Context: an optimization exercise on an open-source flow, tuned for small area, a short achievable clock period and few clock cycles. The choices shown serve that exercise and are no tape-out recipe. Where RTL was checked, it was by simulation tests only, not by an equivalence proof against the original. The series may have gaps, and a smaller design here may also do less where the tests do not look. No functional check of the RTL was part of runs 2 to 6 and 8 to 12.

===== design/flow/run.sh =====
#!/bin/bash
# synth_recipe.tcl (not shown) runs the flow's synth.tcl, then flattens the netlist and writes it again
# the make line also repeats each setting of config.mk as NAME=value (left out here)
make -C /OpenROAD-flow-scripts/flow DESIGN_CONFIG=/design/flow/config.mk WORK_HOME=/design/flow/orfs CLKGATE_MAP_FILE= SYNTH_SCRIPT=/design/flow/synth_recipe.tcl finish

===== design/flow/config.mk =====
export PLATFORM = sky130hd
export DESIGN_NAME = aoc_day2
export DESIGN_NICKNAME = aoc_day2
export VERILOG_FILES = /design/flow/design.v
export SDC_FILE = /design/flow/constraint.sdc
export NUM_CORES = 4
export LEC_CHECK = 0
export CAP_MARGIN = 20
export CORE_MARGIN = 2
export CORE_UTILIZATION = 40
export SLEW_MARGIN = 20

===== design/flow/constraint.sdc =====
create_clock -name core_clock -period 5.0 [get_ports {clock}]
set_input_delay 1.0000 -clock core_clock [delete_from_list [all_inputs] [get_ports {clock}]]
set_output_delay 1.0000 -clock core_clock [all_outputs]
set_load 0.01 [all_outputs]

===== design/flow/design.v =====
module aoc_div_step (
    input  [12:0] t,
    input  [11:0] dv,
    output        fits,
    output [11:0] r
);
    wire [12:0] b  = {1'b1, ~dv};
    wire [12:0] p  = t ^ b;
    wire [12:0] gx = {t[12:1] & b[12:1], t[0] | b[0]};
    wire [12:0] g1 = {gx[12], gx[11] | (p[11] & gx[10]), gx[10], gx[9] | (p[9] & gx[8]), gx[8], gx[7] | (p[7] & gx[6]), gx[6], gx[5] | (p[5] & gx[4]), gx[4], gx[3] | (p[3] & gx[2]), gx[2], gx[1] | (p[1] & gx[0]), gx[0]};
    wire [12:0] p1 = {p[12], p[11] & p[10], p[10], p[9] & p[8], p[8], p[7] & p[6], p[6], p[5] & p[4], p[4], p[3] & p[2], p[2], p[1] & p[0], p[0]};
    wire [12:0] g2 = {g1[12], g1[11] | (p1[11] & g1[9]), g1[10] | (p1[10] & g1[9]), g1[9], g1[8], g1[7] | (p1[7] & g1[5]), g1[6] | (p1[6] & g1[5]), g1[5], g1[4], g1[3] | (p1[3] & g1[1]), g1[2] | (p1[2] & g1[1]), g1[1], g1[0]};
    wire [12:0] p2 = {p1[12], p1[11] & p1[9], p1[10] & p1[9], p1[9], p1[8], p1[7] & p1[5], p1[6] & p1[5], p1[5], p1[4], p1[3] & p1[1], p1[2] & p1[1], p1[1], p1[0]};
    wire [12:0] g3 = {g2[12] | (p2[12] & g2[11]), g2[11], g2[10], g2[9], g2[8], g2[7] | (p2[7] & g2[3]), g2[6] | (p2[6] & g2[3]), g2[5] | (p2[5] & g2[3]), g2[4] | (p2[4] & g2[3]), g2[3], g2[2], g2[1], g2[0]};
    wire [12:0] p3 = {p2[12] & p2[11], p2[11], p2[10], p2[9], p2[8], p2[7] & p2[3], p2[6] & p2[3], p2[5] & p2[3], p2[4] & p2[3], p2[3], p2[2], p2[1], p2[0]};
    wire [12:0] g4 = {g3[12] | (p3[12] & g3[7]), g3[11] | (p3[11] & g3[7]), g3[10] | (p3[10] & g3[7]), g3[9] | (p3[9] & g3[7]), g3[8] | (p3[8] & g3[7]), g3[7], g3[6], g3[5], g3[4], g3[3], g3[2], g3[1], g3[0]};
    wire [12:0] p4 = {p3[12] & p3[7], p3[11] & p3[7], p3[10] & p3[7], p3[9] & p3[7], p3[8] & p3[7], p3[7], p3[6], p3[5], p3[4], p3[3], p3[2], p3[1], p3[0]};
    wire [13:0] c = {g4, 1'b1};
    assign fits = c[13];
    assign r = fits ? (p[11:0] ^ c[11:0]) : t[11:0];
endmodule
module aoc_day2 (
    input         clock,
    input         reset,
    input  [63:0] data_value,
    input         data_valid,
    output        data_ready,
    output        result_valid,
    output [63:0] result_value
);
    localparam [16:0] CUT = 17'b01010101010101010;
    reg ready_q;
    reg phase;           
    always @(posedge clock) begin
        if (reset) begin
            ready_q <= 1'b0;
            phase   <= 1'b0;
        end else begin
            ready_q <= 1'b1;
            if (data_valid && ready_q) phase <= ~phase;
        end
    end
    assign data_ready = ready_q;
    wire [33:0] a_n = data_value[33:0];
    wire [9:0] ge;
    assign ge[0] = a_n >= 34'd10;
    assign ge[1] = a_n >= 34'd100;
    assign ge[2] = a_n >= 34'd1000;
    assign ge[3] = a_n >= 34'd10000;
    assign ge[4] = a_n >= 34'd100000;
    assign ge[5] = a_n >= 34'd1000000;
    assign ge[6] = a_n >= 34'd10000000;
    assign ge[7] = a_n >= 34'd100000000;
    assign ge[8] = a_n >= 34'd1000000000;
    assign ge[9] = a_n >= 34'd10000000000;
    wire [3:0] a_dg = ge[9] ? 4'd10 : ge[8] ? 4'd9 : ge[7] ? 4'd8 :
                      ge[6] ? 4'd7 : ge[5] ? 4'd6 : ge[4] ? 4'd5 :
                      ge[3] ? 4'd4 : ge[2] ? 4'd3 : ge[1] ? 4'd2 :
                      ge[0] ? 4'd1 : 4'd0;
    wire [28:0] a_sh = ge[8] ? a_n[33:5] : ge[6] ? a_n[32:4] :
                       ge[4] ? a_n[31:3] : ge[2] ? a_n[30:2] : a_n[29:1];
    reg        b_v, b_e;
    reg [3:0]  b_dg;
    reg [28:0] b_sh;
    reg [4:0]  b_lo;
    always @(posedge clock) begin
        b_v  <= ~reset & data_valid & ready_q;
        b_e  <= phase;
        b_dg <= a_dg;
        b_sh <= a_sh;
        b_lo <= a_n[4:0];
    end
    function [11:0] divisor_of;
        input [3:0] dg;
        divisor_of = (dg <= 4'd2) ? 12'd5 :
                     (dg <= 4'd4) ? 12'd25 :
                     (dg <= 4'd6) ? 12'd125 :
                     (dg <= 4'd8) ? 12'd625 : 12'd3125;
    endfunction
    wire        s_v   [0:17];
    wire        s_e   [0:17];
    wire [3:0]  s_dg  [0:17];
    wire [4:0]  s_lo  [0:17];
    wire [28:0] s_n   [0:17];
    wire [11:0] s_rem [0:17];
    wire [16:0] s_quo [0:17];
    assign s_v[0]   = b_v;
    assign s_e[0]   = b_e;
    assign s_dg[0]  = b_dg;
    assign s_lo[0]  = b_lo;
    assign s_n[0]   = b_sh;
    assign s_rem[0] = b_sh[28:17];
    assign s_quo[0] = 17'd0;
    genvar s;
    generate
        for (s = 0; s < 17; s = s + 1) begin : div
            wire [11:0] dv = divisor_of(s_dg[s]);
            wire        fits;
            wire [11:0] rem_o;
            aoc_div_step step (
                .t    ({s_rem[s], s_n[s][16 - s]}),
                .dv   (dv),
                .fits (fits),
                .r    (rem_o)
            );
            wire [16:0] quo_o = s_quo[s] | ({16'd0, fits} << (16 - s));
            if (CUT[s]) begin : cut
                reg        v_q, e_q;
                reg [3:0]  dg_q;
                reg [4:0]  lo_q;
                reg [28:0] n_q;
                reg [11:0] rem_q;
                reg [16:0] quo_q;
                always @(posedge clock) begin
                    v_q   <= ~reset & s_v[s];
                    e_q   <= s_e[s];
                    dg_q  <= s_dg[s];
                    lo_q  <= s_lo[s];
                    n_q   <= s_n[s];
                    rem_q <= rem_o;
                    quo_q <= quo_o;
                end
                assign s_v[s+1]   = v_q;
                assign s_e[s+1]   = e_q;
                assign s_dg[s+1]  = dg_q;
                assign s_lo[s+1]  = lo_q;
                assign s_n[s+1]   = n_q;
                assign s_rem[s+1] = rem_q;
                assign s_quo[s+1] = quo_q;
            end else begin : pass
                assign s_v[s+1]   = s_v[s];
                assign s_e[s+1]   = s_e[s];
                assign s_dg[s+1]  = s_dg[s];
                assign s_lo[s+1]  = s_lo[s];
                assign s_n[s+1]   = s_n[s];
                assign s_rem[s+1] = rem_o;
                assign s_quo[s+1] = quo_o;
            end
        end
    endgenerate
    wire [3:0]  z_dg = s_dg[17];
    wire [11:0] z_r  = s_rem[17];
    wire [4:0]  z_lo = s_lo[17];
    reg  [16:0] z_l;
    always @* begin
        case (z_dg)
            4'd0, 4'd1, 4'd2:  z_l = {4'd0, z_r, z_lo[0]};
            4'd3, 4'd4:        z_l = {3'd0, z_r, z_lo[1:0]};
            4'd5, 4'd6:        z_l = {2'd0, z_r, z_lo[2:0]};
            4'd7, 4'd8:        z_l = {1'd0, z_r, z_lo[3:0]};
            default:           z_l = {z_r, z_lo[4:0]};
        endcase
    end
    wire z_even = z_dg[0];                   
    wire z_b = s_e[17] ? (z_l < s_quo[17]) : (z_l <= s_quo[17]);
    reg        q_v, q_e, q_b;
    reg [3:0]  q_dg;
    reg [16:0] q_h;
    always @(posedge clock) begin
        q_v  <= ~reset & s_v[17];
        q_e  <= s_e[17];
        q_dg <= z_dg;
        q_h  <= z_even ? s_quo[17] : 17'd0;
        q_b  <= z_even & z_b;
    end
    wire pp1 = q_h[0] & q_h[1];
    wire pp2 = q_h[0] & q_h[2];
    wire pp3 = q_h[0] & q_h[3];
    wire pp4 = q_h[0] & q_h[4];
    wire pp5 = q_h[0] & q_h[5];
    wire pp6 = q_h[0] & q_h[6];
    wire pp7 = q_h[0] & q_h[7];
    wire pp8 = q_h[0] & q_h[8];
    wire pp9 = q_h[0] & q_h[9];
    wire pp10 = q_h[0] & q_h[10];
    wire pp11 = q_h[0] & q_h[11];
    wire pp12 = q_h[0] & q_h[12];
    wire pp13 = q_h[0] & q_h[13];
    wire pp14 = q_h[0] & q_h[14];
    wire pp15 = q_h[0] & q_h[15];
    wire pp16 = q_h[0] & q_h[16];
    wire pp17 = q_h[1] & q_h[2];
    wire pp18 = q_h[1] & q_h[3];
    wire pp19 = q_h[1] & q_h[4];
    wire pp20 = q_h[1] & q_h[5];
    wire pp21 = q_h[1] & q_h[6];
    wire pp22 = q_h[1] & q_h[7];
    wire pp23 = q_h[1] & q_h[8];
    wire pp24 = q_h[1] & q_h[9];
    wire pp25 = q_h[1] & q_h[10];
    wire pp26 = q_h[1] & q_h[11];
    wire pp27 = q_h[1] & q_h[12];
    wire pp28 = q_h[1] & q_h[13];
    wire pp29 = q_h[1] & q_h[14];
    wire pp30 = q_h[1] & q_h[15];
    wire pp31 = q_h[1] & q_h[16];
    wire pp32 = q_h[2] & q_h[3];
    wire pp33 = q_h[2] & q_h[4];
    wire pp34 = q_h[2] & q_h[5];
    wire pp35 = q_h[2] & q_h[6];
    wire pp36 = q_h[2] & q_h[7];
    wire pp37 = q_h[2] & q_h[8];
    wire pp38 = q_h[2] & q_h[9];
    wire pp39 = q_h[2] & q_h[10];
    wire pp40 = q_h[2] & q_h[11];
    wire pp41 = q_h[2] & q_h[12];
    wire pp42 = q_h[2] & q_h[13];
    wire pp43 = q_h[2] & q_h[14];
    wire pp44 = q_h[2] & q_h[15];
    wire pp45 = q_h[2] & q_h[16];
    wire pp46 = q_h[3] & q_h[4];
    wire pp47 = q_h[3] & q_h[5];
    wire pp48 = q_h[3] & q_h[6];
    wire pp49 = q_h[3] & q_h[7];
    wire pp50 = q_h[3] & q_h[8];
    wire pp51 = q_h[3] & q_h[9];
    wire pp52 = q_h[3] & q_h[10];
    wire pp53 = q_h[3] & q_h[11];
    wire pp54 = q_h[3] & q_h[12];
    wire pp55 = q_h[3] & q_h[13];
    wire pp56 = q_h[3] & q_h[14];
    wire pp57 = q_h[3] & q_h[15];
    wire pp58 = q_h[3] & q_h[16];
    wire pp59 = q_h[4] & q_h[5];
    wire pp60 = q_h[4] & q_h[6];
    wire pp61 = q_h[4] & q_h[7];
    wire pp62 = q_h[4] & q_h[8];
    wire pp63 = q_h[4] & q_h[9];
    wire pp64 = q_h[4] & q_h[10];
    wire pp65 = q_h[4] & q_h[11];
    wire pp66 = q_h[4] & q_h[12];
    wire pp67 = q_h[4] & q_h[13];
    wire pp68 = q_h[4] & q_h[14];
    wire pp69 = q_h[4] & q_h[15];
    wire pp70 = q_h[4] & q_h[16];
    wire pp71 = q_h[5] & q_h[6];
    wire pp72 = q_h[5] & q_h[7];
    wire pp73 = q_h[5] & q_h[8];
    wire pp74 = q_h[5] & q_h[9];
    wire pp75 = q_h[5] & q_h[10];
    wire pp76 = q_h[5] & q_h[11];
    wire pp77 = q_h[5] & q_h[12];
    wire pp78 = q_h[5] & q_h[13];
    wire pp79 = q_h[5] & q_h[14];
    wire pp80 = q_h[5] & q_h[15];
    wire pp81 = q_h[5] & q_h[16];
    wire pp82 = q_h[6] & q_h[7];
    wire pp83 = q_h[6] & q_h[8];
    wire pp84 = q_h[6] & q_h[9];
    wire pp85 = q_h[6] & q_h[10];
    wire pp86 = q_h[6] & q_h[11];
    wire pp87 = q_h[6] & q_h[12];
    wire pp88 = q_h[6] & q_h[13];
    wire pp89 = q_h[6] & q_h[14];
    wire pp90 = q_h[6] & q_h[15];
    wire pp91 = q_h[6] & q_h[16];
    wire pp92 = q_h[7] & q_h[8];
    wire pp93 = q_h[7] & q_h[9];
    wire pp94 = q_h[7] & q_h[10];
    wire pp95 = q_h[7] & q_h[11];
    wire pp96 = q_h[7] & q_h[12];
    wire pp97 = q_h[7] & q_h[13];
    wire pp98 = q_h[7] & q_h[14];
    wire pp99 = q_h[7] & q_h[15];
    wire pp100 = q_h[7] & q_h[16];
    wire pp101 = q_h[8] & q_h[9];
    wire pp102 = q_h[8] & q_h[10];
    wire pp103 = q_h[8] & q_h[11];
    wire pp104 = q_h[8] & q_h[12];
    wire pp105 = q_h[8] & q_h[13];
    wire pp106 = q_h[8] & q_h[14];
    wire pp107 = q_h[8] & q_h[15];
    wire pp108 = q_h[8] & q_h[16];
    wire pp109 = q_h[9] & q_h[10];
    wire pp110 = q_h[9] & q_h[11];
    wire pp111 = q_h[9] & q_h[12];
    wire pp112 = q_h[9] & q_h[13];
    wire pp113 = q_h[9] & q_h[14];
    wire pp114 = q_h[9] & q_h[15];
    wire pp115 = q_h[9] & q_h[16];
    wire pp116 = q_h[10] & q_h[11];
    wire pp117 = q_h[10] & q_h[12];
    wire pp118 = q_h[10] & q_h[13];
    wire pp119 = q_h[10] & q_h[14];
    wire pp120 = q_h[10] & q_h[15];
    wire pp121 = q_h[10] & q_h[16];
    wire pp122 = q_h[11] & q_h[12];
    wire pp123 = q_h[11] & q_h[13];
    wire pp124 = q_h[11] & q_h[14];
    wire pp125 = q_h[11] & q_h[15];
    wire pp126 = q_h[11] & q_h[16];
    wire pp127 = q_h[12] & q_h[13];
    wire pp128 = q_h[12] & q_h[14];
    wire pp129 = q_h[12] & q_h[15];
    wire pp130 = q_h[12] & q_h[16];
    wire pp131 = q_h[13] & q_h[14];
    wire pp132 = q_h[13] & q_h[15];
    wire pp133 = q_h[13] & q_h[16];
    wire pp134 = q_h[14] & q_h[15];
    wire pp135 = q_h[14] & q_h[16];
    wire pp136 = q_h[15] & q_h[16];
    wire hx137 = q_h[0] ^ q_b;
    wire hx138 = q_h[1] ^ q_b;
    wire hx139 = q_h[2] ^ q_b;
    wire hx140 = q_h[3] ^ q_b;
    wire hx141 = q_h[4] ^ q_b;
    wire hx142 = q_h[5] ^ q_b;
    wire hx143 = q_h[6] ^ q_b;
    wire hx144 = q_h[7] ^ q_b;
    wire hx145 = q_h[8] ^ q_b;
    wire hx146 = q_h[9] ^ q_b;
    wire hx147 = q_h[10] ^ q_b;
    wire hx148 = q_h[11] ^ q_b;
    wire hx149 = q_h[12] ^ q_b;
    wire hx150 = q_h[13] ^ q_b;
    wire hx151 = q_h[14] ^ q_b;
    wire hx152 = q_h[15] ^ q_b;
    wire hx153 = q_h[16] ^ q_b;
    wire sqs154 = pp15 ^ pp29;
    wire sqc155 = pp15 & pp29;
    wire sqs156 = pp16 ^ pp30;
    wire sqc157 = pp16 & pp30;
    wire sqs158 = pp31 ^ pp44 ^ pp56;
    wire sqc159 = (pp31 & pp44) | (pp31 & pp56) | (pp44 & pp56);
    wire sqs160 = pp9 ^ pp23;
    wire sqc161 = pp9 & pp23;
    wire sqs162 = pp10 ^ pp24;
    wire sqc163 = pp10 & pp24;
    wire sqs164 = pp11 ^ pp25 ^ pp38;
    wire sqc165 = (pp11 & pp25) | (pp11 & pp38) | (pp25 & pp38);
    wire sqs166 = pp50 ^ pp61;
    wire sqc167 = pp50 & pp61;
    wire sqs168 = pp12 ^ pp26 ^ pp39;
    wire sqc169 = (pp12 & pp26) | (pp12 & pp39) | (pp26 & pp39);
    wire sqs170 = pp51 ^ pp62;
    wire sqc171 = pp51 & pp62;
    wire sqs172 = pp13 ^ pp27 ^ pp40;
    wire sqc173 = (pp13 & pp27) | (pp13 & pp40) | (pp27 & pp40);
    wire sqs174 = pp52 ^ pp63 ^ pp73;
    wire sqc175 = (pp52 & pp63) | (pp52 & pp73) | (pp63 & pp73);
    wire sqs176 = pp82 ^ q_h[7];
    wire sqc177 = pp82 & q_h[7];
    wire sqs178 = pp14 ^ pp28 ^ pp41;
    wire sqc179 = (pp14 & pp28) | (pp14 & pp41) | (pp28 & pp41);
    wire sqs180 = pp53 ^ pp64 ^ pp74;
    wire sqc181 = (pp53 & pp64) | (pp53 & pp74) | (pp64 & pp74);
    wire sqs182 = pp83 ^ hx152;
    wire sqc183 = pp83 & hx152;
    wire sqs184 = sqs154 ^ pp42 ^ pp54;
    wire sqc185 = (sqs154 & pp42) | (sqs154 & pp54) | (pp42 & pp54);
    wire sqs186 = pp65 ^ pp75 ^ pp84;
    wire sqc187 = (pp65 & pp75) | (pp65 & pp84) | (pp75 & pp84);
    wire sqs188 = pp92 ^ q_h[8] ^ hx153;
    wire sqc189 = (pp92 & q_h[8]) | (pp92 & hx153) | (q_h[8] & hx153);
    wire sqs190 = sqc155 ^ sqs156 ^ pp43;
    wire sqc191 = (sqc155 & sqs156) | (sqc155 & pp43) | (sqs156 & pp43);
    wire sqs192 = pp55 ^ pp66 ^ pp76;
    wire sqc193 = (pp55 & pp66) | (pp55 & pp76) | (pp66 & pp76);
    wire sqs194 = pp85 ^ pp93 ^ q_b;
    wire sqc195 = (pp85 & pp93) | (pp85 & q_b) | (pp93 & q_b);
    wire sqs196 = sqc157 ^ sqs158 ^ pp67;
    wire sqc197 = (sqc157 & sqs158) | (sqc157 & pp67) | (sqs158 & pp67);
    wire sqs198 = pp77 ^ pp86 ^ pp94;
    wire sqc199 = (pp77 & pp86) | (pp77 & pp94) | (pp86 & pp94);
    wire sqs200 = pp101 ^ q_h[9] ^ q_b;
    wire sqc201 = (pp101 & q_h[9]) | (pp101 & q_b) | (q_h[9] & q_b);
    wire sqs202 = sqc159 ^ pp45 ^ pp57;
    wire sqc203 = (sqc159 & pp45) | (sqc159 & pp57) | (pp45 & pp57);
    wire sqs204 = pp68 ^ pp78 ^ pp87;
    wire sqc205 = (pp68 & pp78) | (pp68 & pp87) | (pp78 & pp87);
    wire sqs206 = pp95 ^ pp102 ^ q_b;
    wire sqc207 = (pp95 & pp102) | (pp95 & q_b) | (pp102 & q_b);
    wire sqs208 = pp58 ^ pp69 ^ pp79;
    wire sqc209 = (pp58 & pp69) | (pp58 & pp79) | (pp69 & pp79);
    wire sqs210 = pp88 ^ pp96 ^ pp103;
    wire sqc211 = (pp88 & pp96) | (pp88 & pp103) | (pp96 & pp103);
    wire sqs212 = pp109 ^ q_h[10] ^ q_b;
    wire sqc213 = (pp109 & q_h[10]) | (pp109 & q_b) | (q_h[10] & q_b);
    wire sqs214 = pp70 ^ pp80 ^ pp89;
    wire sqc215 = (pp70 & pp80) | (pp70 & pp89) | (pp80 & pp89);
    wire sqs216 = pp97 ^ pp104 ^ pp110;
    wire sqc217 = (pp97 & pp104) | (pp97 & pp110) | (pp104 & pp110);
    wire sqs218 = pp81 ^ pp90 ^ pp98;
    wire sqc219 = (pp81 & pp90) | (pp81 & pp98) | (pp90 & pp98);
    wire sqs220 = pp105 ^ pp111 ^ pp116;
    wire sqc221 = (pp105 & pp111) | (pp105 & pp116) | (pp111 & pp116);
    wire sqs222 = pp91 ^ pp99 ^ pp106;
    wire sqc223 = (pp91 & pp99) | (pp91 & pp106) | (pp99 & pp106);
    wire sqs224 = pp100 ^ pp107 ^ pp113;
    wire sqc225 = (pp100 & pp107) | (pp100 & pp113) | (pp107 & pp113);
    wire sqs226 = pp5 ^ pp19;
    wire sqc227 = pp5 & pp19;
    wire sqs228 = pp6 ^ pp20;
    wire sqc229 = pp6 & pp20;
    wire sqs230 = pp7 ^ pp21 ^ pp34;
    wire sqc231 = (pp7 & pp21) | (pp7 & pp34) | (pp21 & pp34);
    wire sqs232 = pp46 ^ q_h[4];
    wire sqc233 = pp46 & q_h[4];
    wire sqs234 = pp8 ^ pp22 ^ pp35;
    wire sqc235 = (pp8 & pp22) | (pp8 & pp35) | (pp22 & pp35);
    wire sqs236 = pp47 ^ hx146;
    wire sqc237 = pp47 & hx146;
    wire sqs238 = sqs160 ^ pp36 ^ pp48;
    wire sqc239 = (sqs160 & pp36) | (sqs160 & pp48) | (pp36 & pp48);
    wire sqs240 = pp59 ^ q_h[5] ^ hx147;
    wire sqc241 = (pp59 & q_h[5]) | (pp59 & hx147) | (q_h[5] & hx147);
    wire sqs242 = sqc161 ^ sqs162 ^ pp37;
    wire sqc243 = (sqc161 & sqs162) | (sqc161 & pp37) | (sqs162 & pp37);
    wire sqs244 = pp49 ^ pp60 ^ hx148;
    wire sqc245 = (pp49 & pp60) | (pp49 & hx148) | (pp60 & hx148);
    wire sqs246 = sqc163 ^ sqs164 ^ sqs166;
    wire sqc247 = (sqc163 & sqs164) | (sqc163 & sqs166) | (sqs164 & sqs166);
    wire sqs248 = pp71 ^ q_h[6] ^ hx149;
    wire sqc249 = (pp71 & q_h[6]) | (pp71 & hx149) | (q_h[6] & hx149);
    wire sqs250 = sqc165 ^ sqc167 ^ sqs168;
    wire sqc251 = (sqc165 & sqc167) | (sqc165 & sqs168) | (sqc167 & sqs168);
    wire sqs252 = sqs170 ^ pp72 ^ hx150;
    wire sqc253 = (sqs170 & pp72) | (sqs170 & hx150) | (pp72 & hx150);
    wire sqs254 = sqc169 ^ sqc171 ^ sqs172;
    wire sqc255 = (sqc169 & sqc171) | (sqc169 & sqs172) | (sqc171 & sqs172);
    wire sqs256 = sqs174 ^ sqs176 ^ hx151;
    wire sqc257 = (sqs174 & sqs176) | (sqs174 & hx151) | (sqs176 & hx151);
    wire sqs258 = sqc173 ^ sqc175 ^ sqc177;
    wire sqc259 = (sqc173 & sqc175) | (sqc173 & sqc177) | (sqc175 & sqc177);
    wire sqs260 = sqs178 ^ sqs180 ^ sqs182;
    wire sqc261 = (sqs178 & sqs180) | (sqs178 & sqs182) | (sqs180 & sqs182);
    wire sqs262 = sqc179 ^ sqc181 ^ sqc183;
    wire sqc263 = (sqc179 & sqc181) | (sqc179 & sqc183) | (sqc181 & sqc183);
    wire sqs264 = sqs184 ^ sqs186 ^ sqs188;
    wire sqc265 = (sqs184 & sqs186) | (sqs184 & sqs188) | (sqs186 & sqs188);
    wire sqs266 = sqc185 ^ sqc187 ^ sqc189;
    wire sqc267 = (sqc185 & sqc187) | (sqc185 & sqc189) | (sqc187 & sqc189);
    wire sqs268 = sqs190 ^ sqs192 ^ sqs194;
    wire sqc269 = (sqs190 & sqs192) | (sqs190 & sqs194) | (sqs192 & sqs194);
    wire sqs270 = sqc191 ^ sqc193 ^ sqc195;
    wire sqc271 = (sqc191 & sqc193) | (sqc191 & sqc195) | (sqc193 & sqc195);
    wire sqs272 = sqs196 ^ sqs198 ^ sqs200;
    wire sqc273 = (sqs196 & sqs198) | (sqs196 & sqs200) | (sqs198 & sqs200);
    wire sqs274 = sqc197 ^ sqc199 ^ sqc201;
    wire sqc275 = (sqc197 & sqc199) | (sqc197 & sqc201) | (sqc199 & sqc201);
    wire sqs276 = sqs202 ^ sqs204 ^ sqs206;
    wire sqc277 = (sqs202 & sqs204) | (sqs202 & sqs206) | (sqs204 & sqs206);
    wire sqs278 = sqc203 ^ sqc205 ^ sqc207;
    wire sqc279 = (sqc203 & sqc205) | (sqc203 & sqc207) | (sqc205 & sqc207);
    wire sqs280 = sqs208 ^ sqs210 ^ sqs212;
    wire sqc281 = (sqs208 & sqs210) | (sqs208 & sqs212) | (sqs210 & sqs212);
    wire sqs282 = sqc209 ^ sqc211 ^ sqc213;
    wire sqc283 = (sqc209 & sqc211) | (sqc209 & sqc213) | (sqc211 & sqc213);
    wire sqs284 = sqs214 ^ sqs216 ^ q_b;
    wire sqc285 = (sqs214 & sqs216) | (sqs214 & q_b) | (sqs216 & q_b);
    wire sqs286 = sqc215 ^ sqc217 ^ sqs218;
    wire sqc287 = (sqc215 & sqc217) | (sqc215 & sqs218) | (sqc217 & sqs218);
    wire sqs288 = sqs220 ^ q_h[11] ^ q_b;
    wire sqc289 = (sqs220 & q_h[11]) | (sqs220 & q_b) | (q_h[11] & q_b);
    wire sqs290 = sqc219 ^ sqc221 ^ sqs222;
    wire sqc291 = (sqc219 & sqc221) | (sqc219 & sqs222) | (sqc221 & sqs222);
    wire sqs292 = pp112 ^ pp117 ^ q_b;
    wire sqc293 = (pp112 & pp117) | (pp112 & q_b) | (pp117 & q_b);
    wire sqs294 = sqc223 ^ sqs224 ^ pp118;
    wire sqc295 = (sqc223 & sqs224) | (sqc223 & pp118) | (sqs224 & pp118);
    wire sqs296 = pp122 ^ q_h[12] ^ q_b;
    wire sqc297 = (pp122 & q_h[12]) | (pp122 & q_b) | (q_h[12] & q_b);
    wire sqs298 = sqc225 ^ pp108 ^ pp114;
    wire sqc299 = (sqc225 & pp108) | (sqc225 & pp114) | (pp108 & pp114);
    wire sqs300 = pp119 ^ pp123 ^ q_b;
    wire sqc301 = (pp119 & pp123) | (pp119 & q_b) | (pp123 & q_b);
    wire sqs302 = pp115 ^ pp120 ^ pp124;
    wire sqc303 = (pp115 & pp120) | (pp115 & pp124) | (pp120 & pp124);
    wire sqs304 = pp127 ^ q_h[13] ^ q_b;
    wire sqc305 = (pp127 & q_h[13]) | (pp127 & q_b) | (q_h[13] & q_b);
    wire sqs306 = pp121 ^ pp125 ^ pp128;
    wire sqc307 = (pp121 & pp125) | (pp121 & pp128) | (pp125 & pp128);
    wire sqs308 = pp126 ^ pp129 ^ pp131;
    wire sqc309 = (pp126 & pp129) | (pp126 & pp131) | (pp129 & pp131);
    wire sqs310 = pp3 ^ pp17;
    wire sqc311 = pp3 & pp17;
    wire sqs312 = pp4 ^ pp18;
    wire sqc313 = pp4 & pp18;
    wire sqs314 = sqs226 ^ pp32 ^ q_h[3];
    wire sqc315 = (sqs226 & pp32) | (sqs226 & q_h[3]) | (pp32 & q_h[3]);
    wire sqs316 = sqc227 ^ sqs228 ^ pp33;
    wire sqc317 = (sqc227 & sqs228) | (sqc227 & pp33) | (sqs228 & pp33);
    wire sqs318 = sqc229 ^ sqs230 ^ sqs232;
    wire sqc319 = (sqc229 & sqs230) | (sqc229 & sqs232) | (sqs230 & sqs232);
    wire sqs320 = sqc231 ^ sqc233 ^ sqs234;
    wire sqc321 = (sqc231 & sqc233) | (sqc231 & sqs234) | (sqc233 & sqs234);
    wire sqs322 = sqc235 ^ sqc237 ^ sqs238;
    wire sqc323 = (sqc235 & sqc237) | (sqc235 & sqs238) | (sqc237 & sqs238);
    wire sqs324 = sqc239 ^ sqc241 ^ sqs242;
    wire sqc325 = (sqc239 & sqc241) | (sqc239 & sqs242) | (sqc241 & sqs242);
    wire sqs326 = sqc243 ^ sqc245 ^ sqs246;
    wire sqc327 = (sqc243 & sqc245) | (sqc243 & sqs246) | (sqc245 & sqs246);
    wire sqs328 = sqc247 ^ sqc249 ^ sqs250;
    wire sqc329 = (sqc247 & sqc249) | (sqc247 & sqs250) | (sqc249 & sqs250);
    wire sqs330 = sqc251 ^ sqc253 ^ sqs254;
    wire sqc331 = (sqc251 & sqc253) | (sqc251 & sqs254) | (sqc253 & sqs254);
    wire sqs332 = sqc255 ^ sqc257 ^ sqs258;
    wire sqc333 = (sqc255 & sqc257) | (sqc255 & sqs258) | (sqc257 & sqs258);
    wire sqs334 = sqc259 ^ sqc261 ^ sqs262;
    wire sqc335 = (sqc259 & sqc261) | (sqc259 & sqs262) | (sqc261 & sqs262);
    wire sqs336 = sqc263 ^ sqc265 ^ sqs266;
    wire sqc337 = (sqc263 & sqc265) | (sqc263 & sqs266) | (sqc265 & sqs266);
    wire sqs338 = sqc267 ^ sqc269 ^ sqs270;
    wire sqc339 = (sqc267 & sqc269) | (sqc267 & sqs270) | (sqc269 & sqs270);
    wire sqs340 = sqc271 ^ sqc273 ^ sqs274;
    wire sqc341 = (sqc271 & sqc273) | (sqc271 & sqs274) | (sqc273 & sqs274);
    wire sqs342 = sqc275 ^ sqc277 ^ sqs278;
    wire sqc343 = (sqc275 & sqc277) | (sqc275 & sqs278) | (sqc277 & sqs278);
    wire sqs344 = sqc279 ^ sqc281 ^ sqs282;
    wire sqc345 = (sqc279 & sqc281) | (sqc279 & sqs282) | (sqc281 & sqs282);
    wire sqs346 = sqc283 ^ sqc285 ^ sqs286;
    wire sqc347 = (sqc283 & sqc285) | (sqc283 & sqs286) | (sqc285 & sqs286);
    wire sqs348 = sqc287 ^ sqc289 ^ sqs290;
    wire sqc349 = (sqc287 & sqc289) | (sqc287 & sqs290) | (sqc289 & sqs290);
    wire sqs350 = sqc291 ^ sqc293 ^ sqs294;
    wire sqc351 = (sqc291 & sqc293) | (sqc291 & sqs294) | (sqc293 & sqs294);
    wire sqs352 = sqc295 ^ sqc297 ^ sqs298;
    wire sqc353 = (sqc295 & sqc297) | (sqc295 & sqs298) | (sqc297 & sqs298);
    wire sqs354 = sqc299 ^ sqc301 ^ sqs302;
    wire sqc355 = (sqc299 & sqc301) | (sqc299 & sqs302) | (sqc301 & sqs302);
    wire sqs356 = sqc303 ^ sqc305 ^ sqs306;
    wire sqc357 = (sqc303 & sqc305) | (sqc303 & sqs306) | (sqc305 & sqs306);
    wire sqs358 = sqc307 ^ sqs308 ^ q_h[14];
    wire sqc359 = (sqc307 & sqs308) | (sqc307 & q_h[14]) | (sqs308 & q_h[14]);
    wire sqs360 = sqc309 ^ pp130 ^ pp132;
    wire sqc361 = (sqc309 & pp130) | (sqc309 & pp132) | (pp130 & pp132);
    wire sqs362 = pp133 ^ pp134 ^ q_h[15];
    wire sqc363 = (pp133 & pp134) | (pp133 & q_h[15]) | (pp134 & q_h[15]);
    wire sqs364 = q_h[0] ^ hx137;
    wire sqc365 = q_h[0] & hx137;
    wire sqs366 = pp1 ^ q_h[1];
    wire sqc367 = pp1 & q_h[1];
    wire sqs368 = pp2 ^ hx140;
    wire sqc369 = pp2 & hx140;
    wire sqs370 = sqs310 ^ q_h[2] ^ hx141;
    wire sqc371 = (sqs310 & q_h[2]) | (sqs310 & hx141) | (q_h[2] & hx141);
    wire sqs372 = sqc311 ^ sqs312 ^ hx142;
    wire sqc373 = (sqc311 & sqs312) | (sqc311 & hx142) | (sqs312 & hx142);
    wire sqs374 = sqc313 ^ sqs314 ^ hx143;
    wire sqc375 = (sqc313 & sqs314) | (sqc313 & hx143) | (sqs314 & hx143);
    wire sqs376 = sqc315 ^ sqs316 ^ hx144;
    wire sqc377 = (sqc315 & sqs316) | (sqc315 & hx144) | (sqs316 & hx144);
    wire sqs378 = sqc317 ^ sqs318 ^ hx145;
    wire sqc379 = (sqc317 & sqs318) | (sqc317 & hx145) | (sqs318 & hx145);
    wire sqs380 = sqc319 ^ sqs320 ^ sqs236;
    wire sqc381 = (sqc319 & sqs320) | (sqc319 & sqs236) | (sqs320 & sqs236);
    wire sqs382 = sqc321 ^ sqs322 ^ sqs240;
    wire sqc383 = (sqc321 & sqs322) | (sqc321 & sqs240) | (sqs322 & sqs240);
    wire sqs384 = sqc323 ^ sqs324 ^ sqs244;
    wire sqc385 = (sqc323 & sqs324) | (sqc323 & sqs244) | (sqs324 & sqs244);
    wire sqs386 = sqc325 ^ sqs326 ^ sqs248;
    wire sqc387 = (sqc325 & sqs326) | (sqc325 & sqs248) | (sqs326 & sqs248);
    wire sqs388 = sqc327 ^ sqs328 ^ sqs252;
    wire sqc389 = (sqc327 & sqs328) | (sqc327 & sqs252) | (sqs328 & sqs252);
    wire sqs390 = sqc329 ^ sqs330 ^ sqs256;
    wire sqc391 = (sqc329 & sqs330) | (sqc329 & sqs256) | (sqs330 & sqs256);
    wire sqs392 = sqc331 ^ sqs332 ^ sqs260;
    wire sqc393 = (sqc331 & sqs332) | (sqc331 & sqs260) | (sqs332 & sqs260);
    wire sqs394 = sqc333 ^ sqs334 ^ sqs264;
    wire sqc395 = (sqc333 & sqs334) | (sqc333 & sqs264) | (sqs334 & sqs264);
    wire sqs396 = sqc335 ^ sqs336 ^ sqs268;
    wire sqc397 = (sqc335 & sqs336) | (sqc335 & sqs268) | (sqs336 & sqs268);
    wire sqs398 = sqc337 ^ sqs338 ^ sqs272;
    wire sqc399 = (sqc337 & sqs338) | (sqc337 & sqs272) | (sqs338 & sqs272);
    wire sqs400 = sqc339 ^ sqs340 ^ sqs276;
    wire sqc401 = (sqc339 & sqs340) | (sqc339 & sqs276) | (sqs340 & sqs276);
    wire sqs402 = sqc341 ^ sqs342 ^ sqs280;
    wire sqc403 = (sqc341 & sqs342) | (sqc341 & sqs280) | (sqs342 & sqs280);
    wire sqs404 = sqc343 ^ sqs344 ^ sqs284;
    wire sqc405 = (sqc343 & sqs344) | (sqc343 & sqs284) | (sqs344 & sqs284);
    wire sqs406 = sqc345 ^ sqs346 ^ sqs288;
    wire sqc407 = (sqc345 & sqs346) | (sqc345 & sqs288) | (sqs346 & sqs288);
    wire sqs408 = sqc347 ^ sqs348 ^ sqs292;
    wire sqc409 = (sqc347 & sqs348) | (sqc347 & sqs292) | (sqs348 & sqs292);
    wire sqs410 = sqc349 ^ sqs350 ^ sqs296;
    wire sqc411 = (sqc349 & sqs350) | (sqc349 & sqs296) | (sqs350 & sqs296);
    wire sqs412 = sqc351 ^ sqs352 ^ sqs300;
    wire sqc413 = (sqc351 & sqs352) | (sqc351 & sqs300) | (sqs352 & sqs300);
    wire sqs414 = sqc353 ^ sqs354 ^ sqs304;
    wire sqc415 = (sqc353 & sqs354) | (sqc353 & sqs304) | (sqs354 & sqs304);
    wire sqs416 = sqc355 ^ sqs356 ^ q_b;
    wire sqc417 = (sqc355 & sqs356) | (sqc355 & q_b) | (sqs356 & q_b);
    wire sqs418 = sqc357 ^ sqs358 ^ q_b;
    wire sqc419 = (sqc357 & sqs358) | (sqc357 & q_b) | (sqs358 & q_b);
    wire sqs420 = sqc359 ^ sqs360 ^ q_b;
    wire sqc421 = (sqc359 & sqs360) | (sqc359 & q_b) | (sqs360 & q_b);
    wire sqs422 = sqc361 ^ sqs362 ^ q_b;
    wire sqc423 = (sqc361 & sqs362) | (sqc361 & q_b) | (sqs362 & q_b);
    wire sqs424 = sqc363 ^ pp135 ^ q_b;
    wire sqc425 = (sqc363 & pp135) | (sqc363 & q_b) | (pp135 & q_b);
    wire sqs426 = pp136 ^ q_h[16] ^ q_b;
    wire sqc427 = (pp136 & q_h[16]) | (pp136 & q_b) | (q_h[16] & q_b);
    wire [33:0] sqra428 = {sqc427, sqc425, sqc423, sqc421, sqc419, sqc417, sqc415, sqc413, sqc411, sqc409, sqc407, sqc405, sqc403, sqc401, sqc399, sqc397, sqc395, sqc393, sqc391, sqc389, sqc387, sqc385, sqc383, sqc381, sqc379, sqc377, sqc375, sqc373, sqc371, sqc369, sqc367, sqs366, sqc365, sqs364};
    wire [33:0] sqrb429 = {q_b, sqs426, sqs424, sqs422, sqs420, sqs418, sqs416, sqs414, sqs412, sqs410, sqs408, sqs406, sqs404, sqs402, sqs400, sqs398, sqs396, sqs394, sqs392, sqs390, sqs388, sqs386, sqs384, sqs382, sqs380, sqs378, sqs376, sqs374, sqs372, sqs370, sqs368, hx139, hx138, q_b};
    wire [33:0] sq_s = sqra428 + sqrb429;
    reg        s_v2, s_e2;
    reg [3:0]  s_dg2;
    reg [32:0] s_t;
    always @(posedge clock) begin
        s_v2  <= ~reset & q_v;
        s_e2  <= q_e;
        s_dg2 <= q_dg;
        s_t   <= sq_s[33:1];
    end
    wire s_a1   = s_dg2 == 4'd5;
    wire s_a10  = s_dg2 == 4'd1 || s_dg2 == 4'd7;
    wire s_a100 = ~(s_a1 | s_a10);
    wire mx430 = (s_a1 & s_t[0]);
    wire mx431 = (s_a1 & s_t[1]);
    wire mx432 = (s_a1 & s_t[2]);
    wire mx433 = (s_a1 & s_t[3]) | (s_a10 & s_t[0]);
    wire mx434 = (s_a1 & s_t[4]) | (s_a10 & s_t[1]);
    wire mx435 = (s_a1 & s_t[5]) | (s_a10 & s_t[2]);
    wire mx436 = (s_a1 & s_t[6]) | (s_a10 & s_t[3]) | (s_a100 & s_t[0]);
    wire mx437 = (s_a1 & s_t[7]) | (s_a10 & s_t[4]) | (s_a100 & s_t[1]);
    wire mx438 = (s_a1 & s_t[8]) | (s_a10 & s_t[5]) | (s_a100 & s_t[2]);
    wire mx439 = (s_a1 & s_t[9]) | (s_a10 & s_t[6]) | (s_a100 & s_t[3]);
    wire mx440 = (s_a1 & s_t[10]) | (s_a10 & s_t[7]) | (s_a100 & s_t[4]);
    wire mx441 = (s_a1 & s_t[11]) | (s_a10 & s_t[8]) | (s_a100 & s_t[5]);
    wire mx442 = (s_a1 & s_t[12]) | (s_a10 & s_t[9]) | (s_a100 & s_t[6]);
    wire mx443 = (s_a1 & s_t[13]) | (s_a10 & s_t[10]) | (s_a100 & s_t[7]);
    wire mx444 = (s_a1 & s_t[14]) | (s_a10 & s_t[11]) | (s_a100 & s_t[8]);
    wire mx445 = (s_a1 & s_t[15]) | (s_a10 & s_t[12]) | (s_a100 & s_t[9]);
    wire mx446 = (s_a1 & s_t[16]) | (s_a10 & s_t[13]) | (s_a100 & s_t[10]);
    wire mx447 = (s_a1 & s_t[17]) | (s_a10 & s_t[14]) | (s_a100 & s_t[11]);
    wire mx448 = (s_a1 & s_t[18]) | (s_a10 & s_t[15]) | (s_a100 & s_t[12]);
    wire mx449 = (s_a1 & s_t[19]) | (s_a10 & s_t[16]) | (s_a100 & s_t[13]);
    wire mx450 = (s_a1 & s_t[20]) | (s_a10 & s_t[17]) | (s_a100 & s_t[14]);
    wire mx451 = (s_a1 & s_t[21]) | (s_a10 & s_t[18]) | (s_a100 & s_t[15]);
    wire mx452 = (s_a1 & s_t[22]) | (s_a10 & s_t[19]) | (s_a100 & s_t[16]);
    wire mx453 = (s_a1 & s_t[23]) | (s_a10 & s_t[20]) | (s_a100 & s_t[17]);
    wire mx454 = (s_a1 & s_t[24]) | (s_a10 & s_t[21]) | (s_a100 & s_t[18]);
    wire mx455 = (s_a1 & s_t[25]) | (s_a10 & s_t[22]) | (s_a100 & s_t[19]);
    wire mx456 = (s_a1 & s_t[26]) | (s_a10 & s_t[23]) | (s_a100 & s_t[20]);
    wire mx457 = (s_a1 & s_t[27]) | (s_a10 & s_t[24]) | (s_a100 & s_t[21]);
    wire mx458 = (s_a1 & s_t[28]) | (s_a10 & s_t[25]) | (s_a100 & s_t[22]);
    wire mx459 = (s_a1 & s_t[29]) | (s_a10 & s_t[26]) | (s_a100 & s_t[23]);
    wire mx460 = (s_a1 & s_t[30]) | (s_a10 & s_t[27]) | (s_a100 & s_t[24]);
    wire mx461 = (s_a1 & s_t[31]) | (s_a10 & s_t[28]) | (s_a100 & s_t[25]);
    wire mx462 = (s_a1 & s_t[32]) | (s_a10 & s_t[29]) | (s_a100 & s_t[26]);
    wire mx463 = (s_a10 & s_t[30]) | (s_a100 & s_t[27]);
    wire mx464 = (s_a10 & s_t[31]) | (s_a100 & s_t[28]);
    wire mx465 = (s_a10 & s_t[32]) | (s_a100 & s_t[29]);
    wire mx466 = (s_a100 & s_t[30]);
    wire mx467 = (s_a100 & s_t[31]);
    wire mx468 = (s_a100 & s_t[32]);
    wire mx469 = (s_a10 & s_t[0]);
    wire mx470 = (s_a10 & s_t[1]);
    wire mx471 = (s_a10 & s_t[2]);
    wire mx472 = (s_a10 & s_t[3]);
    wire mx473 = (s_a10 & s_t[4]) | (s_a100 & s_t[0]);
    wire mx474 = (s_a10 & s_t[5]) | (s_a100 & s_t[1]);
    wire mx475 = (s_a10 & s_t[6]) | (s_a100 & s_t[2]);
    wire mx476 = (s_a10 & s_t[7]) | (s_a100 & s_t[3]);
    wire mx477 = (s_a10 & s_t[8]) | (s_a100 & s_t[4]);
    wire mx478 = (s_a10 & s_t[9]) | (s_a100 & s_t[5]);
    wire mx479 = (s_a10 & s_t[10]) | (s_a100 & s_t[6]);
    wire mx480 = (s_a10 & s_t[11]) | (s_a100 & s_t[7]);
    wire mx481 = (s_a10 & s_t[12]) | (s_a100 & s_t[8]);
    wire mx482 = (s_a10 & s_t[13]) | (s_a100 & s_t[9]);
    wire mx483 = (s_a10 & s_t[14]) | (s_a100 & s_t[10]);
    wire mx484 = (s_a10 & s_t[15]) | (s_a100 & s_t[11]);
    wire mx485 = (s_a10 & s_t[16]) | (s_a100 & s_t[12]);
    wire mx486 = (s_a10 & s_t[17]) | (s_a100 & s_t[13]);
    wire mx487 = (s_a10 & s_t[18]) | (s_a100 & s_t[14]);
    wire mx488 = (s_a10 & s_t[19]) | (s_a100 & s_t[15]);
    wire mx489 = (s_a10 & s_t[20]) | (s_a100 & s_t[16]);
    wire mx490 = (s_a10 & s_t[21]) | (s_a100 & s_t[17]);
    wire mx491 = (s_a10 & s_t[22]) | (s_a100 & s_t[18]);
    wire mx492 = (s_a10 & s_t[23]) | (s_a100 & s_t[19]);
    wire mx493 = (s_a10 & s_t[24]) | (s_a100 & s_t[20]);
    wire mx494 = (s_a10 & s_t[25]) | (s_a100 & s_t[21]);
    wire mx495 = (s_a10 & s_t[26]) | (s_a100 & s_t[22]);
    wire mx496 = (s_a10 & s_t[27]) | (s_a100 & s_t[23]);
    wire mx497 = (s_a10 & s_t[28]) | (s_a100 & s_t[24]);
    wire mx498 = (s_a10 & s_t[29]) | (s_a100 & s_t[25]);
    wire mx499 = (s_a10 & s_t[30]) | (s_a100 & s_t[26]);
    wire mx500 = (s_a10 & s_t[31]) | (s_a100 & s_t[27]);
    wire mx501 = (s_a10 & s_t[32]) | (s_a100 & s_t[28]);
    wire mx502 = (s_a100 & s_t[29]);
    wire mx503 = (s_a100 & s_t[30]);
    wire mx504 = (s_a100 & s_t[31]);
    wire mx505 = (s_a100 & s_t[32]);
    wire mx506 = (s_a100 & s_t[0]);
    wire mx507 = (s_a100 & s_t[1]);
    wire mx508 = (s_a100 & s_t[2]);
    wire mx509 = (s_a100 & s_t[3]);
    wire mx510 = (s_a100 & s_t[4]);
    wire mx511 = (s_a100 & s_t[5]);
    wire mx512 = (s_a100 & s_t[6]);
    wire mx513 = (s_a100 & s_t[7]);
    wire mx514 = (s_a100 & s_t[8]);
    wire mx515 = (s_a100 & s_t[9]);
    wire mx516 = (s_a100 & s_t[10]);
    wire mx517 = (s_a100 & s_t[11]);
    wire mx518 = (s_a100 & s_t[12]);
    wire mx519 = (s_a100 & s_t[13]);
    wire mx520 = (s_a100 & s_t[14]);
    wire mx521 = (s_a100 & s_t[15]);
    wire mx522 = (s_a100 & s_t[16]);
    wire mx523 = (s_a100 & s_t[17]);
    wire mx524 = (s_a100 & s_t[18]);
    wire mx525 = (s_a100 & s_t[19]);
    wire mx526 = (s_a100 & s_t[20]);
    wire mx527 = (s_a100 & s_t[21]);
    wire mx528 = (s_a100 & s_t[22]);
    wire mx529 = (s_a100 & s_t[23]);
    wire mx530 = (s_a100 & s_t[24]);
    wire mx531 = (s_a100 & s_t[25]);
    wire mx532 = (s_a100 & s_t[26]);
    wire mx533 = (s_a100 & s_t[27]);
    wire mx534 = (s_a100 & s_t[28]);
    wire mx535 = (s_a100 & s_t[29]);
    wire mx536 = (s_a100 & s_t[30]);
    wire mx537 = (s_a100 & s_t[31]);
    wire mx538 = (s_a100 & s_t[32]);
    wire ums539 = mx432 ^ mx470;
    wire umc540 = mx432 & mx470;
    wire ums541 = mx433 ^ mx471 ^ mx507;
    wire umc542 = (mx433 & mx471) | (mx433 & mx507) | (mx471 & mx507);
    wire ums543 = mx434 ^ mx472 ^ mx508;
    wire umc544 = (mx434 & mx472) | (mx434 & mx508) | (mx472 & mx508);
    wire ums545 = mx435 ^ mx473 ^ mx509;
    wire umc546 = (mx435 & mx473) | (mx435 & mx509) | (mx473 & mx509);
    wire ums547 = mx436 ^ mx474 ^ mx510;
    wire umc548 = (mx436 & mx474) | (mx436 & mx510) | (mx474 & mx510);
    wire ums549 = mx437 ^ mx475 ^ mx511;
    wire umc550 = (mx437 & mx475) | (mx437 & mx511) | (mx475 & mx511);
    wire ums551 = mx438 ^ mx476 ^ mx512;
    wire umc552 = (mx438 & mx476) | (mx438 & mx512) | (mx476 & mx512);
    wire ums553 = mx439 ^ mx477 ^ mx513;
    wire umc554 = (mx439 & mx477) | (mx439 & mx513) | (mx477 & mx513);
    wire ums555 = mx440 ^ mx478 ^ mx514;
    wire umc556 = (mx440 & mx478) | (mx440 & mx514) | (mx478 & mx514);
    wire ums557 = mx441 ^ mx479 ^ mx515;
    wire umc558 = (mx441 & mx479) | (mx441 & mx515) | (mx479 & mx515);
    wire ums559 = mx442 ^ mx480 ^ mx516;
    wire umc560 = (mx442 & mx480) | (mx442 & mx516) | (mx480 & mx516);
    wire ums561 = mx443 ^ mx481 ^ mx517;
    wire umc562 = (mx443 & mx481) | (mx443 & mx517) | (mx481 & mx517);
    wire ums563 = mx444 ^ mx482 ^ mx518;
    wire umc564 = (mx444 & mx482) | (mx444 & mx518) | (mx482 & mx518);
    wire ums565 = mx445 ^ mx483 ^ mx519;
    wire umc566 = (mx445 & mx483) | (mx445 & mx519) | (mx483 & mx519);
    wire ums567 = mx446 ^ mx484 ^ mx520;
    wire umc568 = (mx446 & mx484) | (mx446 & mx520) | (mx484 & mx520);
    wire ums569 = mx447 ^ mx485 ^ mx521;
    wire umc570 = (mx447 & mx485) | (mx447 & mx521) | (mx485 & mx521);
    wire ums571 = mx448 ^ mx486 ^ mx522;
    wire umc572 = (mx448 & mx486) | (mx448 & mx522) | (mx486 & mx522);
    wire ums573 = mx449 ^ mx487 ^ mx523;
    wire umc574 = (mx449 & mx487) | (mx449 & mx523) | (mx487 & mx523);
    wire ums575 = mx450 ^ mx488 ^ mx524;
    wire umc576 = (mx450 & mx488) | (mx450 & mx524) | (mx488 & mx524);
    wire ums577 = mx451 ^ mx489 ^ mx525;
    wire umc578 = (mx451 & mx489) | (mx451 & mx525) | (mx489 & mx525);
    wire ums579 = mx452 ^ mx490 ^ mx526;
    wire umc580 = (mx452 & mx490) | (mx452 & mx526) | (mx490 & mx526);
    wire ums581 = mx453 ^ mx491 ^ mx527;
    wire umc582 = (mx453 & mx491) | (mx453 & mx527) | (mx491 & mx527);
    wire ums583 = mx454 ^ mx492 ^ mx528;
    wire umc584 = (mx454 & mx492) | (mx454 & mx528) | (mx492 & mx528);
    wire ums585 = mx455 ^ mx493 ^ mx529;
    wire umc586 = (mx455 & mx493) | (mx455 & mx529) | (mx493 & mx529);
    wire ums587 = mx456 ^ mx494 ^ mx530;
    wire umc588 = (mx456 & mx494) | (mx456 & mx530) | (mx494 & mx530);
    wire ums589 = mx457 ^ mx495 ^ mx531;
    wire umc590 = (mx457 & mx495) | (mx457 & mx531) | (mx495 & mx531);
    wire ums591 = mx458 ^ mx496 ^ mx532;
    wire umc592 = (mx458 & mx496) | (mx458 & mx532) | (mx496 & mx532);
    wire ums593 = mx459 ^ mx497 ^ mx533;
    wire umc594 = (mx459 & mx497) | (mx459 & mx533) | (mx497 & mx533);
    wire ums595 = mx460 ^ mx498 ^ mx534;
    wire umc596 = (mx460 & mx498) | (mx460 & mx534) | (mx498 & mx534);
    wire ums597 = mx461 ^ mx499 ^ mx535;
    wire umc598 = (mx461 & mx499) | (mx461 & mx535) | (mx499 & mx535);
    wire ums599 = mx462 ^ mx500 ^ mx536;
    wire umc600 = (mx462 & mx500) | (mx462 & mx536) | (mx500 & mx536);
    wire ums601 = mx463 ^ mx501 ^ mx537;
    wire umc602 = (mx463 & mx501) | (mx463 & mx537) | (mx501 & mx537);
    wire ums603 = mx464 ^ mx502 ^ mx538;
    wire umc604 = (mx464 & mx502) | (mx464 & mx538) | (mx502 & mx538);
    wire ums605 = mx465 ^ mx503;
    wire umc606 = mx465 & mx503;
    wire ums607 = mx466 ^ mx504;
    wire umc608 = mx466 & mx504;
    wire ums609 = mx467 ^ mx505;
    wire umc610 = mx467 & mx505;
    wire [39:0] umra611 = {1'b0, umc610, umc608, umc606, umc604, umc602, umc600, umc598, umc596, umc594, umc592, umc590, umc588, umc586, umc584, umc582, umc580, umc578, umc576, umc574, umc572, umc570, umc568, umc566, umc564, umc562, umc560, umc558, umc556, umc554, umc552, umc550, umc548, umc546, umc544, umc542, umc540, ums539, mx431, mx430};
    wire [39:0] umrb612 = {1'b0, mx468, ums609, ums607, ums605, ums603, ums601, ums599, ums597, ums595, ums593, ums591, ums589, ums587, ums585, ums583, ums581, ums579, ums577, ums575, ums573, ums571, ums569, ums567, ums565, ums563, ums561, ums559, ums557, ums555, ums553, ums551, ums549, ums547, ums545, ums543, ums541, mx506, mx469, 1'b0};
    wire [39:0] um_u = umra611 + umrb612;
    reg        u_v, u_e, u_b1000, u_b1;
    reg [3:0]  u_dg;
    reg [32:0] u_t;
    reg [39:0] u_u;
    always @(posedge clock) begin
        u_v     <= ~reset & s_v2;
        u_e     <= s_e2;
        u_dg    <= s_dg2;
        u_t     <= s_t;
        u_u     <= um_u;
        u_b1000 <= s_dg2 >= 4'd5;
        u_b1    <= s_dg2 <  4'd5;
    end
    wire mx613 = (u_b1 & u_u[0]);
    wire mx614 = (u_b1 & u_u[1]);
    wire mx615 = (u_b1 & u_u[2]);
    wire mx616 = (u_b1 & u_u[3]);
    wire mx617 = (u_b1 & u_u[4]);
    wire mx618 = (u_b1 & u_u[5]);
    wire mx619 = (u_b1 & u_u[6]);
    wire mx620 = (u_b1 & u_u[7]);
    wire mx621 = (u_b1 & u_u[8]);
    wire mx622 = (u_b1 & u_u[9]);
    wire mx623 = (u_b1 & u_u[10]) | (u_b1000 & u_u[0]);
    wire mx624 = (u_b1 & u_u[11]) | (u_b1000 & u_u[1]);
    wire mx625 = (u_b1 & u_u[12]) | (u_b1000 & u_u[2]);
    wire mx626 = (u_b1 & u_u[13]) | (u_b1000 & u_u[3]);
    wire mx627 = (u_b1 & u_u[14]) | (u_b1000 & u_u[4]);
    wire mx628 = (u_b1 & u_u[15]) | (u_b1000 & u_u[5]);
    wire mx629 = (u_b1 & u_u[16]) | (u_b1000 & u_u[6]);
    wire mx630 = (u_b1 & u_u[17]) | (u_b1000 & u_u[7]);
    wire mx631 = (u_b1 & u_u[18]) | (u_b1000 & u_u[8]);
    wire mx632 = (u_b1 & u_u[19]) | (u_b1000 & u_u[9]);
    wire mx633 = (u_b1 & u_u[20]) | (u_b1000 & u_u[10]);
    wire mx634 = (u_b1 & u_u[21]) | (u_b1000 & u_u[11]);
    wire mx635 = (u_b1 & u_u[22]) | (u_b1000 & u_u[12]);
    wire mx636 = (u_b1 & u_u[23]) | (u_b1000 & u_u[13]);
    wire mx637 = (u_b1 & u_u[24]) | (u_b1000 & u_u[14]);
    wire mx638 = (u_b1 & u_u[25]) | (u_b1000 & u_u[15]);
    wire mx639 = (u_b1 & u_u[26]) | (u_b1000 & u_u[16]);
    wire mx640 = (u_b1 & u_u[27]) | (u_b1000 & u_u[17]);
    wire mx641 = (u_b1 & u_u[28]) | (u_b1000 & u_u[18]);
    wire mx642 = (u_b1 & u_u[29]) | (u_b1000 & u_u[19]);
    wire mx643 = (u_b1 & u_u[30]) | (u_b1000 & u_u[20]);
    wire mx644 = (u_b1 & u_u[31]) | (u_b1000 & u_u[21]);
    wire mx645 = (u_b1 & u_u[32]) | (u_b1000 & u_u[22]);
    wire mx646 = (u_b1 & u_u[33]) | (u_b1000 & u_u[23]);
    wire mx647 = (u_b1 & u_u[34]) | (u_b1000 & u_u[24]);
    wire mx648 = (u_b1 & u_u[35]) | (u_b1000 & u_u[25]);
    wire mx649 = (u_b1 & u_u[36]) | (u_b1000 & u_u[26]);
    wire mx650 = (u_b1 & u_u[37]) | (u_b1000 & u_u[27]);
    wire mx651 = (u_b1 & u_u[38]) | (u_b1000 & u_u[28]);
    wire mx652 = (u_b1 & u_u[39]) | (u_b1000 & u_u[29]);
    wire mx653 = (u_b1000 & u_u[30]);
    wire mx654 = (u_b1000 & u_u[31]);
    wire mx655 = (u_b1000 & u_u[32]);
    wire mx656 = (u_b1000 & u_u[33]);
    wire mx657 = (u_b1000 & u_u[34]);
    wire mx658 = (u_b1000 & u_u[35]);
    wire mx659 = (u_b1000 & u_u[36]);
    wire mx660 = (u_b1000 & u_u[37]);
    wire mx661 = (u_b1000 & u_u[38]);
    wire mx662 = (u_b1000 & u_u[39]);
    wire nu663 = u_b1000 & ~u_u[0];
    wire nu664 = u_b1000 & ~u_u[1];
    wire nu665 = u_b1000 & ~u_u[2];
    wire nu666 = u_b1000 & ~u_u[3];
    wire nu667 = u_b1000 & ~u_u[4];
    wire nu668 = u_b1000 & ~u_u[5];
    wire nu669 = u_b1000 & ~u_u[6];
    wire nu670 = u_b1000 & ~u_u[7];
    wire nu671 = u_b1000 & ~u_u[8];
    wire nu672 = u_b1000 & ~u_u[9];
    wire nu673 = u_b1000 & ~u_u[10];
    wire nu674 = u_b1000 & ~u_u[11];
    wire nu675 = u_b1000 & ~u_u[12];
    wire nu676 = u_b1000 & ~u_u[13];
    wire nu677 = u_b1000 & ~u_u[14];
    wire nu678 = u_b1000 & ~u_u[15];
    wire nu679 = u_b1000 & ~u_u[16];
    wire nu680 = u_b1000 & ~u_u[17];
    wire nu681 = u_b1000 & ~u_u[18];
    wire nu682 = u_b1000 & ~u_u[19];
    wire nu683 = u_b1000 & ~u_u[20];
    wire nu684 = u_b1000 & ~u_u[21];
    wire nu685 = u_b1000 & ~u_u[22];
    wire nu686 = u_b1000 & ~u_u[23];
    wire nu687 = u_b1000 & ~u_u[24];
    wire nu688 = u_b1000 & ~u_u[25];
    wire nu689 = u_b1000 & ~u_u[26];
    wire nu690 = u_b1000 & ~u_u[27];
    wire nu691 = u_b1000 & ~u_u[28];
    wire nu692 = u_b1000 & ~u_u[29];
    wire nu693 = u_b1000 & ~u_u[30];
    wire nu694 = u_b1000 & ~u_u[31];
    wire nu695 = u_b1000 & ~u_u[32];
    wire nu696 = u_b1000 & ~u_u[33];
    wire nu697 = u_b1000 & ~u_u[34];
    wire nu698 = u_b1000 & ~u_u[35];
    wire nu699 = u_b1000 & ~u_u[36];
    wire nu700 = u_b1000 & ~u_u[37];
    wire nu701 = u_b1000 & ~u_u[38];
    wire nu702 = u_b1000 & ~u_u[39];
    wire nu703 = u_b1000 & ~u_u[0];
    wire nu704 = u_b1000 & ~u_u[1];
    wire nu705 = u_b1000 & ~u_u[2];
    wire nu706 = u_b1000 & ~u_u[3];
    wire nu707 = u_b1000 & ~u_u[4];
    wire nu708 = u_b1000 & ~u_u[5];
    wire nu709 = u_b1000 & ~u_u[6];
    wire nu710 = u_b1000 & ~u_u[7];
    wire nu711 = u_b1000 & ~u_u[8];
    wire nu712 = u_b1000 & ~u_u[9];
    wire nu713 = u_b1000 & ~u_u[10];
    wire nu714 = u_b1000 & ~u_u[11];
    wire nu715 = u_b1000 & ~u_u[12];
    wire nu716 = u_b1000 & ~u_u[13];
    wire nu717 = u_b1000 & ~u_u[14];
    wire nu718 = u_b1000 & ~u_u[15];
    wire nu719 = u_b1000 & ~u_u[16];
    wire nu720 = u_b1000 & ~u_u[17];
    wire nu721 = u_b1000 & ~u_u[18];
    wire nu722 = u_b1000 & ~u_u[19];
    wire nu723 = u_b1000 & ~u_u[20];
    wire nu724 = u_b1000 & ~u_u[21];
    wire nu725 = u_b1000 & ~u_u[22];
    wire nu726 = u_b1000 & ~u_u[23];
    wire nu727 = u_b1000 & ~u_u[24];
    wire nu728 = u_b1000 & ~u_u[25];
    wire nu729 = u_b1000 & ~u_u[26];
    wire nu730 = u_b1000 & ~u_u[27];
    wire nu731 = u_b1000 & ~u_u[28];
    wire nu732 = u_b1000 & ~u_u[29];
    wire nu733 = u_b1000 & ~u_u[30];
    wire nu734 = u_b1000 & ~u_u[31];
    wire nu735 = u_b1000 & ~u_u[32];
    wire nu736 = u_b1000 & ~u_u[33];
    wire nu737 = u_b1000 & ~u_u[34];
    wire nu738 = u_b1000 & ~u_u[35];
    wire nu739 = u_b1000 & ~u_u[36];
    wire nu740 = u_b1000 & ~u_u[37];
    wire nu741 = u_b1000 & ~u_u[38];
    wire nu742 = u_b1000 & ~u_u[39];
    wire vms743 = mx617 ^ u_t[4];
    wire vmc744 = mx617 & u_t[4];
    wire vms745 = mx618 ^ u_t[5];
    wire vmc746 = mx618 & u_t[5];
    wire vms747 = mx619 ^ u_t[6];
    wire vmc748 = mx619 & u_t[6];
    wire vms749 = mx620 ^ u_t[7];
    wire vmc750 = mx620 & u_t[7];
    wire vms751 = mx621 ^ u_t[8];
    wire vmc752 = mx621 & u_t[8];
    wire vms753 = mx622 ^ u_t[9];
    wire vmc754 = mx622 & u_t[9];
    wire vms755 = mx623 ^ u_t[10];
    wire vmc756 = mx623 & u_t[10];
    wire vms757 = mx624 ^ u_t[11];
    wire vmc758 = mx624 & u_t[11];
    wire vms759 = mx625 ^ u_t[12];
    wire vmc760 = mx625 & u_t[12];
    wire vms761 = mx626 ^ u_t[13];
    wire vmc762 = mx626 & u_t[13];
    wire vms763 = mx627 ^ u_t[14];
    wire vmc764 = mx627 & u_t[14];
    wire vms765 = mx628 ^ u_t[15];
    wire vmc766 = mx628 & u_t[15];
    wire vms767 = mx629 ^ u_t[16];
    wire vmc768 = mx629 & u_t[16];
    wire vms769 = mx630 ^ u_t[17];
    wire vmc770 = mx630 & u_t[17];
    wire vms771 = mx631 ^ u_t[18];
    wire vmc772 = mx631 & u_t[18];
    wire vms773 = mx632 ^ u_t[19];
    wire vmc774 = mx632 & u_t[19];
    wire vms775 = mx633 ^ u_t[20];
    wire vmc776 = mx633 & u_t[20];
    wire vms777 = mx634 ^ u_t[21];
    wire vmc778 = mx634 & u_t[21];
    wire vms779 = mx635 ^ u_t[22];
    wire vmc780 = mx635 & u_t[22];
    wire vms781 = mx636 ^ u_t[23];
    wire vmc782 = mx636 & u_t[23];
    wire vms783 = mx637 ^ u_t[24];
    wire vmc784 = mx637 & u_t[24];
    wire vms785 = mx638 ^ u_t[25];
    wire vmc786 = mx638 & u_t[25];
    wire vms787 = mx639 ^ u_t[26];
    wire vmc788 = mx639 & u_t[26];
    wire vms789 = mx640 ^ u_t[27];
    wire vmc790 = mx640 & u_t[27];
    wire vms791 = mx641 ^ u_t[28];
    wire vmc792 = mx641 & u_t[28];
    wire vms793 = mx642 ^ u_t[29];
    wire vmc794 = mx642 & u_t[29];
    wire vms795 = mx643 ^ u_t[30];
    wire vmc796 = mx643 & u_t[30];
    wire vms797 = mx644 ^ u_t[31];
    wire vmc798 = mx644 & u_t[31];
    wire vms799 = mx645 ^ u_t[32];
    wire vmc800 = mx645 & u_t[32];
    wire vms801 = mx616 ^ u_t[3];
    wire vmc802 = mx616 & u_t[3];
    wire vms803 = vms743 ^ nu663 ^ u_b1000;
    wire vmc804 = (vms743 & nu663) | (vms743 & u_b1000) | (nu663 & u_b1000);
    wire vms805 = vmc744 ^ vms745 ^ nu664;
    wire vmc806 = (vmc744 & vms745) | (vmc744 & nu664) | (vms745 & nu664);
    wire vms807 = vmc746 ^ vms747 ^ nu665;
    wire vmc808 = (vmc746 & vms747) | (vmc746 & nu665) | (vms747 & nu665);
    wire vms809 = vmc748 ^ vms749 ^ nu666;
    wire vmc810 = (vmc748 & vms749) | (vmc748 & nu666) | (vms749 & nu666);
    wire vms811 = vmc750 ^ vms751 ^ nu667;
    wire vmc812 = (vmc750 & vms751) | (vmc750 & nu667) | (vms751 & nu667);
    wire vms813 = vmc752 ^ vms753 ^ nu668;
    wire vmc814 = (vmc752 & vms753) | (vmc752 & nu668) | (vms753 & nu668);
    wire vms815 = vmc754 ^ vms755 ^ nu669;
    wire vmc816 = (vmc754 & vms755) | (vmc754 & nu669) | (vms755 & nu669);
    wire vms817 = vmc756 ^ vms757 ^ nu670;
    wire vmc818 = (vmc756 & vms757) | (vmc756 & nu670) | (vms757 & nu670);
    wire vms819 = vmc758 ^ vms759 ^ nu671;
    wire vmc820 = (vmc758 & vms759) | (vmc758 & nu671) | (vms759 & nu671);
    wire vms821 = vmc760 ^ vms761 ^ nu672;
    wire vmc822 = (vmc760 & vms761) | (vmc760 & nu672) | (vms761 & nu672);
    wire vms823 = vmc762 ^ vms763 ^ nu673;
    wire vmc824 = (vmc762 & vms763) | (vmc762 & nu673) | (vms763 & nu673);
    wire vms825 = vmc764 ^ vms765 ^ nu674;
    wire vmc826 = (vmc764 & vms765) | (vmc764 & nu674) | (vms765 & nu674);
    wire vms827 = vmc766 ^ vms767 ^ nu675;
    wire vmc828 = (vmc766 & vms767) | (vmc766 & nu675) | (vms767 & nu675);
    wire vms829 = vmc768 ^ vms769 ^ nu676;
    wire vmc830 = (vmc768 & vms769) | (vmc768 & nu676) | (vms769 & nu676);
    wire vms831 = vmc770 ^ vms771 ^ nu677;
    wire vmc832 = (vmc770 & vms771) | (vmc770 & nu677) | (vms771 & nu677);
    wire vms833 = vmc772 ^ vms773 ^ nu678;
    wire vmc834 = (vmc772 & vms773) | (vmc772 & nu678) | (vms773 & nu678);
    wire vms835 = vmc774 ^ vms775 ^ nu679;
    wire vmc836 = (vmc774 & vms775) | (vmc774 & nu679) | (vms775 & nu679);
    wire vms837 = vmc776 ^ vms777 ^ nu680;
    wire vmc838 = (vmc776 & vms777) | (vmc776 & nu680) | (vms777 & nu680);
    wire vms839 = vmc778 ^ vms779 ^ nu681;
    wire vmc840 = (vmc778 & vms779) | (vmc778 & nu681) | (vms779 & nu681);
    wire vms841 = vmc780 ^ vms781 ^ nu682;
    wire vmc842 = (vmc780 & vms781) | (vmc780 & nu682) | (vms781 & nu682);
    wire vms843 = vmc782 ^ vms783 ^ nu683;
    wire vmc844 = (vmc782 & vms783) | (vmc782 & nu683) | (vms783 & nu683);
    wire vms845 = vmc784 ^ vms785 ^ nu684;
    wire vmc846 = (vmc784 & vms785) | (vmc784 & nu684) | (vms785 & nu684);
    wire vms847 = vmc786 ^ vms787 ^ nu685;
    wire vmc848 = (vmc786 & vms787) | (vmc786 & nu685) | (vms787 & nu685);
    wire vms849 = vmc788 ^ vms789 ^ nu686;
    wire vmc850 = (vmc788 & vms789) | (vmc788 & nu686) | (vms789 & nu686);
    wire vms851 = vmc790 ^ vms791 ^ nu687;
    wire vmc852 = (vmc790 & vms791) | (vmc790 & nu687) | (vms791 & nu687);
    wire vms853 = vmc792 ^ vms793 ^ nu688;
    wire vmc854 = (vmc792 & vms793) | (vmc792 & nu688) | (vms793 & nu688);
    wire vms855 = vmc794 ^ vms795 ^ nu689;
    wire vmc856 = (vmc794 & vms795) | (vmc794 & nu689) | (vms795 & nu689);
    wire vms857 = vmc796 ^ vms797 ^ nu690;
    wire vmc858 = (vmc796 & vms797) | (vmc796 & nu690) | (vms797 & nu690);
    wire vms859 = vmc798 ^ vms799 ^ nu691;
    wire vmc860 = (vmc798 & vms799) | (vmc798 & nu691) | (vms799 & nu691);
    wire vms861 = vmc800 ^ mx646 ^ nu692;
    wire vmc862 = (vmc800 & mx646) | (vmc800 & nu692) | (mx646 & nu692);
    wire vms863 = mx647 ^ nu693;
    wire vmc864 = mx647 & nu693;
    wire vms865 = mx648 ^ nu694;
    wire vmc866 = mx648 & nu694;
    wire vms867 = mx649 ^ nu695;
    wire vmc868 = mx649 & nu695;
    wire vms869 = mx650 ^ nu696;
    wire vmc870 = mx650 & nu696;
    wire vms871 = mx651 ^ nu697;
    wire vmc872 = mx651 & nu697;
    wire vms873 = mx652 ^ nu698;
    wire vmc874 = mx652 & nu698;
    wire vms875 = mx653 ^ nu699;
    wire vmc876 = mx653 & nu699;
    wire vms877 = mx654 ^ nu700;
    wire vmc878 = mx654 & nu700;
    wire vms879 = mx655 ^ nu701;
    wire vmc880 = mx655 & nu701;
    wire vms881 = mx656 ^ nu702;
    wire vmc882 = mx656 & nu702;
    wire vms883 = mx657 ^ u_b1000;
    wire vmc884 = mx657 & u_b1000;
    wire vms885 = mx658 ^ u_b1000;
    wire vmc886 = mx658 & u_b1000;
    wire vms887 = mx659 ^ u_b1000;
    wire vmc888 = mx659 & u_b1000;
    wire vms889 = mx660 ^ u_b1000;
    wire vmc890 = mx660 & u_b1000;
    wire vms891 = mx661 ^ u_b1000;
    wire vmc892 = mx661 & u_b1000;
    wire vms893 = mx662 ^ u_b1000;
    wire vms894 = vms801 ^ nu703;
    wire vmc895 = vms801 & nu703;
    wire vms896 = vmc802 ^ vms803 ^ nu704;
    wire vmc897 = (vmc802 & vms803) | (vmc802 & nu704) | (vms803 & nu704);
    wire vms898 = vmc804 ^ vms805 ^ nu705;
    wire vmc899 = (vmc804 & vms805) | (vmc804 & nu705) | (vms805 & nu705);
    wire vms900 = vmc806 ^ vms807 ^ nu706;
    wire vmc901 = (vmc806 & vms807) | (vmc806 & nu706) | (vms807 & nu706);
    wire vms902 = vmc808 ^ vms809 ^ nu707;
    wire vmc903 = (vmc808 & vms809) | (vmc808 & nu707) | (vms809 & nu707);
    wire vms904 = vmc810 ^ vms811 ^ nu708;
    wire vmc905 = (vmc810 & vms811) | (vmc810 & nu708) | (vms811 & nu708);
    wire vms906 = vmc812 ^ vms813 ^ nu709;
    wire vmc907 = (vmc812 & vms813) | (vmc812 & nu709) | (vms813 & nu709);
    wire vms908 = vmc814 ^ vms815 ^ nu710;
    wire vmc909 = (vmc814 & vms815) | (vmc814 & nu710) | (vms815 & nu710);
    wire vms910 = vmc816 ^ vms817 ^ nu711;
    wire vmc911 = (vmc816 & vms817) | (vmc816 & nu711) | (vms817 & nu711);
    wire vms912 = vmc818 ^ vms819 ^ nu712;
    wire vmc913 = (vmc818 & vms819) | (vmc818 & nu712) | (vms819 & nu712);
    wire vms914 = vmc820 ^ vms821 ^ nu713;
    wire vmc915 = (vmc820 & vms821) | (vmc820 & nu713) | (vms821 & nu713);
    wire vms916 = vmc822 ^ vms823 ^ nu714;
    wire vmc917 = (vmc822 & vms823) | (vmc822 & nu714) | (vms823 & nu714);
    wire vms918 = vmc824 ^ vms825 ^ nu715;
    wire vmc919 = (vmc824 & vms825) | (vmc824 & nu715) | (vms825 & nu715);
    wire vms920 = vmc826 ^ vms827 ^ nu716;
    wire vmc921 = (vmc826 & vms827) | (vmc826 & nu716) | (vms827 & nu716);
    wire vms922 = vmc828 ^ vms829 ^ nu717;
    wire vmc923 = (vmc828 & vms829) | (vmc828 & nu717) | (vms829 & nu717);
    wire vms924 = vmc830 ^ vms831 ^ nu718;
    wire vmc925 = (vmc830 & vms831) | (vmc830 & nu718) | (vms831 & nu718);
    wire vms926 = vmc832 ^ vms833 ^ nu719;
    wire vmc927 = (vmc832 & vms833) | (vmc832 & nu719) | (vms833 & nu719);
    wire vms928 = vmc834 ^ vms835 ^ nu720;
    wire vmc929 = (vmc834 & vms835) | (vmc834 & nu720) | (vms835 & nu720);
    wire vms930 = vmc836 ^ vms837 ^ nu721;
    wire vmc931 = (vmc836 & vms837) | (vmc836 & nu721) | (vms837 & nu721);
    wire vms932 = vmc838 ^ vms839 ^ nu722;
    wire vmc933 = (vmc838 & vms839) | (vmc838 & nu722) | (vms839 & nu722);
    wire vms934 = vmc840 ^ vms841 ^ nu723;
    wire vmc935 = (vmc840 & vms841) | (vmc840 & nu723) | (vms841 & nu723);
    wire vms936 = vmc842 ^ vms843 ^ nu724;
    wire vmc937 = (vmc842 & vms843) | (vmc842 & nu724) | (vms843 & nu724);
    wire vms938 = vmc844 ^ vms845 ^ nu725;
    wire vmc939 = (vmc844 & vms845) | (vmc844 & nu725) | (vms845 & nu725);
    wire vms940 = vmc846 ^ vms847 ^ nu726;
    wire vmc941 = (vmc846 & vms847) | (vmc846 & nu726) | (vms847 & nu726);
    wire vms942 = vmc848 ^ vms849 ^ nu727;
    wire vmc943 = (vmc848 & vms849) | (vmc848 & nu727) | (vms849 & nu727);
    wire vms944 = vmc850 ^ vms851 ^ nu728;
    wire vmc945 = (vmc850 & vms851) | (vmc850 & nu728) | (vms851 & nu728);
    wire vms946 = vmc852 ^ vms853 ^ nu729;
    wire vmc947 = (vmc852 & vms853) | (vmc852 & nu729) | (vms853 & nu729);
    wire vms948 = vmc854 ^ vms855 ^ nu730;
    wire vmc949 = (vmc854 & vms855) | (vmc854 & nu730) | (vms855 & nu730);
    wire vms950 = vmc856 ^ vms857 ^ nu731;
    wire vmc951 = (vmc856 & vms857) | (vmc856 & nu731) | (vms857 & nu731);
    wire vms952 = vmc858 ^ vms859 ^ nu732;
    wire vmc953 = (vmc858 & vms859) | (vmc858 & nu732) | (vms859 & nu732);
    wire vms954 = vmc860 ^ vms861 ^ nu733;
    wire vmc955 = (vmc860 & vms861) | (vmc860 & nu733) | (vms861 & nu733);
    wire vms956 = vmc862 ^ vms863 ^ nu734;
    wire vmc957 = (vmc862 & vms863) | (vmc862 & nu734) | (vms863 & nu734);
    wire vms958 = vmc864 ^ vms865 ^ nu735;
    wire vmc959 = (vmc864 & vms865) | (vmc864 & nu735) | (vms865 & nu735);
    wire vms960 = vmc866 ^ vms867 ^ nu736;
    wire vmc961 = (vmc866 & vms867) | (vmc866 & nu736) | (vms867 & nu736);
    wire vms962 = vmc868 ^ vms869 ^ nu737;
    wire vmc963 = (vmc868 & vms869) | (vmc868 & nu737) | (vms869 & nu737);
    wire vms964 = vmc870 ^ vms871 ^ nu738;
    wire vmc965 = (vmc870 & vms871) | (vmc870 & nu738) | (vms871 & nu738);
    wire vms966 = vmc872 ^ vms873 ^ nu739;
    wire vmc967 = (vmc872 & vms873) | (vmc872 & nu739) | (vms873 & nu739);
    wire vms968 = vmc874 ^ vms875 ^ nu740;
    wire vmc969 = (vmc874 & vms875) | (vmc874 & nu740) | (vms875 & nu740);
    wire vms970 = vmc876 ^ vms877 ^ nu741;
    wire vmc971 = (vmc876 & vms877) | (vmc876 & nu741) | (vms877 & nu741);
    wire vms972 = vmc878 ^ vms879 ^ nu742;
    wire vmc973 = (vmc878 & vms879) | (vmc878 & nu742) | (vms879 & nu742);
    wire vms974 = vmc880 ^ vms881 ^ u_b1000;
    wire vmc975 = (vmc880 & vms881) | (vmc880 & u_b1000) | (vms881 & u_b1000);
    wire vms976 = vmc882 ^ vms883 ^ u_b1000;
    wire vmc977 = (vmc882 & vms883) | (vmc882 & u_b1000) | (vms883 & u_b1000);
    wire vms978 = vmc884 ^ vms885 ^ u_b1000;
    wire vmc979 = (vmc884 & vms885) | (vmc884 & u_b1000) | (vms885 & u_b1000);
    wire vms980 = vmc886 ^ vms887 ^ u_b1000;
    wire vmc981 = (vmc886 & vms887) | (vmc886 & u_b1000) | (vms887 & u_b1000);
    wire vms982 = vmc888 ^ vms889 ^ u_b1000;
    wire vmc983 = (vmc888 & vms889) | (vmc888 & u_b1000) | (vms889 & u_b1000);
    wire vms984 = vmc890 ^ vms891 ^ u_b1000;
    wire vmc985 = (vmc890 & vms891) | (vmc890 & u_b1000) | (vms891 & u_b1000);
    wire vms986 = vmc892 ^ vms893 ^ u_b1000;
    wire [49:0] vmra987 = {vmc985, vmc983, vmc981, vmc979, vmc977, vmc975, vmc973, vmc971, vmc969, vmc967, vmc965, vmc963, vmc961, vmc959, vmc957, vmc955, vmc953, vmc951, vmc949, vmc947, vmc945, vmc943, vmc941, vmc939, vmc937, vmc935, vmc933, vmc931, vmc929, vmc927, vmc925, vmc923, vmc921, vmc919, vmc917, vmc915, vmc913, vmc911, vmc909, vmc907, vmc905, vmc903, vmc901, vmc899, vmc897, vmc895, vms894, mx615, mx614, mx613};
    wire [49:0] vmrb988 = {vms986, vms984, vms982, vms980, vms978, vms976, vms974, vms972, vms970, vms968, vms966, vms964, vms962, vms960, vms958, vms956, vms954, vms952, vms950, vms948, vms946, vms944, vms942, vms940, vms938, vms936, vms934, vms932, vms930, vms928, vms926, vms924, vms922, vms920, vms918, vms916, vms914, vms912, vms910, vms908, vms906, vms904, vms902, vms900, vms898, vms896, u_b1000, u_t[2], u_t[1], u_t[0]};
    wire [49:0] vm_v = vmra987 + vmrb988;
    reg        v_vd, v_s;
    reg [3:0]  v_dg;
    reg [49:0] v_v;
    always @(posedge clock) begin
        v_vd <= ~reset & u_v;
        v_s  <= ~u_e;
        v_dg <= u_dg;
        v_v  <= vm_v;
    end
    wire [63:0] f_k =
        ({v_dg, v_s} == {4'd0, 1'b0}) ? 64'h0000000000000000 :
        ({v_dg, v_s} == {4'd0, 1'b1}) ? 64'hfffc000000000001 :
        ({v_dg, v_s} == {4'd1, 1'b0}) ? 64'h0000000000000000 :
        ({v_dg, v_s} == {4'd1, 1'b1}) ? 64'hfffc000000000001 :
        ({v_dg, v_s} == {4'd2, 1'b0}) ? 64'h00000000000001ef :
        ({v_dg, v_s} == {4'd2, 1'b1}) ? 64'hfffbfffffffffe12 :
        ({v_dg, v_s} == {4'd3, 1'b0}) ? 64'hfffffffffffff02e :
        ({v_dg, v_s} == {4'd3, 1'b1}) ? 64'hfffc000000000fd3 :
        ({v_dg, v_s} == {4'd4, 1'b0}) ? 64'h000000000007911c :
        ({v_dg, v_s} == {4'd4, 1'b1}) ? 64'hfffbfffffff86ee5 :
        ({v_dg, v_s} == {4'd5, 1'b0}) ? 64'hffffffffffbbf5d6 :
        ({v_dg, v_s} == {4'd5, 1'b1}) ? 64'hfffc000000440a2b :
        ({v_dg, v_s} == {4'd6, 1'b0}) ? 64'h000000001d8958e2 :
        ({v_dg, v_s} == {4'd6, 1'b1}) ? 64'hfffbffffe276a71f :
        ({v_dg, v_s} == {4'd7, 1'b0}) ? 64'hfffffffef3c812f6 :
        ({v_dg, v_s} == {4'd7, 1'b1}) ? 64'hfffc00010c37ed0b :
        ({v_dg, v_s} == {4'd8, 1'b0}) ? 64'h000000735e1a876e :
        ({v_dg, v_s} == {4'd8, 1'b1}) ? 64'hfffbff8ca1e57893 :
        ({v_dg, v_s} == {4'd9, 1'b0}) ? 64'hfffffbe751b3bf76 :
        ({v_dg, v_s} == {4'd9, 1'b1}) ? 64'hfffc0418ae4c408b :
        ({v_dg, v_s} == {4'd10, 1'b0}) ? 64'h0001c2a6a4163c26 :
        ({v_dg, v_s} == {4'd10, 1'b1}) ? 64'hfffa3d595be9c3db :
        64'd0;
    reg [63:0] total;
    wire fv989 = v_v[0] ^ v_s;
    wire fv990 = v_v[1] ^ v_s;
    wire fv991 = v_v[2] ^ v_s;
    wire fv992 = v_v[3] ^ v_s;
    wire fv993 = v_v[4] ^ v_s;
    wire fv994 = v_v[5] ^ v_s;
    wire fv995 = v_v[6] ^ v_s;
    wire fv996 = v_v[7] ^ v_s;
    wire fv997 = v_v[8] ^ v_s;
    wire fv998 = v_v[9] ^ v_s;
    wire fv999 = v_v[10] ^ v_s;
    wire fv1000 = v_v[11] ^ v_s;
    wire fv1001 = v_v[12] ^ v_s;
    wire fv1002 = v_v[13] ^ v_s;
    wire fv1003 = v_v[14] ^ v_s;
    wire fv1004 = v_v[15] ^ v_s;
    wire fv1005 = v_v[16] ^ v_s;
    wire fv1006 = v_v[17] ^ v_s;
    wire fv1007 = v_v[18] ^ v_s;
    wire fv1008 = v_v[19] ^ v_s;
    wire fv1009 = v_v[20] ^ v_s;
    wire fv1010 = v_v[21] ^ v_s;
    wire fv1011 = v_v[22] ^ v_s;
    wire fv1012 = v_v[23] ^ v_s;
    wire fv1013 = v_v[24] ^ v_s;
    wire fv1014 = v_v[25] ^ v_s;
    wire fv1015 = v_v[26] ^ v_s;
    wire fv1016 = v_v[27] ^ v_s;
    wire fv1017 = v_v[28] ^ v_s;
    wire fv1018 = v_v[29] ^ v_s;
    wire fv1019 = v_v[30] ^ v_s;
    wire fv1020 = v_v[31] ^ v_s;
    wire fv1021 = v_v[32] ^ v_s;
    wire fv1022 = v_v[33] ^ v_s;
    wire fv1023 = v_v[34] ^ v_s;
    wire fv1024 = v_v[35] ^ v_s;
    wire fv1025 = v_v[36] ^ v_s;
    wire fv1026 = v_v[37] ^ v_s;
    wire fv1027 = v_v[38] ^ v_s;
    wire fv1028 = v_v[39] ^ v_s;
    wire fv1029 = v_v[40] ^ v_s;
    wire fv1030 = v_v[41] ^ v_s;
    wire fv1031 = v_v[42] ^ v_s;
    wire fv1032 = v_v[43] ^ v_s;
    wire fv1033 = v_v[44] ^ v_s;
    wire fv1034 = v_v[45] ^ v_s;
    wire fv1035 = v_v[46] ^ v_s;
    wire fv1036 = v_v[47] ^ v_s;
    wire fv1037 = v_v[48] ^ v_s;
    wire fv1038 = v_v[49] ^ v_s;
    wire fms1039 = total[0] ^ f_k[0];
    wire fmc1040 = total[0] & f_k[0];
    wire fms1041 = total[1] ^ f_k[1] ^ fv990;
    wire fmc1042 = (total[1] & f_k[1]) | (total[1] & fv990) | (f_k[1] & fv990);
    wire fms1043 = total[2] ^ f_k[2] ^ fv991;
    wire fmc1044 = (total[2] & f_k[2]) | (total[2] & fv991) | (f_k[2] & fv991);
    wire fms1045 = total[3] ^ f_k[3] ^ fv992;
    wire fmc1046 = (total[3] & f_k[3]) | (total[3] & fv992) | (f_k[3] & fv992);
    wire fms1047 = total[4] ^ f_k[4] ^ fv993;
    wire fmc1048 = (total[4] & f_k[4]) | (total[4] & fv993) | (f_k[4] & fv993);
    wire fms1049 = total[5] ^ f_k[5] ^ fv994;
    wire fmc1050 = (total[5] & f_k[5]) | (total[5] & fv994) | (f_k[5] & fv994);
    wire fms1051 = total[6] ^ f_k[6] ^ fv995;
    wire fmc1052 = (total[6] & f_k[6]) | (total[6] & fv995) | (f_k[6] & fv995);
    wire fms1053 = total[7] ^ f_k[7] ^ fv996;
    wire fmc1054 = (total[7] & f_k[7]) | (total[7] & fv996) | (f_k[7] & fv996);
    wire fms1055 = total[8] ^ f_k[8] ^ fv997;
    wire fmc1056 = (total[8] & f_k[8]) | (total[8] & fv997) | (f_k[8] & fv997);
    wire fms1057 = total[9] ^ f_k[9] ^ fv998;
    wire fmc1058 = (total[9] & f_k[9]) | (total[9] & fv998) | (f_k[9] & fv998);
    wire fms1059 = total[10] ^ f_k[10] ^ fv999;
    wire fmc1060 = (total[10] & f_k[10]) | (total[10] & fv999) | (f_k[10] & fv999);
    wire fms1061 = total[11] ^ f_k[11] ^ fv1000;
    wire fmc1062 = (total[11] & f_k[11]) | (total[11] & fv1000) | (f_k[11] & fv1000);
    wire fms1063 = total[12] ^ f_k[12] ^ fv1001;
    wire fmc1064 = (total[12] & f_k[12]) | (total[12] & fv1001) | (f_k[12] & fv1001);
    wire fms1065 = total[13] ^ f_k[13] ^ fv1002;
    wire fmc1066 = (total[13] & f_k[13]) | (total[13] & fv1002) | (f_k[13] & fv1002);
    wire fms1067 = total[14] ^ f_k[14] ^ fv1003;
    wire fmc1068 = (total[14] & f_k[14]) | (total[14] & fv1003) | (f_k[14] & fv1003);
    wire fms1069 = total[15] ^ f_k[15] ^ fv1004;
    wire fmc1070 = (total[15] & f_k[15]) | (total[15] & fv1004) | (f_k[15] & fv1004);
    wire fms1071 = total[16] ^ f_k[16] ^ fv1005;
    wire fmc1072 = (total[16] & f_k[16]) | (total[16] & fv1005) | (f_k[16] & fv1005);
    wire fms1073 = total[17] ^ f_k[17] ^ fv1006;
    wire fmc1074 = (total[17] & f_k[17]) | (total[17] & fv1006) | (f_k[17] & fv1006);
    wire fms1075 = total[18] ^ f_k[18] ^ fv1007;
    wire fmc1076 = (total[18] & f_k[18]) | (total[18] & fv1007) | (f_k[18] & fv1007);
    wire fms1077 = total[19] ^ f_k[19] ^ fv1008;
    wire fmc1078 = (total[19] & f_k[19]) | (total[19] & fv1008) | (f_k[19] & fv1008);
    wire fms1079 = total[20] ^ f_k[20] ^ fv1009;
    wire fmc1080 = (total[20] & f_k[20]) | (total[20] & fv1009) | (f_k[20] & fv1009);
    wire fms1081 = total[21] ^ f_k[21] ^ fv1010;
    wire fmc1082 = (total[21] & f_k[21]) | (total[21] & fv1010) | (f_k[21] & fv1010);
    wire fms1083 = total[22] ^ f_k[22] ^ fv1011;
    wire fmc1084 = (total[22] & f_k[22]) | (total[22] & fv1011) | (f_k[22] & fv1011);
    wire fms1085 = total[23] ^ f_k[23] ^ fv1012;
    wire fmc1086 = (total[23] & f_k[23]) | (total[23] & fv1012) | (f_k[23] & fv1012);
    wire fms1087 = total[24] ^ f_k[24] ^ fv1013;
    wire fmc1088 = (total[24] & f_k[24]) | (total[24] & fv1013) | (f_k[24] & fv1013);
    wire fms1089 = total[25] ^ f_k[25] ^ fv1014;
    wire fmc1090 = (total[25] & f_k[25]) | (total[25] & fv1014) | (f_k[25] & fv1014);
    wire fms1091 = total[26] ^ f_k[26] ^ fv1015;
    wire fmc1092 = (total[26] & f_k[26]) | (total[26] & fv1015) | (f_k[26] & fv1015);
    wire fms1093 = total[27] ^ f_k[27] ^ fv1016;
    wire fmc1094 = (total[27] & f_k[27]) | (total[27] & fv1016) | (f_k[27] & fv1016);
    wire fms1095 = total[28] ^ f_k[28] ^ fv1017;
    wire fmc1096 = (total[28] & f_k[28]) | (total[28] & fv1017) | (f_k[28] & fv1017);
    wire fms1097 = total[29] ^ f_k[29] ^ fv1018;
    wire fmc1098 = (total[29] & f_k[29]) | (total[29] & fv1018) | (f_k[29] & fv1018);
    wire fms1099 = total[30] ^ f_k[30] ^ fv1019;
    wire fmc1100 = (total[30] & f_k[30]) | (total[30] & fv1019) | (f_k[30] & fv1019);
    wire fms1101 = total[31] ^ f_k[31] ^ fv1020;
    wire fmc1102 = (total[31] & f_k[31]) | (total[31] & fv1020) | (f_k[31] & fv1020);
    wire fms1103 = total[32] ^ f_k[32] ^ fv1021;
    wire fmc1104 = (total[32] & f_k[32]) | (total[32] & fv1021) | (f_k[32] & fv1021);
    wire fms1105 = total[33] ^ f_k[33] ^ fv1022;
    wire fmc1106 = (total[33] & f_k[33]) | (total[33] & fv1022) | (f_k[33] & fv1022);
    wire fms1107 = total[34] ^ f_k[34] ^ fv1023;
    wire fmc1108 = (total[34] & f_k[34]) | (total[34] & fv1023) | (f_k[34] & fv1023);
    wire fms1109 = total[35] ^ f_k[35] ^ fv1024;
    wire fmc1110 = (total[35] & f_k[35]) | (total[35] & fv1024) | (f_k[35] & fv1024);
    wire fms1111 = total[36] ^ f_k[36] ^ fv1025;
    wire fmc1112 = (total[36] & f_k[36]) | (total[36] & fv1025) | (f_k[36] & fv1025);
    wire fms1113 = total[37] ^ f_k[37] ^ fv1026;
    wire fmc1114 = (total[37] & f_k[37]) | (total[37] & fv1026) | (f_k[37] & fv1026);
    wire fms1115 = total[38] ^ f_k[38] ^ fv1027;
    wire fmc1116 = (total[38] & f_k[38]) | (total[38] & fv1027) | (f_k[38] & fv1027);
    wire fms1117 = total[39] ^ f_k[39] ^ fv1028;
    wire fmc1118 = (total[39] & f_k[39]) | (total[39] & fv1028) | (f_k[39] & fv1028);
    wire fms1119 = total[40] ^ f_k[40] ^ fv1029;
    wire fmc1120 = (total[40] & f_k[40]) | (total[40] & fv1029) | (f_k[40] & fv1029);
    wire fms1121 = total[41] ^ f_k[41] ^ fv1030;
    wire fmc1122 = (total[41] & f_k[41]) | (total[41] & fv1030) | (f_k[41] & fv1030);
    wire fms1123 = total[42] ^ f_k[42] ^ fv1031;
    wire fmc1124 = (total[42] & f_k[42]) | (total[42] & fv1031) | (f_k[42] & fv1031);
    wire fms1125 = total[43] ^ f_k[43] ^ fv1032;
    wire fmc1126 = (total[43] & f_k[43]) | (total[43] & fv1032) | (f_k[43] & fv1032);
    wire fms1127 = total[44] ^ f_k[44] ^ fv1033;
    wire fmc1128 = (total[44] & f_k[44]) | (total[44] & fv1033) | (f_k[44] & fv1033);
    wire fms1129 = total[45] ^ f_k[45] ^ fv1034;
    wire fmc1130 = (total[45] & f_k[45]) | (total[45] & fv1034) | (f_k[45] & fv1034);
    wire fms1131 = total[46] ^ f_k[46] ^ fv1035;
    wire fmc1132 = (total[46] & f_k[46]) | (total[46] & fv1035) | (f_k[46] & fv1035);
    wire fms1133 = total[47] ^ f_k[47] ^ fv1036;
    wire fmc1134 = (total[47] & f_k[47]) | (total[47] & fv1036) | (f_k[47] & fv1036);
    wire fms1135 = total[48] ^ f_k[48] ^ fv1037;
    wire fmc1136 = (total[48] & f_k[48]) | (total[48] & fv1037) | (f_k[48] & fv1037);
    wire fms1137 = total[49] ^ f_k[49] ^ fv1038;
    wire fmc1138 = (total[49] & f_k[49]) | (total[49] & fv1038) | (f_k[49] & fv1038);
    wire fms1139 = total[50] ^ f_k[50];
    wire fmc1140 = total[50] & f_k[50];
    wire fms1141 = total[51] ^ f_k[51];
    wire fmc1142 = total[51] & f_k[51];
    wire fms1143 = total[52] ^ f_k[52];
    wire fmc1144 = total[52] & f_k[52];
    wire fms1145 = total[53] ^ f_k[53];
    wire fmc1146 = total[53] & f_k[53];
    wire fms1147 = total[54] ^ f_k[54];
    wire fmc1148 = total[54] & f_k[54];
    wire fms1149 = total[55] ^ f_k[55];
    wire fmc1150 = total[55] & f_k[55];
    wire fms1151 = total[56] ^ f_k[56];
    wire fmc1152 = total[56] & f_k[56];
    wire fms1153 = total[57] ^ f_k[57];
    wire fmc1154 = total[57] & f_k[57];
    wire fms1155 = total[58] ^ f_k[58];
    wire fmc1156 = total[58] & f_k[58];
    wire fms1157 = total[59] ^ f_k[59];
    wire fmc1158 = total[59] & f_k[59];
    wire fms1159 = total[60] ^ f_k[60];
    wire fmc1160 = total[60] & f_k[60];
    wire fms1161 = total[61] ^ f_k[61];
    wire fmc1162 = total[61] & f_k[61];
    wire fms1163 = total[62] ^ f_k[62];
    wire fmc1164 = total[62] & f_k[62];
    wire fms1165 = total[63] ^ f_k[63];
    wire [63:0] fmra1166 = {fmc1164, fmc1162, fmc1160, fmc1158, fmc1156, fmc1154, fmc1152, fmc1150, fmc1148, fmc1146, fmc1144, fmc1142, fmc1140, fmc1138, fmc1136, fmc1134, fmc1132, fmc1130, fmc1128, fmc1126, fmc1124, fmc1122, fmc1120, fmc1118, fmc1116, fmc1114, fmc1112, fmc1110, fmc1108, fmc1106, fmc1104, fmc1102, fmc1100, fmc1098, fmc1096, fmc1094, fmc1092, fmc1090, fmc1088, fmc1086, fmc1084, fmc1082, fmc1080, fmc1078, fmc1076, fmc1074, fmc1072, fmc1070, fmc1068, fmc1066, fmc1064, fmc1062, fmc1060, fmc1058, fmc1056, fmc1054, fmc1052, fmc1050, fmc1048, fmc1046, fmc1044, fmc1042, fmc1040, fms1039};
    wire [63:0] fmrb1167 = {fms1165, fms1163, fms1161, fms1159, fms1157, fms1155, fms1153, fms1151, fms1149, fms1147, fms1145, fms1143, fms1141, fms1139, fms1137, fms1135, fms1133, fms1131, fms1129, fms1127, fms1125, fms1123, fms1121, fms1119, fms1117, fms1115, fms1113, fms1111, fms1109, fms1107, fms1105, fms1103, fms1101, fms1099, fms1097, fms1095, fms1093, fms1091, fms1089, fms1087, fms1085, fms1083, fms1081, fms1079, fms1077, fms1075, fms1073, fms1071, fms1069, fms1067, fms1065, fms1063, fms1061, fms1059, fms1057, fms1055, fms1053, fms1051, fms1049, fms1047, fms1045, fms1043, fms1041, fv989};
    wire [63:0] fm_sum = fmra1166 + fmrb1167;
    reg done;
    always @(posedge clock) begin
        if (reset) begin
            total <= 64'd0;
            done  <= 1'b0;
        end else begin
            if (v_vd) total <= fm_sum;
            done <= v_vd & ~v_s;
        end
    end
    assign result_valid = done;
    assign result_value = total;
endmodule

==> results.toml, run 1 <==
[hold_path]
worstHoldEndpoint = "div[3].cut.quo_q[15]$_DFF_P_"
holdPathStages = 0
min_from = "div[1].cut.quo_q[15]$_DFF_P_"
hp-class = "flop to flop"

[routing]
drc = 0
drtIter0Drc = 1783
route.met3.wl_mm = 2.85
dr.pass1.iters = 5
vias = 36375
drt-total-wl_mm = 107
wl_met2_mm = 53.3
routedWlPerCell_um = 14.9
routed.top_layer = "met4"
drt-met1-wl_mm = 47.5
ant_nets = 0

[clock_tree]
cts_root_buf = "clkbuf_16"
cts_hold_buf = 0
clockBufferDepth = 3
cts.reportedPaths.clkPinSlew_ps = 60
htreeDepth = 3
post_cts_resized = 21
numCtsBuffers = 72
cts.sinks = 627
cts_tree = "built"

[placement]
place.gp.congestion = 0.906
portBuffers = 102
placed_area_um2 = 51800
pre_cts_slack_ps = -157
dp_hpwl_mm = 86.2
numPlacedInstances = 7050

[critical_path]
cp_slowest_stage_delay_ps = 570
r2r-end = "v_v[47]$_DFF_P_"
required_ps = 5520
cp.depth = 22
startpoint_type = "flop"
crit_fanout = 11
arrival_ps = 5430
setup.worst_path.end_class = "flop"
reg2reg_setup_slack_ps = 90
cp_top_family = "adder cells"
path_buf_inv = 6
cp_cell_sequence = "buf_12 > clkbuf_16 > a22o_1 > ha_1 > inv_1 > fa_1 > inv_1 > fa_1 > ha_1 > a21o_1 > a21o_1 > a21oi_1 > nor2_1 > nor4_4 > buf_4 > o41ai_4 > o31ai_4 > buf_4 > nor2_2 > or4b_4 > a31oi_4 > xnor2_1"
critical_path_class = "flop to flop"
r2r_start = "u_b1$_DFF_P_"
r2r_cells = 22
crit_end = "v_v[47]$_DFF_P_"

[global_route]
track_usage_pct = 18.2
grt_busiest_layer = "met2"
met2_usage_pct = 33.2
overflow = 0
grt_pass1_wl_mm = 179
met3_usage_pct = 1.94
grtUsageMet1_pct = 22.3
first_global_vias = 36613
grt_antenna_before_repair = 0

[timing]
rsz0062_at_grt = "yes"
fmax_mhz = 204
tightestPinTransition_ps = 949
setup_viol = 0
maxSlewViolCount = 0
finalSetupTns_ps = 0
min_period_ps = 4910
slew_headroom_pct = 36.7
setup_slack_ps = 93.3
hold_slack_ps = 318
hold_viol = 0
fin_crit_sh_pct = 98.1

[logic_synthesis]
ys_warn_count = 1
syn_inst = 5167
synthDistinctLibCells = 83
synth-compound-area-share_pct = 17.2
synth_simple_gate_area_share_pct = 14.2
synth.area.mux_share_pct = 2.76
synth-xor-area-share_pct = 6.74
synth_nets = 5983
yosysMostFrequentCell = "dfxtp_1"
synth_top_area_cell = "dfxtp_1"
yosys.area_share.adder_pct = 25.3
synthArstFlopShare_pct = 0
synth.top_cell.area_share_pct = 27.4
syn_area_per_cell_um2 = 8.88
yosys_most_used_dff = "dfxtp_1"
netlist_area_um2 = 45900
synth-seq-cells = 627
synth-edff-count = 0
synth_common_cells = "dfxtp_1, inv_1, ha_1"
seq_area_frac_synth_pct = 27.4

[cells_and_area]
drive_above_1_share_pct = 16.0
syn_to_final_growth_pct = 21.1
largest_reg_flops = 96
seq_area_um2 = 12600
final_common_cell = "dfxtp_1"
layout_common_cells = "dfxtp_1, inv_1, buf_4"
n_all_inverters = 601
diodes = 0
finalNonFillerCells = 7213
largest_class = "multi-input combinational cells"
nClkBuffers = 99
multi_input_gates = 3755
num-fill-cells = 10825
multi_input_area_share_pct = 56.5
clock_area_share_pct = 4.61
fin_nets = 6460
buffers_excl_clock = 587
top_register = "div.cut.rem_q"

[die]
io_pins = 133
taps = 1512
initial_core_util_pct = 40.2

[run_status]
status = "no timing/DRC/antenna violations"
Testbench counts for the RTL of run 1, summed over its fixed seeds: cycles 488.
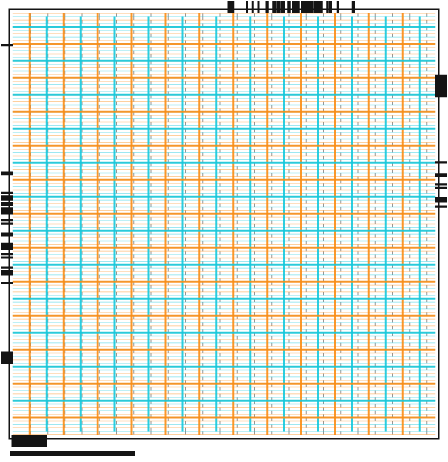
run_1/floorplan.png
The bar under the picture is 100 um long. Pins as bars on the die edge. Tap cells in grey.
Key: orange = VSS; cyan = VDD
The core has 124 rows. 125 met1 rails follow the rows.
die span in y: 343 um
Die Width: 343 um
Core Area: 114000 um^2

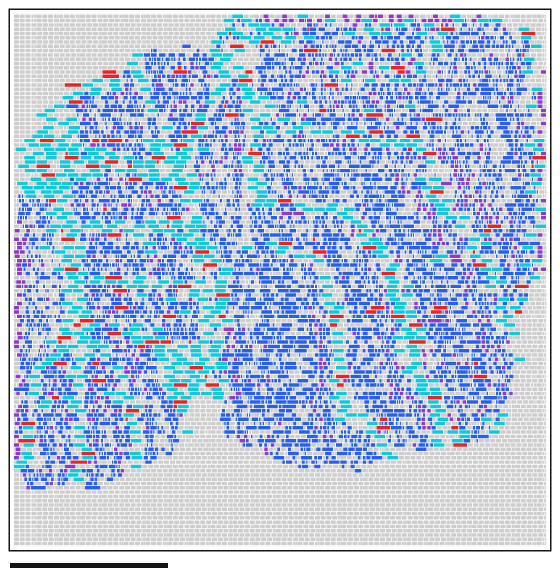
run_1/class_map.png
The bar under the picture is 100 um long. Fill, decap, tap and diode cells in grey.
Key: red = clock drivers and dummy loads [cells 131]; blue = remaining logic cells [cells 4356]; cyan = registers [cells 627]; purple = remaining buffers and delay cells [cells 587]
final instance area: 55600 um^2
Core Util, Final: 48.7%
Rows: 124
Seq area share: 22.7%

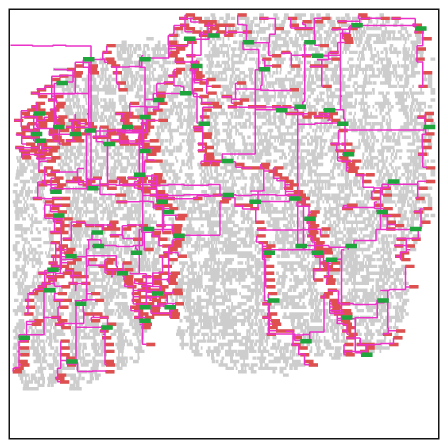
run_1/clock_wires.png
Key: red = flip-flops [count 627]; magenta = clock wires [length 8280 um]; green = clock-net drivers [count 72]
Position of the flops: spread over the die.
Final Skew: 36.3 ps
latest clock arrival within the worst-skew pair: 650 ps

run_1/layers.png
Only two layers are drawn.
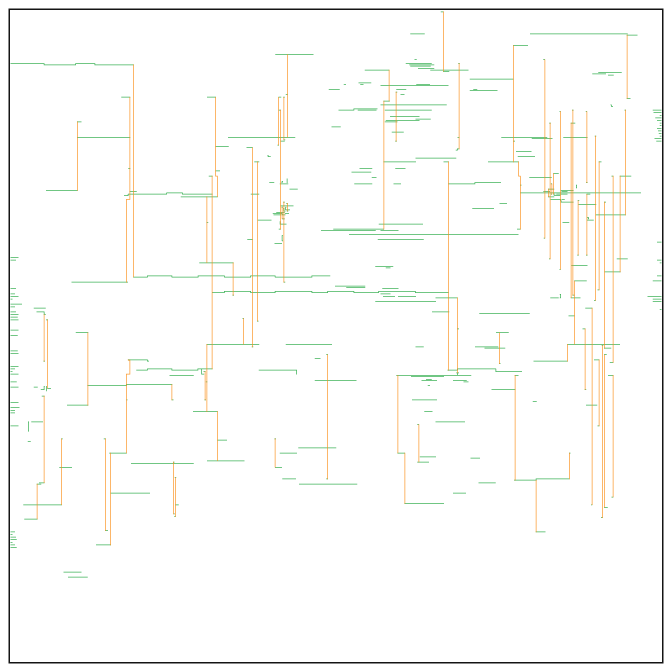

--- run 2 (changed files replaced; the others as in run 1) ---
==> design/flow/design.v <==
module aoc_div_step (
    input  [12:0] t,
    input  [11:0] dv,
    output        fits,
    output [11:0] r
);
    wire [12:0] b  = {1'b1, ~dv};
    wire [12:0] p  = t ^ b;
    wire [12:0] gx = {t[12:1] & b[12:1], t[0] | b[0]};
    wire [12:0] g1 = {gx[12], gx[11] | (p[11] & gx[10]), gx[10], gx[9] | (p[9] & gx[8]), gx[8], gx[7] | (p[7] & gx[6]), gx[6], gx[5] | (p[5] & gx[4]), gx[4], gx[3] | (p[3] & gx[2]), gx[2], gx[1] | (p[1] & gx[0]), gx[0]};
    wire [12:0] p1 = {p[12], p[11] & p[10], p[10], p[9] & p[8], p[8], p[7] & p[6], p[6], p[5] & p[4], p[4], p[3] & p[2], p[2], p[1] & p[0], p[0]};
    wire [12:0] g2 = {g1[12], g1[11] | (p1[11] & g1[9]), g1[10] | (p1[10] & g1[9]), g1[9], g1[8], g1[7] | (p1[7] & g1[5]), g1[6] | (p1[6] & g1[5]), g1[5], g1[4], g1[3] | (p1[3] & g1[1]), g1[2] | (p1[2] & g1[1]), g1[1], g1[0]};
    wire [12:0] p2 = {p1[12], p1[11] & p1[9], p1[10] & p1[9], p1[9], p1[8], p1[7] & p1[5], p1[6] & p1[5], p1[5], p1[4], p1[3] & p1[1], p1[2] & p1[1], p1[1], p1[0]};
    wire [12:0] g3 = {g2[12] | (p2[12] & g2[11]), g2[11], g2[10], g2[9], g2[8], g2[7] | (p2[7] & g2[3]), g2[6] | (p2[6] & g2[3]), g2[5] | (p2[5] & g2[3]), g2[4] | (p2[4] & g2[3]), g2[3], g2[2], g2[1], g2[0]};
    wire [12:0] p3 = {p2[12] & p2[11], p2[11], p2[10], p2[9], p2[8], p2[7] & p2[3], p2[6] & p2[3], p2[5] & p2[3], p2[4] & p2[3], p2[3], p2[2], p2[1], p2[0]};
    wire [12:0] g4 = {g3[12] | (p3[12] & g3[7]), g3[11] | (p3[11] & g3[7]), g3[10] | (p3[10] & g3[7]), g3[9] | (p3[9] & g3[7]), g3[8] | (p3[8] & g3[7]), g3[7], g3[6], g3[5], g3[4], g3[3], g3[2], g3[1], g3[0]};
    wire [12:0] p4 = {p3[12] & p3[7], p3[11] & p3[7], p3[10] & p3[7], p3[9] & p3[7], p3[8] & p3[7], p3[7], p3[6], p3[5], p3[4], p3[3], p3[2], p3[1], p3[0]};
    wire [13:0] c = {g4, 1'b1};
    assign fits = c[13];
    assign r = fits ? (p[11:0] ^ c[11:0]) : t[11:0];
endmodule
module aoc_day2 (
    input         clock,
    input         reset,
    input  [63:0] data_value,
    input         data_valid,
    output        data_ready,
    output        result_valid,
    output [63:0] result_value
);
    localparam [16:0] CUT = 17'b01010101010101010;
    reg ready_q;
    reg phase;           
    always @(posedge clock) begin
        if (reset) begin
            ready_q <= 1'b0;
            phase   <= 1'b0;
        end else begin
            ready_q <= 1'b1;
            if (data_valid && ready_q) phase <= ~phase;
        end
    end
    assign data_ready = ready_q;
    wire [33:0] a_n = data_value[33:0];
    wire [9:0] ge;
    assign ge[0] = a_n >= 34'd10;
    assign ge[1] = a_n >= 34'd100;
    assign ge[2] = a_n >= 34'd1000;
    assign ge[3] = a_n >= 34'd10000;
    assign ge[4] = a_n >= 34'd100000;
    assign ge[5] = a_n >= 34'd1000000;
    assign ge[6] = a_n >= 34'd10000000;
    assign ge[7] = a_n >= 34'd100000000;
    assign ge[8] = a_n >= 34'd1000000000;
    assign ge[9] = a_n >= 34'd10000000000;
    wire [3:0] a_dg = ge[9] ? 4'd10 : ge[8] ? 4'd9 : ge[7] ? 4'd8 :
                      ge[6] ? 4'd7 : ge[5] ? 4'd6 : ge[4] ? 4'd5 :
                      ge[3] ? 4'd4 : ge[2] ? 4'd3 : ge[1] ? 4'd2 :
                      ge[0] ? 4'd1 : 4'd0;
    wire [28:0] a_sh = ge[8] ? a_n[33:5] : ge[6] ? a_n[32:4] :
                       ge[4] ? a_n[31:3] : ge[2] ? a_n[30:2] : a_n[29:1];
    reg        b_v, b_e;
    reg [3:0]  b_dg;
    reg [28:0] b_sh;
    reg [4:0]  b_lo;
    always @(posedge clock) begin
        b_v  <= ~reset & data_valid & ready_q;
        b_e  <= phase;
        b_dg <= a_dg;
        b_sh <= a_sh;
        b_lo <= a_n[4:0];
    end
    function [11:0] divisor_of;
        input [3:0] dg;
        divisor_of = (dg <= 4'd2) ? 12'd5 :
                     (dg <= 4'd4) ? 12'd25 :
                     (dg <= 4'd6) ? 12'd125 :
                     (dg <= 4'd8) ? 12'd625 : 12'd3125;
    endfunction
    wire        s_v   [0:17];
    wire        s_e   [0:17];
    wire [3:0]  s_dg  [0:17];
    wire [4:0]  s_lo  [0:17];
    wire [28:0] s_n   [0:17];
    wire [11:0] s_rem [0:17];
    wire [16:0] s_quo [0:17];
    assign s_v[0]   = b_v;
    assign s_e[0]   = b_e;
    assign s_dg[0]  = b_dg;
    assign s_lo[0]  = b_lo;
    assign s_n[0]   = b_sh;
    assign s_rem[0] = b_sh[28:17];
    assign s_quo[0] = 17'd0;
    genvar s;
    generate
        for (s = 0; s < 17; s = s + 1) begin : div
            wire [11:0] dv = divisor_of(s_dg[s]);
            wire        fits;
            wire [11:0] rem_o;
            aoc_div_step step (
                .t    ({s_rem[s], s_n[s][16 - s]}),
                .dv   (dv),
                .fits (fits),
                .r    (rem_o)
            );
            wire [16:0] quo_o = s_quo[s] | ({16'd0, fits} << (16 - s));
            if (CUT[s]) begin : cut
                reg        v_q, e_q;
                reg [3:0]  dg_q;
                reg [4:0]  lo_q;
                reg [28:0] n_q;
                reg [11:0] rem_q;
                reg [16:0] quo_q;
                always @(posedge clock) begin
                    v_q   <= ~reset & s_v[s];
                    e_q   <= s_e[s];
                    dg_q  <= s_dg[s];
                    lo_q  <= s_lo[s];
                    n_q   <= s_n[s];
                    rem_q <= rem_o;
                    quo_q <= quo_o;
                end
                assign s_v[s+1]   = v_q;
                assign s_e[s+1]   = e_q;
                assign s_dg[s+1]  = dg_q;
                assign s_lo[s+1]  = lo_q;
                assign s_n[s+1]   = n_q;
                assign s_rem[s+1] = rem_q;
                assign s_quo[s+1] = quo_q;
            end else begin : pass
                assign s_v[s+1]   = s_v[s];
                assign s_e[s+1]   = s_e[s];
                assign s_dg[s+1]  = s_dg[s];
                assign s_lo[s+1]  = s_lo[s];
                assign s_n[s+1]   = s_n[s];
                assign s_rem[s+1] = rem_o;
                assign s_quo[s+1] = quo_o;
            end
        end
    endgenerate
    wire [3:0]  z_dg = s_dg[17];
    wire [11:0] z_r  = s_rem[17];
    wire [4:0]  z_lo = s_lo[17];
    reg  [16:0] z_l;
    always @* begin
        case (z_dg)
            4'd0, 4'd1, 4'd2:  z_l = {4'd0, z_r, z_lo[0]};
            4'd3, 4'd4:        z_l = {3'd0, z_r, z_lo[1:0]};
            4'd5, 4'd6:        z_l = {2'd0, z_r, z_lo[2:0]};
            4'd7, 4'd8:        z_l = {1'd0, z_r, z_lo[3:0]};
            default:           z_l = {z_r, z_lo[4:0]};
        endcase
    end
    wire z_even = z_dg[0];                   
    wire z_b = s_e[17] ? (z_l < s_quo[17]) : (z_l <= s_quo[17]);
    reg        q_v, q_e, q_b;
    reg [3:0]  q_dg;
    reg [16:0] q_h;
    always @(posedge clock) begin
        q_v  <= ~reset & s_v[17];
        q_e  <= s_e[17];
        q_dg <= z_dg;
        q_h  <= z_even ? s_quo[17] : 17'd0;
        q_b  <= z_even & z_b;
    end
    wire pp1 = q_h[0] & q_h[1];
    wire pp2 = q_h[0] & q_h[2];
    wire pp3 = q_h[0] & q_h[3];
    wire pp4 = q_h[0] & q_h[4];
    wire pp5 = q_h[0] & q_h[5];
    wire pp6 = q_h[0] & q_h[6];
    wire pp7 = q_h[0] & q_h[7];
    wire pp8 = q_h[0] & q_h[8];
    wire pp9 = q_h[0] & q_h[9];
    wire pp10 = q_h[0] & q_h[10];
    wire pp11 = q_h[0] & q_h[11];
    wire pp12 = q_h[0] & q_h[12];
    wire pp13 = q_h[0] & q_h[13];
    wire pp14 = q_h[0] & q_h[14];
    wire pp15 = q_h[0] & q_h[15];
    wire pp16 = q_h[0] & q_h[16];
    wire pp17 = q_h[1] & q_h[2];
    wire pp18 = q_h[1] & q_h[3];
    wire pp19 = q_h[1] & q_h[4];
    wire pp20 = q_h[1] & q_h[5];
    wire pp21 = q_h[1] & q_h[6];
    wire pp22 = q_h[1] & q_h[7];
    wire pp23 = q_h[1] & q_h[8];
    wire pp24 = q_h[1] & q_h[9];
    wire pp25 = q_h[1] & q_h[10];
    wire pp26 = q_h[1] & q_h[11];
    wire pp27 = q_h[1] & q_h[12];
    wire pp28 = q_h[1] & q_h[13];
    wire pp29 = q_h[1] & q_h[14];
    wire pp30 = q_h[1] & q_h[15];
    wire pp31 = q_h[1] & q_h[16];
    wire pp32 = q_h[2] & q_h[3];
    wire pp33 = q_h[2] & q_h[4];
    wire pp34 = q_h[2] & q_h[5];
    wire pp35 = q_h[2] & q_h[6];
    wire pp36 = q_h[2] & q_h[7];
    wire pp37 = q_h[2] & q_h[8];
    wire pp38 = q_h[2] & q_h[9];
    wire pp39 = q_h[2] & q_h[10];
    wire pp40 = q_h[2] & q_h[11];
    wire pp41 = q_h[2] & q_h[12];
    wire pp42 = q_h[2] & q_h[13];
    wire pp43 = q_h[2] & q_h[14];
    wire pp44 = q_h[2] & q_h[15];
    wire pp45 = q_h[2] & q_h[16];
    wire pp46 = q_h[3] & q_h[4];
    wire pp47 = q_h[3] & q_h[5];
    wire pp48 = q_h[3] & q_h[6];
    wire pp49 = q_h[3] & q_h[7];
    wire pp50 = q_h[3] & q_h[8];
    wire pp51 = q_h[3] & q_h[9];
    wire pp52 = q_h[3] & q_h[10];
    wire pp53 = q_h[3] & q_h[11];
    wire pp54 = q_h[3] & q_h[12];
    wire pp55 = q_h[3] & q_h[13];
    wire pp56 = q_h[3] & q_h[14];
    wire pp57 = q_h[3] & q_h[15];
    wire pp58 = q_h[3] & q_h[16];
    wire pp59 = q_h[4] & q_h[5];
    wire pp60 = q_h[4] & q_h[6];
    wire pp61 = q_h[4] & q_h[7];
    wire pp62 = q_h[4] & q_h[8];
    wire pp63 = q_h[4] & q_h[9];
    wire pp64 = q_h[4] & q_h[10];
    wire pp65 = q_h[4] & q_h[11];
    wire pp66 = q_h[4] & q_h[12];
    wire pp67 = q_h[4] & q_h[13];
    wire pp68 = q_h[4] & q_h[14];
    wire pp69 = q_h[4] & q_h[15];
    wire pp70 = q_h[4] & q_h[16];
    wire pp71 = q_h[5] & q_h[6];
    wire pp72 = q_h[5] & q_h[7];
    wire pp73 = q_h[5] & q_h[8];
    wire pp74 = q_h[5] & q_h[9];
    wire pp75 = q_h[5] & q_h[10];
    wire pp76 = q_h[5] & q_h[11];
    wire pp77 = q_h[5] & q_h[12];
    wire pp78 = q_h[5] & q_h[13];
    wire pp79 = q_h[5] & q_h[14];
    wire pp80 = q_h[5] & q_h[15];
    wire pp81 = q_h[5] & q_h[16];
    wire pp82 = q_h[6] & q_h[7];
    wire pp83 = q_h[6] & q_h[8];
    wire pp84 = q_h[6] & q_h[9];
    wire pp85 = q_h[6] & q_h[10];
    wire pp86 = q_h[6] & q_h[11];
    wire pp87 = q_h[6] & q_h[12];
    wire pp88 = q_h[6] & q_h[13];
    wire pp89 = q_h[6] & q_h[14];
    wire pp90 = q_h[6] & q_h[15];
    wire pp91 = q_h[6] & q_h[16];
    wire pp92 = q_h[7] & q_h[8];
    wire pp93 = q_h[7] & q_h[9];
    wire pp94 = q_h[7] & q_h[10];
    wire pp95 = q_h[7] & q_h[11];
    wire pp96 = q_h[7] & q_h[12];
    wire pp97 = q_h[7] & q_h[13];
    wire pp98 = q_h[7] & q_h[14];
    wire pp99 = q_h[7] & q_h[15];
    wire pp100 = q_h[7] & q_h[16];
    wire pp101 = q_h[8] & q_h[9];
    wire pp102 = q_h[8] & q_h[10];
    wire pp103 = q_h[8] & q_h[11];
    wire pp104 = q_h[8] & q_h[12];
    wire pp105 = q_h[8] & q_h[13];
    wire pp106 = q_h[8] & q_h[14];
    wire pp107 = q_h[8] & q_h[15];
    wire pp108 = q_h[8] & q_h[16];
    wire pp109 = q_h[9] & q_h[10];
    wire pp110 = q_h[9] & q_h[11];
    wire pp111 = q_h[9] & q_h[12];
    wire pp112 = q_h[9] & q_h[13];
    wire pp113 = q_h[9] & q_h[14];
    wire pp114 = q_h[9] & q_h[15];
    wire pp115 = q_h[9] & q_h[16];
    wire pp116 = q_h[10] & q_h[11];
    wire pp117 = q_h[10] & q_h[12];
    wire pp118 = q_h[10] & q_h[13];
    wire pp119 = q_h[10] & q_h[14];
    wire pp120 = q_h[10] & q_h[15];
    wire pp121 = q_h[10] & q_h[16];
    wire pp122 = q_h[11] & q_h[12];
    wire pp123 = q_h[11] & q_h[13];
    wire pp124 = q_h[11] & q_h[14];
    wire pp125 = q_h[11] & q_h[15];
    wire pp126 = q_h[11] & q_h[16];
    wire pp127 = q_h[12] & q_h[13];
    wire pp128 = q_h[12] & q_h[14];
    wire pp129 = q_h[12] & q_h[15];
    wire pp130 = q_h[12] & q_h[16];
    wire pp131 = q_h[13] & q_h[14];
    wire pp132 = q_h[13] & q_h[15];
    wire pp133 = q_h[13] & q_h[16];
    wire pp134 = q_h[14] & q_h[15];
    wire pp135 = q_h[14] & q_h[16];
    wire pp136 = q_h[15] & q_h[16];
    wire hx137 = q_h[0] ^ q_b;
    wire hx138 = q_h[1] ^ q_b;
    wire hx139 = q_h[2] ^ q_b;
    wire hx140 = q_h[3] ^ q_b;
    wire hx141 = q_h[4] ^ q_b;
    wire hx142 = q_h[5] ^ q_b;
    wire hx143 = q_h[6] ^ q_b;
    wire hx144 = q_h[7] ^ q_b;
    wire hx145 = q_h[8] ^ q_b;
    wire hx146 = q_h[9] ^ q_b;
    wire hx147 = q_h[10] ^ q_b;
    wire hx148 = q_h[11] ^ q_b;
    wire hx149 = q_h[12] ^ q_b;
    wire hx150 = q_h[13] ^ q_b;
    wire hx151 = q_h[14] ^ q_b;
    wire hx152 = q_h[15] ^ q_b;
    wire hx153 = q_h[16] ^ q_b;
    wire sqs154 = pp15 ^ pp29;
    wire sqc155 = pp15 & pp29;
    wire sqs156 = pp16 ^ pp30;
    wire sqc157 = pp16 & pp30;
    wire sqs158 = pp31 ^ pp44 ^ pp56;
    wire sqc159 = (pp31 & pp44) | (pp31 & pp56) | (pp44 & pp56);
    wire sqs160 = pp9 ^ pp23;
    wire sqc161 = pp9 & pp23;
    wire sqs162 = pp10 ^ pp24;
    wire sqc163 = pp10 & pp24;
    wire sqs164 = pp11 ^ pp25 ^ pp38;
    wire sqc165 = (pp11 & pp25) | (pp11 & pp38) | (pp25 & pp38);
    wire sqs166 = pp50 ^ pp61;
    wire sqc167 = pp50 & pp61;
    wire sqs168 = pp12 ^ pp26 ^ pp39;
    wire sqc169 = (pp12 & pp26) | (pp12 & pp39) | (pp26 & pp39);
    wire sqs170 = pp51 ^ pp62;
    wire sqc171 = pp51 & pp62;
    wire sqs172 = pp13 ^ pp27 ^ pp40;
    wire sqc173 = (pp13 & pp27) | (pp13 & pp40) | (pp27 & pp40);
    wire sqs174 = pp52 ^ pp63 ^ pp73;
    wire sqc175 = (pp52 & pp63) | (pp52 & pp73) | (pp63 & pp73);
    wire sqs176 = pp82 ^ q_h[7];
    wire sqc177 = pp82 & q_h[7];
    wire sqs178 = pp14 ^ pp28 ^ pp41;
    wire sqc179 = (pp14 & pp28) | (pp14 & pp41) | (pp28 & pp41);
    wire sqs180 = pp53 ^ pp64 ^ pp74;
    wire sqc181 = (pp53 & pp64) | (pp53 & pp74) | (pp64 & pp74);
    wire sqs182 = pp83 ^ hx152;
    wire sqc183 = pp83 & hx152;
    wire sqs184 = sqs154 ^ pp42 ^ pp54;
    wire sqc185 = (sqs154 & pp42) | (sqs154 & pp54) | (pp42 & pp54);
    wire sqs186 = pp65 ^ pp75 ^ pp84;
    wire sqc187 = (pp65 & pp75) | (pp65 & pp84) | (pp75 & pp84);
    wire sqs188 = pp92 ^ q_h[8] ^ hx153;
    wire sqc189 = (pp92 & q_h[8]) | (pp92 & hx153) | (q_h[8] & hx153);
    wire sqs190 = sqc155 ^ sqs156 ^ pp43;
    wire sqc191 = (sqc155 & sqs156) | (sqc155 & pp43) | (sqs156 & pp43);
    wire sqs192 = pp55 ^ pp66 ^ pp76;
    wire sqc193 = (pp55 & pp66) | (pp55 & pp76) | (pp66 & pp76);
    wire sqs194 = pp85 ^ pp93 ^ q_b;
    wire sqc195 = (pp85 & pp93) | (pp85 & q_b) | (pp93 & q_b);
    wire sqs196 = sqc157 ^ sqs158 ^ pp67;
    wire sqc197 = (sqc157 & sqs158) | (sqc157 & pp67) | (sqs158 & pp67);
    wire sqs198 = pp77 ^ pp86 ^ pp94;
    wire sqc199 = (pp77 & pp86) | (pp77 & pp94) | (pp86 & pp94);
    wire sqs200 = pp101 ^ q_h[9] ^ q_b;
    wire sqc201 = (pp101 & q_h[9]) | (pp101 & q_b) | (q_h[9] & q_b);
    wire sqs202 = sqc159 ^ pp45 ^ pp57;
    wire sqc203 = (sqc159 & pp45) | (sqc159 & pp57) | (pp45 & pp57);
    wire sqs204 = pp68 ^ pp78 ^ pp87;
    wire sqc205 = (pp68 & pp78) | (pp68 & pp87) | (pp78 & pp87);
    wire sqs206 = pp95 ^ pp102 ^ q_b;
    wire sqc207 = (pp95 & pp102) | (pp95 & q_b) | (pp102 & q_b);
    wire sqs208 = pp58 ^ pp69 ^ pp79;
    wire sqc209 = (pp58 & pp69) | (pp58 & pp79) | (pp69 & pp79);
    wire sqs210 = pp88 ^ pp96 ^ pp103;
    wire sqc211 = (pp88 & pp96) | (pp88 & pp103) | (pp96 & pp103);
    wire sqs212 = pp109 ^ q_h[10] ^ q_b;
    wire sqc213 = (pp109 & q_h[10]) | (pp109 & q_b) | (q_h[10] & q_b);
    wire sqs214 = pp70 ^ pp80 ^ pp89;
    wire sqc215 = (pp70 & pp80) | (pp70 & pp89) | (pp80 & pp89);
    wire sqs216 = pp97 ^ pp104 ^ pp110;
    wire sqc217 = (pp97 & pp104) | (pp97 & pp110) | (pp104 & pp110);
    wire sqs218 = pp81 ^ pp90 ^ pp98;
    wire sqc219 = (pp81 & pp90) | (pp81 & pp98) | (pp90 & pp98);
    wire sqs220 = pp105 ^ pp111 ^ pp116;
    wire sqc221 = (pp105 & pp111) | (pp105 & pp116) | (pp111 & pp116);
    wire sqs222 = pp91 ^ pp99 ^ pp106;
    wire sqc223 = (pp91 & pp99) | (pp91 & pp106) | (pp99 & pp106);
    wire sqs224 = pp100 ^ pp107 ^ pp113;
    wire sqc225 = (pp100 & pp107) | (pp100 & pp113) | (pp107 & pp113);
    wire sqs226 = pp5 ^ pp19;
    wire sqc227 = pp5 & pp19;
    wire sqs228 = pp6 ^ pp20;
    wire sqc229 = pp6 & pp20;
    wire sqs230 = pp7 ^ pp21 ^ pp34;
    wire sqc231 = (pp7 & pp21) | (pp7 & pp34) | (pp21 & pp34);
    wire sqs232 = pp46 ^ q_h[4];
    wire sqc233 = pp46 & q_h[4];
    wire sqs234 = pp8 ^ pp22 ^ pp35;
    wire sqc235 = (pp8 & pp22) | (pp8 & pp35) | (pp22 & pp35);
    wire sqs236 = pp47 ^ hx146;
    wire sqc237 = pp47 & hx146;
    wire sqs238 = sqs160 ^ pp36 ^ pp48;
    wire sqc239 = (sqs160 & pp36) | (sqs160 & pp48) | (pp36 & pp48);
    wire sqs240 = pp59 ^ q_h[5] ^ hx147;
    wire sqc241 = (pp59 & q_h[5]) | (pp59 & hx147) | (q_h[5] & hx147);
    wire sqs242 = sqc161 ^ sqs162 ^ pp37;
    wire sqc243 = (sqc161 & sqs162) | (sqc161 & pp37) | (sqs162 & pp37);
    wire sqs244 = pp49 ^ pp60 ^ hx148;
    wire sqc245 = (pp49 & pp60) | (pp49 & hx148) | (pp60 & hx148);
    wire sqs246 = sqc163 ^ sqs164 ^ sqs166;
    wire sqc247 = (sqc163 & sqs164) | (sqc163 & sqs166) | (sqs164 & sqs166);
    wire sqs248 = pp71 ^ q_h[6] ^ hx149;
    wire sqc249 = (pp71 & q_h[6]) | (pp71 & hx149) | (q_h[6] & hx149);
    wire sqs250 = sqc165 ^ sqc167 ^ sqs168;
    wire sqc251 = (sqc165 & sqc167) | (sqc165 & sqs168) | (sqc167 & sqs168);
    wire sqs252 = sqs170 ^ pp72 ^ hx150;
    wire sqc253 = (sqs170 & pp72) | (sqs170 & hx150) | (pp72 & hx150);
    wire sqs254 = sqc169 ^ sqc171 ^ sqs172;
    wire sqc255 = (sqc169 & sqc171) | (sqc169 & sqs172) | (sqc171 & sqs172);
    wire sqs256 = sqs174 ^ sqs176 ^ hx151;
    wire sqc257 = (sqs174 & sqs176) | (sqs174 & hx151) | (sqs176 & hx151);
    wire sqs258 = sqc173 ^ sqc175 ^ sqc177;
    wire sqc259 = (sqc173 & sqc175) | (sqc173 & sqc177) | (sqc175 & sqc177);
    wire sqs260 = sqs178 ^ sqs180 ^ sqs182;
    wire sqc261 = (sqs178 & sqs180) | (sqs178 & sqs182) | (sqs180 & sqs182);
    wire sqs262 = sqc179 ^ sqc181 ^ sqc183;
    wire sqc263 = (sqc179 & sqc181) | (sqc179 & sqc183) | (sqc181 & sqc183);
    wire sqs264 = sqs184 ^ sqs186 ^ sqs188;
    wire sqc265 = (sqs184 & sqs186) | (sqs184 & sqs188) | (sqs186 & sqs188);
    wire sqs266 = sqc185 ^ sqc187 ^ sqc189;
    wire sqc267 = (sqc185 & sqc187) | (sqc185 & sqc189) | (sqc187 & sqc189);
    wire sqs268 = sqs190 ^ sqs192 ^ sqs194;
    wire sqc269 = (sqs190 & sqs192) | (sqs190 & sqs194) | (sqs192 & sqs194);
    wire sqs270 = sqc191 ^ sqc193 ^ sqc195;
    wire sqc271 = (sqc191 & sqc193) | (sqc191 & sqc195) | (sqc193 & sqc195);
    wire sqs272 = sqs196 ^ sqs198 ^ sqs200;
    wire sqc273 = (sqs196 & sqs198) | (sqs196 & sqs200) | (sqs198 & sqs200);
    wire sqs274 = sqc197 ^ sqc199 ^ sqc201;
    wire sqc275 = (sqc197 & sqc199) | (sqc197 & sqc201) | (sqc199 & sqc201);
    wire sqs276 = sqs202 ^ sqs204 ^ sqs206;
    wire sqc277 = (sqs202 & sqs204) | (sqs202 & sqs206) | (sqs204 & sqs206);
    wire sqs278 = sqc203 ^ sqc205 ^ sqc207;
    wire sqc279 = (sqc203 & sqc205) | (sqc203 & sqc207) | (sqc205 & sqc207);
    wire sqs280 = sqs208 ^ sqs210 ^ sqs212;
    wire sqc281 = (sqs208 & sqs210) | (sqs208 & sqs212) | (sqs210 & sqs212);
    wire sqs282 = sqc209 ^ sqc211 ^ sqc213;
    wire sqc283 = (sqc209 & sqc211) | (sqc209 & sqc213) | (sqc211 & sqc213);
    wire sqs284 = sqs214 ^ sqs216 ^ q_b;
    wire sqc285 = (sqs214 & sqs216) | (sqs214 & q_b) | (sqs216 & q_b);
    wire sqs286 = sqc215 ^ sqc217 ^ sqs218;
    wire sqc287 = (sqc215 & sqc217) | (sqc215 & sqs218) | (sqc217 & sqs218);
    wire sqs288 = sqs220 ^ q_h[11] ^ q_b;
    wire sqc289 = (sqs220 & q_h[11]) | (sqs220 & q_b) | (q_h[11] & q_b);
    wire sqs290 = sqc219 ^ sqc221 ^ sqs222;
    wire sqc291 = (sqc219 & sqc221) | (sqc219 & sqs222) | (sqc221 & sqs222);
    wire sqs292 = pp112 ^ pp117 ^ q_b;
    wire sqc293 = (pp112 & pp117) | (pp112 & q_b) | (pp117 & q_b);
    wire sqs294 = sqc223 ^ sqs224 ^ pp118;
    wire sqc295 = (sqc223 & sqs224) | (sqc223 & pp118) | (sqs224 & pp118);
    wire sqs296 = pp122 ^ q_h[12] ^ q_b;
    wire sqc297 = (pp122 & q_h[12]) | (pp122 & q_b) | (q_h[12] & q_b);
    wire sqs298 = sqc225 ^ pp108 ^ pp114;
    wire sqc299 = (sqc225 & pp108) | (sqc225 & pp114) | (pp108 & pp114);
    wire sqs300 = pp119 ^ pp123 ^ q_b;
    wire sqc301 = (pp119 & pp123) | (pp119 & q_b) | (pp123 & q_b);
    wire sqs302 = pp115 ^ pp120 ^ pp124;
    wire sqc303 = (pp115 & pp120) | (pp115 & pp124) | (pp120 & pp124);
    wire sqs304 = pp127 ^ q_h[13] ^ q_b;
    wire sqc305 = (pp127 & q_h[13]) | (pp127 & q_b) | (q_h[13] & q_b);
    wire sqs306 = pp121 ^ pp125 ^ pp128;
    wire sqc307 = (pp121 & pp125) | (pp121 & pp128) | (pp125 & pp128);
    wire sqs308 = pp126 ^ pp129 ^ pp131;
    wire sqc309 = (pp126 & pp129) | (pp126 & pp131) | (pp129 & pp131);
    wire sqs310 = pp3 ^ pp17;
    wire sqc311 = pp3 & pp17;
    wire sqs312 = pp4 ^ pp18;
    wire sqc313 = pp4 & pp18;
    wire sqs314 = sqs226 ^ pp32 ^ q_h[3];
    wire sqc315 = (sqs226 & pp32) | (sqs226 & q_h[3]) | (pp32 & q_h[3]);
    wire sqs316 = sqc227 ^ sqs228 ^ pp33;
    wire sqc317 = (sqc227 & sqs228) | (sqc227 & pp33) | (sqs228 & pp33);
    wire sqs318 = sqc229 ^ sqs230 ^ sqs232;
    wire sqc319 = (sqc229 & sqs230) | (sqc229 & sqs232) | (sqs230 & sqs232);
    wire sqs320 = sqc231 ^ sqc233 ^ sqs234;
    wire sqc321 = (sqc231 & sqc233) | (sqc231 & sqs234) | (sqc233 & sqs234);
    wire sqs322 = sqc235 ^ sqc237 ^ sqs238;
    wire sqc323 = (sqc235 & sqc237) | (sqc235 & sqs238) | (sqc237 & sqs238);
    wire sqs324 = sqc239 ^ sqc241 ^ sqs242;
    wire sqc325 = (sqc239 & sqc241) | (sqc239 & sqs242) | (sqc241 & sqs242);
    wire sqs326 = sqc243 ^ sqc245 ^ sqs246;
    wire sqc327 = (sqc243 & sqc245) | (sqc243 & sqs246) | (sqc245 & sqs246);
    wire sqs328 = sqc247 ^ sqc249 ^ sqs250;
    wire sqc329 = (sqc247 & sqc249) | (sqc247 & sqs250) | (sqc249 & sqs250);
    wire sqs330 = sqc251 ^ sqc253 ^ sqs254;
    wire sqc331 = (sqc251 & sqc253) | (sqc251 & sqs254) | (sqc253 & sqs254);
    wire sqs332 = sqc255 ^ sqc257 ^ sqs258;
    wire sqc333 = (sqc255 & sqc257) | (sqc255 & sqs258) | (sqc257 & sqs258);
    wire sqs334 = sqc259 ^ sqc261 ^ sqs262;
    wire sqc335 = (sqc259 & sqc261) | (sqc259 & sqs262) | (sqc261 & sqs262);
    wire sqs336 = sqc263 ^ sqc265 ^ sqs266;
    wire sqc337 = (sqc263 & sqc265) | (sqc263 & sqs266) | (sqc265 & sqs266);
    wire sqs338 = sqc267 ^ sqc269 ^ sqs270;
    wire sqc339 = (sqc267 & sqc269) | (sqc267 & sqs270) | (sqc269 & sqs270);
    wire sqs340 = sqc271 ^ sqc273 ^ sqs274;
    wire sqc341 = (sqc271 & sqc273) | (sqc271 & sqs274) | (sqc273 & sqs274);
    wire sqs342 = sqc275 ^ sqc277 ^ sqs278;
    wire sqc343 = (sqc275 & sqc277) | (sqc275 & sqs278) | (sqc277 & sqs278);
    wire sqs344 = sqc279 ^ sqc281 ^ sqs282;
    wire sqc345 = (sqc279 & sqc281) | (sqc279 & sqs282) | (sqc281 & sqs282);
    wire sqs346 = sqc283 ^ sqc285 ^ sqs286;
    wire sqc347 = (sqc283 & sqc285) | (sqc283 & sqs286) | (sqc285 & sqs286);
    wire sqs348 = sqc287 ^ sqc289 ^ sqs290;
    wire sqc349 = (sqc287 & sqc289) | (sqc287 & sqs290) | (sqc289 & sqs290);
    wire sqs350 = sqc291 ^ sqc293 ^ sqs294;
    wire sqc351 = (sqc291 & sqc293) | (sqc291 & sqs294) | (sqc293 & sqs294);
    wire sqs352 = sqc295 ^ sqc297 ^ sqs298;
    wire sqc353 = (sqc295 & sqc297) | (sqc295 & sqs298) | (sqc297 & sqs298);
    wire sqs354 = sqc299 ^ sqc301 ^ sqs302;
    wire sqc355 = (sqc299 & sqc301) | (sqc299 & sqs302) | (sqc301 & sqs302);
    wire sqs356 = sqc303 ^ sqc305 ^ sqs306;
    wire sqc357 = (sqc303 & sqc305) | (sqc303 & sqs306) | (sqc305 & sqs306);
    wire sqs358 = sqc307 ^ sqs308 ^ q_h[14];
    wire sqc359 = (sqc307 & sqs308) | (sqc307 & q_h[14]) | (sqs308 & q_h[14]);
    wire sqs360 = sqc309 ^ pp130 ^ pp132;
    wire sqc361 = (sqc309 & pp130) | (sqc309 & pp132) | (pp130 & pp132);
    wire sqs362 = pp133 ^ pp134 ^ q_h[15];
    wire sqc363 = (pp133 & pp134) | (pp133 & q_h[15]) | (pp134 & q_h[15]);
    wire sqs364 = q_h[0] ^ hx137;
    wire sqc365 = q_h[0] & hx137;
    wire sqs366 = pp1 ^ q_h[1];
    wire sqc367 = pp1 & q_h[1];
    wire sqs368 = pp2 ^ hx140;
    wire sqc369 = pp2 & hx140;
    wire sqs370 = sqs310 ^ q_h[2] ^ hx141;
    wire sqc371 = (sqs310 & q_h[2]) | (sqs310 & hx141) | (q_h[2] & hx141);
    wire sqs372 = sqc311 ^ sqs312 ^ hx142;
    wire sqc373 = (sqc311 & sqs312) | (sqc311 & hx142) | (sqs312 & hx142);
    wire sqs374 = sqc313 ^ sqs314 ^ hx143;
    wire sqc375 = (sqc313 & sqs314) | (sqc313 & hx143) | (sqs314 & hx143);
    wire sqs376 = sqc315 ^ sqs316 ^ hx144;
    wire sqc377 = (sqc315 & sqs316) | (sqc315 & hx144) | (sqs316 & hx144);
    wire sqs378 = sqc317 ^ sqs318 ^ hx145;
    wire sqc379 = (sqc317 & sqs318) | (sqc317 & hx145) | (sqs318 & hx145);
    wire sqs380 = sqc319 ^ sqs320 ^ sqs236;
    wire sqc381 = (sqc319 & sqs320) | (sqc319 & sqs236) | (sqs320 & sqs236);
    wire sqs382 = sqc321 ^ sqs322 ^ sqs240;
    wire sqc383 = (sqc321 & sqs322) | (sqc321 & sqs240) | (sqs322 & sqs240);
    wire sqs384 = sqc323 ^ sqs324 ^ sqs244;
    wire sqc385 = (sqc323 & sqs324) | (sqc323 & sqs244) | (sqs324 & sqs244);
    wire sqs386 = sqc325 ^ sqs326 ^ sqs248;
    wire sqc387 = (sqc325 & sqs326) | (sqc325 & sqs248) | (sqs326 & sqs248);
    wire sqs388 = sqc327 ^ sqs328 ^ sqs252;
    wire sqc389 = (sqc327 & sqs328) | (sqc327 & sqs252) | (sqs328 & sqs252);
    wire sqs390 = sqc329 ^ sqs330 ^ sqs256;
    wire sqc391 = (sqc329 & sqs330) | (sqc329 & sqs256) | (sqs330 & sqs256);
    wire sqs392 = sqc331 ^ sqs332 ^ sqs260;
    wire sqc393 = (sqc331 & sqs332) | (sqc331 & sqs260) | (sqs332 & sqs260);
    wire sqs394 = sqc333 ^ sqs334 ^ sqs264;
    wire sqc395 = (sqc333 & sqs334) | (sqc333 & sqs264) | (sqs334 & sqs264);
    wire sqs396 = sqc335 ^ sqs336 ^ sqs268;
    wire sqc397 = (sqc335 & sqs336) | (sqc335 & sqs268) | (sqs336 & sqs268);
    wire sqs398 = sqc337 ^ sqs338 ^ sqs272;
    wire sqc399 = (sqc337 & sqs338) | (sqc337 & sqs272) | (sqs338 & sqs272);
    wire sqs400 = sqc339 ^ sqs340 ^ sqs276;
    wire sqc401 = (sqc339 & sqs340) | (sqc339 & sqs276) | (sqs340 & sqs276);
    wire sqs402 = sqc341 ^ sqs342 ^ sqs280;
    wire sqc403 = (sqc341 & sqs342) | (sqc341 & sqs280) | (sqs342 & sqs280);
    wire sqs404 = sqc343 ^ sqs344 ^ sqs284;
    wire sqc405 = (sqc343 & sqs344) | (sqc343 & sqs284) | (sqs344 & sqs284);
    wire sqs406 = sqc345 ^ sqs346 ^ sqs288;
    wire sqc407 = (sqc345 & sqs346) | (sqc345 & sqs288) | (sqs346 & sqs288);
    wire sqs408 = sqc347 ^ sqs348 ^ sqs292;
    wire sqc409 = (sqc347 & sqs348) | (sqc347 & sqs292) | (sqs348 & sqs292);
    wire sqs410 = sqc349 ^ sqs350 ^ sqs296;
    wire sqc411 = (sqc349 & sqs350) | (sqc349 & sqs296) | (sqs350 & sqs296);
    wire sqs412 = sqc351 ^ sqs352 ^ sqs300;
    wire sqc413 = (sqc351 & sqs352) | (sqc351 & sqs300) | (sqs352 & sqs300);
    wire sqs414 = sqc353 ^ sqs354 ^ sqs304;
    wire sqc415 = (sqc353 & sqs354) | (sqc353 & sqs304) | (sqs354 & sqs304);
    wire sqs416 = sqc355 ^ sqs356 ^ q_b;
    wire sqc417 = (sqc355 & sqs356) | (sqc355 & q_b) | (sqs356 & q_b);
    wire sqs418 = sqc357 ^ sqs358 ^ q_b;
    wire sqc419 = (sqc357 & sqs358) | (sqc357 & q_b) | (sqs358 & q_b);
    wire sqs420 = sqc359 ^ sqs360 ^ q_b;
    wire sqc421 = (sqc359 & sqs360) | (sqc359 & q_b) | (sqs360 & q_b);
    wire sqs422 = sqc361 ^ sqs362 ^ q_b;
    wire sqc423 = (sqc361 & sqs362) | (sqc361 & q_b) | (sqs362 & q_b);
    wire sqs424 = sqc363 ^ pp135 ^ q_b;
    wire sqc425 = (sqc363 & pp135) | (sqc363 & q_b) | (pp135 & q_b);
    wire sqs426 = pp136 ^ q_h[16] ^ q_b;
    wire sqc427 = (pp136 & q_h[16]) | (pp136 & q_b) | (q_h[16] & q_b);
    wire [33:0] sqra428 = {sqc427, sqc425, sqc423, sqc421, sqc419, sqc417, sqc415, sqc413, sqc411, sqc409, sqc407, sqc405, sqc403, sqc401, sqc399, sqc397, sqc395, sqc393, sqc391, sqc389, sqc387, sqc385, sqc383, sqc381, sqc379, sqc377, sqc375, sqc373, sqc371, sqc369, sqc367, sqs366, sqc365, sqs364};
    wire [33:0] sqrb429 = {q_b, sqs426, sqs424, sqs422, sqs420, sqs418, sqs416, sqs414, sqs412, sqs410, sqs408, sqs406, sqs404, sqs402, sqs400, sqs398, sqs396, sqs394, sqs392, sqs390, sqs388, sqs386, sqs384, sqs382, sqs380, sqs378, sqs376, sqs374, sqs372, sqs370, sqs368, hx139, hx138, q_b};
    wire [33:0] sq_s = sqra428 + sqrb429;
    reg        s_v2, s_e2;
    reg [3:0]  s_dg2;
    reg [32:0] s_t;
    always @(posedge clock) begin
        s_v2  <= ~reset & q_v;
        s_e2  <= q_e;
        s_dg2 <= q_dg;
        s_t   <= sq_s[33:1];
    end
    wire s_a1   = s_dg2 == 4'd5;
    wire s_a10  = s_dg2 == 4'd1 || s_dg2 == 4'd7;
    wire s_a100 = ~(s_a1 | s_a10);
    wire mx430 = (s_a1 & s_t[0]);
    wire mx431 = (s_a1 & s_t[1]);
    wire mx432 = (s_a1 & s_t[2]);
    wire mx433 = (s_a1 & s_t[3]) | (s_a10 & s_t[0]);
    wire mx434 = (s_a1 & s_t[4]) | (s_a10 & s_t[1]);
    wire mx435 = (s_a1 & s_t[5]) | (s_a10 & s_t[2]);
    wire mx436 = (s_a1 & s_t[6]) | (s_a10 & s_t[3]) | (s_a100 & s_t[0]);
    wire mx437 = (s_a1 & s_t[7]) | (s_a10 & s_t[4]) | (s_a100 & s_t[1]);
    wire mx438 = (s_a1 & s_t[8]) | (s_a10 & s_t[5]) | (s_a100 & s_t[2]);
    wire mx439 = (s_a1 & s_t[9]) | (s_a10 & s_t[6]) | (s_a100 & s_t[3]);
    wire mx440 = (s_a1 & s_t[10]) | (s_a10 & s_t[7]) | (s_a100 & s_t[4]);
    wire mx441 = (s_a1 & s_t[11]) | (s_a10 & s_t[8]) | (s_a100 & s_t[5]);
    wire mx442 = (s_a1 & s_t[12]) | (s_a10 & s_t[9]) | (s_a100 & s_t[6]);
    wire mx443 = (s_a1 & s_t[13]) | (s_a10 & s_t[10]) | (s_a100 & s_t[7]);
    wire mx444 = (s_a1 & s_t[14]) | (s_a10 & s_t[11]) | (s_a100 & s_t[8]);
    wire mx445 = (s_a1 & s_t[15]) | (s_a10 & s_t[12]) | (s_a100 & s_t[9]);
    wire mx446 = (s_a1 & s_t[16]) | (s_a10 & s_t[13]) | (s_a100 & s_t[10]);
    wire mx447 = (s_a1 & s_t[17]) | (s_a10 & s_t[14]) | (s_a100 & s_t[11]);
    wire mx448 = (s_a1 & s_t[18]) | (s_a10 & s_t[15]) | (s_a100 & s_t[12]);
    wire mx449 = (s_a1 & s_t[19]) | (s_a10 & s_t[16]) | (s_a100 & s_t[13]);
    wire mx450 = (s_a1 & s_t[20]) | (s_a10 & s_t[17]) | (s_a100 & s_t[14]);
    wire mx451 = (s_a1 & s_t[21]) | (s_a10 & s_t[18]) | (s_a100 & s_t[15]);
    wire mx452 = (s_a1 & s_t[22]) | (s_a10 & s_t[19]) | (s_a100 & s_t[16]);
    wire mx453 = (s_a1 & s_t[23]) | (s_a10 & s_t[20]) | (s_a100 & s_t[17]);
    wire mx454 = (s_a1 & s_t[24]) | (s_a10 & s_t[21]) | (s_a100 & s_t[18]);
    wire mx455 = (s_a1 & s_t[25]) | (s_a10 & s_t[22]) | (s_a100 & s_t[19]);
    wire mx456 = (s_a1 & s_t[26]) | (s_a10 & s_t[23]) | (s_a100 & s_t[20]);
    wire mx457 = (s_a1 & s_t[27]) | (s_a10 & s_t[24]) | (s_a100 & s_t[21]);
    wire mx458 = (s_a1 & s_t[28]) | (s_a10 & s_t[25]) | (s_a100 & s_t[22]);
    wire mx459 = (s_a1 & s_t[29]) | (s_a10 & s_t[26]) | (s_a100 & s_t[23]);
    wire mx460 = (s_a1 & s_t[30]) | (s_a10 & s_t[27]) | (s_a100 & s_t[24]);
    wire mx461 = (s_a1 & s_t[31]) | (s_a10 & s_t[28]) | (s_a100 & s_t[25]);
    wire mx462 = (s_a1 & s_t[32]) | (s_a10 & s_t[29]) | (s_a100 & s_t[26]);
    wire mx463 = (s_a10 & s_t[30]) | (s_a100 & s_t[27]);
    wire mx464 = (s_a10 & s_t[31]) | (s_a100 & s_t[28]);
    wire mx465 = (s_a10 & s_t[32]) | (s_a100 & s_t[29]);
    wire mx466 = (s_a100 & s_t[30]);
    wire mx467 = (s_a100 & s_t[31]);
    wire mx468 = (s_a100 & s_t[32]);
    wire mx469 = (s_a10 & s_t[0]);
    wire mx470 = (s_a10 & s_t[1]);
    wire mx471 = (s_a10 & s_t[2]);
    wire mx472 = (s_a10 & s_t[3]);
    wire mx473 = (s_a10 & s_t[4]) | (s_a100 & s_t[0]);
    wire mx474 = (s_a10 & s_t[5]) | (s_a100 & s_t[1]);
    wire mx475 = (s_a10 & s_t[6]) | (s_a100 & s_t[2]);
    wire mx476 = (s_a10 & s_t[7]) | (s_a100 & s_t[3]);
    wire mx477 = (s_a10 & s_t[8]) | (s_a100 & s_t[4]);
    wire mx478 = (s_a10 & s_t[9]) | (s_a100 & s_t[5]);
    wire mx479 = (s_a10 & s_t[10]) | (s_a100 & s_t[6]);
    wire mx480 = (s_a10 & s_t[11]) | (s_a100 & s_t[7]);
    wire mx481 = (s_a10 & s_t[12]) | (s_a100 & s_t[8]);
    wire mx482 = (s_a10 & s_t[13]) | (s_a100 & s_t[9]);
    wire mx483 = (s_a10 & s_t[14]) | (s_a100 & s_t[10]);
    wire mx484 = (s_a10 & s_t[15]) | (s_a100 & s_t[11]);
    wire mx485 = (s_a10 & s_t[16]) | (s_a100 & s_t[12]);
    wire mx486 = (s_a10 & s_t[17]) | (s_a100 & s_t[13]);
    wire mx487 = (s_a10 & s_t[18]) | (s_a100 & s_t[14]);
    wire mx488 = (s_a10 & s_t[19]) | (s_a100 & s_t[15]);
    wire mx489 = (s_a10 & s_t[20]) | (s_a100 & s_t[16]);
    wire mx490 = (s_a10 & s_t[21]) | (s_a100 & s_t[17]);
    wire mx491 = (s_a10 & s_t[22]) | (s_a100 & s_t[18]);
    wire mx492 = (s_a10 & s_t[23]) | (s_a100 & s_t[19]);
    wire mx493 = (s_a10 & s_t[24]) | (s_a100 & s_t[20]);
    wire mx494 = (s_a10 & s_t[25]) | (s_a100 & s_t[21]);
    wire mx495 = (s_a10 & s_t[26]) | (s_a100 & s_t[22]);
    wire mx496 = (s_a10 & s_t[27]) | (s_a100 & s_t[23]);
    wire mx497 = (s_a10 & s_t[28]) | (s_a100 & s_t[24]);
    wire mx498 = (s_a10 & s_t[29]) | (s_a100 & s_t[25]);
    wire mx499 = (s_a10 & s_t[30]) | (s_a100 & s_t[26]);
    wire mx500 = (s_a10 & s_t[31]) | (s_a100 & s_t[27]);
    wire mx501 = (s_a10 & s_t[32]) | (s_a100 & s_t[28]);
    wire mx502 = (s_a100 & s_t[29]);
    wire mx503 = (s_a100 & s_t[30]);
    wire mx504 = (s_a100 & s_t[31]);
    wire mx505 = (s_a100 & s_t[32]);
    wire mx506 = (s_a100 & s_t[0]);
    wire mx507 = (s_a100 & s_t[1]);
    wire mx508 = (s_a100 & s_t[2]);
    wire mx509 = (s_a100 & s_t[3]);
    wire mx510 = (s_a100 & s_t[4]);
    wire mx511 = (s_a100 & s_t[5]);
    wire mx512 = (s_a100 & s_t[6]);
    wire mx513 = (s_a100 & s_t[7]);
    wire mx514 = (s_a100 & s_t[8]);
    wire mx515 = (s_a100 & s_t[9]);
    wire mx516 = (s_a100 & s_t[10]);
    wire mx517 = (s_a100 & s_t[11]);
    wire mx518 = (s_a100 & s_t[12]);
    wire mx519 = (s_a100 & s_t[13]);
    wire mx520 = (s_a100 & s_t[14]);
    wire mx521 = (s_a100 & s_t[15]);
    wire mx522 = (s_a100 & s_t[16]);
    wire mx523 = (s_a100 & s_t[17]);
    wire mx524 = (s_a100 & s_t[18]);
    wire mx525 = (s_a100 & s_t[19]);
    wire mx526 = (s_a100 & s_t[20]);
    wire mx527 = (s_a100 & s_t[21]);
    wire mx528 = (s_a100 & s_t[22]);
    wire mx529 = (s_a100 & s_t[23]);
    wire mx530 = (s_a100 & s_t[24]);
    wire mx531 = (s_a100 & s_t[25]);
    wire mx532 = (s_a100 & s_t[26]);
    wire mx533 = (s_a100 & s_t[27]);
    wire mx534 = (s_a100 & s_t[28]);
    wire mx535 = (s_a100 & s_t[29]);
    wire mx536 = (s_a100 & s_t[30]);
    wire mx537 = (s_a100 & s_t[31]);
    wire mx538 = (s_a100 & s_t[32]);
    wire ums539 = mx432 ^ mx470;
    wire umc540 = mx432 & mx470;
    wire ums541 = mx433 ^ mx471 ^ mx507;
    wire umc542 = (mx433 & mx471) | (mx433 & mx507) | (mx471 & mx507);
    wire ums543 = mx434 ^ mx472 ^ mx508;
    wire umc544 = (mx434 & mx472) | (mx434 & mx508) | (mx472 & mx508);
    wire ums545 = mx435 ^ mx473 ^ mx509;
    wire umc546 = (mx435 & mx473) | (mx435 & mx509) | (mx473 & mx509);
    wire ums547 = mx436 ^ mx474 ^ mx510;
    wire umc548 = (mx436 & mx474) | (mx436 & mx510) | (mx474 & mx510);
    wire ums549 = mx437 ^ mx475 ^ mx511;
    wire umc550 = (mx437 & mx475) | (mx437 & mx511) | (mx475 & mx511);
    wire ums551 = mx438 ^ mx476 ^ mx512;
    wire umc552 = (mx438 & mx476) | (mx438 & mx512) | (mx476 & mx512);
    wire ums553 = mx439 ^ mx477 ^ mx513;
    wire umc554 = (mx439 & mx477) | (mx439 & mx513) | (mx477 & mx513);
    wire ums555 = mx440 ^ mx478 ^ mx514;
    wire umc556 = (mx440 & mx478) | (mx440 & mx514) | (mx478 & mx514);
    wire ums557 = mx441 ^ mx479 ^ mx515;
    wire umc558 = (mx441 & mx479) | (mx441 & mx515) | (mx479 & mx515);
    wire ums559 = mx442 ^ mx480 ^ mx516;
    wire umc560 = (mx442 & mx480) | (mx442 & mx516) | (mx480 & mx516);
    wire ums561 = mx443 ^ mx481 ^ mx517;
    wire umc562 = (mx443 & mx481) | (mx443 & mx517) | (mx481 & mx517);
    wire ums563 = mx444 ^ mx482 ^ mx518;
    wire umc564 = (mx444 & mx482) | (mx444 & mx518) | (mx482 & mx518);
    wire ums565 = mx445 ^ mx483 ^ mx519;
    wire umc566 = (mx445 & mx483) | (mx445 & mx519) | (mx483 & mx519);
    wire ums567 = mx446 ^ mx484 ^ mx520;
    wire umc568 = (mx446 & mx484) | (mx446 & mx520) | (mx484 & mx520);
    wire ums569 = mx447 ^ mx485 ^ mx521;
    wire umc570 = (mx447 & mx485) | (mx447 & mx521) | (mx485 & mx521);
    wire ums571 = mx448 ^ mx486 ^ mx522;
    wire umc572 = (mx448 & mx486) | (mx448 & mx522) | (mx486 & mx522);
    wire ums573 = mx449 ^ mx487 ^ mx523;
    wire umc574 = (mx449 & mx487) | (mx449 & mx523) | (mx487 & mx523);
    wire ums575 = mx450 ^ mx488 ^ mx524;
    wire umc576 = (mx450 & mx488) | (mx450 & mx524) | (mx488 & mx524);
    wire ums577 = mx451 ^ mx489 ^ mx525;
    wire umc578 = (mx451 & mx489) | (mx451 & mx525) | (mx489 & mx525);
    wire ums579 = mx452 ^ mx490 ^ mx526;
    wire umc580 = (mx452 & mx490) | (mx452 & mx526) | (mx490 & mx526);
    wire ums581 = mx453 ^ mx491 ^ mx527;
    wire umc582 = (mx453 & mx491) | (mx453 & mx527) | (mx491 & mx527);
    wire ums583 = mx454 ^ mx492 ^ mx528;
    wire umc584 = (mx454 & mx492) | (mx454 & mx528) | (mx492 & mx528);
    wire ums585 = mx455 ^ mx493 ^ mx529;
    wire umc586 = (mx455 & mx493) | (mx455 & mx529) | (mx493 & mx529);
    wire ums587 = mx456 ^ mx494 ^ mx530;
    wire umc588 = (mx456 & mx494) | (mx456 & mx530) | (mx494 & mx530);
    wire ums589 = mx457 ^ mx495 ^ mx531;
    wire umc590 = (mx457 & mx495) | (mx457 & mx531) | (mx495 & mx531);
    wire ums591 = mx458 ^ mx496 ^ mx532;
    wire umc592 = (mx458 & mx496) | (mx458 & mx532) | (mx496 & mx532);
    wire ums593 = mx459 ^ mx497 ^ mx533;
    wire umc594 = (mx459 & mx497) | (mx459 & mx533) | (mx497 & mx533);
    wire ums595 = mx460 ^ mx498 ^ mx534;
    wire umc596 = (mx460 & mx498) | (mx460 & mx534) | (mx498 & mx534);
    wire ums597 = mx461 ^ mx499 ^ mx535;
    wire umc598 = (mx461 & mx499) | (mx461 & mx535) | (mx499 & mx535);
    wire ums599 = mx462 ^ mx500 ^ mx536;
    wire umc600 = (mx462 & mx500) | (mx462 & mx536) | (mx500 & mx536);
    wire ums601 = mx463 ^ mx501 ^ mx537;
    wire umc602 = (mx463 & mx501) | (mx463 & mx537) | (mx501 & mx537);
    wire ums603 = mx464 ^ mx502 ^ mx538;
    wire umc604 = (mx464 & mx502) | (mx464 & mx538) | (mx502 & mx538);
    wire ums605 = mx465 ^ mx503;
    wire umc606 = mx465 & mx503;
    wire ums607 = mx466 ^ mx504;
    wire umc608 = mx466 & mx504;
    wire ums609 = mx467 ^ mx505;
    wire umc610 = mx467 & mx505;
    wire [39:0] umra611 = {1'b0, umc610, umc608, umc606, umc604, umc602, umc600, umc598, umc596, umc594, umc592, umc590, umc588, umc586, umc584, umc582, umc580, umc578, umc576, umc574, umc572, umc570, umc568, umc566, umc564, umc562, umc560, umc558, umc556, umc554, umc552, umc550, umc548, umc546, umc544, umc542, umc540, ums539, mx431, mx430};
    wire [39:0] umrb612 = {1'b0, mx468, ums609, ums607, ums605, ums603, ums601, ums599, ums597, ums595, ums593, ums591, ums589, ums587, ums585, ums583, ums581, ums579, ums577, ums575, ums573, ums571, ums569, ums567, ums565, ums563, ums561, ums559, ums557, ums555, ums553, ums551, ums549, ums547, ums545, ums543, ums541, mx506, mx469, 1'b0};
    wire [39:0] um_u = umra611 + umrb612;
    reg        u_v, u_e, u_b1000, u_b1;
    reg [3:0]  u_dg;
    reg [32:0] u_t;
    reg [39:0] u_u;
    always @(posedge clock) begin
        u_v     <= ~reset & s_v2;
        u_e     <= s_e2;
        u_dg    <= s_dg2;
        u_t     <= s_t;
        u_u     <= um_u;
        u_b1000 <= s_dg2 >= 4'd5;
        u_b1    <= s_dg2 <  4'd5;
    end
    wire [49:0] u_k =
        (u_dg == 4'd0) ? 50'h0000000000000 :
        (u_dg == 4'd1) ? 50'h0000000000000 :
        (u_dg == 4'd2) ? 50'h00000000001ef :
        (u_dg == 4'd3) ? 50'h3fffffffff02e :
        (u_dg == 4'd4) ? 50'h000000007911c :
        (u_dg == 4'd5) ? 50'h3e7ffffbbf5ee :
        (u_dg == 4'd6) ? 50'h3e8001d8958fa :
        (u_dg == 4'd7) ? 50'h3e7fef3c8130e :
        (u_dg == 4'd8) ? 50'h3e8735e1a8786 :
        (u_dg == 4'd9) ? 50'h3e3e751b3bf8e :
        (u_dg == 4'd10) ? 50'h1aaa6a4163c3e :
        50'd0;
    wire mx613 = (u_b1 & u_u[0]);
    wire mx614 = (u_b1 & u_u[1]);
    wire mx615 = (u_b1 & u_u[2]);
    wire mx616 = (u_b1 & u_u[3]);
    wire mx617 = (u_b1 & u_u[4]);
    wire mx618 = (u_b1 & u_u[5]);
    wire mx619 = (u_b1 & u_u[6]);
    wire mx620 = (u_b1 & u_u[7]);
    wire mx621 = (u_b1 & u_u[8]);
    wire mx622 = (u_b1 & u_u[9]);
    wire mx623 = (u_b1 & u_u[10]) | (u_b1000 & u_u[0]);
    wire mx624 = (u_b1 & u_u[11]) | (u_b1000 & u_u[1]);
    wire mx625 = (u_b1 & u_u[12]) | (u_b1000 & u_u[2]);
    wire mx626 = (u_b1 & u_u[13]) | (u_b1000 & u_u[3]);
    wire mx627 = (u_b1 & u_u[14]) | (u_b1000 & u_u[4]);
    wire mx628 = (u_b1 & u_u[15]) | (u_b1000 & u_u[5]);
    wire mx629 = (u_b1 & u_u[16]) | (u_b1000 & u_u[6]);
    wire mx630 = (u_b1 & u_u[17]) | (u_b1000 & u_u[7]);
    wire mx631 = (u_b1 & u_u[18]) | (u_b1000 & u_u[8]);
    wire mx632 = (u_b1 & u_u[19]) | (u_b1000 & u_u[9]);
    wire mx633 = (u_b1 & u_u[20]) | (u_b1000 & u_u[10]);
    wire mx634 = (u_b1 & u_u[21]) | (u_b1000 & u_u[11]);
    wire mx635 = (u_b1 & u_u[22]) | (u_b1000 & u_u[12]);
    wire mx636 = (u_b1 & u_u[23]) | (u_b1000 & u_u[13]);
    wire mx637 = (u_b1 & u_u[24]) | (u_b1000 & u_u[14]);
    wire mx638 = (u_b1 & u_u[25]) | (u_b1000 & u_u[15]);
    wire mx639 = (u_b1 & u_u[26]) | (u_b1000 & u_u[16]);
    wire mx640 = (u_b1 & u_u[27]) | (u_b1000 & u_u[17]);
    wire mx641 = (u_b1 & u_u[28]) | (u_b1000 & u_u[18]);
    wire mx642 = (u_b1 & u_u[29]) | (u_b1000 & u_u[19]);
    wire mx643 = (u_b1 & u_u[30]) | (u_b1000 & u_u[20]);
    wire mx644 = (u_b1 & u_u[31]) | (u_b1000 & u_u[21]);
    wire mx645 = (u_b1 & u_u[32]) | (u_b1000 & u_u[22]);
    wire mx646 = (u_b1 & u_u[33]) | (u_b1000 & u_u[23]);
    wire mx647 = (u_b1 & u_u[34]) | (u_b1000 & u_u[24]);
    wire mx648 = (u_b1 & u_u[35]) | (u_b1000 & u_u[25]);
    wire mx649 = (u_b1 & u_u[36]) | (u_b1000 & u_u[26]);
    wire mx650 = (u_b1 & u_u[37]) | (u_b1000 & u_u[27]);
    wire mx651 = (u_b1 & u_u[38]) | (u_b1000 & u_u[28]);
    wire mx652 = (u_b1 & u_u[39]) | (u_b1000 & u_u[29]);
    wire mx653 = (u_b1000 & u_u[30]);
    wire mx654 = (u_b1000 & u_u[31]);
    wire mx655 = (u_b1000 & u_u[32]);
    wire mx656 = (u_b1000 & u_u[33]);
    wire mx657 = (u_b1000 & u_u[34]);
    wire mx658 = (u_b1000 & u_u[35]);
    wire mx659 = (u_b1000 & u_u[36]);
    wire mx660 = (u_b1000 & u_u[37]);
    wire mx661 = (u_b1000 & u_u[38]);
    wire mx662 = (u_b1000 & u_u[39]);
    wire nu663 = u_b1000 & ~u_u[0];
    wire nu664 = u_b1000 & ~u_u[1];
    wire nu665 = u_b1000 & ~u_u[2];
    wire nu666 = u_b1000 & ~u_u[3];
    wire nu667 = u_b1000 & ~u_u[4];
    wire nu668 = u_b1000 & ~u_u[5];
    wire nu669 = u_b1000 & ~u_u[6];
    wire nu670 = u_b1000 & ~u_u[7];
    wire nu671 = u_b1000 & ~u_u[8];
    wire nu672 = u_b1000 & ~u_u[9];
    wire nu673 = u_b1000 & ~u_u[10];
    wire nu674 = u_b1000 & ~u_u[11];
    wire nu675 = u_b1000 & ~u_u[12];
    wire nu676 = u_b1000 & ~u_u[13];
    wire nu677 = u_b1000 & ~u_u[14];
    wire nu678 = u_b1000 & ~u_u[15];
    wire nu679 = u_b1000 & ~u_u[16];
    wire nu680 = u_b1000 & ~u_u[17];
    wire nu681 = u_b1000 & ~u_u[18];
    wire nu682 = u_b1000 & ~u_u[19];
    wire nu683 = u_b1000 & ~u_u[20];
    wire nu684 = u_b1000 & ~u_u[21];
    wire nu685 = u_b1000 & ~u_u[22];
    wire nu686 = u_b1000 & ~u_u[23];
    wire nu687 = u_b1000 & ~u_u[24];
    wire nu688 = u_b1000 & ~u_u[25];
    wire nu689 = u_b1000 & ~u_u[26];
    wire nu690 = u_b1000 & ~u_u[27];
    wire nu691 = u_b1000 & ~u_u[28];
    wire nu692 = u_b1000 & ~u_u[29];
    wire nu693 = u_b1000 & ~u_u[30];
    wire nu694 = u_b1000 & ~u_u[31];
    wire nu695 = u_b1000 & ~u_u[32];
    wire nu696 = u_b1000 & ~u_u[33];
    wire nu697 = u_b1000 & ~u_u[34];
    wire nu698 = u_b1000 & ~u_u[35];
    wire nu699 = u_b1000 & ~u_u[36];
    wire nu700 = u_b1000 & ~u_u[37];
    wire nu701 = u_b1000 & ~u_u[38];
    wire nu702 = u_b1000 & ~u_u[39];
    wire nu703 = u_b1000 & ~u_u[0];
    wire nu704 = u_b1000 & ~u_u[1];
    wire nu705 = u_b1000 & ~u_u[2];
    wire nu706 = u_b1000 & ~u_u[3];
    wire nu707 = u_b1000 & ~u_u[4];
    wire nu708 = u_b1000 & ~u_u[5];
    wire nu709 = u_b1000 & ~u_u[6];
    wire nu710 = u_b1000 & ~u_u[7];
    wire nu711 = u_b1000 & ~u_u[8];
    wire nu712 = u_b1000 & ~u_u[9];
    wire nu713 = u_b1000 & ~u_u[10];
    wire nu714 = u_b1000 & ~u_u[11];
    wire nu715 = u_b1000 & ~u_u[12];
    wire nu716 = u_b1000 & ~u_u[13];
    wire nu717 = u_b1000 & ~u_u[14];
    wire nu718 = u_b1000 & ~u_u[15];
    wire nu719 = u_b1000 & ~u_u[16];
    wire nu720 = u_b1000 & ~u_u[17];
    wire nu721 = u_b1000 & ~u_u[18];
    wire nu722 = u_b1000 & ~u_u[19];
    wire nu723 = u_b1000 & ~u_u[20];
    wire nu724 = u_b1000 & ~u_u[21];
    wire nu725 = u_b1000 & ~u_u[22];
    wire nu726 = u_b1000 & ~u_u[23];
    wire nu727 = u_b1000 & ~u_u[24];
    wire nu728 = u_b1000 & ~u_u[25];
    wire nu729 = u_b1000 & ~u_u[26];
    wire nu730 = u_b1000 & ~u_u[27];
    wire nu731 = u_b1000 & ~u_u[28];
    wire nu732 = u_b1000 & ~u_u[29];
    wire nu733 = u_b1000 & ~u_u[30];
    wire nu734 = u_b1000 & ~u_u[31];
    wire nu735 = u_b1000 & ~u_u[32];
    wire nu736 = u_b1000 & ~u_u[33];
    wire nu737 = u_b1000 & ~u_u[34];
    wire nu738 = u_b1000 & ~u_u[35];
    wire nu739 = u_b1000 & ~u_u[36];
    wire nu740 = u_b1000 & ~u_u[37];
    wire nu741 = u_b1000 & ~u_u[38];
    wire nu742 = u_b1000 & ~u_u[39];
    wire vms743 = mx617 ^ u_t[4];
    wire vmc744 = mx617 & u_t[4];
    wire vms745 = mx618 ^ u_t[5] ^ nu664;
    wire vmc746 = (mx618 & u_t[5]) | (mx618 & nu664) | (u_t[5] & nu664);
    wire vms747 = mx619 ^ u_t[6] ^ nu665;
    wire vmc748 = (mx619 & u_t[6]) | (mx619 & nu665) | (u_t[6] & nu665);
    wire vms749 = mx620 ^ u_t[7] ^ nu666;
    wire vmc750 = (mx620 & u_t[7]) | (mx620 & nu666) | (u_t[7] & nu666);
    wire vms751 = mx621 ^ u_t[8] ^ nu667;
    wire vmc752 = (mx621 & u_t[8]) | (mx621 & nu667) | (u_t[8] & nu667);
    wire vms753 = mx622 ^ u_t[9] ^ nu668;
    wire vmc754 = (mx622 & u_t[9]) | (mx622 & nu668) | (u_t[9] & nu668);
    wire vms755 = mx623 ^ u_t[10] ^ nu669;
    wire vmc756 = (mx623 & u_t[10]) | (mx623 & nu669) | (u_t[10] & nu669);
    wire vms757 = mx624 ^ u_t[11] ^ nu670;
    wire vmc758 = (mx624 & u_t[11]) | (mx624 & nu670) | (u_t[11] & nu670);
    wire vms759 = mx625 ^ u_t[12] ^ nu671;
    wire vmc760 = (mx625 & u_t[12]) | (mx625 & nu671) | (u_t[12] & nu671);
    wire vms761 = mx626 ^ u_t[13] ^ nu672;
    wire vmc762 = (mx626 & u_t[13]) | (mx626 & nu672) | (u_t[13] & nu672);
    wire vms763 = mx627 ^ u_t[14] ^ nu673;
    wire vmc764 = (mx627 & u_t[14]) | (mx627 & nu673) | (u_t[14] & nu673);
    wire vms765 = mx628 ^ u_t[15] ^ nu674;
    wire vmc766 = (mx628 & u_t[15]) | (mx628 & nu674) | (u_t[15] & nu674);
    wire vms767 = mx629 ^ u_t[16] ^ nu675;
    wire vmc768 = (mx629 & u_t[16]) | (mx629 & nu675) | (u_t[16] & nu675);
    wire vms769 = mx630 ^ u_t[17] ^ nu676;
    wire vmc770 = (mx630 & u_t[17]) | (mx630 & nu676) | (u_t[17] & nu676);
    wire vms771 = mx631 ^ u_t[18] ^ nu677;
    wire vmc772 = (mx631 & u_t[18]) | (mx631 & nu677) | (u_t[18] & nu677);
    wire vms773 = mx632 ^ u_t[19] ^ nu678;
    wire vmc774 = (mx632 & u_t[19]) | (mx632 & nu678) | (u_t[19] & nu678);
    wire vms775 = mx633 ^ u_t[20] ^ nu679;
    wire vmc776 = (mx633 & u_t[20]) | (mx633 & nu679) | (u_t[20] & nu679);
    wire vms777 = mx634 ^ u_t[21] ^ nu680;
    wire vmc778 = (mx634 & u_t[21]) | (mx634 & nu680) | (u_t[21] & nu680);
    wire vms779 = mx635 ^ u_t[22] ^ nu681;
    wire vmc780 = (mx635 & u_t[22]) | (mx635 & nu681) | (u_t[22] & nu681);
    wire vms781 = mx636 ^ u_t[23] ^ nu682;
    wire vmc782 = (mx636 & u_t[23]) | (mx636 & nu682) | (u_t[23] & nu682);
    wire vms783 = mx637 ^ u_t[24] ^ nu683;
    wire vmc784 = (mx637 & u_t[24]) | (mx637 & nu683) | (u_t[24] & nu683);
    wire vms785 = mx638 ^ u_t[25] ^ nu684;
    wire vmc786 = (mx638 & u_t[25]) | (mx638 & nu684) | (u_t[25] & nu684);
    wire vms787 = mx639 ^ u_t[26] ^ nu685;
    wire vmc788 = (mx639 & u_t[26]) | (mx639 & nu685) | (u_t[26] & nu685);
    wire vms789 = mx640 ^ u_t[27] ^ nu686;
    wire vmc790 = (mx640 & u_t[27]) | (mx640 & nu686) | (u_t[27] & nu686);
    wire vms791 = mx641 ^ u_t[28] ^ nu687;
    wire vmc792 = (mx641 & u_t[28]) | (mx641 & nu687) | (u_t[28] & nu687);
    wire vms793 = mx642 ^ u_t[29] ^ nu688;
    wire vmc794 = (mx642 & u_t[29]) | (mx642 & nu688) | (u_t[29] & nu688);
    wire vms795 = mx643 ^ u_t[30] ^ nu689;
    wire vmc796 = (mx643 & u_t[30]) | (mx643 & nu689) | (u_t[30] & nu689);
    wire vms797 = mx644 ^ u_t[31] ^ nu690;
    wire vmc798 = (mx644 & u_t[31]) | (mx644 & nu690) | (u_t[31] & nu690);
    wire vms799 = mx645 ^ u_t[32] ^ nu691;
    wire vmc800 = (mx645 & u_t[32]) | (mx645 & nu691) | (u_t[32] & nu691);
    wire vms801 = mx646 ^ nu692;
    wire vmc802 = mx646 & nu692;
    wire vms803 = mx647 ^ nu693;
    wire vmc804 = mx647 & nu693;
    wire vms805 = mx648 ^ nu694;
    wire vmc806 = mx648 & nu694;
    wire vms807 = mx649 ^ nu695;
    wire vmc808 = mx649 & nu695;
    wire vms809 = mx650 ^ nu696;
    wire vmc810 = mx650 & nu696;
    wire vms811 = mx651 ^ nu697;
    wire vmc812 = mx651 & nu697;
    wire vms813 = mx652 ^ nu698;
    wire vmc814 = mx652 & nu698;
    wire vms815 = mx653 ^ nu699;
    wire vmc816 = mx653 & nu699;
    wire vms817 = mx654 ^ nu700;
    wire vmc818 = mx654 & nu700;
    wire vms819 = mx655 ^ nu701;
    wire vmc820 = mx655 & nu701;
    wire vms821 = mx616 ^ u_t[3];
    wire vmc822 = mx616 & u_t[3];
    wire vms823 = vms743 ^ nu663 ^ nu704;
    wire vmc824 = (vms743 & nu663) | (vms743 & nu704) | (nu663 & nu704);
    wire vms825 = vmc744 ^ vms745 ^ nu705;
    wire vmc826 = (vmc744 & vms745) | (vmc744 & nu705) | (vms745 & nu705);
    wire vms827 = vmc746 ^ vms747 ^ nu706;
    wire vmc828 = (vmc746 & vms747) | (vmc746 & nu706) | (vms747 & nu706);
    wire vms829 = vmc748 ^ vms749 ^ nu707;
    wire vmc830 = (vmc748 & vms749) | (vmc748 & nu707) | (vms749 & nu707);
    wire vms831 = vmc750 ^ vms751 ^ nu708;
    wire vmc832 = (vmc750 & vms751) | (vmc750 & nu708) | (vms751 & nu708);
    wire vms833 = vmc752 ^ vms753 ^ nu709;
    wire vmc834 = (vmc752 & vms753) | (vmc752 & nu709) | (vms753 & nu709);
    wire vms835 = vmc754 ^ vms755 ^ nu710;
    wire vmc836 = (vmc754 & vms755) | (vmc754 & nu710) | (vms755 & nu710);
    wire vms837 = vmc756 ^ vms757 ^ nu711;
    wire vmc838 = (vmc756 & vms757) | (vmc756 & nu711) | (vms757 & nu711);
    wire vms839 = vmc758 ^ vms759 ^ nu712;
    wire vmc840 = (vmc758 & vms759) | (vmc758 & nu712) | (vms759 & nu712);
    wire vms841 = vmc760 ^ vms761 ^ nu713;
    wire vmc842 = (vmc760 & vms761) | (vmc760 & nu713) | (vms761 & nu713);
    wire vms843 = vmc762 ^ vms763 ^ nu714;
    wire vmc844 = (vmc762 & vms763) | (vmc762 & nu714) | (vms763 & nu714);
    wire vms845 = vmc764 ^ vms765 ^ nu715;
    wire vmc846 = (vmc764 & vms765) | (vmc764 & nu715) | (vms765 & nu715);
    wire vms847 = vmc766 ^ vms767 ^ nu716;
    wire vmc848 = (vmc766 & vms767) | (vmc766 & nu716) | (vms767 & nu716);
    wire vms849 = vmc768 ^ vms769 ^ nu717;
    wire vmc850 = (vmc768 & vms769) | (vmc768 & nu717) | (vms769 & nu717);
    wire vms851 = vmc770 ^ vms771 ^ nu718;
    wire vmc852 = (vmc770 & vms771) | (vmc770 & nu718) | (vms771 & nu718);
    wire vms853 = vmc772 ^ vms773 ^ nu719;
    wire vmc854 = (vmc772 & vms773) | (vmc772 & nu719) | (vms773 & nu719);
    wire vms855 = vmc774 ^ vms775 ^ nu720;
    wire vmc856 = (vmc774 & vms775) | (vmc774 & nu720) | (vms775 & nu720);
    wire vms857 = vmc776 ^ vms777 ^ nu721;
    wire vmc858 = (vmc776 & vms777) | (vmc776 & nu721) | (vms777 & nu721);
    wire vms859 = vmc778 ^ vms779 ^ nu722;
    wire vmc860 = (vmc778 & vms779) | (vmc778 & nu722) | (vms779 & nu722);
    wire vms861 = vmc780 ^ vms781 ^ nu723;
    wire vmc862 = (vmc780 & vms781) | (vmc780 & nu723) | (vms781 & nu723);
    wire vms863 = vmc782 ^ vms783 ^ nu724;
    wire vmc864 = (vmc782 & vms783) | (vmc782 & nu724) | (vms783 & nu724);
    wire vms865 = vmc784 ^ vms785 ^ nu725;
    wire vmc866 = (vmc784 & vms785) | (vmc784 & nu725) | (vms785 & nu725);
    wire vms867 = vmc786 ^ vms787 ^ nu726;
    wire vmc868 = (vmc786 & vms787) | (vmc786 & nu726) | (vms787 & nu726);
    wire vms869 = vmc788 ^ vms789 ^ nu727;
    wire vmc870 = (vmc788 & vms789) | (vmc788 & nu727) | (vms789 & nu727);
    wire vms871 = vmc790 ^ vms791 ^ nu728;
    wire vmc872 = (vmc790 & vms791) | (vmc790 & nu728) | (vms791 & nu728);
    wire vms873 = vmc792 ^ vms793 ^ nu729;
    wire vmc874 = (vmc792 & vms793) | (vmc792 & nu729) | (vms793 & nu729);
    wire vms875 = vmc794 ^ vms795 ^ nu730;
    wire vmc876 = (vmc794 & vms795) | (vmc794 & nu730) | (vms795 & nu730);
    wire vms877 = vmc796 ^ vms797 ^ nu731;
    wire vmc878 = (vmc796 & vms797) | (vmc796 & nu731) | (vms797 & nu731);
    wire vms879 = vmc798 ^ vms799 ^ nu732;
    wire vmc880 = (vmc798 & vms799) | (vmc798 & nu732) | (vms799 & nu732);
    wire vms881 = vmc800 ^ vms801 ^ nu733;
    wire vmc882 = (vmc800 & vms801) | (vmc800 & nu733) | (vms801 & nu733);
    wire vms883 = vmc802 ^ vms803 ^ nu734;
    wire vmc884 = (vmc802 & vms803) | (vmc802 & nu734) | (vms803 & nu734);
    wire vms885 = vmc804 ^ vms805 ^ nu735;
    wire vmc886 = (vmc804 & vms805) | (vmc804 & nu735) | (vms805 & nu735);
    wire vms887 = vmc806 ^ vms807 ^ nu736;
    wire vmc888 = (vmc806 & vms807) | (vmc806 & nu736) | (vms807 & nu736);
    wire vms889 = vmc808 ^ vms809 ^ nu737;
    wire vmc890 = (vmc808 & vms809) | (vmc808 & nu737) | (vms809 & nu737);
    wire vms891 = vmc810 ^ vms811 ^ nu738;
    wire vmc892 = (vmc810 & vms811) | (vmc810 & nu738) | (vms811 & nu738);
    wire vms893 = vmc812 ^ vms813 ^ nu739;
    wire vmc894 = (vmc812 & vms813) | (vmc812 & nu739) | (vms813 & nu739);
    wire vms895 = vmc814 ^ vms815 ^ nu740;
    wire vmc896 = (vmc814 & vms815) | (vmc814 & nu740) | (vms815 & nu740);
    wire vms897 = vmc816 ^ vms817 ^ nu741;
    wire vmc898 = (vmc816 & vms817) | (vmc816 & nu741) | (vms817 & nu741);
    wire vms899 = vmc818 ^ vms819 ^ nu742;
    wire vmc900 = (vmc818 & vms819) | (vmc818 & nu742) | (vms819 & nu742);
    wire vms901 = vmc820 ^ mx656 ^ nu702;
    wire vmc902 = (vmc820 & mx656) | (vmc820 & nu702) | (mx656 & nu702);
    wire vms903 = mx613 ^ u_t[0];
    wire vmc904 = mx613 & u_t[0];
    wire vms905 = mx614 ^ u_t[1] ^ u_k[1];
    wire vmc906 = (mx614 & u_t[1]) | (mx614 & u_k[1]) | (u_t[1] & u_k[1]);
    wire vms907 = mx615 ^ u_t[2] ^ u_k[2];
    wire vmc908 = (mx615 & u_t[2]) | (mx615 & u_k[2]) | (u_t[2] & u_k[2]);
    wire vms909 = vms821 ^ nu703 ^ u_k[3];
    wire vmc910 = (vms821 & nu703) | (vms821 & u_k[3]) | (nu703 & u_k[3]);
    wire vms911 = vmc822 ^ vms823 ^ u_k[4];
    wire vmc912 = (vmc822 & vms823) | (vmc822 & u_k[4]) | (vms823 & u_k[4]);
    wire vms913 = vmc824 ^ vms825 ^ u_k[5];
    wire vmc914 = (vmc824 & vms825) | (vmc824 & u_k[5]) | (vms825 & u_k[5]);
    wire vms915 = vmc826 ^ vms827 ^ u_k[6];
    wire vmc916 = (vmc826 & vms827) | (vmc826 & u_k[6]) | (vms827 & u_k[6]);
    wire vms917 = vmc828 ^ vms829 ^ u_k[7];
    wire vmc918 = (vmc828 & vms829) | (vmc828 & u_k[7]) | (vms829 & u_k[7]);
    wire vms919 = vmc830 ^ vms831 ^ u_k[8];
    wire vmc920 = (vmc830 & vms831) | (vmc830 & u_k[8]) | (vms831 & u_k[8]);
    wire vms921 = vmc832 ^ vms833 ^ u_k[9];
    wire vmc922 = (vmc832 & vms833) | (vmc832 & u_k[9]) | (vms833 & u_k[9]);
    wire vms923 = vmc834 ^ vms835 ^ u_k[10];
    wire vmc924 = (vmc834 & vms835) | (vmc834 & u_k[10]) | (vms835 & u_k[10]);
    wire vms925 = vmc836 ^ vms837 ^ u_k[11];
    wire vmc926 = (vmc836 & vms837) | (vmc836 & u_k[11]) | (vms837 & u_k[11]);
    wire vms927 = vmc838 ^ vms839 ^ u_k[12];
    wire vmc928 = (vmc838 & vms839) | (vmc838 & u_k[12]) | (vms839 & u_k[12]);
    wire vms929 = vmc840 ^ vms841 ^ u_k[13];
    wire vmc930 = (vmc840 & vms841) | (vmc840 & u_k[13]) | (vms841 & u_k[13]);
    wire vms931 = vmc842 ^ vms843 ^ u_k[14];
    wire vmc932 = (vmc842 & vms843) | (vmc842 & u_k[14]) | (vms843 & u_k[14]);
    wire vms933 = vmc844 ^ vms845 ^ u_k[15];
    wire vmc934 = (vmc844 & vms845) | (vmc844 & u_k[15]) | (vms845 & u_k[15]);
    wire vms935 = vmc846 ^ vms847 ^ u_k[16];
    wire vmc936 = (vmc846 & vms847) | (vmc846 & u_k[16]) | (vms847 & u_k[16]);
    wire vms937 = vmc848 ^ vms849 ^ u_k[17];
    wire vmc938 = (vmc848 & vms849) | (vmc848 & u_k[17]) | (vms849 & u_k[17]);
    wire vms939 = vmc850 ^ vms851 ^ u_k[18];
    wire vmc940 = (vmc850 & vms851) | (vmc850 & u_k[18]) | (vms851 & u_k[18]);
    wire vms941 = vmc852 ^ vms853 ^ u_k[19];
    wire vmc942 = (vmc852 & vms853) | (vmc852 & u_k[19]) | (vms853 & u_k[19]);
    wire vms943 = vmc854 ^ vms855 ^ u_k[20];
    wire vmc944 = (vmc854 & vms855) | (vmc854 & u_k[20]) | (vms855 & u_k[20]);
    wire vms945 = vmc856 ^ vms857 ^ u_k[21];
    wire vmc946 = (vmc856 & vms857) | (vmc856 & u_k[21]) | (vms857 & u_k[21]);
    wire vms947 = vmc858 ^ vms859 ^ u_k[22];
    wire vmc948 = (vmc858 & vms859) | (vmc858 & u_k[22]) | (vms859 & u_k[22]);
    wire vms949 = vmc860 ^ vms861 ^ u_k[23];
    wire vmc950 = (vmc860 & vms861) | (vmc860 & u_k[23]) | (vms861 & u_k[23]);
    wire vms951 = vmc862 ^ vms863 ^ u_k[24];
    wire vmc952 = (vmc862 & vms863) | (vmc862 & u_k[24]) | (vms863 & u_k[24]);
    wire vms953 = vmc864 ^ vms865 ^ u_k[25];
    wire vmc954 = (vmc864 & vms865) | (vmc864 & u_k[25]) | (vms865 & u_k[25]);
    wire vms955 = vmc866 ^ vms867 ^ u_k[26];
    wire vmc956 = (vmc866 & vms867) | (vmc866 & u_k[26]) | (vms867 & u_k[26]);
    wire vms957 = vmc868 ^ vms869 ^ u_k[27];
    wire vmc958 = (vmc868 & vms869) | (vmc868 & u_k[27]) | (vms869 & u_k[27]);
    wire vms959 = vmc870 ^ vms871 ^ u_k[28];
    wire vmc960 = (vmc870 & vms871) | (vmc870 & u_k[28]) | (vms871 & u_k[28]);
    wire vms961 = vmc872 ^ vms873 ^ u_k[29];
    wire vmc962 = (vmc872 & vms873) | (vmc872 & u_k[29]) | (vms873 & u_k[29]);
    wire vms963 = vmc874 ^ vms875 ^ u_k[30];
    wire vmc964 = (vmc874 & vms875) | (vmc874 & u_k[30]) | (vms875 & u_k[30]);
    wire vms965 = vmc876 ^ vms877 ^ u_k[31];
    wire vmc966 = (vmc876 & vms877) | (vmc876 & u_k[31]) | (vms877 & u_k[31]);
    wire vms967 = vmc878 ^ vms879 ^ u_k[32];
    wire vmc968 = (vmc878 & vms879) | (vmc878 & u_k[32]) | (vms879 & u_k[32]);
    wire vms969 = vmc880 ^ vms881 ^ u_k[33];
    wire vmc970 = (vmc880 & vms881) | (vmc880 & u_k[33]) | (vms881 & u_k[33]);
    wire vms971 = vmc882 ^ vms883 ^ u_k[34];
    wire vmc972 = (vmc882 & vms883) | (vmc882 & u_k[34]) | (vms883 & u_k[34]);
    wire vms973 = vmc884 ^ vms885 ^ u_k[35];
    wire vmc974 = (vmc884 & vms885) | (vmc884 & u_k[35]) | (vms885 & u_k[35]);
    wire vms975 = vmc886 ^ vms887 ^ u_k[36];
    wire vmc976 = (vmc886 & vms887) | (vmc886 & u_k[36]) | (vms887 & u_k[36]);
    wire vms977 = vmc888 ^ vms889 ^ u_k[37];
    wire vmc978 = (vmc888 & vms889) | (vmc888 & u_k[37]) | (vms889 & u_k[37]);
    wire vms979 = vmc890 ^ vms891 ^ u_k[38];
    wire vmc980 = (vmc890 & vms891) | (vmc890 & u_k[38]) | (vms891 & u_k[38]);
    wire vms981 = vmc892 ^ vms893 ^ u_k[39];
    wire vmc982 = (vmc892 & vms893) | (vmc892 & u_k[39]) | (vms893 & u_k[39]);
    wire vms983 = vmc894 ^ vms895 ^ u_k[40];
    wire vmc984 = (vmc894 & vms895) | (vmc894 & u_k[40]) | (vms895 & u_k[40]);
    wire vms985 = vmc896 ^ vms897 ^ u_k[41];
    wire vmc986 = (vmc896 & vms897) | (vmc896 & u_k[41]) | (vms897 & u_k[41]);
    wire vms987 = vmc898 ^ vms899 ^ u_k[42];
    wire vmc988 = (vmc898 & vms899) | (vmc898 & u_k[42]) | (vms899 & u_k[42]);
    wire vms989 = vmc900 ^ vms901 ^ u_k[43];
    wire vmc990 = (vmc900 & vms901) | (vmc900 & u_k[43]) | (vms901 & u_k[43]);
    wire vms991 = vmc902 ^ mx657 ^ u_k[44];
    wire vmc992 = (vmc902 & mx657) | (vmc902 & u_k[44]) | (mx657 & u_k[44]);
    wire vms993 = mx658 ^ u_k[45];
    wire vmc994 = mx658 & u_k[45];
    wire vms995 = mx659 ^ u_k[46];
    wire vmc996 = mx659 & u_k[46];
    wire vms997 = mx660 ^ u_k[47];
    wire vmc998 = mx660 & u_k[47];
    wire vms999 = mx661 ^ u_k[48];
    wire vmc1000 = mx661 & u_k[48];
    wire vms1001 = mx662 ^ u_k[49];
    wire [49:0] vmra1002 = {vmc1000, vmc998, vmc996, vmc994, vmc992, vmc990, vmc988, vmc986, vmc984, vmc982, vmc980, vmc978, vmc976, vmc974, vmc972, vmc970, vmc968, vmc966, vmc964, vmc962, vmc960, vmc958, vmc956, vmc954, vmc952, vmc950, vmc948, vmc946, vmc944, vmc942, vmc940, vmc938, vmc936, vmc934, vmc932, vmc930, vmc928, vmc926, vmc924, vmc922, vmc920, vmc918, vmc916, vmc914, vmc912, vmc910, vmc908, vmc906, vmc904, vms903};
    wire [49:0] vmrb1003 = {vms1001, vms999, vms997, vms995, vms993, vms991, vms989, vms987, vms985, vms983, vms981, vms979, vms977, vms975, vms973, vms971, vms969, vms967, vms965, vms963, vms961, vms959, vms957, vms955, vms953, vms951, vms949, vms947, vms945, vms943, vms941, vms939, vms937, vms935, vms933, vms931, vms929, vms927, vms925, vms923, vms921, vms919, vms917, vms915, vms913, vms911, vms909, vms907, vms905, u_k[0]};
    wire [49:0] vm_v = vmra1002 + vmrb1003;
    reg        v_vd, v_s;
    reg [49:0] v_g;
    always @(posedge clock) begin
        v_vd <= ~reset & u_v;
        v_s  <= ~u_e;
        v_g  <= vm_v;
    end
    reg  [63:0] total;
    wire [64:0] fm_sum = {total, 1'b1} + {{14{v_s}}, v_g ^ {50{v_s}}, v_s};
    reg done;
    always @(posedge clock) begin
        if (reset) begin
            total <= 64'd0;
            done  <= 1'b0;
        end else begin
            if (v_vd) total <= fm_sum[64:1];
            done <= v_vd & ~v_s;
        end
    end
    assign result_valid = done;
    assign result_value = total;
endmodule
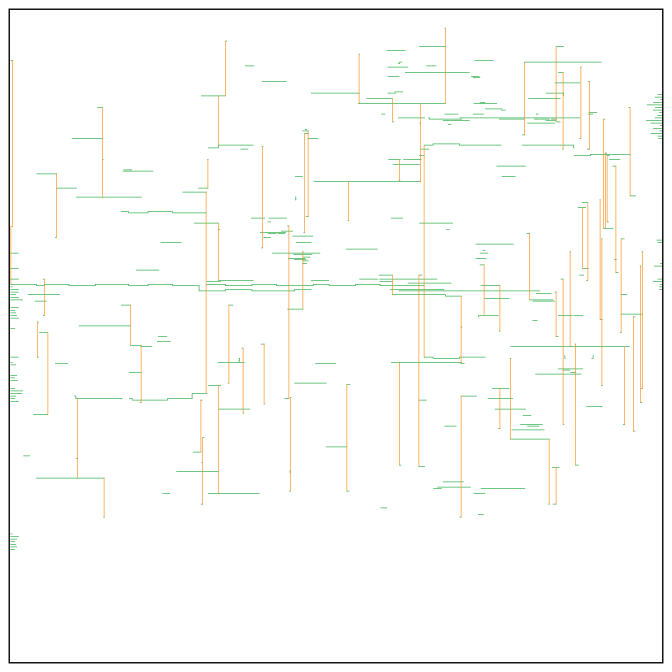
run_2/layers.png
Only two layers are drawn.
Key: orange = M4 [wire length 3060 um]; green = M3 [wire length 2790 um]
DR WL/cell: 15.1 um
GRT Overall Usage: 18.0%
final WL: 105 mm
vias: 35081

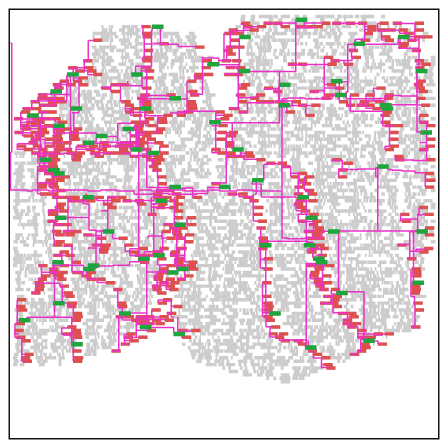
run_2/clock_wires.png
Key: green = clock-net drivers [count 68]; red = flip-flops [count 623]; magenta = clock wires [length 7920 um]
There are 69 routed clock nets.
Final Skew: 20.8 ps
latest clock arrival within the worst-skew pair: 620 ps

==> results.toml, run 2 <==
[routing]
dr.pass1.iters = 5
drtIter0Drc = 1411
ant_nets = 0
vias_per_cell = 5.06
drt-met1-wl_mm = 46.7
drc = 0
wl_met2_mm = 52.0
route.met3.wl_mm = 2.79
routed.top_layer = "met4"

[die]
initial_core_util_pct = 40.3
taps = 1500
die-width_um = 341
io_pins = 133
core_area_um2 = 113000
die_area_um2 = 116000
rows = 123
fp.dieH_um = 341

[cells_and_area]
final_util_pct = 47.1
seq_area_um2 = 12500
largest_reg_flops = 96
postLayoutCellArea_um2 = 53100
multi_input_area_um2 = 30700
buffers_excl_clock = 430
multi_input_area_share_pct = 57.8
multi_input_gates = 3716
syn_to_final_growth_pct = 16.8
nClkBuffers = 91
finalNonFillerCells = 6935
layout_common_cells = "dfxtp_1, inv_1, ha_1"
drive_above_1_share_pct = 12.8
top_register = "div.cut.rem_q"
clock_area_share_pct = 4.48
num-fill-cells = 10903
n_all_inverters = 541
seq_area_share_pct = 23.6
seq_cells = 623
fin_nets = 6150
largest_class = "multi-input combinational cells"
diodes = 1
buf_share_pct = 6.72
final_common_cell = "dfxtp_1"

[clock_tree]
postCtsSetupRepairBufs = 1
cts.reportedPaths.clkPinSlew_ps = 60
cts_tree = "built"
numCtsBuffers = 68
clockBufferDepth = 3
cts.sinks = 623
cts_hold_buf = 0
post_cts_resized = 2
cts_root_buf = "clkbuf_16"
htreeDepth = 3

[critical_path]
required_ps = 5530
crit_path_frequent_cell = "fa_1"
r2r_cells = 20
path_buf_inv = 5
critical_path_class = "flop to flop"
r2r-end = "v_g[35]$_DFF_P_"
crit_end = "v_g[35]$_DFF_P_"
cp_cell_sequence = "buf_12 > and2_1 > fa_1 > fa_1 > inv_1 > fa_1 > inv_1 > ha_1 > buf_4 > a21o_1 > a21oi_1 > nor2_1 > nor3_2 > o21ai_4 > buf_4 > a21boi_2 > o21ai_0 > a31o_2 > a21oi_1 > xnor2_1"
cp_top_family = "adder cells"
startpoint_type = "flop"
setup.worst_path.end_class = "flop"
reg2reg_setup_slack_ps = 200
r2r_start = "u_b1$_DFF_P_"
cp_slowest_cell = "fa_1"
cp_slowest_stage_delay_ps = 500
crit_fanout = 25
cp.depth = 20
arrival_ps = 5340
startpoint = "u_b1$_DFF_P_"

[logic_synthesis]
synth.top_cell.area_share_pct = 27.4
synth_top_family_by_area = "adder cells"
netlist_area_um2 = 45400
seq_area_frac_synth_pct = 27.4
synth_common_cells = "dfxtp_1, inv_1, ha_1"
synth-edff-count = 0
yosys_most_used_dff = "dfxtp_1"
synth-xor-area-share_pct = 6.67
synth_simple_gate_area_share_pct = 14.7
synth.area.mux_share_pct = 2.74
synthArstFlopShare_pct = 0
synth-compound-area-share_pct = 18.2
synth-seq-cells = 623
synth_top_area_cell = "dfxtp_1"
syn_area_per_cell_um2 = 8.99
synth.area.top_cells = "dfxtp_1, fa_1, ha_1"
yosys.area_share.adder_pct = 24.2
ys_warn_count = 1
synthDistinctLibCells = 107
syn_inst = 5052
yosysMostFrequentCell = "dfxtp_1"
synth_nets = 5822

[global_route]
grt_busiest_layer = "met2"
grtUsageMet1_pct = 21.9
overflow = 0
grt_max_degree = 60
met2_usage_pct = 32.8
met3_usage_pct = 1.97
grt_pass1_wl_mm = 174
first_global_vias = 35448
grt_antenna_before_repair = 0

[run_status]
status = "no timing/DRC/antenna violations"

[timing]
fin_crit_sh_pct = 96.0
slew_headroom_pct = 39.8
maxSlewViolCount = 0
setup_viol = 0
hold_viol = 0
tightestPinTransition_ps = 903
min_period_ps = 4800
rsz0062_at_grt = "yes"
hold_slack_ps = 319
finalSetupTns_ps = 0
setup_slack_ps = 198
fmax_mhz = 208

[placement]
pre_cts_slack_ps = -20.9
place.gp.congestion = 0.899
portBuffers = 102
numPlacedInstances = 6788
placed_area_um2 = 50100
dp_hpwl_mm = 84.7

[hold_path]
holdPathStages = 0
min_from = "div[9].cut.quo_q[8]$_DFF_P_"
hp-class = "flop to flop"
worstHoldEndpoint = "div[11].cut.quo_q[8]$_DFF_P_"

[run]
drv_cap = 0
run_2/class_map.png
The bar under the picture is 100 um long. Fill, decap, tap and diode cells in grey.
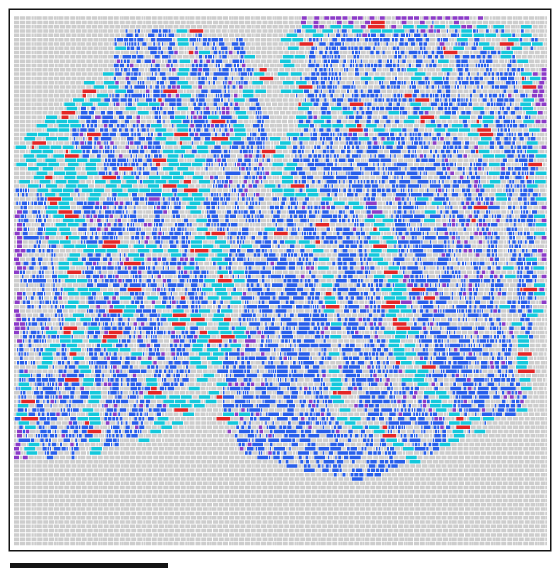

==> run 3: changes to the inputs <==
--- a/design/flow/config.mk
+++ b/design/flow/config.mk
@@ -8,4 +8,5 @@
 export CAP_MARGIN = 20
 export CORE_MARGIN = 2
 export CORE_UTILIZATION = 40
+export GPL_TIMING_DRIVEN = 0
 export SLEW_MARGIN = 20
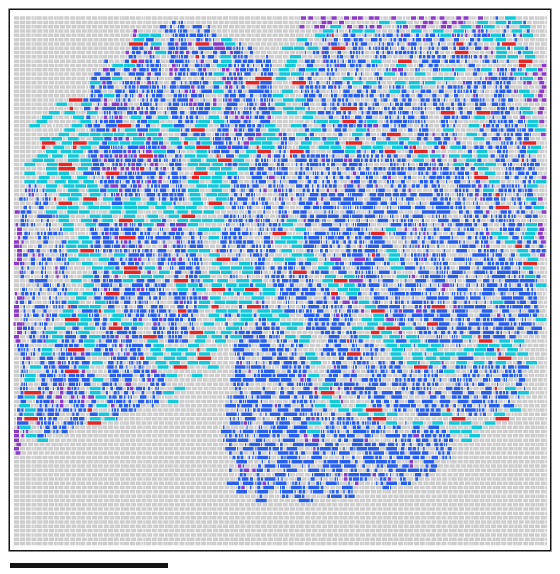
run_3/class_map.png
The bar under the picture is 100 um long. Fill, decap, tap and diode cells in grey.
Key: red = clock drivers and dummy loads [cells 123]; cyan = registers [cells 623]; purple = remaining buffers and delay cells [cells 412]; blue = remaining logic cells [cells 4256]
Core Util, Final: 47.5%
final instance area: 53500 um^2
Seq area share: 23.5%
Core Area: 113000 um^2

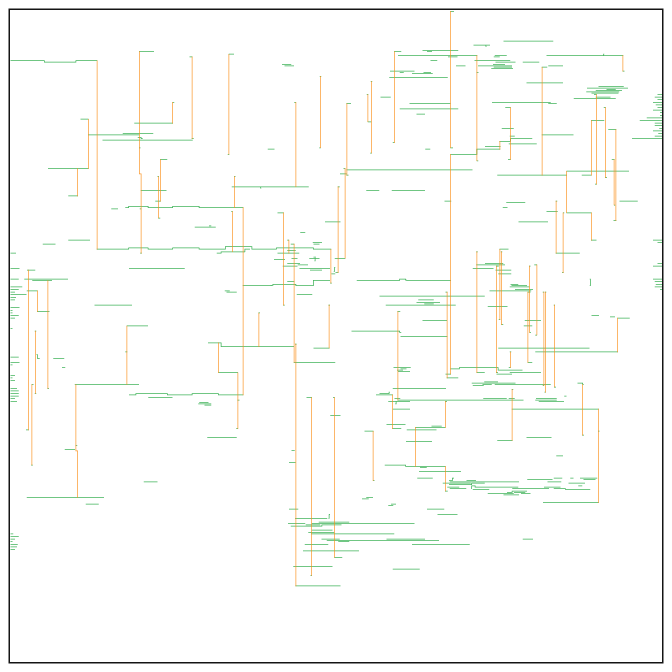
run_3/layers.png
Only two layers are drawn.
Key: orange = M4 [wire length 3050 um]; green = M3 [wire length 4000 um]
DR WL/cell: 16.3 um
GRT Overall Usage: 19.2%
final WL: 112 mm
vias: 36101

==> results.toml, run 3 <==
[hold_path]
hp-class = "flop to flop"
min_from = "b_sh[14]$_DFF_P_"

[logic_synthesis]
yosys_most_used_dff = "dfxtp_1"
synth_nets = 5822
yosys.area_share.adder_pct = 24.2
synth-xor-area-share_pct = 6.67
synth.area.top_cells = "dfxtp_1, fa_1, ha_1"
synth_simple_gate_area_share_pct = 14.7
synth_common_cells = "dfxtp_1, inv_1, ha_1"
syn_area_per_cell_um2 = 8.99
synth.area.mux_share_pct = 2.74
synth-edff-count = 0
seq_area_frac_synth_pct = 27.4
synthArstFlopShare_pct = 0
synth-seq-cells = 623

[critical_path]
critical_path_class = "flop to flop"
crit_fanout = 6
startpoint = "div[7].cut.dg_q[0]$_DFF_P_"
r2r_start = "div[7].cut.dg_q[0]$_DFF_P_"
cp_slowest_cell = "dfxtp_4"
setup.worst_path.end_class = "flop"
r2r-end = "div[9].cut.rem_q[4]$_DFF_P_"
path_buf_inv = 6
r2r_cells = 27

[cells_and_area]
final_common_cell = "dfxtp_1"
multi_input_gates = 3716
largest_reg_flops = 96
layout_common_cells = "dfxtp_1, inv_1, ha_1"
drive_above_1_share_pct = 14.0
top_register = "div.cut.rem_q"
seq_cells = 623
num-fill-cells = 10784

[timing]
rsz0062_at_grt = "yes"
fin_crit_sh_pct = 97.5
setup_viol = 0

[clock_tree]
postCtsSetupRepairBufs = 71
clock_latency_ps = 630
clockBufferDepth = 3
cts_hold_buf = 0

[routing]
dr.pass1.iters = 5
drtIter0Drc = 1820
ant_nets = 0
wl_met2_mm = 55.8

[global_route]
grt_max_degree = 19
grt_antenna_before_repair = 0
first_global_vias = 36084
overflow = 0
grt_pass1_wl_mm = 184

[die]
die_area_um2 = 116000
initial_core_util_pct = 40.3
fp.dieH_um = 341
taps = 1500

[run]
drv_cap = 0

[placement]
pre_cts_slack_ps = -1190
portBuffers = 93

[run_status]
status = "no timing/DRC/antenna violations"
run_3/top_view.png
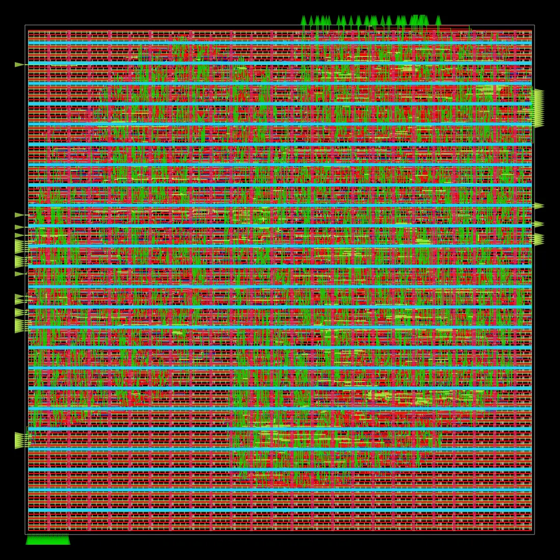

==> run 4: changes to the inputs <==
--- a/design/flow/config.mk
+++ b/design/flow/config.mk
@@ -7,6 +7,6 @@
 export LEC_CHECK = 0
 export CAP_MARGIN = 20
 export CORE_MARGIN = 2
-export CORE_UTILIZATION = 40
-export GPL_TIMING_DRIVEN = 0
+export CORE_UTILIZATION = 65
+export PLACE_DENSITY = 0.75
 export SLEW_MARGIN = 20
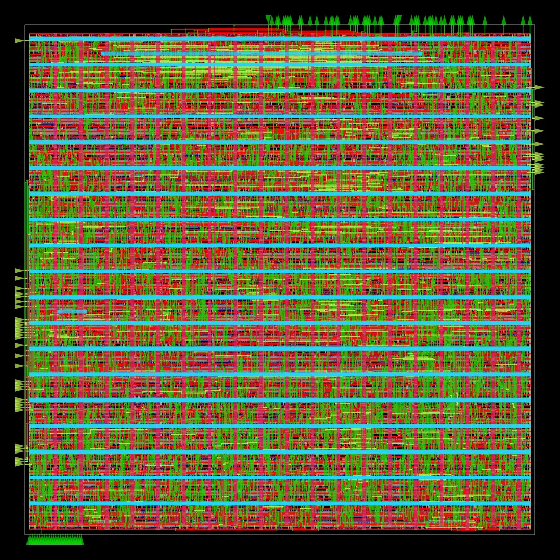
run_4/top_view.png
Core Util, Final: 75.4%
DIE AREA: 72000 um^2
final instance area: 52000 um^2
Final Non-Filler Cells: 6304

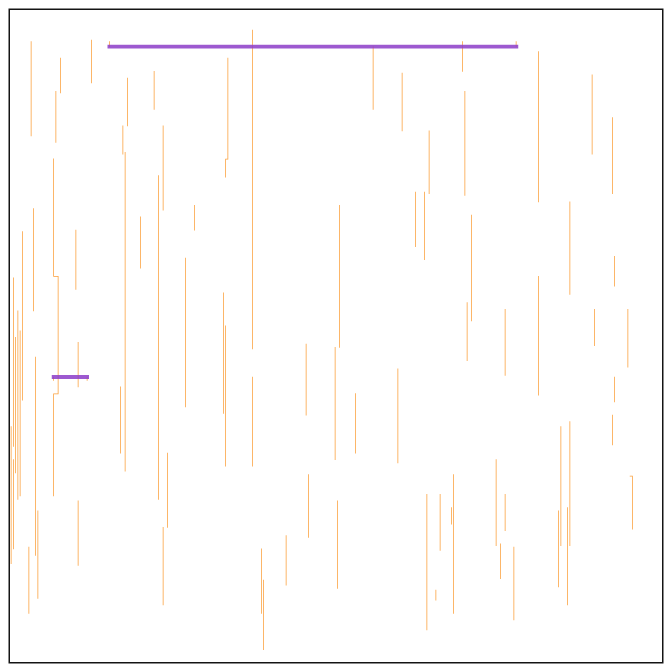
run_4/layers.png
Only two layers are drawn.
Key: purple = M5 [wire length 181 um]; orange = M4 [wire length 3120 um]
vias: 36198
DR WL/cell: 17.7 um

==> results.toml, run 4 <==
[cells_and_area]
nClkBuffers = 85
num-fill-cells = 5146
drive_above_1_share_pct = 12.0
top_register = "div.cut.rem_q"
largest_class = "multi-input combinational cells"
clock_area_share_pct = 4.73
syn_to_final_growth_pct = 14.4
largest_reg_flops = 96
multi_input_area_share_pct = 59.2
seq_cells = 623
n_all_inverters = 540
fin_nets = 6079

[routing]
vias_per_cell = 5.74
dr.pass1.iters = 6
routed.top_layer = "met5"
route.met3.wl_mm = 6.60
wl_met2_mm = 53.2

[clock_tree]
cts_hold_buf = 0
cts.sinks = 623
cts.reportedPaths.clkPinSlew_ps = 60
cts_tree = "built"
post_cts_resized = 8
clock_latency_ps = 620

[global_route]
grtUsageMet1_pct = 40.2
met2_usage_pct = 52.8
grt_pass1_wl_mm = 179
grt_max_degree = 52

[critical_path]
setup.worst_path.end_class = "flop"
cp_slowest_cell = "fa_1"
r2r_cells = 17
crit_end = "s_t[32]$_DFF_P_"
cp_cell_sequence = "and2_1 > fa_1 > fa_1 > inv_1 > fa_1 > inv_1 > fa_1 > fa_1 > ha_1 > o2111a_1 > a21oi_1 > nand2_1 > a31oi_4 > o31ai_2 > nor3_1 > o21bai_1 > xnor2_2"
r2r_start = "q_h[1]$_SDFF_PN0_"
arrival_ps = 5340

[hold_path]
holdPathStages = 0
min_from = "div[1].cut.lo_q[1]$_DFF_P_"

[run_status]
status = "no timing/DRC/antenna violations"

[logic_synthesis]
yosysMostFrequentCell = "dfxtp_1"
synth_nets = 5822
synth.area.mux_share_pct = 2.74
yosys.area_share.adder_pct = 24.2
seq_area_frac_synth_pct = 27.4
synthArstFlopShare_pct = 0
synth-xor-area-share_pct = 6.67
syn_area_per_cell_um2 = 8.99

[timing]
slew_headroom_pct = 35.2
setup_slack_ps = 187
fin_crit_sh_pct = 96.3
hold_slack_ps = 320
setup_viol = 0
hold_viol = 0

[die]
rows = 96
core_area_um2 = 68900
die-width_um = 268

[placement]
pre_cts_slack_ps = -95.0
portBuffers = 102
place.gp.congestion = 0.937

[run]
drv_cap = 0
==> run 5: changes to the inputs <==
--- a/design/flow/config.mk
+++ b/design/flow/config.mk
@@ -5,8 +5,8 @@
 export SDC_FILE = /design/flow/constraint.sdc
 export NUM_CORES = 4
 export LEC_CHECK = 0
-export CAP_MARGIN = 20
+export CAP_MARGIN = 5
 export CORE_MARGIN = 2
 export CORE_UTILIZATION = 65
 export PLACE_DENSITY = 0.75
-export SLEW_MARGIN = 20
+export SLEW_MARGIN = 5
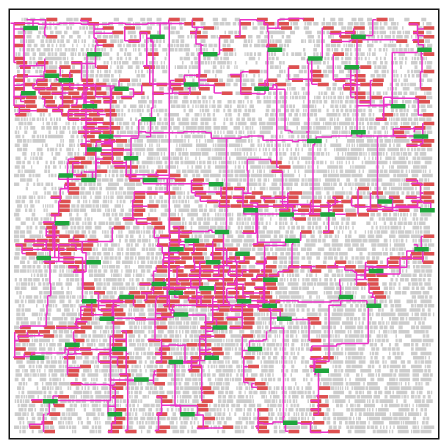
run_5/clock_wires.png
Key: magenta = clock wires [length 7630 um]; red = flip-flops [count 623]; green = clock-net drivers [count 70]
There are 71 routed clock nets.
Final Skew: 43.0 ps

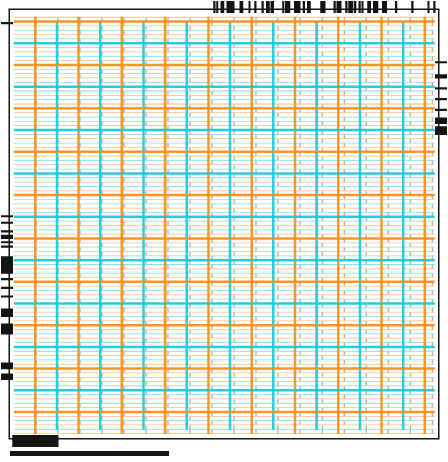
run_5/floorplan.png
The bar under the picture is 100 um long. Pins as bars on the die edge. Tap cells in grey.
Key: cyan = VDD; orange = VSS
19 straps on met4. 97 met1 rails follow the rows.
die span in y: 268 um
Core Area: 68900 um^2
Die Width: 268 um

==> results.toml, run 5 <==
[critical_path]
r2r_cells = 17
startpoint_type = "flop"
crit_path_frequent_cell = "fa_1"
startpoint = "q_h[1]$_SDFF_PN0_"
cp_cell_sequence = "and2_1 > fa_1 > fa_1 > inv_1 > fa_1 > inv_1 > fa_1 > fa_1 > ha_1 > o2111a_1 > a21oi_1 > nand2_1 > a31oi_4 > o31ai_2 > nor3_1 > o21bai_1 > xnor2_2"
path_buf_inv = 2
cp_top_family = "adder cells"
crit_fanout = 6
r2r-end = "s_t[32]$_DFF_P_"
cp_slowest_cell = "fa_1"
cp.depth = 17
required_ps = 5520

[logic_synthesis]
syn_area_per_cell_um2 = 8.99
netlist_area_um2 = 45400
synth_top_area_cell = "dfxtp_1"
seq_area_frac_synth_pct = 27.4
syn_inst = 5052
synth.area.mux_share_pct = 2.74
synth-seq-cells = 623
synth-compound-area-share_pct = 18.2
yosys_most_used_dff = "dfxtp_1"
synth_simple_gate_area_share_pct = 14.7
synthDistinctLibCells = 107
synthArstFlopShare_pct = 0
synth_nets = 5822

[clock_tree]
cts_root_buf = "clkbuf_16"
clockBufferDepth = 3
cts_hold_buf = 0
htreeDepth = 3
cts.reportedPaths.clkPinSlew_ps = 60
numCtsBuffers = 70
clock_latency_ps = 620
post_cts_resized = 8

[cells_and_area]
layout_common_cells = "dfxtp_1, inv_1, ha_1"
multi_input_area_share_pct = 59.2
seq_cells = 623
drive_above_1_share_pct = 12.0
clock_area_share_pct = 4.73
largest_class = "multi-input combinational cells"
nClkBuffers = 85
postLayoutCellArea_um2 = 52000
multi_input_area_um2 = 30800
fin_nets = 6079
finalNonFillerCells = 6304
buffers_excl_clock = 358
final_common_cell = "dfxtp_1"
seq_area_share_pct = 24.0
largest_reg_flops = 96
buf_share_pct = 5.83
diodes = 9
seq_area_um2 = 12500

[timing]
setup_viol = 0
fin_crit_sh_pct = 96.3
hold_slack_ps = 320
setup_slack_ps = 187
tightestPinTransition_ps = 970
maxSlewViolCount = 0
min_period_ps = 4810
hold_viol = 0
slew_headroom_pct = 35.2
finalSetupTns_ps = 0

[die]
die_area_um2 = 72000
taps = 931
initial_core_util_pct = 65.9
rows = 96

[global_route]
grtUsageMet1_pct = 40.2
grt_max_degree = 52
grt_busiest_layer = "met2"
first_global_vias = 35406
met3_usage_pct = 5.79
track_usage_pct = 31.1
grt_pass1_wl_mm = 179
met2_usage_pct = 52.8

[routing]
route.met3.wl_mm = 6.60
drc = 0
vias = 36198
drt-met1-wl_mm = 48.2
routed.top_layer = "met5"
vias_per_cell = 5.74
ant_nets = 0

[placement]
place.gp.congestion = 0.937
placed_area_um2 = 48900
pre_cts_slack_ps = -95.0
dp_hpwl_mm = 88.1

[hold_path]
worstHoldEndpoint = "div[3].cut.lo_q[1]$_DFF_P_"
min_from = "div[1].cut.lo_q[1]$_DFF_P_"
hp-class = "flop to flop"
holdPathStages = 0

[run_status]
status = "no timing/DRC/antenna violations"

[run]
drv_cap = 0
run_5/class_map.png
The bar under the picture is 100 um long. Fill, decap, tap and diode cells in grey.
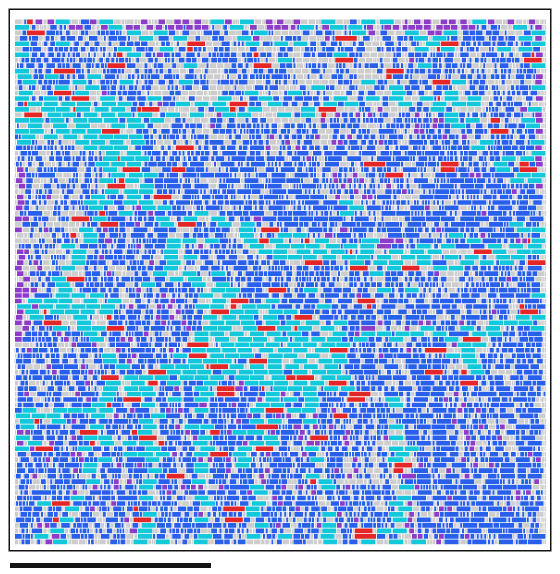

## Run 6: large edit since run 5, in outline
design/flow/design.v: 1231 -> 1420 lines; modules unchanged: 0
  aoc_day2: edited, 1210 -> 1420 lines
  removed: aoc_div_step
==> design/flow/config.mk (replaced) <==
export PLATFORM = sky130hd
export DESIGN_NAME = aoc_day2
export DESIGN_NICKNAME = aoc_day2
export VERILOG_FILES = /design/flow/design.v
export SDC_FILE = /design/flow/constraint.sdc
export NUM_CORES = 4
export LEC_CHECK = 0
export ABC_AREA = 1
export CAP_MARGIN = 20
export CORE_MARGIN = 2
export CORE_UTILIZATION = 40
export SLEW_MARGIN = 20
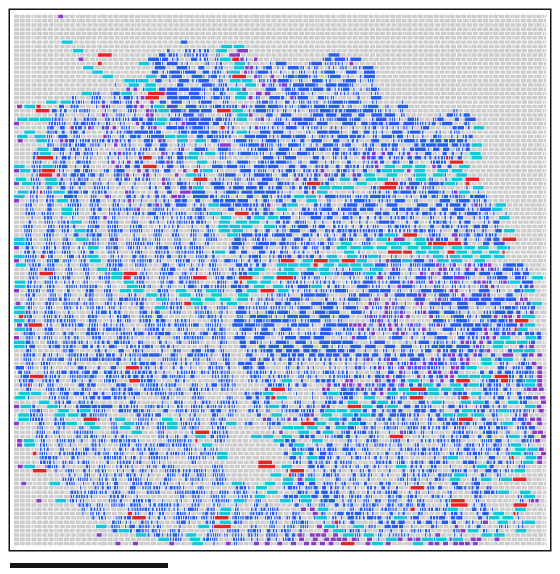
run_6/class_map.png
The bar under the picture is 100 um long. Fill, decap, tap and diode cells in grey.
Key: purple = remaining buffers and delay cells [cells 345]; red = clock drivers and dummy loads [cells 96]; blue = remaining logic cells [cells 6658]; cyan = registers [cells 413]
final instance area: 52800 um^2
Core Util, Final: 46.3%
Seq area share: 15.7%
Core Area: 114000 um^2

==> results.toml, run 6 <==
[run_status]
status = "no timing/DRC/antenna violations"

[cells_and_area]
syn_to_final_growth_pct = 15.1
largest_class = "multi-input combinational cells"
seq_area_um2 = 8300
drive_above_1_share_pct = 11.3
clock_area_share_pct = 3.47
buf_share_pct = 5.59
num-fill-cells = 11833
largest_reg_flops = 64
final_common_cell = "nand2_1"
multi_input_gates = 5168
finalNonFillerCells = 9024
top_register = "total"
buffers_excl_clock = 345
multi_input_area_share_pct = 61.1
multi_input_area_um2 = 32300
diodes = 0
fin_nets = 8101
nClkBuffers = 62
seq_cells = 413
n_all_inverters = 1490

[critical_path]
crit_end = "s_t[29]$_DFF_P_"
critical_path_class = "flop to flop"
cp.depth = 21
crit_fanout = 5
startpoint_type = "flop"
cp_cell_sequence = "buf_4 > nand2_1 > inv_1 > fa_1 > inv_1 > fa_1 > inv_1 > fa_1 > inv_1 > fa_1 > inv_1 > ha_1 > a21oi_1 > nor2_1 > nor2_1 > o221ai_1 > a221oi_2 > o21ai_1 > buf_4 > a31oi_1 > xor2_1"
setup.worst_path.end_class = "flop"
cp_slowest_stage_delay_ps = 570
crit_path_frequent_cell = "inv_1"
arrival_ps = 5350
path_buf_inv = 7
required_ps = 5560
reg2reg_setup_slack_ps = 210
cp_slowest_cell = "fa_1"
r2r_cells = 21
r2r-end = "s_t[29]$_DFF_P_"
cp_top_family = "adder cells"
startpoint = "q_h[2]$_SDFF_PN0_"
r2r_start = "q_h[2]$_SDFF_PN0_"

[clock_tree]
cts.reportedPaths.clkPinSlew_ps = 60
cts_tree = "built"
numCtsBuffers = 51
cts.sinks = 413
cts_root_buf = "clkbuf_16"
cts_hold_buf = 0
post_cts_resized = 20
clock_latency_ps = 640
htreeDepth = 2
postCtsSetupRepairBufs = 5
clockBufferDepth = 3

[run]
drv_cap = 0

[logic_synthesis]
yosys_most_used_dff = "dfxtp_1"
synth.area.top_cells = "dfxtp_1, nand2_1, fa_1"
seq_area_frac_synth_pct = 18.0
ys_warn_count = 1
yosys.area_share.adder_pct = 20.2
synthArstFlopShare_pct = 0
synth-xor-area-share_pct = 4.68
syn_inst = 7162
synthDistinctLibCells = 61
synth.top_cell.area_share_pct = 18.0
synth_top_area_cell = "dfxtp_1"
synth_nets = 7794
netlist_area_um2 = 45900
synth-compound-area-share_pct = 12.2
synth-seq-cells = 413
yosysMostFrequentCell = "nand2_1"
synth_top_family_by_area = "simple AND/OR/NAND/NOR gates"
syn_area_per_cell_um2 = 6.41
synth-edff-count = 0
synth_common_cells = "nand2_1, inv_1, nor2_1"
synth.area.mux_share_pct = 0

[placement]
placed_area_um2 = 50200
pre_cts_slack_ps = -403
place.gp.congestion = 0.910
numPlacedInstances = 8912
dp_hpwl_mm = 91.9
portBuffers = 102

[routing]
route.met3.wl_mm = 4.19
ant_nets = 0
dr.pass1.iters = 5
drc = 0
drtIter0Drc = 2174
routed.top_layer = "met4"
vias_per_cell = 4.84
routedWlPerCell_um = 12.3
wl_met2_mm = 51.6
drt-met1-wl_mm = 53.4

[die]
fp.dieH_um = 343
initial_core_util_pct = 40.2
die_area_um2 = 117000
io_pins = 133
die-width_um = 343
rows = 124

[global_route]
grt_pass1_wl_mm = 188
grt_antenna_before_repair = 0
grt_max_degree = 69
met3_usage_pct = 1.90
overflow = 0
grt_busiest_layer = "met2"
first_global_vias = 40743
met2_usage_pct = 32.1

[timing]
maxSlewViolCount = 0
setup_viol = 0
hold_slack_ps = 325
fmax_mhz = 209
fin_crit_sh_pct = 95.8
setup_slack_ps = 209
min_period_ps = 4790
hold_viol = 0
clock-skew-final_ps = 30.5
finalSetupTns_ps = 0

[hold_path]
hp-class = "flop to flop"
holdPathStages = 0
worstHoldEndpoint = "c3_n[3]$_DFF_P_"
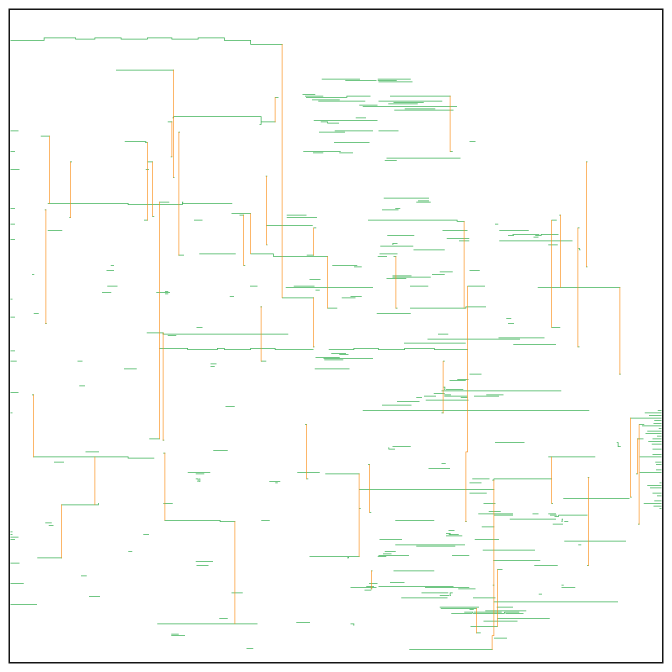
run_6/layers.png
Only two layers are drawn.
Key: green = M3 [wire length 4190 um]; orange = M4 [wire length 1950 um]
GRT Overall Usage: 18.7%
vias: 43645
final WL: 111 mm

run_6/top_view.png
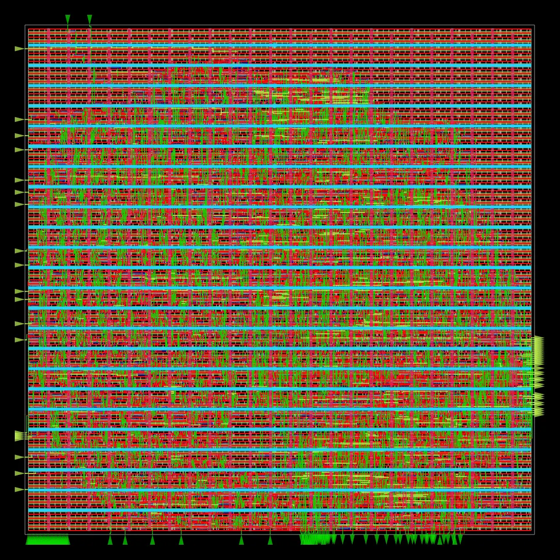

==> run 7: changes to the inputs <==
--- a/design/flow/design.v
+++ b/design/flow/design.v
@@ -27,6 +27,21 @@
                 (~x[3] & ~x[2] & x[0]) | (x[2] & x[1] & ~x[0]) | (x[3] & ~x[0])};
     endfunction
     wire [33:0] a_n = data_value[33:0];
+    wire [9:0] ge;
+    assign ge[0] = a_n >= 34'd10;
+    assign ge[1] = a_n >= 34'd100;
+    assign ge[2] = a_n >= 34'd1000;
+    assign ge[3] = a_n >= 34'd10000;
+    assign ge[4] = a_n >= 34'd100000;
+    assign ge[5] = a_n >= 34'd1000000;
+    assign ge[6] = a_n >= 34'd10000000;
+    assign ge[7] = a_n >= 34'd100000000;
+    assign ge[8] = a_n >= 34'd1000000000;
+    assign ge[9] = a_n >= 34'd10000000000;
+    wire [3:0] a_dg = ge[9] ? 4'd10 : ge[8] ? 4'd9 : ge[7] ? 4'd8 :
+                      ge[6] ? 4'd7 : ge[5] ? 4'd6 : ge[4] ? 4'd5 :
+                      ge[3] ? 4'd4 : ge[2] ? 4'd3 : ge[1] ? 4'd2 :
+                      ge[0] ? 4'd1 : 4'd0;
     wire a_v = ~reset & data_valid & ready_q;
     wire a_e = phase;
     wire [3:0] dd1 = add3({1'b0, a_n[33], a_n[32], a_n[31]});
@@ -43,10 +58,12 @@
     wire [3:0] dd12 = add3({1'b0, dd5[3], dd7[3], dd9[3]});
     reg [12:0] c1_bcd;
     reg [23:0] c1_n;
+    reg [3:0] c1_dg;
     reg c1_e, c1_v;
     always @(posedge clock) begin
         c1_bcd <= {dd12[3], dd12[2], dd12[1], dd12[0], dd11[3], dd11[2], dd11[1], dd11[0], dd10[3], dd10[2], dd10[1], dd10[0], a_n[24]};
         c1_n <= a_n[23:0];
+        c1_dg <= a_dg;
         c1_e <= a_e;
         c1_v <= ~reset & a_v;
     end
@@ -94,10 +111,12 @@
     wire [3:0] dd54 = add3({1'b0, dd38[3], dd43[3], dd48[3]});
     reg [24:0] c2_bcd;
     reg [13:0] c2_n;
+    reg [3:0] c2_dg;
     reg c2_e, c2_v;
     always @(posedge clock) begin
         c2_bcd <= {dd54[3], dd54[2], dd54[1], dd54[0], dd53[3], dd53[2], dd53[1], dd53[0], dd52[3], dd52[2], dd52[1], dd52[0], dd51[3], dd51[2], dd51[1], dd51[0], dd50[3], dd50[2], dd50[1], dd50[0], dd49[3], dd49[2], dd49[1], dd49[0], c1_n[14]};
         c2_n <= c1_n[13:0];
+        c2_dg <= c1_dg;
         c2_e <= c1_e;
         c2_v <= ~reset & c1_v;
     end
@@ -175,10 +194,12 @@
     wire [3:0] dd126 = add3({1'b0, dd101[3], dd109[3], dd117[3]});
     reg [36:0] c3_bcd;
     reg [3:0] c3_n;
+    reg [3:0] c3_dg;
     reg c3_e, c3_v;
     always @(posedge clock) begin
         c3_bcd <= {dd126[3], dd126[2], dd126[1], dd126[0], dd125[3], dd125[2], dd125[1], dd125[0], dd124[3], dd124[2], dd124[1], dd124[0], dd123[3], dd123[2], dd123[1], dd123[0], dd122[3], dd122[2], dd122[1], dd122[0], dd121[3], dd121[2], dd121[1], dd121[0], dd120[3], dd120[2], dd120[1], dd120[0], dd119[3], dd119[2], dd119[1], dd119[0], dd118[3], dd118[2], dd118[1], dd118[0], c2_n[4]};
         c3_n <= c2_n[3:0];
+        c3_dg <= c2_dg;
         c3_e <= c2_e;
         c3_v <= ~reset & c2_v;
     end
@@ -230,9 +251,8 @@
     wire [3:0] z_d8 = {dd162[2], dd162[1], dd162[0], dd161[3]};
     wire [3:0] z_d9 = {dd163[2], dd163[1], dd163[0], dd162[3]};
     wire [3:0] z_d10 = {1'b0, 1'b0, 1'b0, dd163[3]};
-    wire [3:0] z_dg = (z_d10 != 4'd0) ? 4'd10 : (z_d9 != 4'd0) ? 4'd9 : (z_d8 != 4'd0) ? 4'd8 : (z_d7 != 4'd0) ? 4'd7 : (z_d6 != 4'd0) ? 4'd6 : (z_d5 != 4'd0) ? 4'd5 : (z_d4 != 4'd0) ? 4'd4 : (z_d3 != 4'd0) ? 4'd3 : (z_d2 != 4'd0) ? 4'd2 : (z_d1 != 4'd0) ? 4'd1 : 4'd0;
-    wire [2:0] z_k = (z_dg + 4'd1) >> 1;
-    wire z_even = z_dg[0];
+    wire [2:0] z_k = (c3_dg + 4'd1) >> 1;
+    wire z_even = c3_dg[0];
     wire [19:0] z_h = (z_k == 3'd1) ? {16'd0, {z_d1}} : (z_k == 3'd2) ? {12'd0, {z_d3, z_d2}} : (z_k == 3'd3) ? {8'd0, {z_d5, z_d4, z_d3}} : (z_k == 3'd4) ? {4'd0, {z_d7, z_d6, z_d5, z_d4}} : {z_d9, z_d8, z_d7, z_d6, z_d5};
     wire [19:0] z_l = (z_k == 3'd1) ? {16'd0, {z_d0}} : (z_k == 3'd2) ? {12'd0, {z_d1, z_d0}} : (z_k == 3'd3) ? {8'd0, {z_d2, z_d1, z_d0}} : (z_k == 3'd4) ? {4'd0, {z_d3, z_d2, z_d1, z_d0}} : {z_d4, z_d3, z_d2, z_d1, z_d0};
     wire z_b = c3_e ? (z_l < z_h) : (z_l <= z_h);
@@ -242,7 +262,7 @@
     always @(posedge clock) begin
         y_v    <= ~reset & c3_v;
         y_e    <= c3_e;
-        y_dg   <= z_dg;
+        y_dg   <= c3_dg;
         y_h    <= z_h;
         y_b    <= z_b;
         y_even <= z_even;
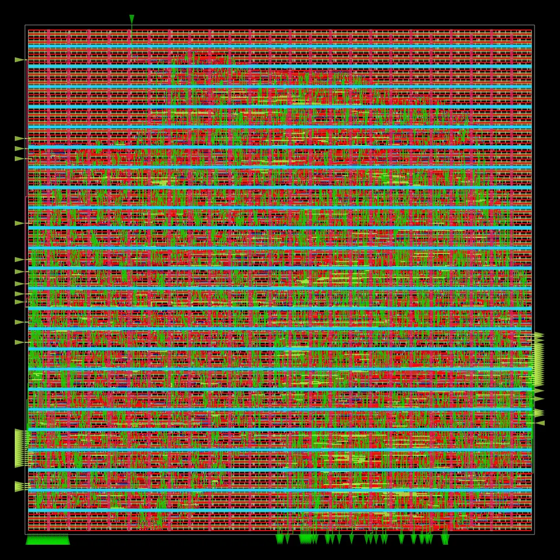
run_7/top_view.png
DIE AREA: 118000 um^2
final WL: 116 mm
Final Non-Filler Cells: 8954

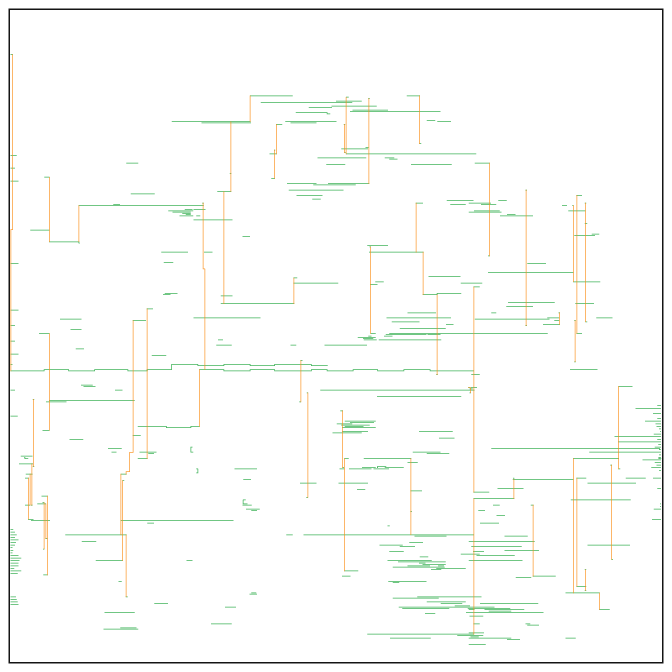
run_7/layers.png
Only two layers are drawn.
Key: green = M3 [wire length 4410 um]; orange = M4 [wire length 2250 um]
GRT Overall Usage: 19.6%
DR WL/cell: 13.0 um
vias: 43852

==> results.toml, run 7 <==
[run_status]
status = "no timing/DRC/antenna violations"

[logic_synthesis]
syn_inst = 7171
synth-edff-count = 0
synth_simple_gate_area_share_pct = 32.0
yosys.area_share.adder_pct = 20.1
synthDistinctLibCells = 58
ys_warn_count = 1
synthArstFlopShare_pct = 0
synth-compound-area-share_pct = 12.7
synth-seq-cells = 425
seq_area_frac_synth_pct = 18.5
yosys_most_used_dff = "dfxtp_1"
yosysMostFrequentCell = "nand2_1"
netlist_area_um2 = 46100
synth-xor-area-share_pct = 4.30
synth.area.top_cells = "dfxtp_1, nand2_1, fa_1"
synth_common_cells = "nand2_1, inv_1, nor2_1"
synth.area.mux_share_pct = 0
syn_area_per_cell_um2 = 6.43
synth_top_area_cell = "dfxtp_1"
synth.top_cell.area_share_pct = 18.5
synth_top_family_by_area = "simple AND/OR/NAND/NOR gates"

[timing]
slew_headroom_pct = 31.9
maxSlewViolCount = 0
finalSetupTns_ps = 0
tightestPinTransition_ps = 1020
setup_slack_ps = 215
clock-skew-final_ps = 39.9
hold_slack_ps = 313
fmax_mhz = 209
hold_viol = 0

[global_route]
met2_usage_pct = 34.2
overflow = 0
grt_antenna_before_repair = 0
grt_pass1_wl_mm = 194
first_global_vias = 41580
grt_max_degree = 97
met3_usage_pct = 2.04
grtUsageMet1_pct = 25.9

[cells_and_area]
seq_cells = 425
multi_input_gates = 5232
seq_area_um2 = 8520
top_register = "total"
nClkBuffers = 59
largest_class = "multi-input combinational cells"
buffers_excl_clock = 269
seq_area_share_pct = 16.4
buf_share_pct = 4.43
final_util_pct = 45.4
num-fill-cells = 11811
final_common_cell = "nand2_1"
clock_area_share_pct = 3.50
postLayoutCellArea_um2 = 51900
drive_above_1_share_pct = 8.80
multi_input_area_um2 = 32000
diodes = 0
n_all_inverters = 1421
largest_reg_flops = 64
multi_input_area_share_pct = 61.7
layout_common_cells = "nand2_1, inv_1, nor2_1"

[die]
core_area_um2 = 114000
die-width_um = 343
io_pins = 133
fp.dieH_um = 343
taps = 1512
initial_core_util_pct = 40.3

[placement]
place.gp.congestion = 0.916
numPlacedInstances = 8856
placed_area_um2 = 49900
pre_cts_slack_ps = -249
portBuffers = 102
dp_hpwl_mm = 97.2

[critical_path]
startpoint_type = "flop"
crit_fanout = 4
critical_path_class = "flop to flop"
r2r_start = "q_h[14]$_SDFF_PN0_"
cp_top_family = "adder cells"
cp_slowest_stage_delay_ps = 540
r2r_cells = 20
startpoint = "q_h[14]$_SDFF_PN0_"
required_ps = 5520
reg2reg_setup_slack_ps = 210
path_buf_inv = 4
crit_path_frequent_cell = "fa_1"
setup.worst_path.end_class = "flop"
crit_end = "s_t[29]$_DFF_P_"
r2r-end = "s_t[29]$_DFF_P_"
cp.depth = 20
cp_cell_sequence = "buf_4 > nand2_1 > inv_1 > ha_1 > fa_1 > fa_1 > fa_1 > fa_1 > ha_1 > buf_4 > nand2_1 > nor2_1 > a21oi_1 > o21ai_1 > a31oi_1 > o21ai_2 > a21oi_2 > o21ai_1 > buf_4 > xor2_1"
arrival_ps = 5310

[hold_path]
min_from = "c1_n[7]$_DFF_P_"
worstHoldEndpoint = "c2_n[7]$_DFF_P_"
hp-class = "flop to flop"

[routing]
vias_per_cell = 4.90
drc = 0
routed.top_layer = "met4"
drt-met1-wl_mm = 54.8
wl_met2_mm = 54.6
ant_nets = 0
dr.pass1.iters = 5
route.met3.wl_mm = 4.41
drtIter0Drc = 2370

[clock_tree]
cts_hold_buf = 0
clock_latency_ps = 670
clockBufferDepth = 3
cts.reportedPaths.clkPinSlew_ps = 60
htreeDepth = 2
postCtsSetupRepairBufs = 0
cts_tree = "built"
cts.sinks = 425
numCtsBuffers = 51

[run]
drv_cap = 0
Testbench counts for the RTL of run 7, summed over its fixed seeds: cycles 448.
run_7/floorplan.png
The bar under the picture is 100 um long. Pins as bars on the die edge. Tap cells in grey.
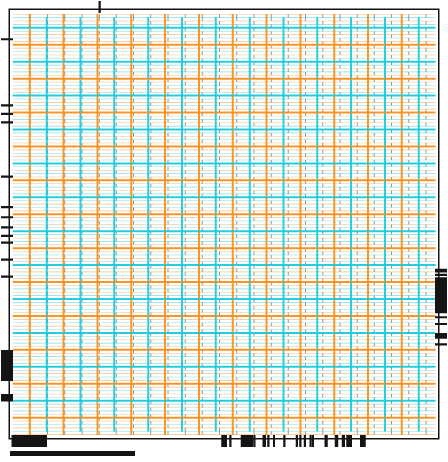

## Run 8: files that changed since run 7, shown whole
==> design/flow/design.v <==
module aoc_div_step #(
    parameter integer pos = 0
) (
    input  [16:0] rem_in,
    input  [33:0] num,
    input  [16:0] divisor,
    input  [16:0] quo_in,
    output [16:0] rem_out,
    output [16:0] quo_out
);
    wire [17:0] t    = {rem_in, num[pos]};
    wire [18:0] diff = {1'b0, t} - {2'b00, divisor};
    wire        fits = ~diff[18];
    assign rem_out = fits ? diff[16:0] : t[16:0];
    assign quo_out = quo_in | ({16'd0, fits} << pos);
endmodule
module aoc_day2 (
    input         clock,
    input         reset,
    input  [63:0] data_value,
    input         data_valid,
    output        data_ready,
    output        result_valid,
    output [63:0] result_value
);
    localparam [16:0] CUT = 17'b01010101010101010;
    reg ready_q;
    reg phase;           
    always @(posedge clock) begin
        if (reset) begin
            ready_q <= 1'b0;
            phase   <= 1'b0;
        end else begin
            ready_q <= 1'b1;
            if (data_valid && ready_q) phase <= ~phase;
        end
    end
    assign data_ready = ready_q;
    reg        a_v, a_e;
    reg [33:0] a_n;
    always @(posedge clock) begin
        a_v <= ~reset & data_valid & ready_q;
        a_e <= phase;
        a_n <= data_value[33:0];
    end
    wire [9:0] ge;
    assign ge[0] = a_n >= 34'd10;
    assign ge[1] = a_n >= 34'd100;
    assign ge[2] = a_n >= 34'd1000;
    assign ge[3] = a_n >= 34'd10000;
    assign ge[4] = a_n >= 34'd100000;
    assign ge[5] = a_n >= 34'd1000000;
    assign ge[6] = a_n >= 34'd10000000;
    assign ge[7] = a_n >= 34'd100000000;
    assign ge[8] = a_n >= 34'd1000000000;
    assign ge[9] = a_n >= 34'd10000000000;
    reg [3:0] a_d;       
    integer j;
    always @* begin
        a_d = 4'd0;
        for (j = 0; j < 10; j = j + 1)
            if (ge[j]) a_d = j + 1;
    end
    reg        b_v, b_e;
    reg [3:0]  b_d;
    reg [33:0] b_n;
    always @(posedge clock) begin
        b_v <= ~reset & a_v;
        b_e <= a_e;
        b_d <= a_d;
        b_n <= a_n;
    end
    function [16:0] divisor_of;
        input [3:0] d;
        case (d)
            4'd1, 4'd2:  divisor_of = 17'd11;
            4'd3, 4'd4:  divisor_of = 17'd101;
            4'd5, 4'd6:  divisor_of = 17'd1001;
            4'd7, 4'd8:  divisor_of = 17'd10001;
            default:     divisor_of = 17'd100001;
        endcase
    endfunction
    wire        s_v   [0:17];
    wire        s_e   [0:17];
    wire [3:0]  s_d   [0:17];
    wire [33:0] s_n   [0:17];
    wire [16:0] s_rem [0:17];
    wire [16:0] s_quo [0:17];
    assign s_v[0]   = b_v;
    assign s_e[0]   = b_e;
    assign s_d[0]   = b_d;
    assign s_n[0]   = b_n;
    assign s_rem[0] = b_n[33:17];
    assign s_quo[0] = 17'd0;
    genvar s;
    generate
        for (s = 0; s < 17; s = s + 1) begin : div
            wire [16:0] rem_o, quo_o;
            aoc_div_step #(.pos(16 - s)) step (
                .rem_in  (s_rem[s]),
                .num     (s_n[s]),
                .divisor (divisor_of(s_d[s])),
                .quo_in  (s_quo[s]),
                .rem_out (rem_o),
                .quo_out (quo_o)
            );
            if (CUT[s]) begin : cut
                reg        v_q, e_q;
                reg [3:0]  d_q;
                reg [33:0] n_q;
                reg [16:0] rem_q, quo_q;
                always @(posedge clock) begin
                    v_q   <= ~reset & s_v[s];
                    e_q   <= s_e[s];
                    d_q   <= s_d[s];
                    n_q   <= s_n[s];
                    rem_q <= rem_o;
                    quo_q <= quo_o;
                end
                assign s_v[s+1]   = v_q;
                assign s_e[s+1]   = e_q;
                assign s_d[s+1]   = d_q;
                assign s_n[s+1]   = n_q;
                assign s_rem[s+1] = rem_q;
                assign s_quo[s+1] = quo_q;
            end else begin : pass
                assign s_v[s+1]   = s_v[s];
                assign s_e[s+1]   = s_e[s];
                assign s_d[s+1]   = s_d[s];
                assign s_n[s+1]   = s_n[s];
                assign s_rem[s+1] = rem_o;
                assign s_quo[s+1] = quo_o;
            end
        end
    endgenerate
    reg        q_v, q_e, q_z;
    reg [3:0]  q_d;
    reg [16:0] q_x;
    always @(posedge clock) begin
        q_v <= ~reset & s_v[17];
        q_e <= s_e[17];
        q_d <= s_d[17];
        q_x <= s_d[17][0] ? s_quo[17] : 17'd0;    
        q_z <= s_d[17][0] & ~s_e[17] & (s_rem[17] == 17'd0);
    end
    wire [33:0] sq = q_x * q_x;
    wire [33:0] sx = q_z ? sq - {17'd0, q_x} : sq + {17'd0, q_x};
    reg        t_v, t_e;
    reg [3:0]  t_d;
    reg [32:0] t_t;
    always @(posedge clock) begin
        t_v <= ~reset & q_v;
        t_e <= q_e;
        t_d <= q_d;
        t_t <= sx[33:1];
    end
    reg [48:0] mt;
    always @* begin
        case (t_d)
            4'd1:    mt = t_t * 49'd11;
            4'd3:    mt = t_t * 49'd101;
            4'd5:    mt = t_t * 49'd1001;
            4'd7:    mt = t_t * 49'd10001;
            default: mt = t_t * 49'd100001;
        endcase
    end
    reg [63:0] kc;
    always @* begin
        case (t_d)
            4'd2:    kc = 64'd495;
            4'd3:    kc = -64'd4050;
            4'd4:    kc = 64'd495900;
            4'd5:    kc = -64'd4459050;
            4'd6:    kc = 64'd495540450;
            4'd7:    kc = -64'd4499959050;
            4'd8:    kc = 64'd495500035950;
            4'd9:    kc = -64'd4504049959050;
            4'd10:   kc = 64'd495495949990950;
            default: kc = 64'd0;
        endcase
    end
    wire [63:0] g = kc + {15'd0, mt};
    reg        m_v, m_e;
    reg [63:0] m_g;
    always @(posedge clock) begin
        m_v <= ~reset & t_v;
        m_e <= t_e;
        m_g <= t_e ? g : -g;
    end
    reg [63:0] total;
    reg        done;
    always @(posedge clock) begin
        if (reset) begin
            total <= 64'd0;
            done  <= 1'b0;
        end else begin
            if (m_v) total <= total + m_g;
            done <= m_v & m_e;
        end
    end
    assign result_valid = done;
    assign result_value = total;
endmodule
==> design/flow/config.mk <==
export PLATFORM = sky130hd
export DESIGN_NAME = aoc_day2
export DESIGN_NICKNAME = aoc_day2
export VERILOG_FILES = /design/flow/design.v
export SDC_FILE = /design/flow/constraint.sdc
export NUM_CORES = 4
export LEC_CHECK = 0
export CAP_MARGIN = 20
export CORE_MARGIN = 2
export CORE_UTILIZATION = 40
export SLEW_MARGIN = 20
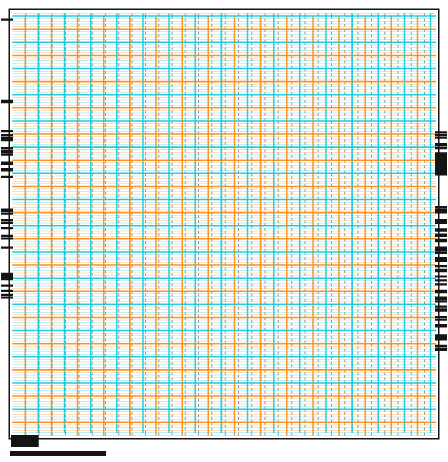
run_8/floorplan.png
The bar under the picture is 100 um long. Pins as bars on the die edge. Tap cells in grey.
Key: cyan = VDD; orange = VSS
The core has 161 rows. 2526 tap cells. 32 straps on met5. 133 signal pins sit on the boundary.
die span in y: 444 um
Core Area: 193000 um^2
Die Width: 444 um

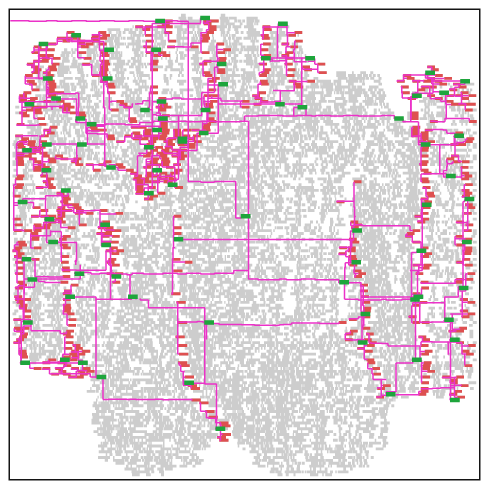
run_8/clock_wires.png
Key: red = flip-flops [count 715]; green = clock-net drivers [count 83]; magenta = clock wires [length 10900 um]
Position of the flops: spread over the die.
latest clock arrival within the worst-skew pair: 750 ps

==> results.toml, run 8 <==
[critical_path]
crit_path_frequent_cell = "fa_1"
cp.depth = 37
startpoint = "t_t[13]$_DFF_P_"
cp_top_family = "adder cells"
cp_slowest_cell = "fa_1"
critical_path_class = "flop to flop"
r2r_cells = 37
r2r-end = "m_g[58]$_DFF_P_"
crit_end = "m_g[58]$_DFF_P_"
crit_fanout = 7
arrival_ps = 9170
reg2reg_setup_slack_ps = -3590
required_ps = 5580
startpoint_type = "flop"
cp_slowest_stage_delay_ps = 620
r2r_start = "t_t[13]$_DFF_P_"
path_buf_inv = 9
setup.worst_path.end_class = "flop"

[timing]
hold_slack_ps = 293
hold_viol = 0
fmax_mhz = 116
fin_crit_sh_pct = 172
slew_headroom_pct = 27.2
rsz0062_at_grt = "yes"
setup_viol = 123
min_period_ps = 8590
maxSlewViolCount = 0
setup_slack_ps = -3590
tightestPinTransition_ps = 1090
finalSetupTns_ps = -218900
clock-skew-final_ps = 66.5

[logic_synthesis]
synth.area.top_cells = "dfxtp_1, ha_1, fa_1"
synth_top_family_by_area = "adder cells"
seq_area_frac_synth_pct = 18.5
synth-seq-cells = 715
yosys_most_used_dff = "dfxtp_1"
synth_nets = 10760
synth.area.mux_share_pct = 2.10
yosysMostFrequentCell = "inv_1"
synth_simple_gate_area_share_pct = 12.0
yosys.area_share.adder_pct = 35.0
syn_inst = 8919
synthArstFlopShare_pct = 0
synthDistinctLibCells = 112
synth_top_area_cell = "dfxtp_1"
synth-xor-area-share_pct = 6.72
synth-compound-area-share_pct = 17.6
ys_warn_count = 1
syn_area_per_cell_um2 = 8.69
netlist_area_um2 = 77500

[routing]
ant_nets = 0
routed.top_layer = "met5"
vias_per_cell = 5.16
drt-met1-wl_mm = 104
drc = 0
drtIter0Drc = 3286
routedWlPerCell_um = 18.1
route.met3.wl_mm = 9.31
dr.pass1.iters = 6
drt-total-wl_mm = 242
vias = 69019

[clock_tree]
cts_root_buf = "clkbuf_16"
cts.reportedPaths.clkPinSlew_ps = 70
htreeDepth = 3
clockBufferDepth = 3
postCtsSetupRepairBufs = 93
cts_tree = "built"
cts_hold_buf = 0
post_cts_resized = 337
cts.sinks = 715
numCtsBuffers = 83

[placement]
portBuffers = 102
placed_area_um2 = 95900
numPlacedInstances = 13112
dp_hpwl_mm = 205
pre_cts_slack_ps = -3990

[run_status]
status = "finished with violations"
so.violations = "negative setup slack"

[die]
io_pins = 133
die_area_um2 = 197000
rows = 161
initial_core_util_pct = 40.3
taps = 2526

[cells_and_area]
finalNonFillerCells = 13377
n_all_inverters = 1463
layout_common_cells = "buf_4, inv_1, ha_1"
top_register = "div.cut.rem_q"
buf_share_pct = 15.3
num-fill-cells = 17658
multi_input_area_share_pct = 59.3
drive_above_1_share_pct = 26.2
largest_class = "multi-input combinational cells"
multi_input_area_um2 = 60700
largest_reg_flops = 136
final_common_cell = "buf_4"
postLayoutCellArea_um2 = 102000
final_util_pct = 53.2
seq_cells = 715
diodes = 1
buffers_excl_clock = 1970
syn_to_final_growth_pct = 32.1
seq_area_um2 = 14400
seq_area_share_pct = 14.1
nClkBuffers = 109
multi_input_gates = 6550

[hold_path]
hp-class = "flop to flop"
holdPathStages = 0
worstHoldEndpoint = "div[5].cut.quo_q[15]$_DFF_P_"
min_from = "div[3].cut.quo_q[15]$_DFF_P_"

[global_route]
overflow = 0
grt_max_degree = 68
grtUsageMet1_pct = 29.7
grt_antenna_before_repair = 4
track_usage_pct = 24.1
met3_usage_pct = 2.62
first_global_vias = 71902
grt_busiest_layer = "met2"
grt_pass1_wl_mm = 382

[run]
drv_cap = 0
run_8/class_map.png
The bar under the picture is 100 um long. Fill, decap, tap and diode cells in grey.
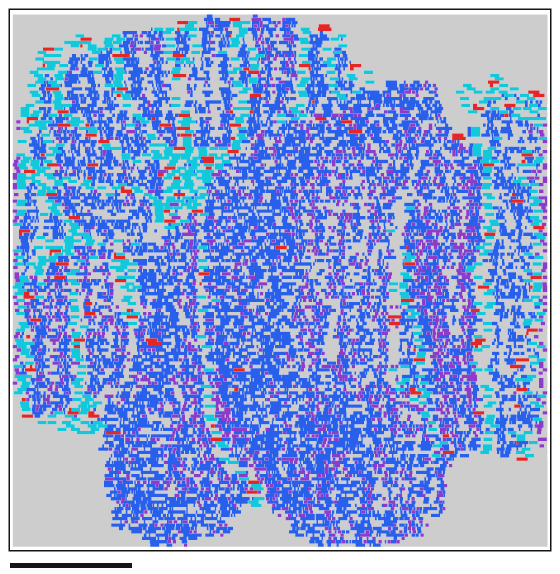

## Run 9: large edit since run 8, in outline
design/flow/design.v: 203 -> 1411 lines; modules unchanged: 0
  aoc_day2: edited, 187 -> 1411 lines
  removed: aoc_div_step
--- a/design/flow/config.mk
+++ b/design/flow/config.mk
@@ -6,4 +6,5 @@
 export NUM_CORES = 4
 export LEC_CHECK = 0
+export ABC_AREA = 1
 export CAP_MARGIN = 20
 export CORE_MARGIN = 2
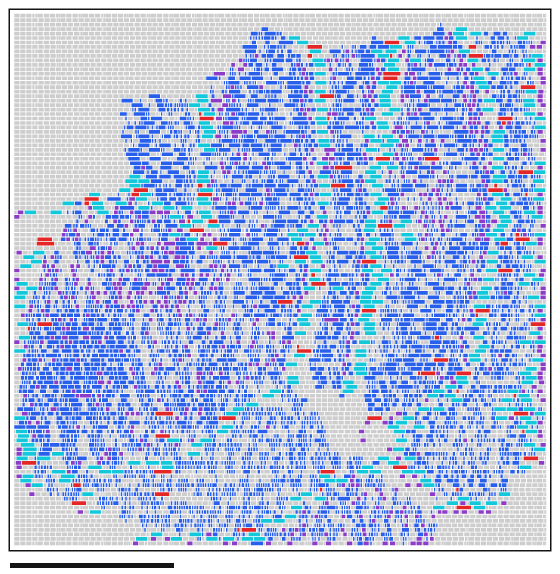
run_9/class_map.png
The bar under the picture is 100 um long. Fill, decap, tap and diode cells in grey.
Key: cyan = registers [cells 370]; purple = remaining buffers and delay cells [cells 736]; red = clock drivers and dummy loads [cells 83]; blue = remaining logic cells [cells 6069]
Core Area: 105000 um^2
Rows: 119
Core Util, Final: 52.3%

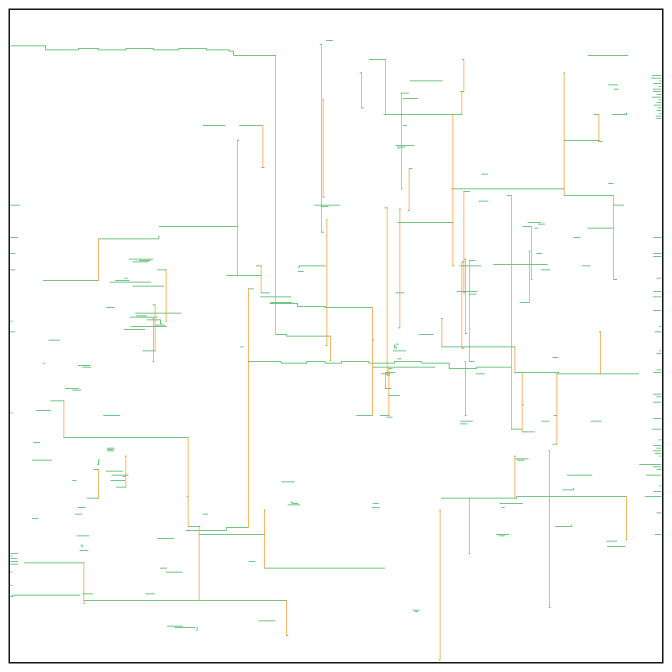
run_9/layers.png
Only two layers are drawn.
Key: orange = M4 [wire length 2160 um]; green = M3 [wire length 2330 um]
vias: 40750
DR WL/cell: 12.0 um
GRT Overall Usage: 18.3%
final WL: 104 mm

==> results.toml, run 9 <==
[logic_synthesis]
synth_top_area_cell = "dfxtp_1"
synth-seq-cells = 370
synth_simple_gate_area_share_pct = 30.3
syn_area_per_cell_um2 = 6.45
synthDistinctLibCells = 61
synth-xor-area-share_pct = 5.20
synth_nets = 7164
synth_common_cells = "nand2_1, inv_1, nor2_1"
synth.area.top_cells = "dfxtp_1, nand2_1, fa_1"
synth-edff-count = 0
yosys.area_share.adder_pct = 22.0
ys_warn_count = 1
synth.area.mux_share_pct = 0
synthArstFlopShare_pct = 0
seq_area_frac_synth_pct = 17.6
syn_inst = 6532
synth.top_cell.area_share_pct = 17.6
synth_top_family_by_area = "simple AND/OR/NAND/NOR gates"
synth-compound-area-share_pct = 11.6

[cells_and_area]
drive_above_1_share_pct = 22.9
final_common_cell = "nand2_1"
seq_area_um2 = 7490
top_register = "total"
seq_cells = 370
diodes = 0
largest_reg_flops = 64
num-fill-cells = 10183
clock_area_share_pct = 2.81
multi_input_area_um2 = 32700
n_all_inverters = 1388
seq_area_share_pct = 13.7
largest_class = "multi-input combinational cells"
layout_common_cells = "nand2_1, inv_1, buf_4"
postLayoutCellArea_um2 = 54800
fin_nets = 7855
buf_share_pct = 11.1
buffers_excl_clock = 736
multi_input_area_share_pct = 59.7

[routing]
ant_nets = 0
routed.top_layer = "met4"
drt-met1-wl_mm = 47.3
dr.pass1.iters = 7
drtIter0Drc = 1637
drc = 0

[clock_tree]
clockBufferDepth = 3
clock_latency_ps = 630
htreeDepth = 2
cts_root_buf = "clkbuf_16"
cts.reportedPaths.clkPinSlew_ps = 70
post_cts_resized = 196
cts_hold_buf = 0
cts_tree = "built"
numCtsBuffers = 46
cts.sinks = 370

[global_route]
overflow = 0
first_global_vias = 38847
grt_busiest_layer = "met2"
met3_usage_pct = 1.77
grtUsageMet1_pct = 22.6
grt_pass1_wl_mm = 171
grt_antenna_before_repair = 1
grt_max_degree = 71

[timing]
tightestPinTransition_ps = 744
finalSetupTns_ps = -2590
rsz0062_at_grt = "yes"
fmax_mhz = 164
min_period_ps = 6110
setup_viol = 15
slew_headroom_pct = 50.4
maxSlewViolCount = 0
fin_crit_sh_pct = 122
setup_slack_ps = -1110
clock-skew-final_ps = 28.0
hold_viol = 0

[critical_path]
cp_slowest_cell = "dfxtp_4"
crit_path_frequent_cell = "nand2_4"
critical_path_class = "flop to flop"
reg2reg_setup_slack_ps = -1110
startpoint_type = "flop"
crit_fanout = 11
path_buf_inv = 6
r2r-end = "y_b$_DFF_P_"
arrival_ps = 6610
startpoint = "c2_bcd[0]$_DFF_P_"
cp_top_family = "simple AND/OR/NAND/NOR gates"
cp.depth = 48
crit_end = "y_b$_DFF_P_"
required_ps = 5510

[placement]
dp_hpwl_mm = 81.4
numPlacedInstances = 8461
pre_cts_slack_ps = -1120
portBuffers = 102

[die]
initial_core_util_pct = 40.2
taps = 1391
io_pins = 133
fp.dieH_um = 328
die-width_um = 328
die_area_um2 = 108000

[hold_path]
min_from = "c1_n[3]$_DFF_P_"
worstHoldEndpoint = "c2_n[3]$_DFF_P_"
holdPathStages = 0
hp-class = "flop to flop"

[run_status]
status = "finished with violations"
so.violations = "negative setup slack"

[run]
drv_cap = 0
run_9/floorplan.png
The bar under the picture is 100 um long. Pins as bars on the die edge. Tap cells in grey.
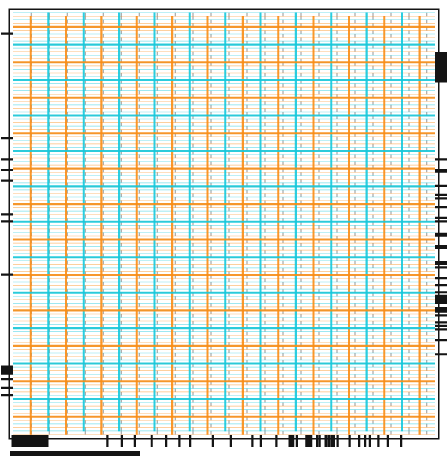

==> run 10: too many edits to list; what changed since run 9 <==
design/flow/design.v: 1411 -> 1503 lines; modules unchanged: 0
  aoc_day2: edited, 1411 -> 1503 lines
--- a/design/flow/config.mk
+++ b/design/flow/config.mk
@@ -6,5 +6,4 @@
 export NUM_CORES = 4
 export LEC_CHECK = 0
-export ABC_AREA = 1
 export CAP_MARGIN = 20
 export CORE_MARGIN = 2
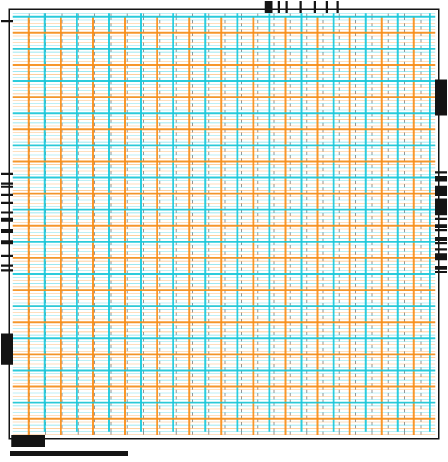
run_10/floorplan.png
The bar under the picture is 100 um long. Pins as bars on the die edge. Tap cells in grey.
Key: orange = VSS; cyan = VDD
132 met1 rails follow the rows. 26 straps on met4.
Core Area: 127000 um^2
die span in y: 362 um
Die Width: 362 um

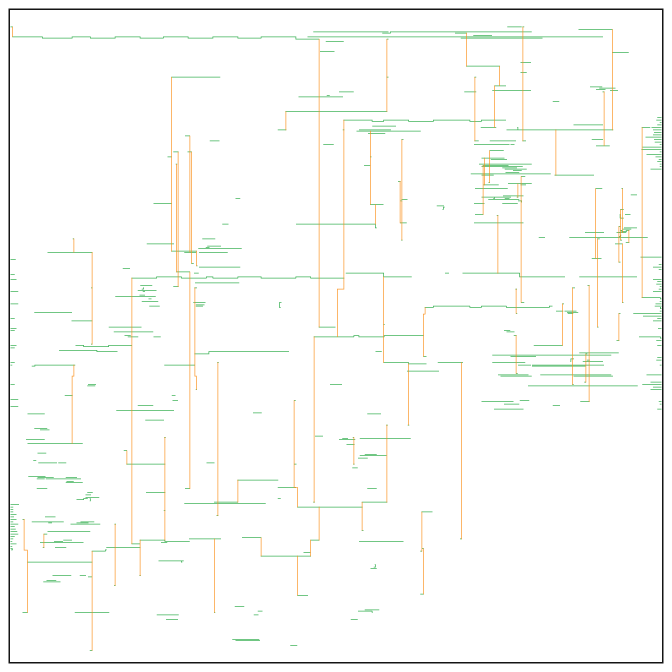
run_10/layers.png
Only two layers are drawn.
Key: orange = M4 [wire length 3100 um]; green = M3 [wire length 4420 um]
final WL: 125 mm
vias: 38799
GRT Overall Usage: 18.8%
DR WL/cell: 16.2 um

==> results.toml, run 10 <==
[clock_tree]
cts.sinks = 797
cts.reportedPaths.clkPinSlew_ps = 60
cts_tree = "built"
cts_root_buf = "clkbuf_16"
postCtsSetupRepairBufs = 37
cts_hold_buf = 0
numCtsBuffers = 90
clockBufferDepth = 3

[timing]
maxSlewViolCount = 0
min_period_ps = 8840
hold_slack_ps = 299
fmax_mhz = 113
setup_slack_ps = -3840
tightestPinTransition_ps = 1040
setup_viol = 76
finalSetupTns_ps = -115380

[cells_and_area]
buffers_excl_clock = 582
seq_cells = 797
multi_input_area_um2 = 33800
nClkBuffers = 124
seq_area_um2 = 16000
drive_above_1_share_pct = 16.3
fin_nets = 6815
final_common_cell = "dfxtp_1"
top_register = "div.cut.rem_q"
multi_input_area_share_pct = 54.3
buf_share_pct = 7.96
largest_class = "multi-input combinational cells"
finalNonFillerCells = 7692
layout_common_cells = "dfxtp_1, inv_1, buf_4"
postLayoutCellArea_um2 = 62300

[logic_synthesis]
seq_area_frac_synth_pct = 31.1
yosys.area_share.adder_pct = 25.8
synth.area.top_cells = "dfxtp_1, fa_1, ha_1"
synth_top_area_cell = "dfxtp_1"
synth-compound-area-share_pct = 14.4
ys_warn_count = 1
yosysMostFrequentCell = "dfxtp_1"
synthDistinctLibCells = 92
syn_area_per_cell_um2 = 9.38
yosys_most_used_dff = "dfxtp_1"
syn_inst = 5466
synth-edff-count = 0
synth_top_family_by_area = "adder cells"

[critical_path]
path_buf_inv = 2
crit_path_frequent_cell = "fa_2"
critical_path_class = "flop to flop"
startpoint_type = "flop"
crit_end = "total[59]$_SDFFE_PP0P_"
r2r-end = "total[59]$_SDFFE_PP0P_"
arrival_ps = 9390
startpoint = "v_s$_DFF_P_"
cp.depth = 29
cp_slowest_stage_delay_ps = 460

[placement]
portBuffers = 102
pre_cts_slack_ps = -3870
placed_area_um2 = 57200

[run_status]
so.violations = "negative setup slack"
status = "finished with violations"

[routing]
routed.top_layer = "met4"
dr.pass1.iters = 7
drtIter0Drc = 2078
drc = 0
vias_per_cell = 5.04

[hold_path]
min_from = "div[3].cut.n_q[3]$_DFF_P_"
hp-class = "flop to flop"

[global_route]
grt_busiest_layer = "met2"
met3_usage_pct = 2.42
overflow = 0
grt_max_degree = 91
first_global_vias = 38661
grt_pass1_wl_mm = 201
met2_usage_pct = 32.2

[die]
taps = 1662
io_pins = 133
initial_core_util_pct = 40.3
rows = 131

[run]
drv_cap = 0
run_10/clock_wires.png
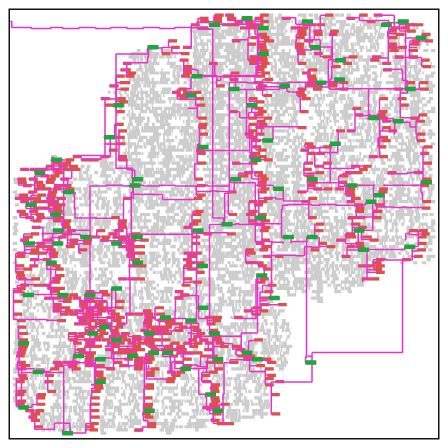

==> run 11: too many edits to list; what changed since run 10 <==
design/flow/design.v: 1503 -> 1864 lines; modules unchanged: 0
  aoc_day2: edited, 1503 -> 1864 lines
--- a/design/flow/config.mk
+++ b/design/flow/config.mk
@@ -9,3 +9,4 @@
 export CORE_MARGIN = 2
 export CORE_UTILIZATION = 40
+export SETUP_SLACK_MARGIN = 1.5
 export SLEW_MARGIN = 20
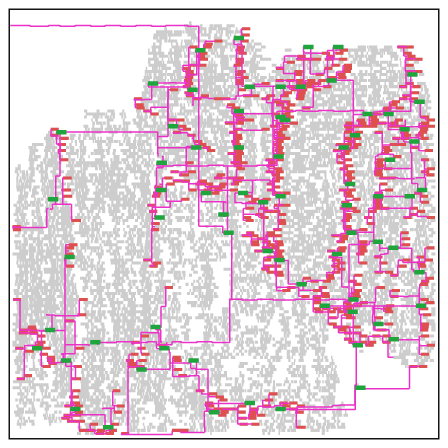
run_11/clock_wires.png
Key: magenta = clock wires [length 8800 um]; green = clock-net drivers [count 72]; red = flip-flops [count 594]
Position of the flops: spread over the die. There are 73 routed clock nets.
latest clock arrival within the worst-skew pair: 700 ps
Final Skew: 56.4 ps

==> results.toml, run 11 <==
[run_status]
status = "finished with violations"
so.violations = "negative setup slack"

[clock_tree]
post_cts_resized = 505
numCtsBuffers = 72
cts.sinks = 594
cts_root_buf = "clkbuf_16"
cts.reportedPaths.clkPinSlew_ps = 60
cts_hold_buf = 0
postCtsSetupRepairBufs = 143
clockBufferDepth = 3

[critical_path]
crit_fanout = 5
path_buf_inv = 4
cp.depth = 32
r2r_cells = 32
reg2reg_setup_slack_ps = -870
crit_path_frequent_cell = "buf_6"
startpoint_type = "flop"
cp_top_family = "compound AO/OA/AOI/OAI gates"
required_ps = 5580

[global_route]
first_global_vias = 54386
grtUsageMet1_pct = 27.8
overflow = 0
grt_busiest_layer = "met2"
met3_usage_pct = 2.40
grt_pass1_wl_mm = 279
track_usage_pct = 22.8

[logic_synthesis]
synth.area.top_cells = "dfxtp_1, fa_1, ha_1"
synth_top_area_cell = "dfxtp_1"
yosys.area_share.adder_pct = 20.1
synth-seq-cells = 594
yosys_most_used_dff = "dfxtp_1"
synthDistinctLibCells = 129
ys_warn_count = 1
synth-edff-count = 0
synth-xor-area-share_pct = 4.05
syn_area_per_cell_um2 = 7.90
synth_top_family_by_area = "compound AO/OA/AOI/OAI gates"
synth-compound-area-share_pct = 25.0
synth.area.mux_share_pct = 3.10
yosysMostFrequentCell = "nor2_1"
syn_inst = 7260

[cells_and_area]
drive_above_1_share_pct = 28.0
n_all_inverters = 649
layout_common_cells = "buf_4, inv_1, nor2_1"
seq_area_share_pct = 15.7
fin_nets = 8916
largest_reg_flops = 64
top_register = "total"
seq_cells = 594
postLayoutCellArea_um2 = 76200
multi_input_gates = 5594
syn_to_final_growth_pct = 32.8
seq_area_um2 = 12000
buf_share_pct = 14.0

[routing]
routed.top_layer = "met4"
route.met3.wl_mm = 6.68
drtIter0Drc = 3724
routedWlPerCell_um = 17.3
vias_per_cell = 5.54
drt-met1-wl_mm = 73.8
wl_met2_mm = 89.4
dr.pass1.iters = 8
ant_nets = 0

[die]
initial_core_util_pct = 40.4
io_pins = 133
die-width_um = 383
rows = 138
fp.dieH_um = 383
core_area_um2 = 142000

[timing]
slew_headroom_pct = 40.3
min_period_ps = 5870
hold_viol = 0
setup_viol = 4
fin_crit_sh_pct = 117
setup_slack_ps = -874
maxSlewViolCount = 0
hold_slack_ps = 277

[run]
drv_cap = 0

[placement]
numPlacedInstances = 9736
placed_area_um2 = 67100
portBuffers = 102
pre_cts_slack_ps = -1020

[hold_path]
hp-class = "flop to flop"
worstHoldEndpoint = "c3_n[4]$_DFF_P_"
min_from = "c2_n[4]$_DFF_P_"
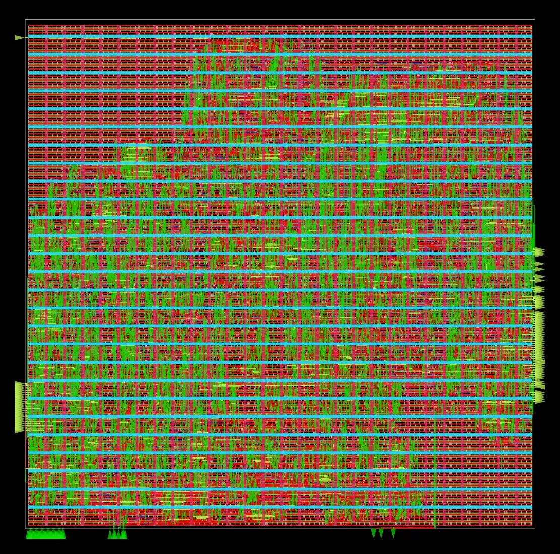
run_11/top_view.png
Final Non-Filler Cells: 10149
Core Util, Final: 53.7%
DIE AREA: 146000 um^2
final WL: 175 mm

run_11/floorplan.png
The bar under the picture is 100 um long. Pins as bars on the die edge. Tap cells in grey.
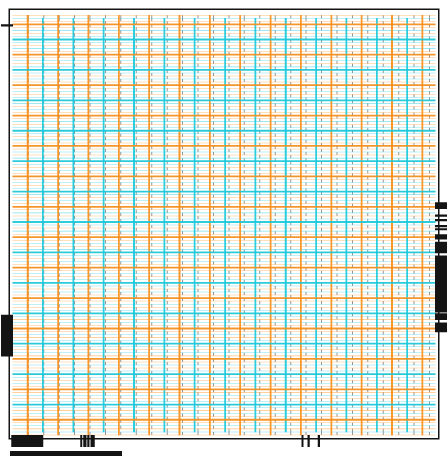

==> run 12: changes to the inputs <==
--- a/design/flow/config.mk
+++ b/design/flow/config.mk
@@ -5,6 +5,7 @@
 export SDC_FILE = /design/flow/constraint.sdc
 export NUM_CORES = 4
 export LEC_CHECK = 0
+export ABC_AREA = 1
 export CAP_MARGIN = 20
 export CORE_MARGIN = 2
 export CORE_UTILIZATION = 40
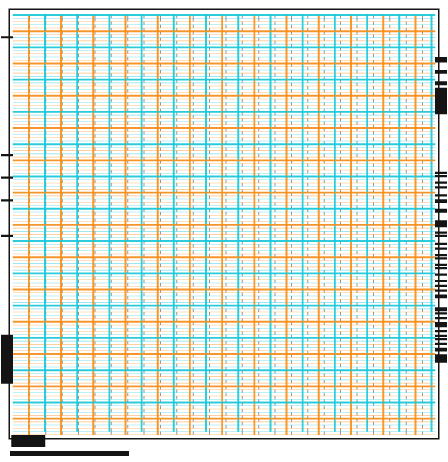
run_12/floorplan.png
The bar under the picture is 100 um long. Pins as bars on the die edge. Tap cells in grey.
Key: orange = VSS; cyan = VDD
1650 tap cells. 26 straps on met4.
Die Width: 361 um
die span in y: 361 um

==> results.toml, run 12 <==
[critical_path]
crit_end = "q_h[14]$_SDFF_PN0_"
setup.worst_path.end_class = "flop"
cp.depth = 27
cp_slowest_stage_delay_ps = 550
startpoint = "y_h[5]$_DFF_P_"
path_buf_inv = 6
r2r_cells = 27
crit_fanout = 3
r2r_start = "y_h[5]$_DFF_P_"
startpoint_type = "flop"
reg2reg_setup_slack_ps = 750
crit_path_frequent_cell = "nand2_1"
cp_slowest_cell = "fa_1"
required_ps = 5550
critical_path_class = "flop to flop"
cp_top_family = "adder cells"
arrival_ps = 4800

[logic_synthesis]
synth.area.mux_share_pct = 0
synthDistinctLibCells = 61
netlist_area_um2 = 50900
synth_simple_gate_area_share_pct = 30.1
synth-compound-area-share_pct = 9.89
synth-seq-cells = 594
yosys_most_used_dff = "dfxtp_1"
synth-edff-count = 0
seq_area_frac_synth_pct = 23.4
synth_top_family_by_area = "simple AND/OR/NAND/NOR gates"
synth.top_cell.area_share_pct = 23.4
syn_inst = 7373
yosysMostFrequentCell = "nand2_1"
syn_area_per_cell_um2 = 6.90
synth_common_cells = "nand2_1, inv_1, nor2_1"
synth.area.top_cells = "dfxtp_1, fa_1, nand2_1"
synthArstFlopShare_pct = 0
ys_warn_count = 1
yosys.area_share.adder_pct = 22.1
synth_top_area_cell = "dfxtp_1"
synth-xor-area-share_pct = 3.34
synth_nets = 8088

[timing]
hold_slack_ps = 323
fmax_mhz = 235
hold_viol = 0
setup_viol = 0
rsz0062_at_grt = "yes"
fin_crit_sh_pct = 84.9
slew_headroom_pct = 27.4
tightestPinTransition_ps = 1090
min_period_ps = 4250
finalSetupTns_ps = 0
maxSlewViolCount = 0
setup_slack_ps = 753
clock-skew-final_ps = 33.6

[hold_path]
min_from = "c2_n[6]$_DFF_P_"
hp-class = "flop to flop"
worstHoldEndpoint = "c3_bcd[0]$_DFF_P_"

[cells_and_area]
multi_input_gates = 5265
num-fill-cells = 12307
layout_common_cells = "nand2_1, inv_1, nor2_1"
largest_reg_flops = 64
seq_area_um2 = 12000
finalNonFillerCells = 9361
n_all_inverters = 1416
largest_class = "multi-input combinational cells"
nClkBuffers = 86
fin_nets = 8368
multi_input_area_um2 = 37900
final_util_pct = 49.7
diodes = 0
clock_area_share_pct = 4.15
buf_share_pct = 4.18
syn_to_final_growth_pct = 23.1
top_register = "total"
buffers_excl_clock = 303
final_common_cell = "nand2_1"
seq_cells = 594
drive_above_1_share_pct = 22.2
seq_area_share_pct = 19.2
multi_input_area_share_pct = 60.6

[run_status]
status = "no timing/DRC/antenna violations"

[routing]
vias = 45385
drt-met1-wl_mm = 58.6
vias_per_cell = 4.85
dr.pass1.iters = 5
route.met3.wl_mm = 3.71
drtIter0Drc = 2210
wl_met2_mm = 63.3
drc = 0
routed.top_layer = "met4"
routedWlPerCell_um = 13.8
ant_nets = 0

[clock_tree]
cts.sinks = 594
htreeDepth = 3
clock_latency_ps = 680
cts_hold_buf = 0
cts_tree = "built"
cts_root_buf = "clkbuf_16"
cts.reportedPaths.clkPinSlew_ps = 60
post_cts_resized = 367
clockBufferDepth = 3
numCtsBuffers = 73
postCtsSetupRepairBufs = 64

[global_route]
grt_max_degree = 94
overflow = 0
met3_usage_pct = 1.87
first_global_vias = 43832
grtUsageMet1_pct = 24.2
met2_usage_pct = 33.8
track_usage_pct = 19.0
grt_busiest_layer = "met2"
grt_pass1_wl_mm = 208
grt_antenna_before_repair = 1

[placement]
pre_cts_slack_ps = 750
portBuffers = 102
placed_area_um2 = 53800
numPlacedInstances = 9050
place.gp.congestion = 0.898
dp_hpwl_mm = 99.5

[die]
io_pins = 133
rows = 130
taps = 1650
core_area_um2 = 126000
die_area_um2 = 130000
initial_core_util_pct = 40.4

[run]
drv_cap = 0
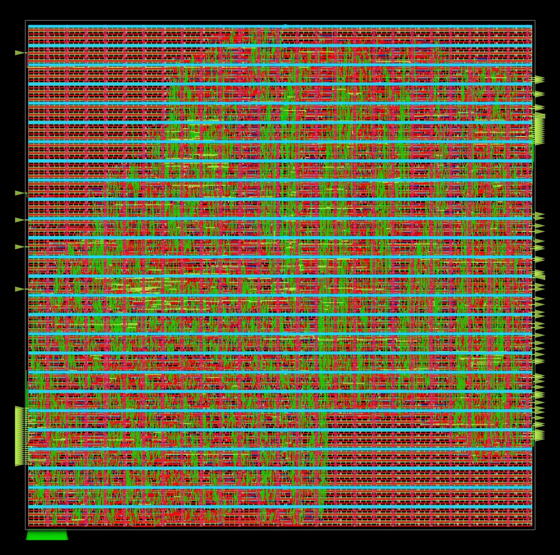
run_12/top_view.png
final WL: 129 mm
final instance area: 62600 um^2

## afterwards: timing with drivers on the ports
How much do the figures lean on ideal ports? The routed layouts below were timed once more, with nothing changed but the port constraints.
Step 1: set_driving_cell puts a clkbuf_16 on clock and a buf_2 on each other input, an assumption about the parent block.
Step 2 also shifts input and output timing later by t, the mid clock arrival at the registers, as if the neighbouring blocks saw the same clock.
a / b / c = ideal ports / drivers / drivers and shift; a / b = the first two.
| run | shift t [ns] | setup WS [ns] | worst hold slack (ns) | cell pins on the clock port's net |
|---|---|---|---|---|
| run 1 | 0.691 | 0.093 / 0.093 / 0.093 | 0.318 / 0.318 / 0.318 | 1 |
| run 2 | 0.673 | 0.198 / 0.198 / 0.198 | 0.319 / 0.319 / 0.319 | 1 |
| run 3 | 0.688 | 0.124 / 0.124 / 0.124 | 0.321 / 0.321 / 0.321 | 1 |
| run 4 | 0.675 | 0.187 / 0.187 / 0.187 | 0.320 / 0.320 / 0.320 | 1 |
| run 5 | 0.675 | 0.187 / 0.187 / 0.187 | 0.320 / 0.320 / 0.320 | 1 |
| run 6 | 0.696 | 0.209 / 0.209 / 0.209 | 0.325 / 0.325 / 0.325 | 1 |
| run 7 | 0.716 | 0.215 / 0.215 / 0.215 | 0.313 / 0.313 / 0.313 | 1 |
| run 8 | 0.802 | -3.589 / -3.589 / -3.589 | 0.293 / 0.293 / 0.293 | 1 |
| run 9 | 0.690 | -1.105 / -1.105 / -1.105 | 0.306 / 0.306 / 0.306 | 1 |
| run 10 | 0.769 | -3.843 / -3.843 / -3.843 | 0.299 / 0.299 / 0.299 | 1 |
| run 11 | 0.752 | -0.874 / -0.874 / -0.874 | 0.277 / 0.277 / 0.277 | 1 |
| run 12 | 0.732 | 0.753 / 0.753 / 0.753 | 0.323 / 0.323 / 0.323 | 1 |
